Context: an optimization exercise on an open-source flow, tuned for small area. The choices shown serve that exercise and are no tape-out recipe.
RTL that was checked went through simulation tests only; none was proved equivalent to the original.
Some runs may be left out. An edit can pass the tests and still lose a function that they never use.
No functional check of the RTL was part of runs 2 and 3.
No activity file was given, so power comes from the tool's default toggle rates.

### design/flow/design.v
module Colon (
  input [6:0] x,
  input [5:0] y,
  output out
);
localparam GREEN = 16'h07E0;
localparam ORANGE = 16'hFFE0;  
localparam RED = 16'hF800;
localparam BLACK = 16'h0000;
localparam PURPLE = 16'hF81F;
localparam YELLOW = 16'hFC00;    
localparam BLUE = 16'h001F;
localparam WHITE = 16'hFFFF;
localparam CYAN = 16'hF81F;
localparam MAGENTA = 16'hF81F;
localparam BROWN = 16'h8204;
localparam SKYBLUE = 16'h5FFF;
parameter X = 0;
parameter Y = 0;
assign out = ((x >= X + 5 && x <= X + 6 ) && (y >= Y + 4 && y <= Y + 5)) || ((x >= X + 5 && x <= X + 6 ) && (y >= Y + 7 && y <= Y + 8));
endmodule
module Number (
  input [6:0] x,
  input [5:0] y,
  input [3:0] n,
  output out
);
localparam GREEN = 16'h07E0;
localparam ORANGE = 16'hFFE0;  
localparam RED = 16'hF800;
localparam BLACK = 16'h0000;
localparam PURPLE = 16'hF81F;
localparam YELLOW = 16'hFC00;    
localparam BLUE = 16'h001F; localparam WHITE = 16'hFFFF;
localparam CYAN = 16'hF81F;
localparam MAGENTA = 16'hF81F;
localparam BROWN = 16'h8204;
localparam SKYBLUE = 16'h5FFF;
parameter X = 0;
parameter Y = 0;
    wire zero = ((x >= X + 3 && x <= X + 7) && (y >= Y + 3 && y <= Y + 4)) || ((x >= X + 3 && x <= X+ 4) && (y >= Y + 3 && y <= Y + 10)) || ((x >= X + 3 && x <= X + 7) && (y >= Y + 9 && y <= Y + 10)) || ((x >= X + 6 && x <= X + 7) && (y >= Y + 3  && y <= Y + 10));
    wire one = ((x >= X + 6 && x <= X + 7)  && (y >= Y + 3 && y <= Y + 10));
    wire two = ((x >= X + 3 && x <= X + 7) && (y >= Y + 3 && y <= Y + 4)) || ((x >= X + 3 && x <= X + 7) && (y >= Y + 9 && y <= Y + 10)) || ((x >= X + 3 && x <= X + 7) && (y >= Y + 6 && y <= Y + 7)) || ((x >= X + 6 && x <= X + 7) && (y == Y + 5)) || ((x >= X + 3 && x <= X + 4) && (y == Y + 8));
    wire three = ((x >= X + 3 && x <= X + 7) && (y >= Y + 3 && y <= Y + 4)) || ((x >= X + 4 && x <= X + 7) && (y >= Y + 6 && y <= Y + 7)) || ((x >= X + 3 && x <= X + 7) && (y >= Y + 9 && y <= Y + 10)) || ((x >= X + 6 && x <= X + 7) && (y == Y + 5)) || ((x >= X + 6 && x <= X + 7) && (y == Y + 8));
    wire four = ((x >= X + 3 && x <= X + 4) && (y >= Y + 3 && y <= Y + 7)) || ((x >= X + 6 && x <= X + 7) && (y >= Y + 3 && y <= Y + 10)) || ((x >= X +3 && x <= X + 7) && (y >= Y + 6 && y <= Y + 7));
    wire five = ((x >= X + 3 && x <= X + 7) && (y >= Y + 3 && y <= Y + 4)) || ((x >= X + 3 && x <= X + 7) && (y >= Y + 9 && y <= Y + 10)) || ((x >= X + 3 && x <= X + 7) && (y >= Y + 6 && y <= Y + 7)) || ((x >= X + 6 && x <= X + 7) && (y == Y + 8)) || ((x >= X + 3 && x <= X + 4) && (y == Y + 5));
    wire six = ((x >= X + 3 && x <= X + 7) && (y >= Y + 3 && y <= Y + 4)) || ((x >= X + 3 && x <= X + 7) && (y >= Y + 9 && y <= Y + 10)) || ((x >= X + 3 && x <= X + 7) && (y >= Y + 6 && y <= Y + 7)) || ((x >= X + 6 && x <= X + 7) && (y == Y + 8)) || ((x >= X + 3 && x <= X + 4) && (y == Y + 5)) || ((x >= X + 3 && x <= X + 4) && (y == Y + 8));
    wire seven = ((x >= X + 6 && x <= X + 7) && (y >= Y + 3 && y <= Y + 10)) || ((x >= X + 3 && x <= X + 7) && (y >= Y + 3 && y <= Y + 4));
    wire eight = ((x >= X + 3 && x <= X + 7) && (y >= Y + 3 && y <= Y + 4)) || ((x >= X + 3 && x <= X + 7) && (y >= Y + 6 && y <= Y + 7)) || ((x >= X + 3 && x <= X + 7) && (y >= Y + 9 && y <= Y + 10)) || ((x >= X + 3 && x <= X + 4) && (y >= Y + 3 && y <= Y + 10)) || ((x >= X + 6 && x <= X + 7) && (y >= Y + 3 && y <= Y + 10));
    wire nine = ((x >= X + 6 && x <= X + 7) && (y >= Y + 3 && y <= Y + 10)) || ((x >= X + 3 && x <= X + 7) && (y >= Y + 3 && y <= Y + 4)) || ((x >= X + 3 && x <= X + 7) && (y >= Y + 6 && y <= Y + 7)) || ((x >= X + 3 && x <= X + 4) && (y >= Y + 3 && y <= Y + 7));
	assign out =  (  (zero && n == 4'd0) || (one && n == 4'd1) || (two && n == 4'd2) || (three && n == 4'd3) || (four && n == 4'd4) ||
                   (five && n == 4'd5) || (six && n == 4'd6) || (seven && n == 4'd7) || (eight && n == 4'd8) || (nine && n == 4'd9) );
endmodule
module Title(
  input [6:0] x,
  input [5:0] y,
  output reg [15:0] oled_data
);
localparam GREEN = 16'h07E0;
localparam ORANGE = 16'hFFE0;  
localparam RED = 16'hF800;
localparam BLACK = 16'h0000;
localparam PURPLE = 16'hF81F;
localparam YELLOW = 16'hFC00;    
localparam BLUE = 16'h001F;
localparam WHITE = 16'hFFFF;
localparam CYAN = 16'hF81F;
localparam MAGENTA = 16'hF81F;
localparam BROWN = 16'h8204;
localparam SKYBLUE = 16'h5FFF;
    wire FLASHING_CHAIR =((x == 20) && (y >= 28 && y <= 32)) || ((x >= 21 && x <= 23) && (y == 28)) || ((x >= 21 && x <= 22) && (y == 30)) ||
                         ((x == 25) && (y >= 28 && y <= 32)) || ((x >=26 && x <= 28) && (y == 32)) || 
                         ((x == 30) && (y >= 29 && y <= 32)) || ((x >= 31 && x <= 32) && (y == 28)) || ((x >= 31 && x <= 32) && (y == 30)) || ((x == 33) && (y >= 29 && y <= 32)) ||
                         ((x >= 36 && x <= 38) && (y == 28)) || ((x == 35) && (y == 29)) || ((x >= 36 && x <= 37) && (y == 30))  || ((x == 38) && (y == 31)) || ((x >= 35 && x <= 37) && (y == 32)) ||
                         ((x == 40) && (y >= 28 && y <= 32)) || ((x >= 41 && x <= 42) && (y == 30)) || ((x == 43) && (y >= 28 && y <= 32)) ||
                         ((x >= 45 && x <= 47) && (y == 28)) || ((x == 46) && (y >= 28 && y <= 32)) ||
                         ((x == 49) && (y >= 28 && y <= 32)) || ((x == 50) && (y == 29)) || ((x == 51) && (y == 30)) || ((x == 52) && (y >= 28 && y <= 32)) ||
                         ((x == 54) && (y >= 29 && y <= 31)) || ((x >= 55 && x <= 56) && (y == 28)) || ((x >= 55 && x <= 56) && (y == 32)) || ((x == 57) && (y >= 30 && y <= 31)) || ((x == 56) && (y == 30)) ||
                         ((x == 64) && (y == 29)) || ((x >= 62 && x <= 63) && (y == 28)) || ((x == 61) && (y >= 29 && y <= 31)) || ((x >= 62 && x <= 63) && (y == 32)) || ((x == 64) && (y == 31)) ||
                         ((x == 66) && (y >= 28 && y <= 32)) || ((x >= 67 && x <= 68) && (y == 30)) || ((x == 69) && (y >= 28 && y <= 32)) ||
                         ((x == 71) && (y >= 29 && y <= 32)) || ((x >= 72 && x <= 73) && (y == 28)) || ((x == 74) && (y >= 29 && y <= 32)) || ((x >= 72 && x <= 73) && (y == 30)) ||
                         ((x >= 76 && x <= 78) && (y == 28)) || ((x == 77) && (y >= 28 && y <= 32)) || ((x >= 76 && x <= 78) && (y == 32)) ||
                         ((x == 80) && (y >= 28 && y <= 32)) || ((x >= 81 && x <= 82) && (y == 28)) || ((x == 83) && (y == 29)) || ((x >= 81 && x <= 82) && (y == 30)) || ((x == 82) && (y == 31)) || ((x == 83) && (y == 32));
    wire GAME_CONTROL = ((x == 18) && (y == 42)) || ((x == 19) && (y == 43)) || ((x == 18) && (y == 44)) ||
                        ((x >= 22 && x <= 23) && (y == 41)) || ((x == 21) && (y >= 42 && y <= 44)) || ((x >= 22 && x <= 23) && (y == 45)) || ((x == 24) && (y >= 43 && y <= 44)) || ((x >= 23 && x <= 24) && (y == 43)) ||
                        ((x >= 27 && x <= 28) && (y == 41)) || ((x == 26) && (y >= 42 && y <= 45)) || ((x >= 26 && x <= 29) && (y == 43)) || ((x == 29) && (y >= 42 && y <= 45)) ||
                        ((x == 31) && (y >= 41 && y <= 45)) || ((x == 32) && (y == 42)) || ((x == 33) && (y == 43)) || ((x == 34) && (y == 42)) || ((x == 35) && (y >= 41 && y <= 45)) ||
                        ((x == 37) && (y >= 41 && y <= 45)) || ((x >= 37 && x <= 40) && (y == 41)) || ((x >= 37 && x <= 39) && (y == 43)) || ((x >= 37 && x <= 40) && (y == 45)) ||
                        ((x == 44) && (y >= 42 && y <= 44)) || ((x >=45 && x <= 46) && (y == 41)) || ((x >= 45 && x <= 46) && (y == 45)) || ((x == 47) && (y == 44)) || ((x == 47) && (y == 42)) ||
                        ((x == 49) && (y >= 42 && y <= 44)) || ((x >= 50 && x <= 51) && (y == 41)) || ((x == 52) && (y >= 42 && y <= 44)) || ((x >= 50 && x <= 51) && (y == 45)) ||
                        ((x == 54) && (y >= 41 && y <= 45)) || ((x == 55) && (y == 42)) || ((x == 56) && (y == 43)) || ((x == 57) && (y >= 41 && y <= 45)) ||
                        ((x >= 59 && x <= 63) && (y == 41)) || ((x == 61) && (y >= 41 && y <= 45)) ||
                        ((x == 65) && (y >= 41 && y <= 45)) || ((x >= 65 && x <= 67) && (y == 41)) || ((x == 68) && (y ==42)) || ((x == 67) && (y == 44)) || ((x >= 65 && x <= 67) && (y == 43)) || ((x == 68) && (y == 45)) ||
                        ((x >= 71 && x <= 72) && (y == 41)) || ((x == 70) && (y >= 42 && y <= 44)) || ((x >= 71 && x <= 72) && (y == 45)) || ((x == 73) && (y >= 42 && y <= 44)) ||
                        ((x == 75) && (y >= 41 && y <= 45)) || ((x >= 75 && x <= 78) && (y == 45)) ||
                        ((x == 81) && (y == 42)) || ((x == 80) && (y == 43)) || ((x == 81) && (y == 44));    
    wire blink = ((x == 12) && (y == 22)) || ((x == 16) && (y == 22)) ||
                 ((x == 12) && (y == 26)) || ((x == 13) && (y >= 25 && y <= 27)) || ((x == 14) && (y >= 24 && y <= 28)) || ((x == 15) && (y >= 25 && y <= 27)) || ((x == 16) && (y == 26)) ||
                 ((x == 12) && (y == 30)) || ((x == 16) && (y == 30)) ||
                 ((x == 12) && (y == 34)) || ((x == 13) && (y >= 33 && y <= 35)) || ((x == 14) && (y >= 32 && y <= 36)) || ((x == 15) && (y >= 33 && y <= 35)) || ((x == 16) && (y == 34)) ||
                 ((x == 12) && (y == 38)) || ((x == 16) && (y == 38)) ||
                 ((x == 20) && (y == 22)) || ((x == 21) && (y >= 21 && y <= 23)) || ((x == 22) && (y >= 20 && y <= 24)) || ((x == 23) && (y >= 21 && y <= 24)) || ((x == 24) && (y == 22)) ||
                 ((x == 26) && (y == 20)) || ((x == 26) && (y == 24)) ||
                 ((x == 28) && (y == 22)) || ((x == 29) && (y >= 21 && y <= 23)) || ((x == 30) && (y >= 20 && y <= 24)) || ((x == 31) && (y >= 21 && y <= 24)) || ((x == 32) && (y == 22)) ||
                 ((x == 34) && (y == 20)) || ((x == 34) && (y == 24));
    wire arrow1 = ((x == 86) && (y == 57)) || ((x == 87) && (y == 58)) || ((x == 86) && (y == 59)) ||
                  ((x == 89) && (y == 57)) || ((x == 90) && (y == 58)) || ((x == 89) && (y == 59)) ||
                  ((x == 92) && (y == 57)) || ((x == 93) && (y == 58)) || ((x == 92) && (y == 59));    
    always @ (*) begin
    oled_data = WHITE;
        if (FLASHING_CHAIR || GAME_CONTROL || blink) begin
            oled_data = BLACK;
        end
        else if (arrow1) begin
            oled_data = RED;
        end
    end 
endmodule
module Controls_1(
  input [6:0] x,
  input [5:0] y,
  output reg [15:0] oled_data
);
localparam GREEN = 16'h07E0;
localparam ORANGE = 16'hFFE0;  
localparam RED = 16'hF800;
localparam BLACK = 16'h0000;
localparam PURPLE = 16'hF81F;
localparam YELLOW = 16'hFC00;    
localparam BLUE = 16'h001F;
localparam WHITE = 16'hFFFF;
localparam CYAN = 16'hF81F;
localparam MAGENTA = 16'hF81F;
localparam BROWN = 16'h8204;
localparam SKYBLUE = 16'h5FFF;
    wire S1 = ((x >= 20 && x <= 21) && (y >= 5 && y <= 7)) || ((x >= 22 && x <= 23) && (y == 5)) || ((x >= 22 && x <= 23) && (y >= 7 && y <= 9)) || ((x >= 20 && x <= 21) && (y == 9)) ||
              ((x >= 25 && x <= 26) && (y >= 5 && y <= 9)) || ((x >= 27 && x <= 28) && (y == 5)) || ((x == 27) && (y == 7)) || ((x >= 27 && x <= 28) && (y == 9)) ||
              ((x >= 30 && x <= 33) && (y == 5)) || ((x >= 31 && x <= 32) && (y >= 5 && y <= 9)) ||
              ((x >= 35 && x <= 38) && (y == 5)) || ((x >= 36 && x <= 37) && (y >= 5 && y <= 9)) ||
              ((x >= 40 && x <= 43) && (y == 5)) || ((x >= 41 && x <= 42) && (y >= 5 && y <= 9)) || ((x >= 40 && x <= 43) && (y == 9)) ||
              ((x >= 45 && x <= 46) && (y >= 5 && y <= 9)) || ((x == 47) && (y == 5)) || ((x == 48) && (y >= 5 && y <= 9)) ||
              ((x >= 50 && x <= 51) && (y >= 5 && y <= 9)) || ((x >= 52 && x <= 53) && (y == 5)) || ((x == 52) && (y == 9)) || ((x == 53) && (y >= 7 && y <= 9)) ||
              ((x >= 57 && x <= 58) && (y >= 5 && y <= 9)) || ((x == 59) && (y == 5)) || ((x == 60) && (y >= 5 && y <= 9)) ||
              ((x >= 62 && x <= 63) && (y >= 5 && y <= 9)) || ((x == 64) && (y == 5)) || ((x == 64) && (y == 9)) || ((x == 65) && (y >= 5 && y <= 9)) ||
              ((x == 68) && (y == 9)) ||
              ((x == 73) && (y == 6)) || ((x >= 74 && x <= 75) && (y >= 5 && y <= 9)) || ((x == 73) && (y == 9)) || ((x == 76) && (y == 9));
    wire xrange_3tier_ob = x >= 43 && x <= 53;
    wire xrange_3tier_ib = x >= 47 && x <= 49;
    wire xrange_mid_ib_L = x >= 33 && x <= 35;
    wire xrange_mid_ib_R = x >= 61 && x <= 63;
    wire yrange_top_ob = y >= 18 && y <= 26;
    wire yrange_top_ib = y >= 21 && y <= 23;
    wire yrange_mid_ob = y >= 29 && y <= 37;
    wire yrange_mid_ib = y >= 32 && y <= 34; 
    wire yrange_bottom_ob = y >= 40 && y <= 48;
    wire yrange_bottom_ib = y >= 43 && y <= 45;
    wire BUTTONS = ((x == 43) && (yrange_top_ob)) || ((x == 53) && (yrange_top_ob)) || ((xrange_3tier_ob) && (y == 18)) || ((xrange_3tier_ob) && (y == 26)) ||
                   ((x == 45) && (y == 20)) || ((x == 45) && (y == 24)) || ((x == 51) && (y == 20)) || ((x == 51) && (y == 24)) ||
                   ((x == 47) && (yrange_top_ib)) || ((x == 49) && (yrange_top_ib)) || ((xrange_3tier_ib) && (y == 21)) || ((xrange_3tier_ib) && (y == 23)) ||
                   ((x == 48) && (y == 22)) ||      
                   ((x == 43) && (yrange_mid_ob)) || ((x == 53) && (yrange_mid_ob)) || ((xrange_3tier_ob) && (y == 29)) || ((xrange_3tier_ob) && (y == 37)) ||     
                   ((x == 45) && (y == 31)) || ((x == 45) && (y == 35)) || ((x == 51) && (y == 31)) || ((x == 51) && (y == 35)) ||
                   ((x == 47) && (yrange_mid_ib)) || ((x == 49) && (yrange_mid_ib)) || ((xrange_3tier_ib) && (y == 32)) || ((xrange_3tier_ib) && (y == 34)) ||
                   ((x == 48) && (y == 33)) ||
                   ((x == 43) && (yrange_bottom_ob)) || ((x == 53) && (yrange_bottom_ob)) || ((xrange_3tier_ob) && (y == 40)) || ((xrange_3tier_ob) && (y == 48)) ||
                   ((x == 45) && (y == 42)) || ((x == 45) && (y == 46)) || ((x == 51) && (y == 42)) || ((x == 51) && (y == 46)) ||
                   ((x == 47) && (yrange_bottom_ib)) || ((x == 49) && (yrange_bottom_ib)) || ((xrange_3tier_ib) && (y == 43)) || ((xrange_3tier_ib) && (y == 45)) ||      
                   ((x == 48) && (y == 44)) ||
                   ((x == 29) && (yrange_mid_ob)) || ((x == 39) && (yrange_mid_ob)) || ((x >= 29 && x <= 39) && (y == 29)) || ((x >= 29 && x <= 39) && (y == 37)) ||     
                   ((x == 31) && (y == 31)) || ((x == 31) && (y == 35)) || ((x == 37) && (y == 31)) || ((x == 37) && (y == 35)) ||
                   ((x == 33) && (yrange_mid_ib)) || ((x == 35) && (yrange_mid_ib)) || ((xrange_mid_ib_L) && (y == 32)) || ((xrange_mid_ib_L) && (y == 34)) ||      
                   ((x == 34) && (y == 33)) ||
                   ((x == 57) && (yrange_mid_ob)) || ((x == 67) && (yrange_mid_ob)) || ((x >= 57 && x <= 67) && (y == 29)) || ((x >= 57 && x <= 67) && (y == 37)) ||
                   ((x == 59) && (y == 31)) || ((x == 59) && (y == 35)) || ((x == 65) && (y == 31)) || ((x == 65) && (y == 35)) ||
                   ((x == 61) && (yrange_mid_ib)) || ((x == 63) && (yrange_mid_ib)) || ((xrange_mid_ib_R) && (y == 32)) || ((xrange_mid_ib_R) && (y == 34)) ||
                   ((x == 62) && (y == 33));      
    wire ENTER = ((x == 54) && (y == 38)) || ((x == 55) && (y == 39)) || ((x == 56) && (y == 40)) || ((x == 57) && (y == 41)) || ((x == 58) && (y == 44)) || ((x == 58) && (y == 42)) || 
                 ((x == 59) && (y >= 43 && y <= 44)) || ((x == 60) && (y >= 42 && y <= 44)) ||
                 ((x == 61) && (y >= 45 && y <= 49)) || ((x >= 61 && x <= 64) && (y == 45)) || ((x >= 61 && x <= 63) && (y == 47)) || ((x >= 61 && x <= 64) && (y == 49)) ||
                 ((x == 66) && (y >= 45 && y <= 49)) || ((x == 67) && (y == 46)) || ((x == 68) && (y == 47)) || ((x == 69) && (y >= 45 && y <= 49)) ||
                 ((x >= 71 && x <= 75) && (y == 45)) || ((x == 73) && (y >= 45 && y <= 49)) ||
                 ((x == 77) && (y >= 45 && y <= 49)) || ((x >= 77 && x <= 80) && (y == 45)) || ((x >= 77 && x <= 79) && (y == 47)) || ((x >= 77 && x <= 80) && (y == 49)) ||
                 ((x == 82) && (y >= 45 && y <= 49)) || ((x >= 82 && x <= 84) && (y == 45)) || ((x == 85) && (y == 46)) || ((x >= 82 && x <= 84) && (y == 47)) || ((x == 84) && (y == 48)) || ((x == 85) && (y == 49));
    wire NEXT = ((x == 62) && (y >= 24 && y <= 28)) || ((x >= 62 && x <= 67) && (y == 24)) || ((x == 68) && (y >= 22 && y <= 26)) || ((x == 69) && (y >= 23 && y <= 25)) || ((x == 70) && (y == 24)) ||
                ((x == 72) && (y >= 21 && y <= 25)) || ((x == 73) && (y == 22)) || ((x == 74) && (y == 23)) || ((x == 75) && (y >= 21 && y <= 25)) || 
                ((x == 77) && (y >= 21 && y <= 25)) || ((x >= 77 && x <= 80) && (y == 21)) || ((x >= 77 && x <= 79) && (y == 23)) || ((x >= 77 && x <= 80) && (y == 25)) ||
                ((x == 82) && (y >= 21 && y <= 22)) || ((x == 82) && (y >= 24 && y <= 25)) || ((x >= 83 && x <= 84) && (y == 23)) || ((x == 85) && (y >= 21 && y <= 22)) || ((x == 85) && (y >= 24 && y <= 25)) ||
                ((x >= 87 && x <= 91) && (y == 21)) || ((x == 89) && (y >= 21 && y <= 25));
    wire GRAB_CHAIR = ((x == 34) && (y >= 24 && y <= 29)) || ((x >= 29 && x <= 34) && (y == 24)) || ((x == 28) && (y >= 22 && y <= 26)) || ((x == 27) && (y >= 23 && y <= 25)) || ((x == 26) && (y == 24)) ||
                      ((x >= 6 && x <= 7) && (y == 21)) || ((x == 5) && (y >= 22 && y <= 24)) || ((x >= 6 && x <= 7) && (y == 25)) || ((x == 8) && (y >= 23 && y <= 24)) || ((x == 7) && (y == 23)) ||
                      ((x == 10) && (y >= 21 && y <= 25)) || ((x >= 10 && x <= 12) && (y == 21)) || ((x == 13) && (y == 22)) || ((x >= 11 && x <= 12) && (y == 23)) || ((x == 12) && (y == 24)) || ((x == 13) && (y == 25)) ||
                      ((x == 15) && (y >= 22 && y <= 25)) || ((x >= 16 && x <= 17) && (y == 21)) || ((x >= 15 && x <= 18) && (y == 23)) || ((x == 18) && (y >= 22 && y <= 25)) ||
                      ((x == 20) && (y >= 21 && y <= 25)) || ((x >= 20 && x <= 22) && (y == 21)) || ((x == 23) && (y == 22)) || ((x >= 20 && x <= 22) && (y == 23)) || ((x == 23) && (y == 24)) || ((x >= 20 && x <= 22) && (y == 25)) ||  
                      ((x == 8) && (y == 28)) || ((x >= 6 && x <= 7) && (y == 27)) || ((x == 5) && (y >= 28 && y <= 30)) || ((x >= 6 && x <= 7) && (y == 31)) || ((x == 8) && (y == 30)) ||
                      ((x == 10) && (y >= 27 && y <= 31)) || ((x >= 10 && x <= 13) && (y == 29)) || ((x == 13) && (y >= 27 && y <= 31)) ||
                      ((x == 15) && (y >= 28 && y <= 31)) || ((x >= 16 && x <= 17) && (y == 27)) || ((x == 18) && (y >= 28 && y <= 31)) || ((x >= 15 && x <= 18) && (y == 29)) ||
                      ((x >= 20 && x <= 22) && (y == 27)) || ((x == 21) && (y >= 27 && y <= 31)) || ((x >= 20 && x <= 22) && (y == 31)) ||
                      ((x == 24) && (y >= 27 && y <= 31)) || ((x >= 24 && x <= 26) && (y == 27)) || ((x == 27) && (y == 28)) || ((x >= 24 && x <= 26) && (y == 29)) || ((x == 26) && (y == 30)) || ((x == 27) && (y == 31));
    wire arrow2 = ((x == 86) && (y == 57)) || ((x == 87) && (y == 58)) || ((x == 86) && (y == 59)) ||
                  ((x == 89) && (y == 57)) || ((x == 90) && (y == 58)) || ((x == 89) && (y == 59)) ||
                  ((x == 92) && (y == 57)) || ((x == 93) && (y == 58)) || ((x == 92) && (y == 59));   
    always @ (*) begin
    oled_data = WHITE;
        if (S1 || BUTTONS || ENTER || NEXT || GRAB_CHAIR) begin
            oled_data = BLACK;
        end
        else if (arrow2) begin
            oled_data = RED;
        end
    end 
endmodule 
module Mic_Start(
  input [6:0] x,
  input [5:0] y,
  output reg [15:0] oled_data
);
localparam GREEN = 16'h07E0;
localparam ORANGE = 16'hFFE0;  
localparam RED = 16'hF800;
localparam BLACK = 16'h0000;
localparam PURPLE = 16'hF81F;
localparam YELLOW = 16'hFC00;    
localparam BLUE = 16'h001F;
localparam WHITE = 16'hFFFF;
localparam CYAN = 16'hF81F;
localparam MAGENTA = 16'hF81F;
localparam BROWN = 16'h8204;
localparam SKYBLUE = 16'h5FFF;    
localparam LIGHTGREEN = 16'hAFE5;
localparam DARKGREEN = 16'h632C;
    wire MIC_vLine = ((x == 27) && (y >= 34 && y <= 43)) || 
                     ((x == 28) && (y >= 32 && y <= 33)) ||
                     ((x == 29) && (y >= 30 && y <= 31)) || 
                     ((x == 34) && (y >= 26 && y <= 28)) ||
                     ((x >= 36 && x <= 37) && (y >= 30 && y <= 33)) || 
                     ((x == 36) && (y >= 33 && y <= 36)) ||
                     ((x == 35) && (y >= 37 && y <= 43)) ||
                     ((x == 38) && (y >= 26 && y <= 29)) ||
                     ((x == 46) && (y >= 22 && y <= 25));
    wire MIC_Body = 
                        ((x >= 30 && x <= 31) && (y == 29)) ||
                        ((x >= 30 && x <= 32) && (y == 31)) ||
                        ((x == 32) && (y == 28)) ||
                        ((x == 33) && (y == 27)) ||
                        ((x >= 33 && x <= 34) && (y == 30)) ||
                        ((x == 35) && (y == 26)) ||
                        ((x >= 35 && x <= 38) && (y == 29)) ||
                        ((x >= 36 && x <= 37) && (y == 25)) ||
                        ((x == 38) && (y == 24)) ||
                        ((x == 39) && (y == 23)) ||
                        ((x >= 39 && x <= 40) && (y == 28)) ||
                        ((x == 40) && (y == 22)) ||
                        ((x == 40) && (y == 24)) ||
                        ((x >= 41 && x <= 45) && (y == 21)) ||
                        ((x == 41) && (y == 25)) ||
                        ((x == 41 && x <= 43) && (y == 27)) ||
                        ((x == 42) && (y == 26)) ||
                        ((x >= 44 && x <= 45) && (y == 26));
    wire color_Mic_LG = ((x == 30) && (y == 30)) ||
                     ((x == 32) && (y == 29)) ||
                     ((x == 33) && (y == 28)) ||
                     ((x == 38) && (y == 25)) ||
                     ((x == 39) && (y == 24)) ||
                     ((x == 39) && (y == 27)) ||
                     ((x == 40) && (y == 26)) ||
                     ((x == 41) && (y == 23)) ||
                     ((x == 42) && (y == 22)) ||
                     ((x == 43) && (y == 26)) ||
                     ((x == 44) && (y == 25)) ||
                     ((x == 44) && (y == 22)) ||
                     ((x == 45) && (y == 22)) ||              
                     ((x == 45) && (y == 23));
    wire color_Mic_DG = ((x >= 31 && x <= 32) && (y == 30)) ||
                        ((x >= 33 && x <= 34) && (y == 29)) ||
                        ((x == 35) && (y >= 27 && y <= 28)) ||
                        ((x >= 36 && x <= 37) && (y >= 26 && y <= 28)) ||
                        ((x == 39) && (y >= 25 && y <= 26)) ||
                        ((x == 40) && (y == 25)) ||
                        ((x == 40) && (y == 27)) ||
                        ((x == 41) && (y == 26)) ||
                        ((x == 40) && (y == 23)) || 
                        ((x == 41) && (y == 22)) ||
                        ((x == 43) && (y == 22)) ||
                        ((x == 44) && (y >= 23 && y <= 24)) ||
                        ((x == 45) && (y >= 24 && y <= 25)) ||              
                        ((x >= 42 && x <= 43) && (y >= 23 && y <= 25)) ||                 
                        ((x == 41) && (y == 24));
    wire MIC_TEST = ((x == 47) && (y >= 30 && y <= 34)) || ((x == 48) && (y >= 29 && y <= 35)) || ((x == 49) && (y == 29)) || ((x == 49) && (y == 35)) || ((x == 51) && (y == 31)) || ((x == 50) && (y == 32)) || ((x == 52) && (y == 32)) || ((x >= 50 && x <= 52) && (y == 30)) || ((x >= 50 && x <= 52) && (y >= 33 && y <= 34)) || ((x == 53) && (y == 35)) || ((x >= 52 && x <= 53) && (y == 29)) || ((x == 54) && (y >= 30 && y <= 34)) ||
                    ((x == 56) && (y == 56)) || ((x == 56) && (y == 34)) || ((x == 57) && (y >= 29 && y <= 35)) || ((x == 58) && (y >= 31 && y <= 33)) || ((x == 60) && (y >= 31 && y <= 33)) || ((x >= 58 && x <= 60) && (y == 29)) || ((x >= 58 && x <= 60) && (y == 35)) || ((x == 61) && (y == 30)) || ((x == 61) && (y == 34)) ||
                    ((x == 63) && (y >= 31 && y <= 33))  || ((x == 64) && (y >= 30 && y <= 34)) || ((x == 65) && (y >= 29 && y <= 30)) || ((x == 65) && (y >= 34 && y <= 35)) || ((x >= 66 && x <= 67) && (y == 29)) || ((x >= 66 && x <= 67) && (y ==35)) || ((x == 68) && (y == 30)) || ((x == 68) && (y == 34)) || ((x == 66) && (y >= 31 && y <= 33)) || ((x == 67) && (y == 31)) || ((x == 67) && (y == 33)) ||
                    ((x == 47) && (y == 38)) || ((x == 48) && (y >= 37 && y <= 39)) || ((x >= 49 && x <= 53) && (y == 37)) || ((x == 54) && (y == 38)) || ((x == 53) && (y == 39)) || ((x == 52) && (y >= 39 && y <= 42)) || ((x == 51) && (y == 43)) || ((x >= 49 && x <= 50) && (y >= 39 && y <= 42)) ||
                    ((x == 56) && (y >= 38 && y <= 42)) || ((x == 57) && (y >= 37 && y <= 43)) || ((x >= 58 && x <= 61) && (y == 37)) || ((x >= 58 && x <= 61) && (y == 43)) || ((x == 62) && (y == 38)) || ((x == 62) && (y == 42)) || ((x == 61) && (y >= 39 && y <= 41)) || ((x >= 59 && x <= 60) && (y == 39)) || ((x >= 59 && x <= 60) && (y == 41)) ||
                    ((x == 64) && (y == 39)) || ((x == 64) && (y == 42)) || ((x == 65) && (y >= 38 && y <= 43)) || ((x == 66) && (y == 38)) || ((x >= 66 && x <= 69) && (y == 37)) || ((x == 70) && (y == 38)) || ((x >=67 && x <= 69) && (y == 39)) || ((x == 69) && (y == 40)) || ((x == 70) && (y == 41)) || ((x == 69) && (y == 42)) || ((x >= 66 && x <= 68) && (y == 43)) || ((x >= 66 && x <= 68) && (y == 41)) || ((x == 66) && (y == 40)) ||
                    ((x == 72) && (y == 38)) || ((x == 73) && (y >= 37 && y <= 39)) || ((x >= 74 && x <= 78) && (y == 37)) || ((x == 79) && (y == 38)) || ((x == 78) && (y == 39)) || ((x == 77) && (y >= 39 && y <= 42)) || ((x == 76) && (y == 43)) || ((x >= 74 && x <= 75) && (y >= 40 && y <= 42));   
    always @ (*) begin
    oled_data = WHITE;
        if (MIC_vLine || MIC_TEST || MIC_Body) begin
            oled_data = BLACK;
        end
        else if (color_Mic_LG) begin
            oled_data = LIGHTGREEN;
        end
        else if (color_Mic_DG) begin
            oled_data = DARKGREEN;
        end
    end  
endmodule
module Mic_Volume(
  input [6:0] x,
  input [5:0] y,
  input [1:0] theme_sw,
  input [4:0] volume,
  output reg [15:0] oled_data
);
localparam GREEN = 16'h07E0;
localparam ORANGE = 16'hFFE0;  
localparam RED = 16'hF800;
localparam BLACK = 16'h0000;
localparam WHITE = 16'hFFFF;
localparam BLUE = 16'h001F;
localparam SKYBLUE = 16'h5FFF;
localparam PURPLE = 16'hF81F;
localparam CYAN = 16'hF81F;
localparam MAGENTA = 16'hF81F;
localparam BROWN = 16'h8204;
localparam YELLOW = 16'hFC00;    
wire xrange_bar = (x >= 18 && x <= 77); 
wire green_bottom_bar = xrange_bar && (y >= 42 && y <= 46);
wire orange_bottom_bar = xrange_bar && (y >= 37 && y <= 41);
wire red_bottom_bar = xrange_bar && (y >= 32 && y <= 36);
wire red_top_bar = xrange_bar && (y >= 27 && y <= 31);
wire orange_top_bar = xrange_bar && (y >= 22 && y <= 26);    
wire green_top_bar = xrange_bar && (y >= 17 && y <= 21);
reg [15:0] green;
reg [15:0] orange;
reg [15:0] red;
reg [15:0] black;
wire [6:0] active_bars;
assign active_bars = { (volume == 0), (volume >= 1), (volume >= 3), (volume >= 6), (volume >= 9), (volume >= 12), (volume >= 14) };
always @ (*) begin
  case (theme_sw)
    2'b00: begin
             green = GREEN;
             orange = ORANGE;
             red = RED;
             black = BLACK;
           end
    2'b01: begin
             green = PURPLE;
             orange = BLUE;
             red = YELLOW;
             black = WHITE;
           end
    2'b10: begin
             green = ORANGE;
             orange = GREEN;
             red = CYAN;
             black = BLUE;
           end
    2'b11: begin
             green = BROWN;
             orange = MAGENTA;
             red = BLUE; 
             black = SKYBLUE;
           end
  endcase
  oled_data = black;
  if (active_bars[0] && green_top_bar) begin
    oled_data = green;
  end 
  else if (active_bars[5] && green_bottom_bar) begin
    oled_data = green;
  end 
  else if ( active_bars[1] && orange_top_bar) begin
    oled_data = orange;
  end 
  else if (active_bars[4] && orange_bottom_bar) begin
    oled_data = orange;
  end 
  else if (active_bars[2] && red_top_bar) begin
    oled_data = red;
  end 
  else if (active_bars[3] && red_bottom_bar) begin
    oled_data = red;  
  end 
  else if (active_bars[6] && (green_top_bar || green_bottom_bar)) begin
    oled_data = green;
  end 
  else if (active_bars[6] && (orange_top_bar || orange_bottom_bar)) begin
    oled_data = orange;
  end 
  else if (active_bars[6] && (red_top_bar || red_bottom_bar)) begin
    oled_data = red;
  end 
end
endmodule
module Record_Start(
  input [6:0] x,
  input [5:0] y,
  output reg [15:0] oled_data
);
localparam GREEN = 16'h07E0;
localparam ORANGE = 16'hFFE0;  
localparam RED = 16'hF800;
localparam BLACK = 16'h0000;
localparam PURPLE = 16'hF81F;
localparam YELLOW = 16'hFC00;    
localparam BLUE = 16'h001F;
localparam WHITE = 16'hFFFF;
localparam CYAN = 16'hF81F;
localparam MAGENTA = 16'hF81F;
localparam BROWN = 16'h8204;
localparam SKYBLUE = 16'h5FFF;
    wire Hand = ((x >= 34 && x <= 52) && (y >= 7 && y <= 8)) || ((x >= 34 && x <= 35) && (y >= 7 && y <= 12)) || ((x >= 51 && x <= 52) && (y >= 7 && y <= 12)) || 
                ((x >= 32 && x <= 33) && (y >= 13 && y <= 18)) || ((x >= 30 && x <= 31) && (y >= 19 && y <= 31)) || ((x >= 32 && x <= 33) && (y >= 32 && y <= 33)) ||
                ((x >= 34 && x <= 37) && (y >= 34 && y <= 35)) || ((x >= 36 && x <= 37) && (y >= 29 && y <= 35)) || ((x >= 38 && x <= 43) && (y >= 36 && y <= 37)) ||
                ((x >= 42 && x <= 43) && (y >= 30 && y <= 37)) || ((x >= 44 && x <= 49) && (y >= 38 && y <= 39)) || ((x >= 48 && x <= 49) && (y >= 30 && y <= 47)) || 
                ((x >= 50 && x <= 52) && (y >= 48 && y <= 49)) || ((x >= 53 && x <= 54) && (y >= 25 && y <= 47)) || ((x >= 53 && x <= 58) && (y >= 30 && y <= 31)) ||
                ((x >= 59 && x <= 60) && (y >= 25 && y <= 29)) || ((x >= 57 && x <= 58) && (y >= 21 && y <= 24)) || ((x >= 55 && x <= 56) && (y >= 17 && y <= 20)) ||
                ((x >= 53 && x <= 54) && (y >= 13 && y <= 16));
    wire pushbtn = ((x >= 46 && x <= 56) && (y == 53)) || ((x == 45) && (y == 54)) || ((x == 57) && (y == 54)) || ((x == 58) && (y >= 55 && y <= 59)) || 
                   ((x == 44) && (y >= 55 && y <= 59)) || ((x == 43) && (y == 59)) || ((x == 59) && (y == 59)) || ((x == 43) && (y == 60)) || 
                   ((x == 59) && (y == 60)) || ((x == 44) && (y == 61)) || ((x == 58) && (y == 61)) || ((x >= 45 && x <= 57) && (y == 62));
    wire pushbtnbar1 = ((x >= 45 && x<= 57) && (y >= 55 && y <= 59));
    wire pushbtnbar2 = ((x >= 46 && x<= 56) && (y == 54));
    wire PRESS = ((x == 3) && (y >= 12 && y <= 16)) || ((x >= 3 && x <= 5) && (y == 12)) || ((x == 6) && (y == 13)) || ((x >= 3 && x <= 5) && (y == 14)) ||
                 ((x == 8) && (y >= 12 && y <= 16)) || ((x >= 8 && x <= 10) && (y == 12)) || ((x == 11) && (y == 13)) || ((x >= 8 && x <= 10) && (y == 14)) || ((x == 10) && (y == 15)) || ((x == 11) && (y == 16)) ||
                 ((x == 13) && (y >= 12 && y <= 16 )) || ((x >= 13 && x <= 16) && (y == 12)) || ((x >= 13 && x <= 15) && (y == 14)) || ((x >= 13 && x <= 16) && (y == 16)) ||
                 ((x >= 19 && x <= 21) && (y == 12)) || ((x == 18) && (y == 13)) || ((x >= 19 && x <= 20) && (y == 14)) || ((x == 21) && (y == 15)) || ((x >= 18 && x <= 20) && (y == 16)) ||
                 ((x >= 24 && x <= 26) && (y == 12)) || ((x == 23) && (y == 13)) || ((x >= 24 && x <= 25) && (y == 14)) || ((x == 26) && (y == 15)) || ((x >= 23 && x <= 25) && (y == 16));
    wire HOLD = ((x == 3) && (y >= 24 && y <= 28)) || ((x >= 3 && x <= 6) && (y == 26)) || ((x == 6) && (y >= 24 && y <= 28)) || 
                ((x == 8) && (y >= 25 && y <= 27)) || ((x >= 9 && x <= 10) && (y == 24)) || ((x >= 9 && x <= 10) && (y == 28)) || ((x == 11) && (y >= 25 && y <= 27)) ||
                ((x == 13) && (y >= 24 && y <= 28)) || ((x >= 13 && x <= 16) && (y == 28)) ||
                ((x == 18) && (y >= 24 && y <= 28)) || ((x >= 18 && x <= 20) && (y == 24)) || ((x == 21) && (y >= 25 && y <= 27)) || ((x >= 18 && x <= 20) && (y == 28));
    wire ctr_btn = ((x == 61) && (y >= 56 && y <= 58)) || ((x >= 62 && x <= 63) && (y == 55)) || ((x >= 62 && x <= 63) && (y == 59)) || ((x == 64) && (y == 56)) || ((x == 64) && (y == 58)) ||
                   ((x >= 66 && x <= 70) && (y == 55)) || ((x == 68) && (y >= 55 && y <= 59)) ||
                   ((x == 72) && (y >= 55 && y <= 59)) || ((x >= 72 && x <= 74) && (y == 55)) || ((x == 75) && (y == 56)) || ((x >= 72 && x <= 74) && (y == 57)) || ((x == 74) && (y == 58)) || ((x == 75) && (y == 59)) ||
                   ((x == 79) && (y >= 55 && y <= 59)) || ((x >= 79 && x <= 81) && (y == 55)) || ((x == 82) && (y == 56)) || ((x >= 79 && x <= 81) && (y == 57)) ||  ((x == 82) && (y == 58)) || ((x >= 79 && x <= 81) && (y == 59)) ||  
                   ((x >= 84 && x< 88) && (y == 55)) || ((x == 86) && (y >= 55 && y <= 59)) ||
                   ((x == 90) && (y >= 55 && y <= 59)) || ((x == 91) && (y == 56)) || ((x == 92) && (y == 57)) || ((x == 93) && (y >= 55 && y <= 59));
    always @ (*) begin
    oled_data = WHITE;
        if (Hand || pushbtn || PRESS || HOLD || ctr_btn) begin
            oled_data = BLACK;
        end
        else if (pushbtnbar2) begin
            oled_data = SKYBLUE;
        end
        else if (pushbtnbar1) begin
            oled_data = BLUE;
        end
    end  
endmodule
module Record_Speak(
  input [6:0] x,
  input [5:0] y,
  input [79:0] volume,
  output reg [15:0] oled_data
);
localparam GREEN = 16'h07E0;
localparam ORANGE = 16'hFFE0;  
localparam RED = 16'hF800;
localparam BLACK = 16'h0000;
localparam PURPLE = 16'hF81F;
localparam YELLOW = 16'hFC00;    
localparam BLUE = 16'h001F;
localparam WHITE = 16'hFFFF;
localparam CYAN = 16'hF81F;
localparam MAGENTA = 16'hF81F;
localparam BROWN = 16'h8204;
localparam SKYBLUE = 16'h5FFF;
    wire SPEAK = ((x >= 4 && x <= 6) && (y == 36)) || ((x == 3) && (y == 37)) || ((x >= 4 && x <= 5) && (y == 38)) || ((x == 6) && (y == 39)) || ((x >= 3 && x <= 5) && (y == 40)) ||  
                 ((x == 8) && (y >= 36 && y <= 40)) || ((x >= 8 && x <= 10) && (y == 36)) || ((x == 11) && (y == 37)) || ((x >= 8 && x <=10) && (y == 38)) ||
                 ((x == 13) && (y >= 36 && y <= 40)) || ((x >= 13 && x <= 16) && (y == 36)) || ((x >= 13 && x <= 15) && (y == 38)) || ((x >= 13 && x <= 16) && (y == 40)) ||
                 ((x == 18) && (y >= 37 && y <= 40)) || ((x >= 19 && x <= 20) && (y == 36)) || ((x >= 18 && x <= 21) && (y == 38)) || ((x == 21) && (y >= 37 && y <= 40)) ||
                 ((x == 23) && (y >= 36 && y <= 40)) || ((x == 24) && (y == 38)) || ((x == 25) && (y == 37)) || ((x == 26) && (y == 36)) || ((x == 25) && (y == 39)) || ((x == 26) && (y == 40)); 
    wire AND = ((x >= 31 && x <= 34) && (y == 40)) || ((x == 30) && (y == 39)) || ((x == 33) && (y == 39)) || ((x == 34) && (y == 38)) || ((x == 32) && (y == 38)) || ((x == 32) && (y == 36)) || ((x == 31) && (y >= 37 && y <= 38)) || ((x == 33) && (y >= 36 && y <= 37));  
    wire RELEASE = ((x == 3) && (y >= 48 && y <= 52)) || ((x >= 3 && x <= 5) && (y == 48)) || ((x == 6) && (y == 49)) || ((x >= 3 && x <= 5) && (y == 50)) || ((x == 5) && (y == 51)) || ((x == 6) && (y == 52)) ||  
                   ((x == 8) && (y >= 48 && y <= 52)) || ((x >= 8 && x <= 11) && (y == 48)) || ((x >= 8 && x <= 10) && (y == 50)) || ((x >= 8 && x <= 11) && (y == 52)) ||
                   ((x == 13) && (y >= 48 && y <= 52)) || ((x >= 13 && x <= 16) && (y == 52)) ||
                   ((x == 18) && (y >= 48 && y <= 52)) || ((x >= 18 && x <= 21) && (y == 48)) || ((x >= 18 && x <= 20) && (y == 50)) || ((x >= 18 && x <= 21) && (y == 52)) ||
                   ((x == 23) && (y >= 49 && y <= 52)) || ((x >= 24 && x <= 25) && (y == 48)) || ((x >= 23 && x <= 26) && (y == 50)) || ((x == 26) && (y >= 49 && y <= 52)) ||
                   ((x >= 29 && x <= 31) && (y == 48)) || ((x == 28) && (y == 49)) || ((x >= 29 && x <= 30) && (y == 50)) || ((x == 31) && (y == 51)) || ((x >= 28 && x <= 30) && (y == 52)) ||
                   ((x == 33) && (y >= 48 && y <= 52)) || ((x >= 33 && x <= 36) && (y == 48)) || ((x >= 33 && x <= 35) && (y == 50)) || ((x >= 33 && x <= 36) && (y == 52));    
    wire xrange [15:0];
    assign xrange[0] = (x >= 43 && x <= 44);
    assign xrange[1] = (x >= 46 && x <= 47);
    assign xrange[2] = (x >= 49 && x <= 50);
    assign xrange[3] = (x >= 52 && x <= 53);
    assign xrange[4] = (x >= 55 && x <= 56);
    assign xrange[5] = (x >= 58 && x <= 59);
    assign xrange[6] = (x >= 61 && x <= 62);
    assign xrange[7] = (x >= 64 && x <= 65);
    assign xrange[8] = (x >= 67 && x <= 68);
    assign xrange[9] = (x >= 70 && x <= 71);
    assign xrange[10] = (x >= 73 && x <= 74);
    assign xrange[11] = (x >= 76 && x <= 77);
    assign xrange[12] = (x >= 79 && x <= 80);
    assign xrange[13] = (x >= 82 && x <= 83);
    assign xrange[14] = (x >= 85 && x <= 86);
    assign xrange[15] = (x >= 88 && x <= 89);
    wire yrange [15:0];
    assign yrange[0] = (y >= 51 && y <= 52); 
    assign yrange[1] = (y >= 48 && y <= 49);
    assign yrange[2] = (y >= 45 && y <= 46);
    assign yrange[3] = (y >= 42 && y <= 43);
    assign yrange[4] = (y >= 39 && y <= 40);
    assign yrange[5] = (y >= 36 && y <= 37);
    assign yrange[6] = (y >= 33 && y <= 34);
    assign yrange[7] = (y >= 30 && y <= 31);
    assign yrange[8] = (y >= 27 && y <= 28);
    assign yrange[9] = (y >= 24 && y <= 25);
    assign yrange[10] = (y >= 21 && y <= 22);
    assign yrange[11] = (y >= 18 && y <= 19);
    assign yrange[12] = (y >= 15 && y <= 16);
    assign yrange[13] = (y >= 12 && y <= 13);
    assign yrange[14] = (y >= 9 && y <= 10);
    assign yrange[15] = (y >= 6 && y <= 7);
  integer i;
  integer j;
  always @ (*) begin
    oled_data = WHITE;
    if (SPEAK || AND || RELEASE) begin
        oled_data = BLACK;
    end
    for (i = 0; i < 16; i = i + 1) begin   
      for (j = 0; j < 16; j = j + 1) begin  
        if (volume[(i*5) +: 5] >= j && xrange[i] && yrange[j]) begin
          if (j <= 1) begin
            oled_data = BROWN;
          end else if (j <= 3) begin
            oled_data = RED;
          end else if (j <= 5) begin
            oled_data = YELLOW;
          end else if (j <= 7) begin
            oled_data = ORANGE;
          end else if (j <= 9) begin
            oled_data = GREEN;
          end else if (j <= 11) begin
            oled_data = SKYBLUE;
          end else if (j <= 13) begin
            oled_data = BLUE;
          end else begin
            oled_data = PURPLE;
          end
        end
      end
    end
  end
endmodule
module Game_Start(
  input [6:0] x,
  input [5:0] y,
  input [2:0] cnt,
  output reg [15:0] oled_data
);
localparam GREEN = 16'h07E0;
localparam ORANGE = 16'hFFE0;  
localparam RED = 16'hF800;
localparam BLACK = 16'h0000;
localparam PURPLE = 16'hF81F;
localparam YELLOW = 16'hFC00;    
localparam BLUE = 16'h001F;
localparam WHITE = 16'hFFFF;
localparam CYAN = 16'hF81F;
localparam MAGENTA = 16'hF81F;
localparam BROWN = 16'h8204;
localparam SKYBLUE = 16'h5FFF;
localparam LIGHTGREEN = 16'hAFE5;
    wire LOADING_GAME = ((x == 10) && (y >= 17 && y <= 21)) || ((x >= 10 && x <= 13) && (y == 21)) ||
                        ((x == 15) && (y >= 18 && y <= 20)) || ((x >= 16 && x <= 17) && (y == 17)) || ((x == 18) && (y >= 18 && y <= 20)) || ((x >= 16 && x <= 17) && (y == 21)) ||
                        ((x == 20) && (y >= 18 && y <= 21)) || ((x >= 21 && x <= 22) && (y == 17)) || ((x >= 20 && x <= 23) && (y == 19)) || ((x == 23) && (y >= 18 && y <= 21)) ||
                        ((x == 25) && (y >= 17 && y <= 21)) || ((x >= 25 && x <= 27) && (y == 17)) ||  ((x >= 25 && x <= 27) && (y == 21)) || ((x == 28) && (y >= 18 && y <= 20)) ||
                        ((x >= 30 && x <= 32) && (y == 17)) || ((x == 31) && (y >= 17 && y <= 21)) || ((x >= 30 && x <= 32) && (y == 21)) ||
                        ((x == 34) && (y >= 17 && y <= 21)) || ((x == 35) && (y == 18)) || ((x == 36) && (y == 19)) || ((x == 37) && (y >= 17 && y <= 21)) ||
                        ((x == 39) && (y >= 18 && y <= 20)) || ((x >= 40 && x <= 41) && (y == 17)) || ((x >= 40 && x <= 41) && (y == 21)) || ((x == 42) && (y >= 19 && y <= 20)) || ((x >= 41 && x <= 42) && (y == 19)) ||  
                        ((x == 46) && (y >= 18 && y <= 20)) || ((x >= 47 && x <= 48) && (y == 17)) || ((x >= 47 && x <= 48) && (y == 21)) || ((x == 49) && (y >= 19 && y <= 20)) || ((x >= 48 && x <= 49) && (y == 19)) ||  
                        ((x == 51) && (y >= 18 && y <= 21)) || ((x >= 52 && x <= 53) && (y == 17)) || ((x >= 51 && x <= 54) && (y == 19)) || ((x == 54) && (y >= 18 && y <= 21)) ||
                        ((x == 56) && (y >= 17 && y <= 21)) || ((x == 57) && (y == 18)) || ((x == 58) && (y == 19)) || ((x == 59) && (y == 18)) || ((x == 60) && (y >= 17 && y <= 21)) ||
                        ((x == 62) && (y >= 17 && y <= 21)) || ((x >= 62 && x <= 65) && (y == 17)) || ((x >= 62 && x <= 64) && (y == 19)) || ((x >= 62 && x <= 65) && (y == 21));
    wire LOADING_BAR_OB = ((x >= 10 && x <= 12) && (y >= 29 && y <= 46)) || ((x >= 87 && x <= 89) && (y >= 29 && y <= 46)) ||
                          ((x >= 13 && x <= 86) && (y >= 26 && y <= 28)) || ((x >= 13 && x <= 86) && (y >= 47 && y <= 49));
    wire LOADING_BAR_1 = (x >= 14 && x <= 30) && (y >= 30 && y <= 45);
    wire LOADING_BAR_2 = (x >= 32 && x <= 49) && (y >= 30 && y <= 45);
    wire LOADING_BAR_3 = (x >= 51 && x <= 67) && (y >= 30 && y <= 45);
    wire LOADING_BAR_4 = (x >= 69 && x <= 85) && (y >= 30 && y <= 45);
    wire rule =  ((x >= 12 && x <= 13) && (y == 51)) || ((x >= 10 && x <= 11) && (y >= 51 && y <= 55)) || ((x >= 12 && x <= 13) && (y == 55)) || ((x == 13) && (y >= 53 && y <= 55)) ||
                 ((x >= 15 && x <= 16) && (y >= 51 && y <= 55)) || ((x == 17) && (y == 51)) || ((x == 17 ) && (y == 53)) || ((x == 18) && (y >= 51 && y <= 52)) || ((x == 18) && (y >= 54 && y <= 55)) ||
                 ((x >= 20 && x <= 21) && (y >= 51 && y <= 55)) || ((x == 22) && (y == 51)) || ((x == 22 ) && (y == 53)) || ((x == 23) && (y >= 51 && y <= 55)) ||
                 ((x >= 25 && x <= 26) && (y >= 51 && y <= 55)) || ((x == 27) && (y == 51)) || ((x == 27 ) && (y == 53)) || ((x == 27 ) && (y == 55)) || ((x == 28 ) && (y == 52)) || ((x == 28) && (y == 54)) ||
                 ((x >= 32 && x <= 35) && (y == 51)) || ((x >= 33 && x <= 34) && (y >= 51 && y <= 55)) ||
                 ((x >= 37 && x <= 38) && (y >= 51 && y <= 55)) || ((x == 39) && (y == 53)) || ((x == 40) && (y >= 51 && y <= 55)) || 
                 ((x >= 42 && x <= 43) && (y >= 51 && y <= 55)) || ((x == 44) && (y == 53)) || ((x >= 44 && x <= 45) && (y == 51)) || ((x >= 44 && x <= 45) && (y == 55)) || 
                 ((x == 49) && (y >= 52 && y <= 54)) || ((x == 50) && (y >= 51 && y <= 55)) || ((x >= 51 && x <= 52) && (y == 51)) || ((x >= 51 && x <= 52) && (y == 55)) || 
                 ((x >= 54 && x <= 55) && (y >= 51 && y <= 55)) || ((x == 56) && (y == 53)) || ((x == 57 )&& (y >= 51 && y <= 55)) ||
                 ((x >= 59 && x <= 60) && (y >= 51 && y <= 55)) || ((x == 61) && (y == 51)) || ((x == 61 ) && (y == 53)) || ((x == 62) && (y >= 51 && y <= 55)) ||
                 ((x >= 64 && x <= 67) && (y == 51)) || ((x >= 64 && x <= 67) && (y == 55)) || ((x >= 65 && x <= 66) && (y >= 51 && y < 55)) || 
                 ((x >= 69 && x <= 70) && (y >= 51 && y <= 55)) || ((x == 71 ) && (y == 51)) || ((x == 71 ) && (y == 53)) || ((x == 72) && (y >= 51 && y <= 52)) || ((x == 72) && (y >= 54 && y <= 55)) ||     
                 ((x >= 76 && x <= 77) && (y >= 51 && y <= 55)) || ((x == 78 ) && (y == 51)) || ((x == 78 ) && (y == 53)) || ((x == 78 ) && (y == 55)) || ((x == 79 ) && (y == 52)) || ((x == 79) && (y == 54)) ||
                 ((x == 81) && (y >= 51 && y <= 53)) || ((x == 82) && (y == 53)) || ((x >= 83 && x <= 84) && (y >= 51 && y <= 55)) ||
                 ((x >= 10 && x <= 13) && (y == 57)) || ((x >= 10 && x <= 13) && (y == 61)) || ((x >= 11 && x <= 12) && (y >= 57 && y <= 61)) ||
                 ((x >= 15 && x <= 18) && (y == 57)) || ((x >= 16 && x <= 17) && (y >= 57 && y <= 61)) ||
                 ((x >= 22 && x <= 23) && (y >= 57 && y <= 59)) || ((x >= 24 && x <= 25) && (y == 57)) || ((x >= 24 && x <= 25) && (y >= 59 && y <= 61)) || ((x >= 22 && x <= 23) && (y == 61)) ||
                 ((x >= 27 && x <= 30) && (y == 57)) || ((x >= 28 && x <= 29) && (y >= 57 && y <= 61)) || 
                 ((x >= 32 && x <= 33) && (y >= 57 && y <= 61)) || ((x == 34) && (y == 57)) || ((x == 34) && (y == 61)) || ((x == 35) && (y >= 57 && y <= 61)) || 
                 ((x >= 37 && x <= 38) && (y >= 57 && y <= 61)) || ((x == 39) && (y == 57)) || ((x == 39) && (y == 59)) || ((x == 40) && (y >= 57 && y <= 59)) ||
                 ((x >= 42 && x <= 43) && (y >= 57 && y <= 59)) || ((x >= 44 && x <= 45) && (y == 57)) || ((x >= 44 && x <= 45) && (y >= 59 && y <= 61)) || ((x >= 42 && x <= 43) && (y == 61)) ||
                 ((x >= 49 && x <= 50) && (y >= 57 && y <= 61)) || ((x >= 51 && x <= 52) && (y == 57)) || ((x == 51) && (y == 59)) ||
                 ((x >= 54 && x <= 55) && (y >= 57 && y <= 61)) || ((x >= 56 && x <= 57) && (y == 61)) ||
                 ((x >= 59 && x <= 60) && (y >= 57 && y <= 61)) || ((x == 61) && (y == 57)) || ((x == 61) && (y == 59)) || ((x == 62) && (y >= 57 && y <= 61)) ||
                 ((x >= 64 && x <= 65) && (y >= 57 && y <= 59)) || ((x >= 66 && x <= 67) && (y == 57)) || ((x >= 66 && x <= 67) && (y >= 59 && y <= 61)) || ((x >= 64 && x <= 65) && (y == 61)) ||
                 ((x >= 69 && x <= 70) && (y >= 57 && y <= 61)) || ((x == 71) && (y == 59)) || ((x == 72) && (y >= 57 && y <= 61)) || 
                 ((x >= 74 && x <= 77) && (y == 57)) || ((x >= 74 && x <= 77) && (y == 61)) || ((x >= 75 && x <= 76) && (y >= 57 && y <= 61)) ||
                 ((x >= 79 && x <= 80) && (y >= 57 && y <= 61)) || ((x == 81) && (y == 57)) || ((x == 82) && (y >= 57 && y <= 61)) ||
                 ((x >= 84 && x <= 85) && (y >= 57 && y <= 61)) || ((x == 86) && (y == 57)) || ((x == 86) && (y == 61)) || ((x == 87) && (y == 57)) || ((x == 87) && (y >= 59 && y <= 61));
    always @ (*) begin
    oled_data = WHITE;
        if (LOADING_GAME || LOADING_BAR_OB) begin
            oled_data = BLACK;
        end
        else if ((LOADING_BAR_1 && cnt == 3'd1) || (LOADING_BAR_2 && cnt == 3'd2) || (LOADING_BAR_3 && cnt == 3'd3) || (LOADING_BAR_4 && cnt == 3'd4)) begin
            oled_data = LIGHTGREEN; 
        end
        else if (rule) begin
            oled_data = RED;
        end
    end 
endmodule
module Game_Play(
  input clk,
  input rst,
  input en,
  input [6:0] x,
  input [5:0] y,
  input active,
  output reg [15:0] oled_data
);
reg [15:0] oled_background_data;
localparam GREEN = 16'h07E0;
localparam ORANGE = 16'hFFE0;  
localparam RED = 16'hF800;
localparam BLACK = 16'h0000;
localparam PURPLE = 16'hF81F;
localparam YELLOW = 16'hFC00;    
localparam BLUE = 16'h001F;
localparam WHITE = 16'hFFFF;
localparam CYAN = 16'hF81F;
localparam MAGENTA = 16'hF81F;
localparam BROWN = 16'h8204;
localparam SKYBLUE = 16'h5FFF;
    wire xrange_bar1 = (x >= 35 && x <= 62);
    wire yrange_stick1 = (y >= 12 && y <= 21);
    wire xrange_bar2 = (x >= 30 && x <= 67);
    wire yrange_stick2 = (y >= 37 && y <= 38);    
    wire xrange_bar3 = (x >= 40 && x <= 57);
    wire yrange_stick3 = (y >= 23 && y <= 35);
    wire yrange_stick4 = (y >= 22 && y <= 35);
    wire yrange_stick5 = (y >= 40 && y <= 56);
    wire yrange_stick6 = (y >= 40 && y <= 56);
    wire CHAIR = xrange_bar1 && (y >= 11 && y <= 12) || xrange_bar1 && (y >= 21 && y <= 22) || ((x >= 33 && x <= 34) && yrange_stick1) || ((x >= 64 && x <= 65) && yrange_stick1) || 
                 xrange_bar2 && (y >= 35 && y <= 36) || xrange_bar2 && (y >= 39 && y <= 40) || ((x >= 28 && x <= 29) && yrange_stick2) || ((x >= 68 && x <= 69) && yrange_stick2) || 
                 xrange_bar3 && (y >= 43 && y <= 44) || xrange_bar3 && (y >= 46 && y <= 47) || 
                 ((x >= 35 && x <= 39) && (y >= 55 && y <= 56)) || ((x >= 58 && x <= 62) && (y >= 55 && y <= 56)) ||
                 ((x >= 39 && x <= 40) && yrange_stick3)|| ((x >= 42 && x <= 43) && yrange_stick3) ||
                 ((x >= 54 && x <= 55) && yrange_stick4) || ((x >= 57 && x <= 58) && yrange_stick4) ||
                 ((x >= 35 && x <= 36) && yrange_stick5) || ((x >= 38 && x <= 39) && yrange_stick5) ||
                 ((x >= 58 && x <= 59) && yrange_stick6) || ((x >= 61 && x <= 62) && yrange_stick6);
    wire BROWN_CHAIR = xrange_bar1 && yrange_stick1 || xrange_bar2 && yrange_stick2 || xrange_bar3 && y == 45 || x == 41 && yrange_stick3 || x == 56 && yrange_stick4 || x == 37 && yrange_stick5 || x == 60 && yrange_stick6;
    always @ (*) begin
    oled_data = oled_background_data;
        if (CHAIR) begin
            oled_data = BLACK;
        end
        if (BROWN_CHAIR) begin
            oled_data = BROWN;
        end
    end 
    always @ (posedge clk) begin
      if (rst) begin
        oled_background_data <= WHITE;
      end else if (en) begin
      oled_background_data <= WHITE;
      if (active) begin
        oled_background_data <= (oled_background_data == MAGENTA) ? SKYBLUE : MAGENTA;
      end
      end
    end
endmodule
module Game_End_1(
  input [6:0] x,
  input [5:0] y,
  input [8:0] score,
  output reg [15:0] oled_data
);
localparam GREEN = 16'h07E0;
localparam ORANGE = 16'hFFE0;  
localparam RED = 16'hF800;
localparam BLACK = 16'h0000;
localparam PURPLE = 16'hF81F;
localparam YELLOW = 16'hFC00;    
localparam BLUE = 16'h001F;
localparam WHITE = 16'hFFFF;
localparam CYAN = 16'hF81F;
localparam MAGENTA = 16'hF81F;
localparam BROWN = 16'h8204;
localparam SKYBLUE = 16'h5FFF;
wire n1;
wire c;
wire n2;
wire n3;
wire [3:0] num1;
wire [3:0] num2;
wire [3:0] num3;
assign num1 = score / 100;
assign num2 = score % 10;
assign num3 = score % 100;
Number #(.X(3), .Y(3)) number1(x, y, num1, n1);
Colon #(.X(12), .Y(3)) colon(x, y, c);
Number #(.X(18), .Y(3)) number2(x, y, num2, n2);
Number #(.X(27), .Y(3)) number3(x, y, num3, n3);
    wire TIME_TAKEN = ((x == 9) && (y == 26)) || ((x == 16) && (y == 26)) || ((x == 15) && (y == 27)) || ((x == 10) && (y >= 25 && y <= 27)) || ((x >= 11 && x <= 12) && (y >= 27 && y <= 30)) || ((x == 14) && (y >= 27 && y <= 30)) ||  ((x >= 10 && x <= 15) && (y == 25)) || ((x == 13) && (y == 31)) ||
                      ((x == 18) && (y == 26)) || ((x == 18) && (y == 30)) || ((x == 23) && (y == 26)) || ((x == 23) && (y == 30)) || ((x == 19) && (y >= 25 && y <= 31)) || ((x == 20) && (y >= 27 && y <= 29)) ||  ((x == 22) && (y >= 27 && y <= 29)) || ((x >= 19 && x <= 22) && (y == 25)) || ((x >= 19 && x <= 22) && (y == 31)) ||
                      ((x == 25) && (y >= 26 && y <= 30)) || ((x == 26) && (y >= 25 && y <= 31)) || ((x == 32) && (y >= 26 && y <= 30)) || ((x == 28) && (y >= 28 && y <= 30)) || ((x == 29) && (y >= 29 && y <= 30)) || ((x == 30) && (y >= 28 && y <= 30)) || ((x == 27) && (y == 25)) || ((x == 27) && (y == 31)) || ((x == 29) && (y == 27)) || ((x == 31) && (y == 31)) ||  ((x >= 28 && x <= 30) && (y == 26)) ||  ((x >= 30 && x <= 31) && (y == 25)) ||
                      ((x == 34) && (y >= 26 && y <= 30)) || ((x == 35) && (y >= 25 && y <= 31)) || ((x >= 35 && x <= 39) && (y == 31)) || ((x >= 35 && x <= 39) && (y == 25)) || ((x >= 37 && x <= 39) && (y == 27)) || ((x >= 37 && x <= 39) && (y == 29)) || ((x == 39) && (y >= 27 && y <= 29)) || ((x == 40) && (y == 26)) || ((x == 40) && (y == 30)) || 
                      ((x == 44) && (y == 26)) || ((x == 51) && (y == 26)) || ((x == 45) && (y >= 25 && y <= 27)) || ((x >= 46 && x <= 47) && (y >= 27 && y <= 30)) || ((x == 49) && (y >= 27 && y <= 30)) ||  ((x >= 45 && x <= 50) && (y == 25)) || ((x == 50) && (y == 27)) || ((x == 48) && (y == 31)) ||                  
                      ((x == 53) && (y >= 27 && y <=30)) || ((x == 54) && (y >= 26 && y <= 31)) || ((x == 55) && (y >= 25 && y <= 26)) || ((x == 55) && (y == 31)) || ((x >= 55 && x <= 57) && (y == 25)) || ((x >= 56 && x <= 57) && (y == 27)) || ((x >= 56 && x <= 57) && (y >= 29 && y <= 30)) || ((x == 58) && (y == 26)) || ((x >= 57 && x <= 58) && (y == 31)) || ((x == 59) && (y >= 27 && y <= 30)) || 
                      ((x == 61) && (y >= 26 && y <=30)) || ((x == 62) && (y >= 25 && y <=31)) || ((x == 63) && (y == 25)) || ((x == 63) && (y == 31)) || ((x == 64) && (y >= 26 && y <= 27)) || ((x == 64) && (y >= 29 && y <= 30)) || ((x == 65) && (y >= 25 && y <= 26)) ||  ((x == 65) && (y >= 30 && y <= 31)) || ((x == 66) && (y == 25)) || ((x == 67) && (y == 26)) || ((x == 66) && (y == 27)) || ((x == 65) && (y == 28)) || ((x == 66) && (y == 29)) || ((x == 67) && (y == 30)) || ((x == 66) && (y == 31)) ||
                      ((x == 69) && (y >= 26 && y <= 30)) || ((x == 70) && (y >= 25 && y <= 31)) || ((x >= 70 && x <= 74) && (y == 31)) || ((x >= 70 && x <= 74) && (y == 25)) || ((x >= 72 && x <= 74) && (y == 27)) || ((x >= 72 && x <= 74) && (y == 29)) || ((x == 74) && (y >= 27 && y <= 29)) || ((x == 75) && (y == 26)) || ((x == 75) && (y == 30)) ||                       
                      ((x == 77) && (y >= 26 && y <= 30)) || ((x == 78) && (y >= 25 && y <= 31)) || ((x == 79) && (y == 25)) || ((x == 79) && (y == 31)) || ((x == 80) && (y == 26)) || ((x == 80) && (y >= 28 && y <= 30)) || ((x == 81) && (y >= 25 && y <= 27)) || ((x == 82) && (y == 25)) || ((x == 82) && (y == 31)) || ((x == 81) && (y >= 29 && y <= 30)) || ((x == 83) && (y >= 26 && y <= 30));
    always @ (*) begin
    oled_data = WHITE;
        if (TIME_TAKEN || n1 || c || n2 || n3) begin
            oled_data = BLACK;
        end
    end 
endmodule
module Game_End_2(
  input [6:0] x,
  input [5:0] y,
  output reg [15:0] oled_data
);
localparam GREEN = 16'h07E0;
localparam ORANGE = 16'hFFE0;  
localparam RED = 16'hF800;
localparam BLACK = 16'h0000;
localparam PURPLE = 16'hF81F;
localparam YELLOW = 16'hFC00;    
localparam BLUE = 16'h001F;
localparam WHITE = 16'hFFFF;
localparam CYAN = 16'hF81F;
localparam MAGENTA = 16'hF81F;
localparam BROWN = 16'h8204;
localparam SKYBLUE = 16'h5FFF;
localparam LIGHTGREEN = 16'hAFE5;
    wire too_early = ((x >= 8 && x <= 20) && (y >= 9 && y <= 11)) || ((x >= 12 && x <= 17) && (y >= 12 && y <= 23)) ||
                     ((x >= 24 && x <= 29) && (y >= 9 && y <= 23)) || ((x >= 30 && x <= 32) && (y >= 9 && y <= 11)) || ((x >= 30 && x <= 32) && (y >= 21 && y <= 23)) || ((x >= 33 && x <= 35) && (y >= 9 && y <= 23)) ||
                     ((x >= 39 && x <= 44) && (y >= 9 && y <= 23)) || ((x >= 45 && x <= 47) && (y >= 9 && y <= 11)) || ((x >= 45 && x <= 47) && (y >= 21 && y <= 23)) || ((x >= 48 && x <= 50) && (y >= 9 && y <= 23)) ||
                     ((x >= 9 && x <= 14) && (y >= 39 && y <= 53)) || ((x >= 15 && x <= 20) && (y >= 39 && y <= 41)) || ((x >= 15 && x <= 17) && (y >= 45 && y <= 47)) || ((x >= 15 && x <= 20) && (y >= 51 && y <= 53)) ||
                     ((x >= 24 && x <= 29) && (y >= 39 && y <= 53)) || ((x>= 30 && x <= 32) && (y >= 39 && y <= 41)) || ((x >= 30 && x <= 32) && (y >= 45 && y <= 47)) || ((x >= 33 &&x <= 35) && (y >= 39 && y <= 53)) ||
                     ((x >= 39 && x <= 44) && (y >= 39 && y <= 53)) || ((x >= 45 && x <= 47) && (y >= 39 && y <= 41)) || ((x >= 45 && x <= 47) && (y >= 45 && y <= 47)) || ((x >= 48 && x <= 50) && (y >= 39 && y <= 44)) || ((x >= 48 && x <= 50) && (y >= 48 && y <= 53)) ||
                     ((x >= 54 && x <= 59) && (y >= 39 && y <= 50)) || ((x >= 54 && x <= 65) && (y >= 51 && y <= 53)) ||
                     ((x >= 69 && x <= 71) && (y >= 39 && y <= 44)) || ((x >= 78 && x <= 80) && (y >= 39 && y <= 44)) || ((x >= 72 && x <= 77) && (y >= 45 && y <= 53));  
    always @ (*) begin
    oled_data = WHITE;
        if (too_early) begin
            oled_data = BLACK;
        end
    end 
endmodule
module Game_End_3(
  input [6:0] x,
  input [5:0] y,
  output reg [15:0] oled_data
);
localparam GREEN = 16'h07E0;
localparam ORANGE = 16'hFFE0;  
localparam RED = 16'hF800;
localparam BLACK = 16'h0000;
localparam PURPLE = 16'hF81F;
localparam YELLOW = 16'hFC00;    
localparam BLUE = 16'h001F;
localparam WHITE = 16'hFFFF;
localparam CYAN = 16'hF81F;
localparam MAGENTA = 16'hF81F;
localparam BROWN = 16'h8204;
localparam SKYBLUE = 16'h5FFF;
localparam LIGHTGREEN = 16'hAFE5;
    wire too_late = ((x >= 8 && x <= 20) && (y >= 9 && y <= 11)) || ((x >= 12 && x <= 17) && (y >= 12 && y <= 23)) ||
                    ((x >= 24 && x <= 29) && (y >= 9 && y <= 23)) || ((x >= 30 && x <= 32) && (y >= 9 && y <= 11)) || ((x >= 30 && x <= 32) && (y >= 21 && y <= 23)) || ((x >= 33 && x <= 35) && (y >= 9 && y <= 23)) ||
                    ((x >= 39 && x <= 44) && (y >= 9 && y <= 23)) || ((x >= 45 && x <= 47) && (y >= 9 && y <= 11)) || ((x >= 45 && x <= 47) && (y >= 21 && y <= 23)) || ((x >= 48 && x <= 50) && (y >= 9 && y <= 23)) ||
                    ((x >= 9 && x <= 14) && (y >= 39 && y <= 50)) || ((x >= 9 && x <= 20) && (y >= 51 && y <= 53)) ||
                    ((x >= 24 && x <= 29) && (y >= 39 && y <= 53)) || ((x>= 30 && x <= 32) && (y >= 39 && y <= 41)) || ((x >= 30 && x <= 32) && (y >= 45 && y <= 47)) || ((x >= 33 &&x <= 35) && (y >= 39 && y <= 53)) ||
                    ((x >= 39 && x <= 50) && (y >= 39 && y <= 41)) || ((x >= 42 && x <= 47) && (y >= 42 && y <= 53)) ||
                    ((x >= 54 && x <= 59) && (y >= 39 && y <= 53)) || ((x >= 60 && x <= 65) && (y >= 39 && y <= 41)) || ((x >= 60 && x <= 62) && (y >= 45 && y <= 47)) || ((x >= 60 && x <= 65) && (y >= 51 && y <= 53));
    always @ (*) begin
    oled_data = WHITE;
        if (too_late) begin
            oled_data = BLACK;
        end
    end 
endmodule
module LFSR(
  input clk,
  input init,
  input [8:0] seed,
  output [8:0] out
);
reg [9:1] lfsr;
wire x;
always @ (posedge clk) begin
  if (init) begin
    lfsr <= seed;
  end else begin
    lfsr <= { lfsr[8:1], x };
  end
end
assign x = lfsr[9] ^~ lfsr[5];
assign out = lfsr[9:1];
endmodule
module Slow_Clock(
  input clk,
  input rst,
  output reg slow_clk,
  output tick
);
localparam CLOCK_FREQUENCY = 3000;
parameter SLOW_CLOCK_FREQUENCY = 1;
localparam MAX_COUNT = CLOCK_FREQUENCY / SLOW_CLOCK_FREQUENCY;
reg [31:0] cnt;
assign tick = (cnt >= (MAX_COUNT - 1)) && !slow_clk;
always @ (posedge clk) begin
  if (rst) begin
    cnt <= 32'b0;
    slow_clk <= 1'b0;
  end else begin
    cnt <= cnt + 31'b1;
    if (cnt >= (MAX_COUNT - 1)) begin
      cnt <= 31'b0;
      slow_clk <= ~slow_clk;
    end
  end
end
endmodule
module Game(
  input clk,
  input rst,
  input [6:0] x,
  input [5:0] y,
  input btnL,
  input btnR,
  input btnC,
  input sw,
  input [1:0] theme_sw,
  input [4:0] volume,
  output reg [15:0] oled_data
);
localparam IDLE = 4'b0000;
localparam TITLE = 4'b0001;
localparam CONTROLS_1 = 4'b0010;
localparam CONTROLS_2 = 4'b0011;
localparam SETTINGS = 4'b0100;
localparam MIC_START = 4'b0101;
localparam MIC_VOLUME = 4'b0110;
localparam RECORD_START = 4'b0111;
localparam RECORD_SPEAK = 4'b1000;
localparam GAME_START = 4'b1010;
localparam GAME_PLAY = 4'b1011;
localparam GAME_END_1 = 4'b1100;
localparam GAME_END_2 = 4'b1101;
localparam GAME_END_3 = 4'b1110;
localparam GAME_REPLAY = 4'b1111;
localparam OLED_BLANK = 16'h0000;
localparam GAME_PLAY_ACTIVE_MIN_CNT = 9'd100;
localparam GAME_PLAY_TIMEOUT_CNT = 9'd300;
reg [3:0] state;
reg [3:0] next_state;
wire clk_1hz;
wire clk_6hz;
wire clk_10hz;
wire clk_20hz;
wire clk_100hz;
wire tick_1hz;
wire tick_6hz;
wire tick_10hz;
wire tick_20hz;
wire tick_100hz;
Slow_Clock #(.SLOW_CLOCK_FREQUENCY(1)) slow_clock_1_hz(clk, rst, clk_1hz, tick_1hz);
Slow_Clock #(.SLOW_CLOCK_FREQUENCY(6)) slow_clock_6_hz(clk, rst, clk_6hz, tick_6hz);
Slow_Clock #(.SLOW_CLOCK_FREQUENCY(10)) slow_clock_10_hz(clk, rst, clk_10hz, tick_10hz);
Slow_Clock #(.SLOW_CLOCK_FREQUENCY(20)) slow_clock_30_hz(clk, rst, clk_20hz, tick_20hz);
Slow_Clock #(.SLOW_CLOCK_FREQUENCY(100)) slow_clock_100_hz(clk, rst, clk_100hz, tick_100hz);
reg btnR_pulse [2:0];
reg [8:0] record_cnt;
reg [4:0] record_volume [15:0]; 
reg [79:0] record_volume_flattened;
reg [8:0] record_total_volume; 
wire lfsr_init;
wire [8:0] lfsr_seed;
reg [8:0] lfsr_cnt;
wire [8:0] lfsr_out;
reg [2:0] game_start_cnt;
reg [8:0] game_play_active_cnt;
reg [8:0] game_play_timeout_cnt;
wire game_play_active;
wire game_play_timeout;
wire [8:0] game_play_score_cnt;
assign lfsr_init = state == RECORD_SPEAK;
assign lfsr_seed = record_cnt ^ record_total_volume ^ lfsr_cnt;
LFSR lfsr(clk, lfsr_init, lfsr_seed, lfsr_out);
assign game_play_active = |game_play_active_cnt;
assign game_play_timeout = !(|game_play_timeout_cnt);
assign game_play_score_cnt = GAME_PLAY_TIMEOUT_CNT - game_play_timeout_cnt;
integer i;
always @ (*) begin
  record_total_volume = 9'd0;
  for (i = 0; i < 16; i = i + 1) begin
    record_total_volume = record_total_volume + record_volume[i];
    record_volume_flattened[(i*5) +: 5] = record_volume[i];
  end
end
always @ (posedge clk) begin
  if (rst) begin
    btnR_pulse[0] <= 1'b0;
    btnR_pulse[1] <= 1'b0;
    btnR_pulse[2] <= 1'b0;
    lfsr_cnt <= 9'd0;
  end else begin
    btnR_pulse[0] <= btnR;
    btnR_pulse[1] <= btnR_pulse[0];
    btnR_pulse[2] <= btnR_pulse[0] & ~btnR_pulse[1];
    lfsr_cnt <= lfsr_cnt + 9'd1;
  end
end
always @ (posedge clk) begin
  if (rst) begin
    record_cnt <= 9'd0;
    for (i = 0; i < 16; i = i + 1) begin
      record_volume[i] <= 5'd0;
    end
  end else if (tick_6hz) case (state)
    RECORD_START: begin
                 record_cnt <= 9'd0;
                 for (i = 0; i < 16; i = i + 1) begin
                   record_volume[i] <= 5'd0;
                 end
               end
    RECORD_SPEAK: begin
                 record_cnt <= record_cnt + 9'd1;
                 record_volume[0] <= volume;
                 for (i = 1; i < 16; i = i + 1) begin
                   record_volume[i] <= record_volume[i-1];
                 end
               end
  endcase
end
always @ (posedge clk) begin
  if (rst) begin
    game_play_active_cnt <= 9'd0;
    game_play_timeout_cnt <= 9'd0;
  end else if (tick_100hz) case (state)
    GAME_START: begin
                  game_play_active_cnt <= lfsr_out < GAME_PLAY_ACTIVE_MIN_CNT ? lfsr_out + GAME_PLAY_ACTIVE_MIN_CNT : lfsr_out;
                  game_play_timeout_cnt <= GAME_PLAY_TIMEOUT_CNT;
                end
    GAME_PLAY: begin
                 if (game_play_active) game_play_active_cnt <= game_play_active_cnt - 9'd1;
                 else if (!game_play_timeout) game_play_timeout_cnt <= game_play_timeout_cnt - 9'd1;
               end
  endcase
end
always @ (posedge clk) begin
  if (rst) begin
    game_start_cnt <= 3'b0;
  end else if (tick_1hz) case (state)
    RECORD_SPEAK: game_start_cnt <= 3'b0;
    GAME_START: game_start_cnt <= game_start_cnt + 3'b1;
  endcase
end
wire [15:0] title_oled_data;
wire [15:0] controls_1_oled_data;
wire [15:0] mic_start_oled_data;
wire [15:0] mic_volume_oled_data;
wire [15:0] record_start_oled_data;
wire [15:0] record_speak_oled_data;
wire [15:0] game_start_oled_data;
wire [15:0] game_play_oled_data;
wire [15:0] game_end_1_oled_data;
wire [15:0] game_end_2_oled_data;
wire [15:0] game_end_3_oled_data;
Title title(x, y, title_oled_data);
Controls_1 controls_1(x, y, controls_1_oled_data);
Mic_Start mic_start(x, y, mic_start_oled_data);
Mic_Volume mic_volume(x, y, theme_sw, volume, mic_volume_oled_data);
Record_Start record_start(x, y, record_start_oled_data);
Record_Speak record_speak(x, y, record_volume_flattened, record_speak_oled_data);
Game_Start game_start(x, y, game_start_cnt, game_start_oled_data);
Game_Play game_play(clk, rst, tick_20hz, x, y, game_play_active, game_play_oled_data);
Game_End_1 game_end_1(x, y, game_play_score_cnt, game_end_1_oled_data);
Game_End_2 game_end_2(x, y, game_end_2_oled_data);
Game_End_3 game_end_3(x, y, game_end_3_oled_data);
always @ (*) begin
  oled_data = OLED_BLANK;
  case (state)
    TITLE: oled_data = title_oled_data;
    CONTROLS_1: oled_data = controls_1_oled_data;
    MIC_START: oled_data = mic_start_oled_data;
    MIC_VOLUME: oled_data = mic_volume_oled_data;
    RECORD_START: oled_data = record_start_oled_data;
    RECORD_SPEAK: oled_data = record_speak_oled_data;
    GAME_START: oled_data = game_start_oled_data;
    GAME_PLAY: oled_data = game_play_oled_data;
    GAME_END_1: oled_data = game_end_1_oled_data;
    GAME_END_2: oled_data = game_end_2_oled_data;
    GAME_END_3: oled_data = game_end_3_oled_data;
  endcase
end
always @ (posedge clk) begin
  if (rst) state <= IDLE;
  else state <= next_state;
end
always @ (*) begin
  next_state = state;
  case (next_state)
    IDLE: if (sw) next_state = TITLE;
    TITLE: if (btnR_pulse[2]) next_state = CONTROLS_1;
    CONTROLS_1: if (btnR_pulse[2]) next_state = CONTROLS_2;
    CONTROLS_2: if (btnR_pulse[2]) next_state = SETTINGS;
    SETTINGS: if (btnL || btnR_pulse[2]) next_state = MIC_START;
    MIC_START: if (btnR_pulse[2]) next_state = MIC_VOLUME;
    MIC_VOLUME: if (btnR_pulse[2]) next_state = RECORD_START;
    RECORD_START: if (btnC) next_state = RECORD_SPEAK;
    RECORD_SPEAK: if (~btnC) next_state = GAME_START;
    GAME_START: if (game_start_cnt > 3'd4) next_state = GAME_PLAY;
    GAME_PLAY: begin
                 if (game_play_timeout) next_state = GAME_END_3;
                 else if (btnL) next_state = game_play_active ? GAME_END_2 : GAME_END_1;  
               end
  endcase
  if (~sw) begin
    next_state = IDLE;
  end
end
endmodule
module Volume_Screen(
  input [6:0] x,
  input [5:0] y,
  input [1:0] theme_sw,
  input [5:0] display_sw,
  input [4:0] volume,
  output reg [15:0] oled_data
);
localparam GREEN = 16'h07E0;
localparam ORANGE = 16'hFFE0;  
localparam RED = 16'hF800;
localparam BLACK = 16'h0000;
localparam WHITE = 16'hFFFF;
localparam BLUE = 16'h001F;
localparam SKYBLUE = 16'h5FFF;
localparam PURPLE = 16'hF81F;
localparam CYAN = 16'hF81F;
localparam MAGENTA = 16'hF81F;
localparam BROWN = 16'h8204;
localparam YELLOW = 16'hFC00;    
wire green_left_border = (x == 1) && (y >= 1 && y <= 62); 
wire green_right_border = (x == 94) && (y >= 1 && y <= 62); 
wire green_top_border = (x >= 1 && x <= 94) && (y == 62); 
wire green_bottom_border = (x >= 1 && x <= 94) && (y == 1);
wire orange_left_border = (x == 3) && (y >= 3 && y <= 60);
wire orange_right_border = (x == 92) && (y >= 3 && y <= 60);
wire orange_top_border = (x >= 3 && x <= 92) && (y == 60);
wire orange_bottom_border = (x >= 3 && x <= 92) && (y == 3);
wire red_left_border = (x == 5) && (y >= 5 && y <= 58);
wire red_right_border = (x == 90) && (y >= 5 && y <= 58);
wire red_top_border = (x >= 5 && x <= 90) && (y == 58);
wire red_bottom_border = (x >= 5 && x <= 90) && (y == 5);
wire xrange_bar = (x >= 18 && x <= 77); 
wire green_bottom_bar = xrange_bar && (y >= 42 && y <= 46);
wire orange_bottom_bar = xrange_bar && (y >= 37 && y <= 41);
wire red_bottom_bar = xrange_bar && (y >= 32 && y <= 36);
wire red_top_bar = xrange_bar && (y >= 27 && y <= 31);
wire orange_top_bar = xrange_bar && (y >= 22 && y <= 26);    
wire green_top_bar = xrange_bar && (y >= 17 && y <= 21);
reg [15:0] green;
reg [15:0] orange;
reg [15:0] red;
reg [15:0] black;
wire [6:0] active_bars;
assign active_bars = { (volume == 0), (volume >= 1), (volume >= 3), (volume >= 6), (volume >= 9), (volume >= 12), (volume >= 14) };
always @ (*) begin
  case (theme_sw)
    2'b00: begin
             green = GREEN;
             orange = ORANGE;
             red = RED;
             black = BLACK;
           end
    2'b01: begin
             green = PURPLE;
             orange = BLUE;
             red = YELLOW;
             black = WHITE;
           end
    2'b10: begin
             green = ORANGE;
             orange = GREEN;
             red = CYAN;
             black = BLUE;
           end
    2'b11: begin
             green = BROWN;
             orange = MAGENTA;
             red = BLUE; 
             black = SKYBLUE;
           end
  endcase
  oled_data = black;
  if (display_sw[2] && (green_left_border || green_right_border || green_top_border || green_bottom_border)) begin
    oled_data = green;
  end 
  else if (display_sw[1] && (orange_left_border || orange_right_border || orange_top_border || orange_bottom_border)) begin
    oled_data = orange;
  end 
  else if (display_sw[0] && (red_left_border || red_right_border || red_top_border || red_bottom_border)) begin
    oled_data = red;
  end 
  else if (display_sw[5] && active_bars[0] && green_top_bar) begin
    oled_data = green;
  end 
  else if (display_sw[5] && active_bars[5] && green_bottom_bar) begin
    oled_data = green;
  end 
  else if (display_sw[4] && active_bars[1] && orange_top_bar) begin
    oled_data = orange;
  end 
  else if (display_sw[4] && active_bars[4] && orange_bottom_bar) begin
    oled_data = orange;
  end 
  else if (display_sw[3] && active_bars[2] && red_top_bar) begin
    oled_data = red;
  end 
  else if (display_sw[3] && active_bars[3] && red_bottom_bar) begin
    oled_data = red;  
  end 
  else if (display_sw[5] && active_bars[6] && (green_top_bar || green_bottom_bar)) begin
    oled_data = green;
  end 
  else if (display_sw[4] && active_bars[6] && (orange_top_bar || orange_bottom_bar)) begin
    oled_data = orange;
  end 
  else if (display_sw[3] && active_bars[6] && (red_top_bar || red_bottom_bar)) begin
    oled_data = red;
  end 
end
endmodule
module Game_Top (
    input clk,
    input rst,
    input [12:0] pixel_index,
    input game_sw,
    input [8:1] VOLUME_SW,
    input btnL,
    input btnR,
    input btnC,
    input [4:0] volume,
    output [15:0] oled_data
    );
    wire [15:0] game_oled_data;
    wire [15:0] volume_oled_data;
    wire [6:0] x;
    assign x [6:0] = pixel_index % 96;
    wire [5:0] y;
    assign y [5:0] = pixel_index / 96;
    Volume_Screen v0(x, y, VOLUME_SW[2:1], VOLUME_SW[8:3], volume, volume_oled_data);
    Game game(clk, rst, x, y, btnL, btnR, btnC, game_sw, VOLUME_SW[2:1], volume, game_oled_data);
    assign oled_data = game_sw ? game_oled_data : volume_oled_data;
endmodule
### design/flow/run.sh
#!/bin/bash
# synth_recipe.tcl (not shown) runs the flow's synth.tcl, then flattens the netlist and writes it again
# the make line also repeats each setting of config.mk as NAME=value (left out here)
make -C /OpenROAD-flow-scripts/flow DESIGN_CONFIG=/design/flow/config.mk WORK_HOME=/design/flow/orfs CLKGATE_MAP_FILE= SYNTH_SCRIPT=/design/flow/synth_recipe.tcl finish
### design/flow/config.mk
export PLATFORM = sky130hd
export DESIGN_NAME = Game_Top
export DESIGN_NICKNAME = Game_Top
export VERILOG_FILES = /design/flow/design.v
export SDC_FILE = /design/flow/constraint.sdc
export NUM_CORES = 4
export LEC_CHECK = 0
export CAP_MARGIN = 20
export CELL_PAD_IN_SITES_DETAIL_PLACEMENT = 1
export CORE_MARGIN = 2
export CORE_UTILIZATION = 25
export PLACE_DENSITY = 0.35
export SLEW_MARGIN = 20
### design/flow/constraint.sdc
create_clock -name core_clock -period 20.0 [get_ports {clk}]
set_input_delay 4.0000 -clock core_clock [delete_from_list [all_inputs] [get_ports {clk}]]
set_output_delay 4.0000 -clock core_clock [all_outputs]
set_load 0.01 [all_outputs]
Run 1, metal 1:
Supply wires on this layer in grey.
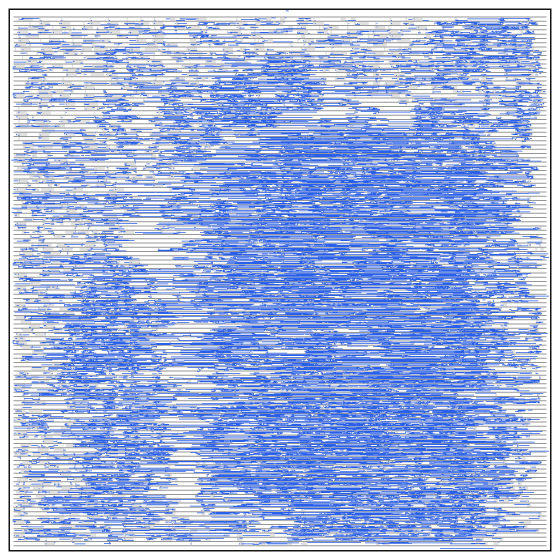
- main direction: horizontal
- wire length on this layer: 99.4 mm
total number of vias: 40700
Routed WL: 263000 µm
met1 Use GR: 0.507

Run 1, the metal 2 layer:
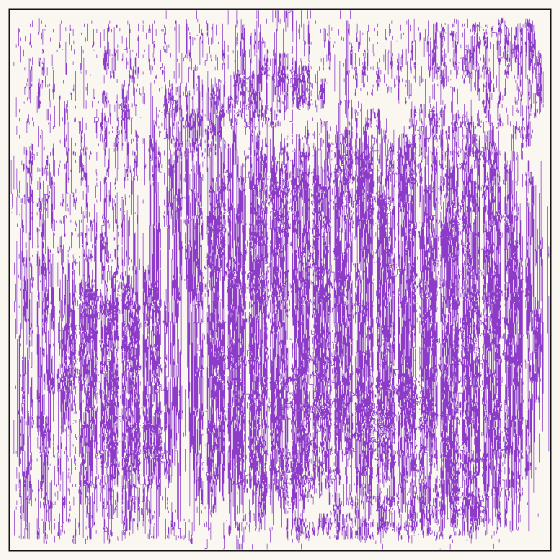
- share of all routed wire: 40%
- nets with wire on the layer: 3908
- main direction: vertical
met2 Use GR: 0.602

Run 1, M3 wires:
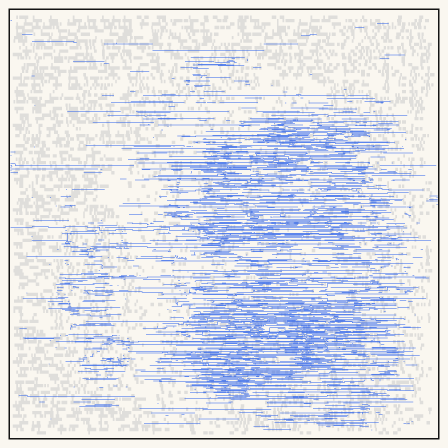
- main direction: horizontal
- nets with wire on the layer: 808
- wire length on this layer: 33.2 mm
- longest straight run: 188 µm
GRT met3 Usage: 0.188

Run 1, M4 wires:
Bar = 100 µm. Supply wires on this layer in grey.
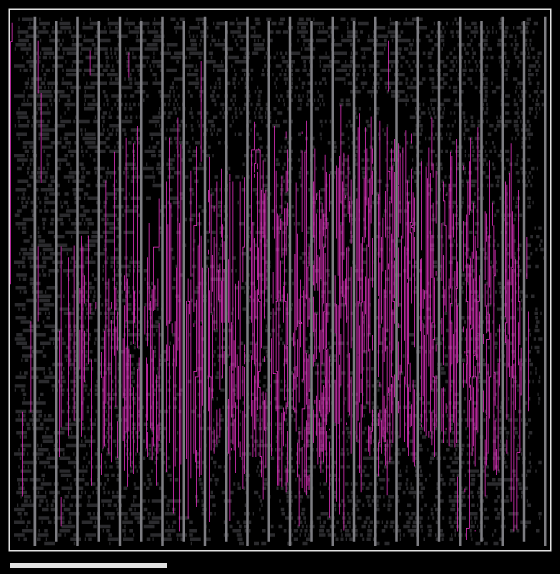
- share of all routed wire: 9.8%
- nets with wire on the layer: 333
- wire length on this layer: 25.9 mm
- longest straight run: 204 µm
- main direction: vertical

==> results.py, run 1 <==
metrics = {
    "logic_synthesis": {
        "ys_seq_area_frac": 0.186,
        "synth_top_area_frac": 0.186,
        "synth.distinct_cells": 115,
        "synthMuxAreaShare": 0.00760,
        "synth_xor_area_frac": 0.0293,
        "synthesis.area_um2": 29000,
        "synth_area_leaders": "dfxtp_1, nor2_1, a21oi_1",
    },
    "cts": {
        "post_cts_buffers": 0,
        "cts_resized": 0,
        "clk_latency_ns": 0.62,
        "clk_root_buffer_cell": "clkbuf_16",
        "clockBufferDepth": 3,
    },
    "power_and_ir_drop": {
        "p_int_mw": 1.05,
        "pwr-share-clk": 0.285,
        "p_sw_mw": 0.952,
        "vdd.ir_drop.worst_mv": 0.0611,
        "p_leak_nw": 11.9,
    },
    "sta": {
        "maxSlewViolCount": 0,
        "fin_tns_setup_ns": 0,
        "slew_headroom": 0.0853,
        "hold_ws_ns": 0.389,
        "finClkSkew_ns": 0.0278,
        "finalHoldViolCount": 0,
        "grt_setup_unrepaired": "no",
    },
    "layout": {
        "n_sequential_cell": 269,
        "num_antenna_cells": 19,
        "mostFrequentLayoutCells": "nor2_1, nand2_1, a21oi_1",
        "synthToLayoutAreaGrowth_pct": 16.2,
        "seq_share": 0.160,
        "regMostFlops": "game.record_volume",
        "largest_class": "multi-input gates",
        "nonClkBufAreaFrac": 0.0701,
        "drive_gt1_frac": 0.105,
        "n_all_buffers": 298,
        "postLayoutCoreUtil": 0.294,
        "multi_input_area_share": 0.666,
    },
    "floorplanning": {
        "ios": 48,
        "n_tap_cell": 1512,
    },
    "hold_path": {
        "whs_endpoint": "game.btnR_pulse[2]",
    },
    "worst_setup_path": {
        "crit_fanout": 26,
        "rr_startpoint": "game.record_volume[0][0]",
        "cp.arrival_ns": 13.88,
    },
    "placed_design": {
        "dp_cells": 5809,
    },
    "flow_run": {
        "drv_cap": 0,
    },
    "run_status": {
        "status": "finished clean",
    },
    "global_route": {
        "overflow": 0,
    },
}
run 1: worst max-delay path by stage:
stage               startpoint            to  slack [ns]  cells past startpoint
6_report       pixel_index[12]  oled_data[8]        2.12                     23
5_1_grt        pixel_index[12]  oled_data[4]        1.88                     22
4_1_cts        pixel_index[12]  oled_data[7]        2.45                     23
3_5_place_dp   pixel_index[12]  oled_data[7]        2.46                     23
3_3_place_gp   pixel_index[12]  oled_data[1]        2.26                     22
2_1_floorplan  pixel_index[11]  oled_data[4]        6.68                     22
run 1: metal layers:
layer / track usage / vias up / share of wire / wire length (µm)
li1: - / 16200 / - / -
met1: 0.507 / 20500 / 0.38 / 99400
met2: 0.602 / 2961 / 0.40 / 104000
met3: 0.188 / 1069 / 0.13 / 33200
met4: 0.345 / 40 / 0.098 / 25900
met5: 0.0124 / - / 0.0025 / 663
run 1: power by group through the flow:
stage	Sequential, mW	Clock (mW)	Combinational [mW]
2_1_floorplan	0.562	0	0.351
3_3_place_gp	0.564	0	0.807
3_5_place_dp	0.564	0	0.795
4_1_cts	0.552	0.596	0.797
5_1_grt	0.553	0.610	0.846
6_report	0.552	0.569	0.878
Run 1, placement view:
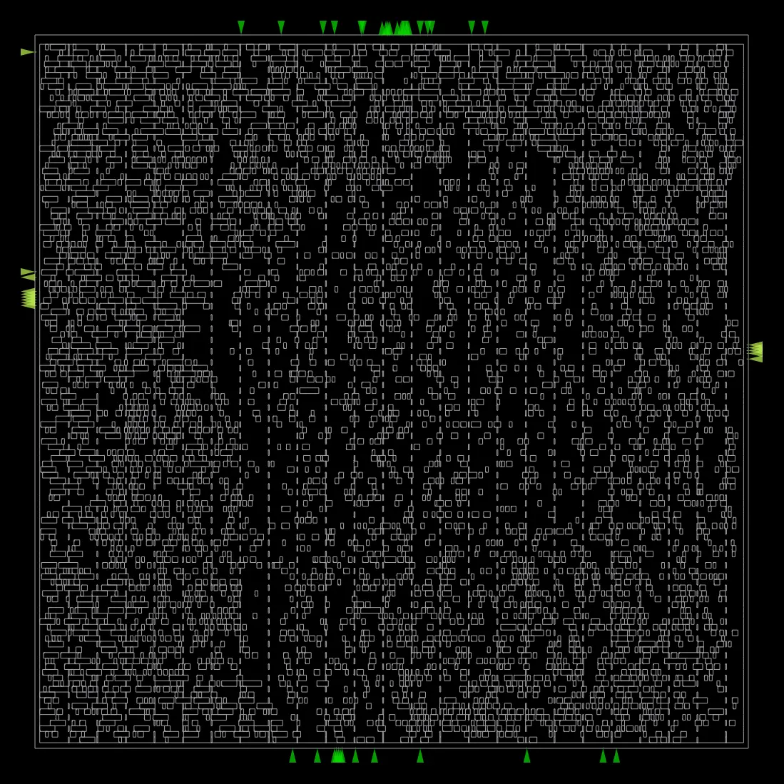

--- run 2: outline of the changes from run 1 ---
design/flow/design.v: 1176 -> 3157 lines; modules unchanged: 0
  Glyph: new, 314 lines
  Masks: new, 2533 lines
  Game_Top: edited, 22 -> 310 lines
  removed: Colon, Number, Title, Controls_1, Mic_Start, Mic_Volume, Record_Start, Record_Speak, Game_Start, Game_Play, Game_End_1, Game_End_2, Game_End_3, LFSR, Slow_Clock, Game, Volume_Screen
==> module Game_Top as of run 2 <==
module Game_Top (
    input clk,
    input rst,
    input [12:0] pixel_index,
    input game_sw,
    input [8:1] VOLUME_SW,
    input btnL,
    input btnR,
    input btnC,
    input [4:0] volume,
    output reg [15:0] oled_data
    );
localparam GREEN = 16'h07E0;
localparam ORANGE = 16'hFFE0;
localparam RED = 16'hF800;
localparam BLACK = 16'h0000;
localparam WHITE = 16'hFFFF;
localparam BLUE = 16'h001F;
localparam SKYBLUE = 16'h5FFF;
localparam PURPLE = 16'hF81F;
localparam BROWN = 16'h8204;
localparam YELLOW = 16'hFC00;
localparam LIGHTGREEN = 16'hAFE5;
localparam DARKGREEN = 16'h632C;
localparam IDLE = 4'b0000;
localparam TITLE = 4'b0001;
localparam CONTROLS_1 = 4'b0010;
localparam CONTROLS_2 = 4'b0011;
localparam SETTINGS = 4'b0100;
localparam MIC_START = 4'b0101;
localparam MIC_VOLUME = 4'b0110;
localparam RECORD_START = 4'b0111;
localparam RECORD_SPEAK = 4'b1000;
localparam GAME_START = 4'b1010;
localparam GAME_PLAY = 4'b1011;
localparam GAME_END_1 = 4'b1100;
localparam GAME_END_2 = 4'b1101;
localparam GAME_END_3 = 4'b1110;
reg [5:0] y;
reg [1:0] xh;
integer k;
always @(*) begin
  y = 6'd0;
  xh = 2'd0;
  for (k = 0; k < 64; k = k + 1) begin
    if (pixel_index[12:5] == 3*k)     begin y = k; xh = 2'd0; end
    if (pixel_index[12:5] == 3*k + 1) begin y = k; xh = 2'd1; end
    if (pixel_index[12:5] == 3*k + 2) begin y = k; xh = 2'd2; end
  end
end
wire [6:0] x = {xh, pixel_index[4:0]};
reg [8:0] lfsr_cnt;
reg [1:0] c3;
reg [2:0] d0, d1, d2;
wire d0m = d0 == 3'd4;
wire d1m = d1 == 3'd4;
wire d2m = d2 == 3'd4;
wire c3m = c3 == 2'd2;
wire tick_100hz = lfsr_cnt[1:0] == 2'd1 && c3m && d0m;
wire tick_20hz  = lfsr_cnt[1:0] == 2'd1 && c3m && d0m && d1m;
wire tick_10hz  = lfsr_cnt[2:0] == 3'd3 && c3m && d0m && d1m;
wire tick_6hz   = lfsr_cnt[2:0] == 3'd3 && d0m && d1m && d2m;
wire tick_1hz   = lfsr_cnt[3:0] == 4'd7 && c3m && d0m && d1m && d2m;
always @(posedge clk) begin
  if (rst) begin
    lfsr_cnt <= 9'd0;
    c3 <= 2'd0;
    d0 <= 3'd0;
    d1 <= 3'd0;
    d2 <= 3'd0;
  end else begin
    lfsr_cnt <= lfsr_cnt + 9'd1;
    c3 <= c3m ? 2'd0 : c3 + 2'd1;
    d0 <= d0m ? 3'd0 : d0 + 3'd1;
    if (d0m) begin
      d1 <= d1m ? 3'd0 : d1 + 3'd1;
      if (d1m) d2 <= d2m ? 3'd0 : d2 + 3'd1;
    end
  end
end
reg [3:0] state;
reg [3:0] next_state;
reg btnR_d0, btnR_d1, btnR_pulse;
always @(posedge clk) begin
  if (rst) begin
    btnR_d0 <= 1'b0;
    btnR_d1 <= 1'b0;
    btnR_pulse <= 1'b0;
  end else begin
    btnR_d0 <= btnR;
    btnR_d1 <= btnR_d0;
    btnR_pulse <= btnR_d0 & ~btnR_d1;
  end
end
reg [4:0] rv [15:0];
reg [8:0] rv_sum;
reg [8:0] record_cnt;
integer i;
always @(posedge clk) begin
  if (rst) begin
    record_cnt <= 9'd0;
    rv_sum <= 9'd0;
    for (i = 0; i < 16; i = i + 1) rv[i] <= 5'd0;
  end else if (tick_6hz) begin
    if (state == RECORD_START) begin
      record_cnt <= 9'd0;
      rv_sum <= 9'd0;
      for (i = 0; i < 16; i = i + 1) rv[i] <= 5'd0;
    end else if (state == RECORD_SPEAK) begin
      record_cnt <= record_cnt + 9'd1;
      rv_sum <= rv_sum + {4'd0, volume} - {4'd0, rv[15]};
      rv[0] <= volume;
      for (i = 1; i < 16; i = i + 1) rv[i] <= rv[i-1];
    end
  end
end
reg [9:1] lfsr;
always @(posedge clk) begin
  if (state == RECORD_SPEAK) lfsr <= record_cnt ^ rv_sum ^ lfsr_cnt;
  else lfsr <= {lfsr[8:1], lfsr[9] ~^ lfsr[5]};
end
reg [2:0] game_start_cnt;
always @(posedge clk) begin
  if (rst) game_start_cnt <= 3'd0;
  else if (tick_1hz) begin
    if (state == RECORD_SPEAK) game_start_cnt <= 3'd0;
    else if (state == GAME_START) game_start_cnt <= game_start_cnt + 3'd1;
  end
end
reg [8:0] active_cnt;
reg [1:0] sc_h;
reg [3:0] sc_t, sc_o;
wire game_play_active = |active_cnt;
wire game_play_timeout = sc_h == 2'd3;
always @(posedge clk) begin
  if (rst) begin
    active_cnt <= 9'd0;
    sc_h <= 2'd3;
    sc_t <= 4'd0;
    sc_o <= 4'd0;
  end else if (tick_100hz) begin
    if (state == GAME_START) begin
      active_cnt <= lfsr < 9'd100 ? lfsr + 9'd100 : lfsr;
      sc_h <= 2'd0;
      sc_t <= 4'd0;
      sc_o <= 4'd0;
    end else if (state == GAME_PLAY) begin
      if (game_play_active) active_cnt <= active_cnt - 9'd1;
      else if (!game_play_timeout) begin
        if (sc_o == 4'd9) begin
          sc_o <= 4'd0;
          if (sc_t == 4'd9) begin
            sc_t <= 4'd0;
            sc_h <= sc_h + 2'd1;
          end else sc_t <= sc_t + 4'd1;
        end else sc_o <= sc_o + 4'd1;
      end
    end
  end
end
reg bg_on, bg_sb;
always @(posedge clk) begin
  if (rst) begin
    bg_on <= 1'b0;
    bg_sb <= 1'b0;
  end else if (tick_20hz) begin
    bg_on <= game_play_active;
    bg_sb <= game_play_active & bg_on & ~bg_sb;
  end
end
always @(posedge clk) begin
  if (rst) state <= IDLE;
  else state <= next_state;
end
always @(*) begin
  next_state = state;
  case (state)
    IDLE: if (game_sw) next_state = TITLE;
    TITLE: if (btnR_pulse) next_state = CONTROLS_1;
    CONTROLS_1: if (btnR_pulse) next_state = CONTROLS_2;
    CONTROLS_2: if (btnR_pulse) next_state = SETTINGS;
    SETTINGS: if (btnL || btnR_pulse) next_state = MIC_START;
    MIC_START: if (btnR_pulse) next_state = MIC_VOLUME;
    MIC_VOLUME: if (btnR_pulse) next_state = RECORD_START;
    RECORD_START: if (btnC) next_state = RECORD_SPEAK;
    RECORD_SPEAK: if (~btnC) next_state = GAME_START;
    GAME_START: if (game_start_cnt > 3'd4) next_state = GAME_PLAY;
    GAME_PLAY: begin
                 if (game_play_timeout) next_state = GAME_END_3;
                 else if (btnL) next_state = game_play_active ? GAME_END_2 : GAME_END_1;
               end
    default: ;
  endcase
  if (~game_sw) next_state = IDLE;
end
wire ti_B, ti_R, c1_B, c1_R, ms_B, ms_LG, ms_DG, rs_B, rs_SB, rs_BL, gs_B,
     gs_R, gs_bar1, gs_bar2, gs_bar3, gs_bar4, ge1_B, ge2_B, ge3_B, rsp_B,
     gp_BR, gp_B;
Masks masks (
  .y5(y[5]), .y4(y[4]), .y3(y[3]), .y2(y[2]), .y1(y[1]), .y0(y[0]),
  .x6(x[6]), .x5(x[5]), .x4(x[4]), .x3(x[3]), .x2(x[2]), .x1(x[1]), .x0(x[0]),
  .ti_B(ti_B), .ti_R(ti_R), .c1_B(c1_B), .c1_R(c1_R), .ms_B(ms_B), .ms_LG(ms_LG),
  .ms_DG(ms_DG), .rs_B(rs_B), .rs_SB(rs_SB), .rs_BL(rs_BL), .gs_B(gs_B),
  .gs_R(gs_R), .gs_bar1(gs_bar1), .gs_bar2(gs_bar2), .gs_bar3(gs_bar3),
  .gs_bar4(gs_bar4), .ge1_B(ge1_B), .ge2_B(ge2_B), .ge3_B(ge3_B), .rsp_B(rsp_B),
  .gp_BR(gp_BR), .gp_B(gp_B));
wire [3:0] num3 = {sc_t[0], 3'd0} + {sc_t[2:0], 1'b0} + sc_o;
reg [3:0] dnum;
reg [2:0] ddx;
reg dslot;
always @(*) begin
  dnum = 4'd0; ddx = 3'd0; dslot = 1'b0;
  if (x >= 7'd6 && x <= 7'd10) begin dslot = 1'b1; dnum = {2'd0, sc_h}; ddx = x - 7'd6; end
  if (x >= 7'd21 && x <= 7'd25) begin dslot = 1'b1; dnum = sc_o; ddx = x - 7'd21; end
  if (x >= 7'd30 && x <= 7'd34) begin dslot = 1'b1; dnum = num3; ddx = x - 7'd30; end
end
wire dy_ok = y >= 6'd6 && y <= 6'd13;
wire [5:0] ddy = y - 6'd6;
wire glyph_on;
Glyph glyph(dnum, ddx, ddy[2:0], glyph_on);
wire ge1_black = ge1_B | (dslot & dy_ok & glyph_on);
reg [3:0] bi, bj;
reg bxv, byv;
always @(*) begin
  bi = 4'd0; bxv = 1'b0; bj = 4'd0; byv = 1'b0;
  for (k = 0; k < 16; k = k + 1) begin
    if (x == 43 + 3*k || x == 44 + 3*k) begin bi = k; bxv = 1'b1; end
    if (y == 51 - 3*k || y == 52 - 3*k) begin bj = k; byv = 1'b1; end
  end
end
wire [4:0] bv = rv[bi];
wire bar_on = bxv & byv & (bv >= {1'b0, bj});
reg [15:0] bar_col;
always @(*) begin
  case (bj[3:1])
    3'd0: bar_col = BROWN;
    3'd1: bar_col = RED;
    3'd2: bar_col = YELLOW;
    3'd3: bar_col = ORANGE;
    3'd4: bar_col = GREEN;
    3'd5: bar_col = SKYBLUE;
    3'd6: bar_col = BLUE;
    default: bar_col = PURPLE;
  endcase
end
wire [5:0] display_sw = game_sw ? 6'b111000 : VOLUME_SW[8:3];
wire [1:0] theme_sw = VOLUME_SW[2:1];
wire green_left_border = (x == 1) && (y >= 1 && y <= 62);
wire green_right_border = (x == 94) && (y >= 1 && y <= 62);
wire green_top_border = (x >= 1 && x <= 94) && (y == 62);
wire green_bottom_border = (x >= 1 && x <= 94) && (y == 1);
wire orange_left_border = (x == 3) && (y >= 3 && y <= 60);
wire orange_right_border = (x == 92) && (y >= 3 && y <= 60);
wire orange_top_border = (x >= 3 && x <= 92) && (y == 60);
wire orange_bottom_border = (x >= 3 && x <= 92) && (y == 3);
wire red_left_border = (x == 5) && (y >= 5 && y <= 58);
wire red_right_border = (x == 90) && (y >= 5 && y <= 58);
wire red_top_border = (x >= 5 && x <= 90) && (y == 58);
wire red_bottom_border = (x >= 5 && x <= 90) && (y == 5);
wire xrange_bar = (x >= 18 && x <= 77);
wire green_bottom_bar = xrange_bar && (y >= 42 && y <= 46);
wire orange_bottom_bar = xrange_bar && (y >= 37 && y <= 41);
wire red_bottom_bar = xrange_bar && (y >= 32 && y <= 36);
wire red_top_bar = xrange_bar && (y >= 27 && y <= 31);
wire orange_top_bar = xrange_bar && (y >= 22 && y <= 26);
wire green_top_bar = xrange_bar && (y >= 17 && y <= 21);
wire [6:0] active_bars = { (volume == 0), (volume >= 1), (volume >= 3), (volume >= 6), (volume >= 9), (volume >= 12), (volume >= 14) };
reg [15:0] green, orange, red, black, vol_col;
always @(*) begin
  case (theme_sw)
    2'b00: begin green = GREEN; orange = ORANGE; red = RED; black = BLACK; end
    2'b01: begin green = PURPLE; orange = BLUE; red = YELLOW; black = WHITE; end
    2'b10: begin green = ORANGE; orange = GREEN; red = PURPLE; black = BLUE; end
    default: begin green = BROWN; orange = PURPLE; red = BLUE; black = SKYBLUE; end
  endcase
  vol_col = black;
  if (display_sw[2] && (green_left_border || green_right_border || green_top_border || green_bottom_border)) vol_col = green;
  else if (display_sw[1] && (orange_left_border || orange_right_border || orange_top_border || orange_bottom_border)) vol_col = orange;
  else if (display_sw[0] && (red_left_border || red_right_border || red_top_border || red_bottom_border)) vol_col = red;
  else if (display_sw[5] && active_bars[0] && green_top_bar) vol_col = green;
  else if (display_sw[5] && active_bars[5] && green_bottom_bar) vol_col = green;
  else if (display_sw[4] && active_bars[1] && orange_top_bar) vol_col = orange;
  else if (display_sw[4] && active_bars[4] && orange_bottom_bar) vol_col = orange;
  else if (display_sw[3] && active_bars[2] && red_top_bar) vol_col = red;
  else if (display_sw[3] && active_bars[3] && red_bottom_bar) vol_col = red;
  else if (display_sw[5] && active_bars[6] && (green_top_bar || green_bottom_bar)) vol_col = green;
  else if (display_sw[4] && active_bars[6] && (orange_top_bar || orange_bottom_bar)) vol_col = orange;
  else if (display_sw[3] && active_bars[6] && (red_top_bar || red_bottom_bar)) vol_col = red;
end
wire gs_lg = (gs_bar1 && game_start_cnt == 3'd1) || (gs_bar2 && game_start_cnt == 3'd2) ||
             (gs_bar3 && game_start_cnt == 3'd3) || (gs_bar4 && game_start_cnt == 3'd4);
always @(*) begin
  oled_data = BLACK;
  if (!game_sw) oled_data = vol_col;
  else case (state)
    TITLE: oled_data = ti_B ? BLACK : ti_R ? RED : WHITE;
    CONTROLS_1: oled_data = c1_B ? BLACK : c1_R ? RED : WHITE;
    MIC_START: oled_data = ms_B ? BLACK : ms_LG ? LIGHTGREEN : ms_DG ? DARKGREEN : WHITE;
    MIC_VOLUME: oled_data = vol_col;
    RECORD_START: oled_data = rs_B ? BLACK : rs_SB ? SKYBLUE : rs_BL ? BLUE : WHITE;
    RECORD_SPEAK: oled_data = bar_on ? bar_col : rsp_B ? BLACK : WHITE;
    GAME_START: oled_data = gs_B ? BLACK : gs_lg ? LIGHTGREEN : gs_R ? RED : WHITE;
    GAME_PLAY: oled_data = gp_BR ? BROWN : gp_B ? BLACK : bg_sb ? SKYBLUE : bg_on ? PURPLE : WHITE;
    GAME_END_1: oled_data = ge1_black ? BLACK : WHITE;
    GAME_END_2: oled_data = ge2_B ? BLACK : WHITE;
    GAME_END_3: oled_data = ge3_B ? BLACK : WHITE;
    default: oled_data = BLACK;
  endcase
end
endmodule
--- a/design/flow/config.mk
+++ b/design/flow/config.mk
@@ -6,8 +6,9 @@
 export NUM_CORES = 4
 export LEC_CHECK = 0
+export ABC_AREA = 1
 export CAP_MARGIN = 20
 export CELL_PAD_IN_SITES_DETAIL_PLACEMENT = 1
 export CORE_MARGIN = 2
-export CORE_UTILIZATION = 25
-export PLACE_DENSITY = 0.35
+export CORE_UTILIZATION = 30
+export PLACE_DENSITY = 0.4
 export SLEW_MARGIN = 20
Run 2, placement view:
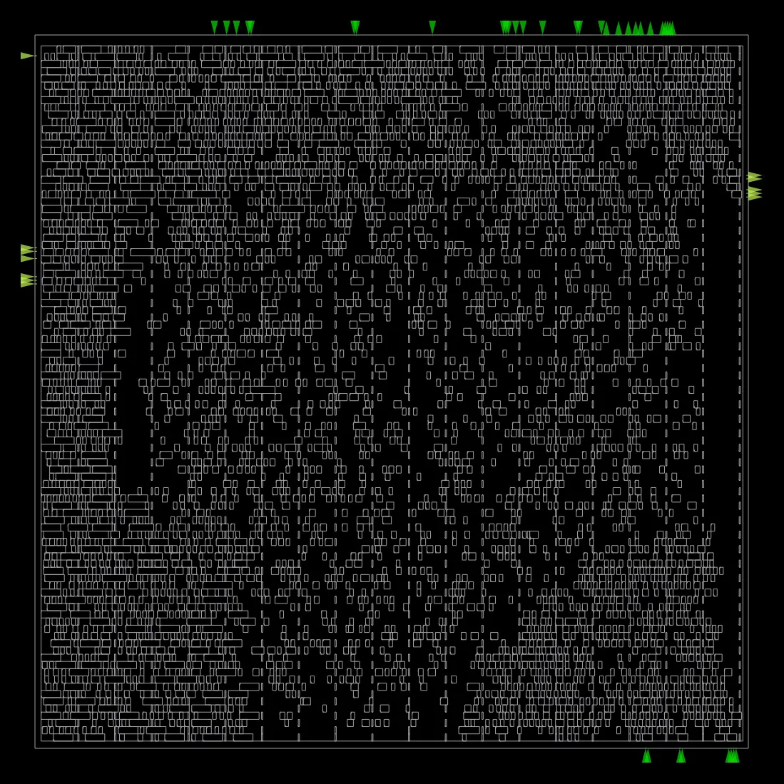
tap cells: 931
Seq area share: 0.133
core area: 68800 µm²
standard-cell rows: 96

Run 2, CTS result over the die:
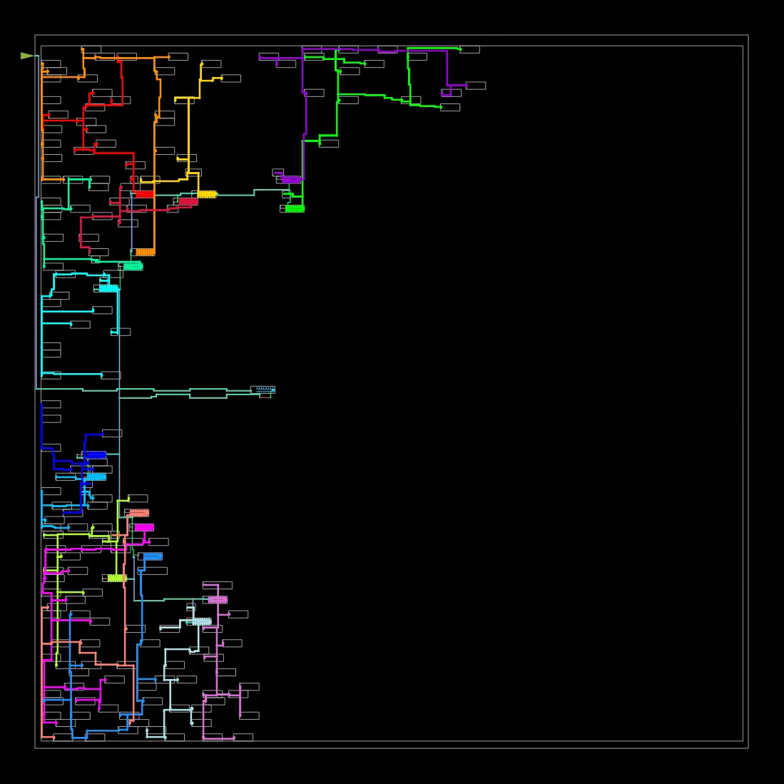
Num CTS Buffers: 17
H-tree levels: 4

Run 2, M3 wires:
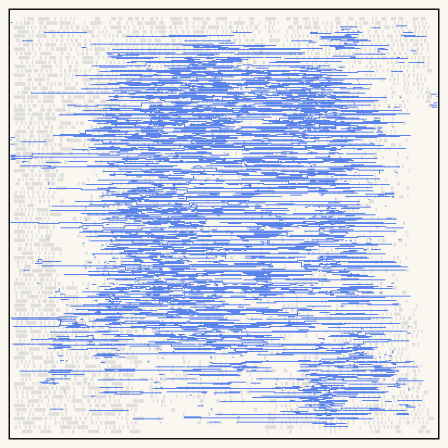
- share of all routed wire: 16%
- nets with wire on the layer: 775
- wire length on this layer: 30.8 mm
GRT met3 Usage: 0.302
total number of vias: 33100

Run 2, M4 wires:
Bar = 100 µm. Supply wires on this layer in grey.
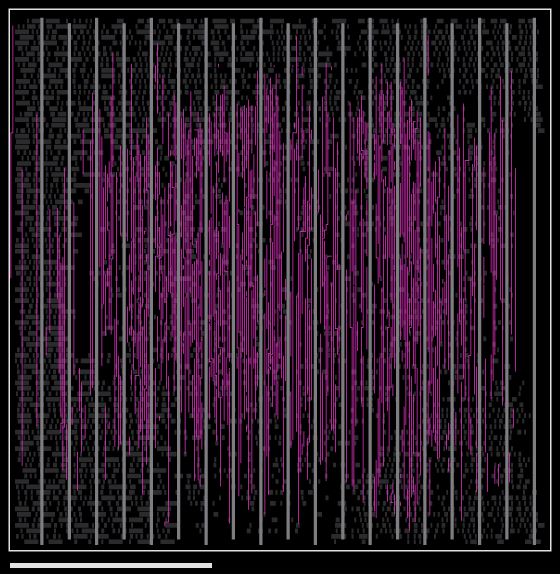
- share of all routed wire: 10%
- wire length on this layer: 20.2 mm
- nets with wire on the layer: 311
Routed WL: 195000 µm

==> results.py, run 2 <==
metrics = {
    "cts": {
        "clk_root_buffer_cell": "clkbuf_16",
        "clockBufferDepth": 2,
        "cts_resized": 0,
        "clk_latency_ns": 0.46,
        "post_cts_buffers": 0,
    },
    "power_and_ir_drop": {
        "p_int_mw": 0.754,
        "clk-power_mw": 0.356,
        "pg_comb_mw": 1.00,
        "p_leak_nw": 10.2,
    },
    "layout": {
        "postLayoutCoreUtil": 0.345,
        "regMostFlops": "rv",
        "mostFrequentLayoutCells": "nand2_1, nor2_1, inv_1",
        "synthToLayoutAreaGrowth_pct": 13.5,
        "drive_gt1_frac": 0.0699,
    },
    "global_route": {
        "globalRouteMet2Util": 0.720,
        "use_met1": 0.605,
        "overflow": 0,
        "gr-max-usage-layer": "met2",
    },
    "worst_setup_path": {
        "cp-endpoint": "oled_data[6]",
        "rr_startpoint": "state[3]",
        "cp.depth": 65,
        "cp.arrival_ns": 15.18,
    },
    "sta": {
        "finClkSkew_ns": 0.0245,
    },
    "drt": {
        "wl_met3_um": 30800,
    },
    "run_status": {
        "status": "finished clean",
    },
    "logic_synthesis": {
        "synth.distinct_cells": 75,
        "synth_top_area_frac": 0.167,
    },
}
## run 2: layout make-up
| cell class | count | area, µm² |
|---|---|---|
| clock buffers | 17 | 425 |
| flip-flops and latches | 158 | 3160 |
| well taps | 931 | 1160 |
| multi-input cells | 3045 | 15200 |
| repair buffers | 182 | 1480 |
| inverters | 548 | 2060 |
| clock inverters | 14 | 175 |
| fillers | 9493 | 45100 |
| diodes | 27 | 67.6 |
## run 2: how the worst min path moves through the flow
| stage | slack, ns | cells after the start | end | start |
|---|---|---|---|---|
| global placement | 0.38 | 1 | btnR_pulse | btnR_d1 |
| floorplan | 0.37 | 1 | btnR_pulse | btnR_d1 |
| detailed placement | 0.38 | 1 | btnR_pulse | btnR_d1 |
| global route | 0.41 | 1 | btnR_pulse | btnR_d1 |
| finish | 0.40 | 1 | btnR_pulse | btnR_d1 |
| CTS | 0.40 | 1 | btnR_pulse | btnR_d1 |
## run 2: kinds of logic after synthesis
kind of cell / share of synthesized area
compound gates: 0.239
xor+xnor: 0.0130
fa+ha+maj: 0.0437
buf+inv: 0.127
flops: 0.151
mux: 0.000479
simple gates: 0.425
==> run 3: changes to the inputs <==
--- a/design/flow/config.mk
+++ b/design/flow/config.mk
@@ -11,4 +11,4 @@
 export CORE_MARGIN = 2
-export CORE_UTILIZATION = 30
-export PLACE_DENSITY = 0.4
+export CORE_UTILIZATION = 50
+export PLACE_DENSITY = 0.6
 export SLEW_MARGIN = 20
==> results.py, run 3 <==
metrics = {
    "logic_synthesis": {
        "synthArstFlopShare": 0,
        "avgSynthCellArea_um2": 5.38,
        "yosys_warnings": 3,
        "post-synth-top-count-cell": "nand2_1",
        "yosysTopAreaCell": "nand2_1",
        "synth.distinct_cells": 75,
        "synth_edf_count": 0,
        "synth_area_leaders": "nand2_1, dfxtp_1, nor2_1",
        "ys_seq_elements": 158,
        "syn_inst": 3887,
        "synth.top_cells.by_count": "nand2_1, nor2_1, inv_1",
        "ys_seq_area_frac": 0.151,
        "synthesis.area_um2": 20900,
        "yosys_most_used_dff": "dfxtp_1",
        "synth_top_area_frac": 0.167,
    },
    "placed_design": {
        "gp_congestion": 1.53,
        "dp_hpwl_um": 127000,
        "port_buffers": 47,
    },
    "run_status": {
        "stop_error": "[ERROR GRT-0116] Global routing finished with congestion. Check the congestion regions in the DRC Viewer.",
        "lastStage": "global routing (5_1_grt)",
        "status": "stopped before the end",
    },
    "cts": {
        "post_cts_buffers": 0,
        "cts-buffers-inserted": 17,
        "cts_resized": 0,
        "clockBufferDepth": 2,
        "clock_sinks": 158,
        "clk_root_buffer_cell": "clkbuf_16",
        "ctsHoldBuffers": 0,
        "cts-htree-levels": 4,
    },
    "floorplanning": {
        "dieWidth_um": 208,
        "die_h_um": 208,
        "ios": 48,
        "rows": 74,
        "start_util": 0.509,
    },
    "global_route": {
        "grt_max_degree": 100,
    },
}
## run 3: metrics by stage
| stage | area, µm² | cells | power [mW] | hold slack (ns) | worst slack (ns) |
|---|---|---|---|---|---|
| CTS | 22700 | 4449 | 1.56 | 0.427 | 1.45 |
| detailed placement | 22100 | 4417 | 1.19 | 0.413 | 1.68 |
| global placement | 22100 | 4417 | 1.14 | 0.382 | 2.30 |
| floorplan | 20900 | 3887 | 0.815 | 0.373 | 5.36 |
## run 3: power groups by stage
stage / Sequential, mW / Combinational [mW] / Clock [mW]
2_1_floorplan: 0.348 / 0.467 / 0
3_3_place_gp: 0.352 / 0.784 / 0
3_5_place_dp: 0.356 / 0.838 / 0
4_1_cts: 0.351 / 0.859 / 0.353
## run 3: logic make-up after synthesis
family,synth area share
simple gates,0.425
compound gates,0.239
buf+inv,0.127
flops,0.151
fa+ha+maj,0.0437
xor+xnor,0.0130
mux,0.000479
## run 3: how the worst min path moves through the flow
stage	from	to	slack (ns)	cells after the start
4_1_cts	btnR_d1	btnR_pulse	0.43	1
2_1_floorplan	btnR_d1	btnR_pulse	0.37	1
3_5_place_dp	btnR_d1	btnR_pulse	0.41	1
3_3_place_gp	btnR_d1	btnR_pulse	0.38	1
==> run 4: too many edits to list; what changed since run 3 <==
design/flow/design.v: 3157 -> 2591 lines; modules unchanged: 0
  Glyph: edited, 314 -> 63 lines
  Masks: edited, 2533 -> 1924 lines
  YDec: new, 62 lines
  XDec: new, 92 lines
  YDec2: new, 64 lines
  VReg: new, 94 lines
  Game_Top: edited, 310 -> 292 lines
==> module Game_Top as of run 4 <==
module Game_Top (
    input clk,
    input rst,
    input [12:0] pixel_index,
    input game_sw,
    input [8:1] VOLUME_SW,
    input btnL,
    input btnR,
    input btnC,
    input [4:0] volume,
    output reg [15:0] oled_data
    );
localparam GREEN = 16'h07E0;
localparam ORANGE = 16'hFFE0;
localparam RED = 16'hF800;
localparam BLACK = 16'h0000;
localparam WHITE = 16'hFFFF;
localparam BLUE = 16'h001F;
localparam SKYBLUE = 16'h5FFF;
localparam PURPLE = 16'hF81F;
localparam BROWN = 16'h8204;
localparam YELLOW = 16'hFC00;
localparam LIGHTGREEN = 16'hAFE5;
localparam DARKGREEN = 16'h632C;
localparam IDLE = 4'b0000;
localparam TITLE = 4'b0001;
localparam CONTROLS_1 = 4'b0010;
localparam CONTROLS_2 = 4'b0011;
localparam SETTINGS = 4'b0100;
localparam MIC_START = 4'b0101;
localparam MIC_VOLUME = 4'b0110;
localparam RECORD_START = 4'b0111;
localparam RECORD_SPEAK = 4'b1000;
localparam GAME_START = 4'b1010;
localparam GAME_PLAY = 4'b1011;
localparam GAME_END_1 = 4'b1100;
localparam GAME_END_2 = 4'b1101;
localparam GAME_END_3 = 4'b1110;
wire [5:0] y;
wire [1:0] xh;
YDec ydec(.q(pixel_index[12:5]), .y(y), .xh(xh));
wire [6:0] x = {xh, pixel_index[4:0]};
reg [8:0] lfsr_cnt;
reg [1:0] c3;
reg [2:0] d0, d1, d2;
wire d0m = d0 == 3'd4;
wire d1m = d1 == 3'd4;
wire d2m = d2 == 3'd4;
wire c3m = c3 == 2'd2;
wire tick_100hz = lfsr_cnt[1:0] == 2'd1 && c3m && d0m;
wire tick_20hz  = lfsr_cnt[1:0] == 2'd1 && c3m && d0m && d1m;
wire tick_10hz  = lfsr_cnt[2:0] == 3'd3 && c3m && d0m && d1m;
wire tick_6hz   = lfsr_cnt[2:0] == 3'd3 && d0m && d1m && d2m;
wire tick_1hz   = lfsr_cnt[3:0] == 4'd7 && c3m && d0m && d1m && d2m;
always @(posedge clk) begin
  if (rst) begin
    lfsr_cnt <= 9'd0;
    c3 <= 2'd0;
    d0 <= 3'd0;
    d1 <= 3'd0;
    d2 <= 3'd0;
  end else begin
    lfsr_cnt <= lfsr_cnt + 9'd1;
    c3 <= c3m ? 2'd0 : c3 + 2'd1;
    d0 <= d0m ? 3'd0 : d0 + 3'd1;
    if (d0m) begin
      d1 <= d1m ? 3'd0 : d1 + 3'd1;
      if (d1m) d2 <= d2m ? 3'd0 : d2 + 3'd1;
    end
  end
end
reg [3:0] state;
reg [3:0] next_state;
reg btnR_d0, btnR_d1, btnR_pulse;
always @(posedge clk) begin
  if (rst) begin
    btnR_d0 <= 1'b0;
    btnR_d1 <= 1'b0;
    btnR_pulse <= 1'b0;
  end else begin
    btnR_d0 <= btnR;
    btnR_d1 <= btnR_d0;
    btnR_pulse <= btnR_d0 & ~btnR_d1;
  end
end
reg [4:0] rv [15:0];
reg [8:0] rv_sum;
reg [8:0] record_cnt;
integer i;
always @(posedge clk) begin
  if (rst) begin
    record_cnt <= 9'd0;
    rv_sum <= 9'd0;
    for (i = 0; i < 16; i = i + 1) rv[i] <= 5'd0;
  end else if (tick_6hz) begin
    if (state == RECORD_START) begin
      record_cnt <= 9'd0;
      rv_sum <= 9'd0;
      for (i = 0; i < 16; i = i + 1) rv[i] <= 5'd0;
    end else if (state == RECORD_SPEAK) begin
      record_cnt <= record_cnt + 9'd1;
      rv_sum <= rv_sum + {4'd0, volume} - {4'd0, rv[15]};
      rv[0] <= volume;
      for (i = 1; i < 16; i = i + 1) rv[i] <= rv[i-1];
    end
  end
end
reg [9:1] lfsr;
always @(posedge clk) begin
  if (state == RECORD_SPEAK) lfsr <= record_cnt ^ rv_sum ^ lfsr_cnt;
  else lfsr <= {lfsr[8:1], lfsr[9] ~^ lfsr[5]};
end
reg [2:0] game_start_cnt;
always @(posedge clk) begin
  if (rst) game_start_cnt <= 3'd0;
  else if (tick_1hz) begin
    if (state == RECORD_SPEAK) game_start_cnt <= 3'd0;
    else if (state == GAME_START) game_start_cnt <= game_start_cnt + 3'd1;
  end
end
reg [8:0] active_cnt;
reg [1:0] sc_h;
reg [3:0] sc_t, sc_o;
wire game_play_active = |active_cnt;
wire game_play_timeout = sc_h == 2'd3;
always @(posedge clk) begin
  if (rst) begin
    active_cnt <= 9'd0;
    sc_h <= 2'd3;
    sc_t <= 4'd0;
    sc_o <= 4'd0;
  end else if (tick_100hz) begin
    if (state == GAME_START) begin
      active_cnt <= lfsr < 9'd100 ? lfsr + 9'd100 : lfsr;
      sc_h <= 2'd0;
      sc_t <= 4'd0;
      sc_o <= 4'd0;
    end else if (state == GAME_PLAY) begin
      if (game_play_active) active_cnt <= active_cnt - 9'd1;
      else if (!game_play_timeout) begin
        if (sc_o == 4'd9) begin
          sc_o <= 4'd0;
          if (sc_t == 4'd9) begin
            sc_t <= 4'd0;
            sc_h <= sc_h + 2'd1;
          end else sc_t <= sc_t + 4'd1;
        end else sc_o <= sc_o + 4'd1;
      end
    end
  end
end
reg bg_on, bg_sb;
always @(posedge clk) begin
  if (rst) begin
    bg_on <= 1'b0;
    bg_sb <= 1'b0;
  end else if (tick_20hz) begin
    bg_on <= game_play_active;
    bg_sb <= game_play_active & bg_on & ~bg_sb;
  end
end
always @(posedge clk) begin
  if (rst) state <= IDLE;
  else state <= next_state;
end
always @(*) begin
  next_state = state;
  case (state)
    IDLE: if (game_sw) next_state = TITLE;
    TITLE: if (btnR_pulse) next_state = CONTROLS_1;
    CONTROLS_1: if (btnR_pulse) next_state = CONTROLS_2;
    CONTROLS_2: if (btnR_pulse) next_state = SETTINGS;
    SETTINGS: if (btnL || btnR_pulse) next_state = MIC_START;
    MIC_START: if (btnR_pulse) next_state = MIC_VOLUME;
    MIC_VOLUME: if (btnR_pulse) next_state = RECORD_START;
    RECORD_START: if (btnC) next_state = RECORD_SPEAK;
    RECORD_SPEAK: if (~btnC) next_state = GAME_START;
    GAME_START: if (game_start_cnt > 3'd4) next_state = GAME_PLAY;
    GAME_PLAY: begin
                 if (game_play_timeout) next_state = GAME_END_3;
                 else if (btnL) next_state = game_play_active ? GAME_END_2 : GAME_END_1;
               end
    default: ;
  endcase
  if (~game_sw) next_state = IDLE;
end
wire ti_B, ti_R, c1_B, c1_R, ms_B, ms_LG, ms_DG, rs_B, rs_SB, rs_BL, gs_B,
     gs_R, gs_bar1, gs_bar2, gs_bar3, gs_bar4, ge1_B, ge2_B, ge3_B, rsp_B,
     gp_BR, gp_B;
wire [21:0] m;
Masks masks(.y(y), .x(x), .m(m));
assign {gp_B, gp_BR, rsp_B, ge3_B, ge2_B, ge1_B, gs_bar4, gs_bar3, gs_bar2, gs_bar1, gs_R, gs_B,
        rs_BL, rs_SB, rs_B, ms_DG, ms_LG, ms_B, c1_R, c1_B, ti_R, ti_B} = m;
wire [3:0] num3 = {sc_t[0], 3'd0} + {sc_t[2:0], 1'b0} + sc_o;
wire [3:0] bi, bj;
wire bxv, byv, dyok;
wire [2:0] ds, dx, dy;
XDec xdec(.x(x), .bi(bi), .bxv(bxv), .ds(ds), .dx(dx));
YDec2 ydec2(.y(y), .bj(bj), .byv(byv), .dyok(dyok), .dy(dy));
wire [3:0] dnum = ({4{ds[0]}} & {2'd0, sc_h}) | ({4{ds[1]}} & sc_o) | ({4{ds[2]}} & num3);
wire glyph_on;
Glyph glyph(.n(dnum), .dx(dx), .dy(dy), .g(glyph_on));
wire ge1_black = ge1_B | ((|ds) & dyok & glyph_on);
wire [4:0] bv = rv[bi];
wire bar_on = bxv & byv & (bv >= {1'b0, bj});
wire [5:0] display_sw = game_sw ? 6'b111000 : VOLUME_SW[8:3];
wire [1:0] theme_sw = VOLUME_SW[2:1];
wire [8:0] vr;
VReg vreg(.y(y), .x(x), .r(vr));
wire g_border = vr[0], o_border = vr[1], r_border = vr[2];
wire green_top_bar = vr[3], green_bottom_bar = vr[4], orange_top_bar = vr[5];
wire orange_bottom_bar = vr[6], red_top_bar = vr[7], red_bottom_bar = vr[8];
wire [6:0] active_bars = { (volume == 0), (volume >= 1), (volume >= 3), (volume >= 6), (volume >= 9), (volume >= 12), (volume >= 14) };
localparam C_BLACK = 4'd0, C_WHITE = 4'd1, C_RED = 4'd2, C_LIGHTGREEN = 4'd3,
           C_DARKGREEN = 4'd4, C_SKYBLUE = 4'd5, C_BLUE = 4'd6, C_BROWN = 4'd7,
           C_YELLOW = 4'd8, C_ORANGE = 4'd9, C_GREEN = 4'd10, C_PURPLE = 4'd11;
reg [1:0] role;
always @(*) begin
  role = 2'd0;
  if (display_sw[2] && g_border) role = 2'd1;
  else if (display_sw[1] && o_border) role = 2'd2;
  else if (display_sw[0] && r_border) role = 2'd3;
  else if (display_sw[5] && active_bars[0] && green_top_bar) role = 2'd1;
  else if (display_sw[5] && active_bars[5] && green_bottom_bar) role = 2'd1;
  else if (display_sw[4] && active_bars[1] && orange_top_bar) role = 2'd2;
  else if (display_sw[4] && active_bars[4] && orange_bottom_bar) role = 2'd2;
  else if (display_sw[3] && active_bars[2] && red_top_bar) role = 2'd3;
  else if (display_sw[3] && active_bars[3] && red_bottom_bar) role = 2'd3;
  else if (display_sw[5] && active_bars[6] && (green_top_bar || green_bottom_bar)) role = 2'd1;
  else if (display_sw[4] && active_bars[6] && (orange_top_bar || orange_bottom_bar)) role = 2'd2;
  else if (display_sw[3] && active_bars[6] && (red_top_bar || red_bottom_bar)) role = 2'd3;
end
reg [3:0] vol_ci;
always @(*) begin
  case ({theme_sw, role})
    4'b00_00: vol_ci = C_BLACK;   4'b00_01: vol_ci = C_GREEN;  4'b00_10: vol_ci = C_ORANGE; 4'b00_11: vol_ci = C_RED;
    4'b01_00: vol_ci = C_WHITE;   4'b01_01: vol_ci = C_PURPLE; 4'b01_10: vol_ci = C_BLUE;   4'b01_11: vol_ci = C_YELLOW;
    4'b10_00: vol_ci = C_BLUE;    4'b10_01: vol_ci = C_ORANGE; 4'b10_10: vol_ci = C_GREEN;  4'b10_11: vol_ci = C_PURPLE;
    4'b11_00: vol_ci = C_SKYBLUE; 4'b11_01: vol_ci = C_BROWN;  4'b11_10: vol_ci = C_PURPLE; default: vol_ci = C_BLUE;
  endcase
end
reg [3:0] bar_ci;
always @(*) begin
  case (bj[3:1])
    3'd0: bar_ci = C_BROWN;
    3'd1: bar_ci = C_RED;
    3'd2: bar_ci = C_YELLOW;
    3'd3: bar_ci = C_ORANGE;
    3'd4: bar_ci = C_GREEN;
    3'd5: bar_ci = C_SKYBLUE;
    3'd6: bar_ci = C_BLUE;
    default: bar_ci = C_PURPLE;
  endcase
end
wire gs_lg = (gs_bar1 && game_start_cnt == 3'd1) || (gs_bar2 && game_start_cnt == 3'd2) ||
             (gs_bar3 && game_start_cnt == 3'd3) || (gs_bar4 && game_start_cnt == 3'd4);
reg [3:0] ci;
always @(*) begin
  ci = C_BLACK;
  if (!game_sw) ci = vol_ci;
  else case (state)
    TITLE: ci = ti_B ? C_BLACK : ti_R ? C_RED : C_WHITE;
    CONTROLS_1: ci = c1_B ? C_BLACK : c1_R ? C_RED : C_WHITE;
    MIC_START: ci = ms_B ? C_BLACK : ms_LG ? C_LIGHTGREEN : ms_DG ? C_DARKGREEN : C_WHITE;
    MIC_VOLUME: ci = vol_ci;
    RECORD_START: ci = rs_B ? C_BLACK : rs_SB ? C_SKYBLUE : rs_BL ? C_BLUE : C_WHITE;
    RECORD_SPEAK: ci = bar_on ? bar_ci : rsp_B ? C_BLACK : C_WHITE;
    GAME_START: ci = gs_B ? C_BLACK : gs_lg ? C_LIGHTGREEN : gs_R ? C_RED : C_WHITE;
    GAME_PLAY: ci = gp_BR ? C_BROWN : gp_B ? C_BLACK : bg_sb ? C_SKYBLUE : bg_on ? C_PURPLE : C_WHITE;
    GAME_END_1: ci = ge1_black ? C_BLACK : C_WHITE;
    GAME_END_2: ci = ge2_B ? C_BLACK : C_WHITE;
    GAME_END_3: ci = ge3_B ? C_BLACK : C_WHITE;
    default: ci = C_BLACK;
  endcase
end
always @(*) begin
  case (ci)
    C_WHITE: oled_data = WHITE;
    C_RED: oled_data = RED;
    C_LIGHTGREEN: oled_data = LIGHTGREEN;
    C_DARKGREEN: oled_data = DARKGREEN;
    C_SKYBLUE: oled_data = SKYBLUE;
    C_BLUE: oled_data = BLUE;
    C_BROWN: oled_data = BROWN;
    C_YELLOW: oled_data = YELLOW;
    C_ORANGE: oled_data = ORANGE;
    C_GREEN: oled_data = GREEN;
    C_PURPLE: oled_data = PURPLE;
    default: oled_data = BLACK;
  endcase
end
endmodule
==> module YDec2 as of run 4 <==
module YDec2(
  input [5:0] y,
  output [3:0] bj,
  output [0:0] byv,
  output [0:0] dyok,
  output [2:0] dy
);
  wire new_n16, new_n17, new_n18, new_n19, new_n20, new_n21, new_n22,
    new_n23, new_n24, new_n25, new_n26, new_n27, new_n28, new_n29, new_n30,
    new_n31, new_n32, new_n33, new_n34, new_n35, new_n36, new_n37, new_n38,
    new_n40, new_n41, new_n42, new_n43, new_n44, new_n45, new_n46, new_n47,
    new_n48, new_n49, new_n50, new_n52, new_n54, new_n55, new_n56, new_n59,
    new_n60, new_n61;
  assign new_n16 = y[4] & y[3];
  assign new_n17 = y[5] & y[3];
  assign new_n18 = ~y[4] & ~new_n17;
  assign new_n19 = ~y[2] & new_n18;
  assign new_n20 = y[2] & ~new_n18;
  assign new_n21 = ~new_n19 & ~new_n20;
  assign new_n22 = ~new_n16 & ~new_n21;
  assign new_n23 = y[1] & y[0];
  assign new_n24 = y[2] & y[1];
  assign new_n25 = ~y[4] & ~y[3];
  assign new_n26 = ~new_n24 & new_n25;
  assign new_n27 = ~new_n16 & ~new_n26;
  assign new_n28 = ~y[5] & ~y[3];
  assign new_n29 = ~new_n17 & ~new_n28;
  assign new_n30 = ~y[2] & ~y[1];
  assign new_n31 = ~new_n29 & ~new_n30;
  assign new_n32 = new_n27 & new_n31;
  assign new_n33 = ~new_n22 & new_n32;
  assign new_n34 = ~y[1] & new_n29;
  assign new_n35 = new_n21 & new_n34;
  assign new_n36 = new_n16 & new_n24;
  assign new_n37 = ~y[5] & new_n36;
  assign new_n38 = ~new_n35 & ~new_n37;
  assign bj[0] = new_n33 | ~new_n38;
  assign new_n40 = ~new_n23 & ~bj[0];
  assign new_n41 = new_n22 & ~new_n40;
  assign new_n42 = ~new_n27 & ~new_n29;
  assign new_n43 = ~y[1] & ~y[0];
  assign new_n44 = ~new_n19 & ~new_n36;
  assign new_n45 = ~new_n31 & new_n44;
  assign new_n46 = new_n43 & ~new_n45;
  assign new_n47 = ~new_n42 & ~new_n46;
  assign new_n48 = ~new_n41 & new_n47;
  assign new_n49 = ~new_n43 & new_n45;
  assign new_n50 = new_n40 & new_n49;
  assign byv[0] = new_n48 & ~new_n50;
  assign new_n52 = ~y[5] & ~new_n36;
  assign bj[3] = byv[0] & new_n52;
  assign new_n54 = ~y[2] & ~new_n40;
  assign new_n55 = y[2] & new_n40;
  assign new_n56 = ~new_n54 & ~new_n55;
  assign bj[2] = byv[0] & new_n56;
  assign bj[1] = ~new_n45 & new_n48;
  assign new_n59 = y[3] & new_n18;
  assign new_n60 = ~new_n24 & new_n59;
  assign new_n61 = y[2] & new_n33;
  assign dyok[0] = new_n60 | new_n61;
  assign dy[2] = ~new_n30 & new_n60;
  assign dy[1] = ~y[1] & new_n59;
  assign dy[0] = y[0] & dyok[0];
endmodule
--- a/design/flow/config.mk
+++ b/design/flow/config.mk
@@ -10,5 +10,5 @@
 export CELL_PAD_IN_SITES_DETAIL_PLACEMENT = 1
 export CORE_MARGIN = 2
-export CORE_UTILIZATION = 50
-export PLACE_DENSITY = 0.6
+export CORE_UTILIZATION = 30
+export PLACE_DENSITY = 0.4
 export SLEW_MARGIN = 20
Run 4, metal 1:
Supply wires on this layer in grey.
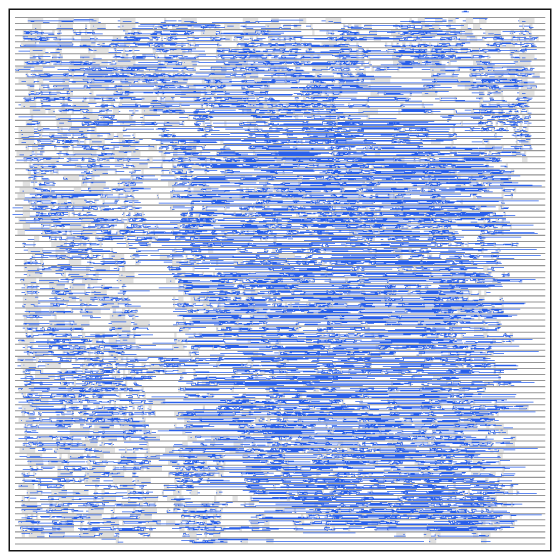
- longest straight run: 113 µm
- nets with wire on the layer: 2948
- main direction: horizontal
total number of vias: 22900
Routed WL: 122000 µm
met1 Use GR: 0.486

Run 4, the metal 2 layer:
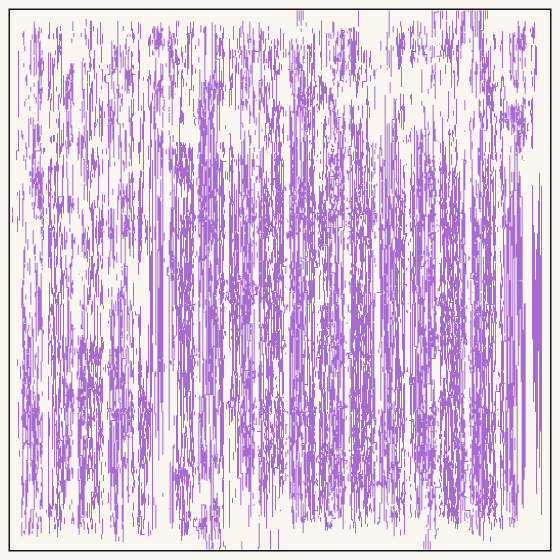
- share of all routed wire: 42%
- main direction: vertical
- wire length on this layer: 51.0 mm
- nets with wire on the layer: 2598
- longest straight run: 148 µm
met2 Use GR: 0.614

==> results.py, run 4 <==
metrics = {
    "layout": {
        "mostFrequentLayoutCells": "nand2_1, inv_1, nor2_1",
        "synthToLayoutAreaGrowth_pct": 11.2,
        "multi_input_area_share": 0.636,
        "drive_gt1_frac": 0.0603,
        "seq_area_um2": 3160,
        "seq_share": 0.166,
        "nonClkBufAreaFrac": 0.0451,
        "fill_cells": 7515,
    },
    "drt": {
        "wl_met2_um": 51000,
        "wl_met3_um": 12800,
    },
    "logic_synthesis": {
        "synth_area_leaders": "dfxtp_1, nand2_1, ha_1",
        "syn_inst": 2970,
        "synth-simple-area-share": 0.401,
        "avgSynthCellArea_um2": 5.76,
        "synth_fa_ha_area_frac": 0.0849,
        "synth_edf_count": 0,
        "post-synth-top-count-cell": "nand2_1",
        "synth_xor_area_frac": 0.0169,
        "synth.distinct_cells": 69,
        "yosys_most_used_dff": "dfxtp_1",
        "synth_top_area_frac": 0.185,
    },
    "run_status": {
        "status": "finished clean",
    },
    "cts": {
        "post_cts_buffers": 0,
        "clock_sinks": 158,
        "ctsHoldBuffers": 0,
        "clk_latency_ns": 0.48,
        "clockBufferDepth": 2,
        "cts_resized": 0,
        "cts-htree-levels": 4,
    },
    "worst_setup_path": {
        "cp.arrival_ns": 12.26,
        "crit_fanout": 22,
    },
    "floorplanning": {
        "die_h_um": 243,
        "core_um2": 56400,
        "start_util": 0.303,
        "n_tap_cell": 756,
    },
    "global_route": {
        "overflow": 0,
    },
    "sta": {
        "slew_headroom": 0.0837,
        "maxSlewViolCount": 0,
        "finalHoldViolCount": 0,
        "fin_tns_setup_ns": 0,
    },
    "hold_path": {
        "hold_depth": 1,
        "min-delay-start": "btnR_d1",
    },
    "power_and_ir_drop": {
        "seq_cell_power_mw": 0.349,
        "pwr-share-clk": 0.230,
        "p_sw_mw": 0.801,
    },
    "placed_design": {
        "dp_hpwl_um": 91500,
    },
    "flow_run": {
        "drv_cap": 0,
    },
}
Run 4, M4 wires:
Bar = 50 µm. Supply wires on this layer in grey.
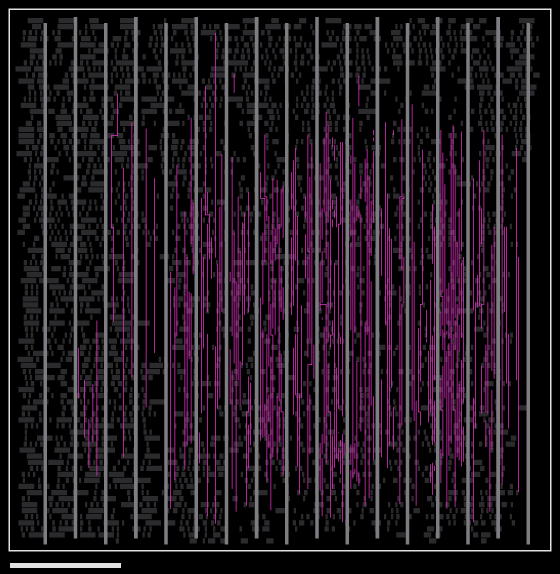
- longest straight run: 162 µm
- nets with wire on the layer: 162

Run 4, M3 wires:
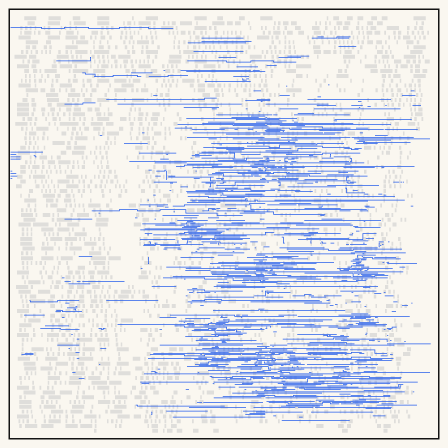
- nets with wire on the layer: 363
- longest straight run: 115 µm
- share of all routed wire: 11%
- main direction: horizontal
- wire length on this layer: 12800 µm
GRT met3 Usage: 0.129

[run 4: kinds of logic after synthesis]
kind of cell	Yosys count
xor+xnor	33
buf+inv	473
fa+ha+maj	113
simple gates	1589
flops	158
compound gates	604
[run 4: through the flow]
stage           util  cell area (µm²)  hold WS [ns]  worst slack, ns
2_1_floorplan      -            17100         0.373             6.62
3_3_place_gp   0.326            18400         0.383             4.37
3_5_place_dp   0.326            18400         0.394             4.00
4_1_cts        0.337            19000         0.410             3.98
5_1_grt        0.337            19000         0.424             3.32
6_report       0.337            19000         0.407             3.74
[run 4: worst max-delay path by stage]
| stage | slack, ns | start | depth (start not counted) | to |
|---|---|---|---|---|
| after detailed placement | 4.00 | pixel_index[12] | 42 | oled_data[4] |
| after CTS | 3.98 | pixel_index[12] | 42 | oled_data[4] |
| after global routing | 3.32 | pixel_index[11] | 42 | oled_data[4] |
| final | 3.74 | pixel_index[12] | 42 | oled_data[4] |
| after floorplan | 6.62 | pixel_index[2] | 37 | oled_data[4] |
| after global placement | 4.37 | pixel_index[12] | 43 | oled_data[4] |

## separate check: timing with driven ports
In the flow no input, the clock included, has a driving cell. The finished layouts below were timed again as built, in two steps. Step 1, drivers: a clkbuf_16 drives clk and a buf_2 each remaining input, both assumed. Step 2 adds t to the input delays and takes it off the output delays; t is the mean of the earliest and latest rising clock arrival at the registers after step 1. Input paths then give back, and output paths get back, about the clock's delay inside the block. a / b / c = ideal ports / drivers / drivers and shift; a / b = the first two.
run	t, ns	slack for setup (ns)	hold slack, ns	worst setup path at the end	clock arrival spread, ns
run 1	0.675	2.118 / 2.093 / 2.093	0.389 / 0.389 / 0.389	input to output	0.033 / 0.034
run 2	0.512	0.819 / 0.795 / 0.795	0.401 / 0.401 / 0.401	input to output	0.025 / 0.025
run 4	0.535	3.737 / 3.705 / 3.705	0.407 / 0.407 / 0.407	input to output	0.021 / 0.020
After both steps setup and hold are still met in every run listed. The setup slack of run 4, which loses most, moves by -0.032 ns with the drivers and by -0.032 ns with both steps.
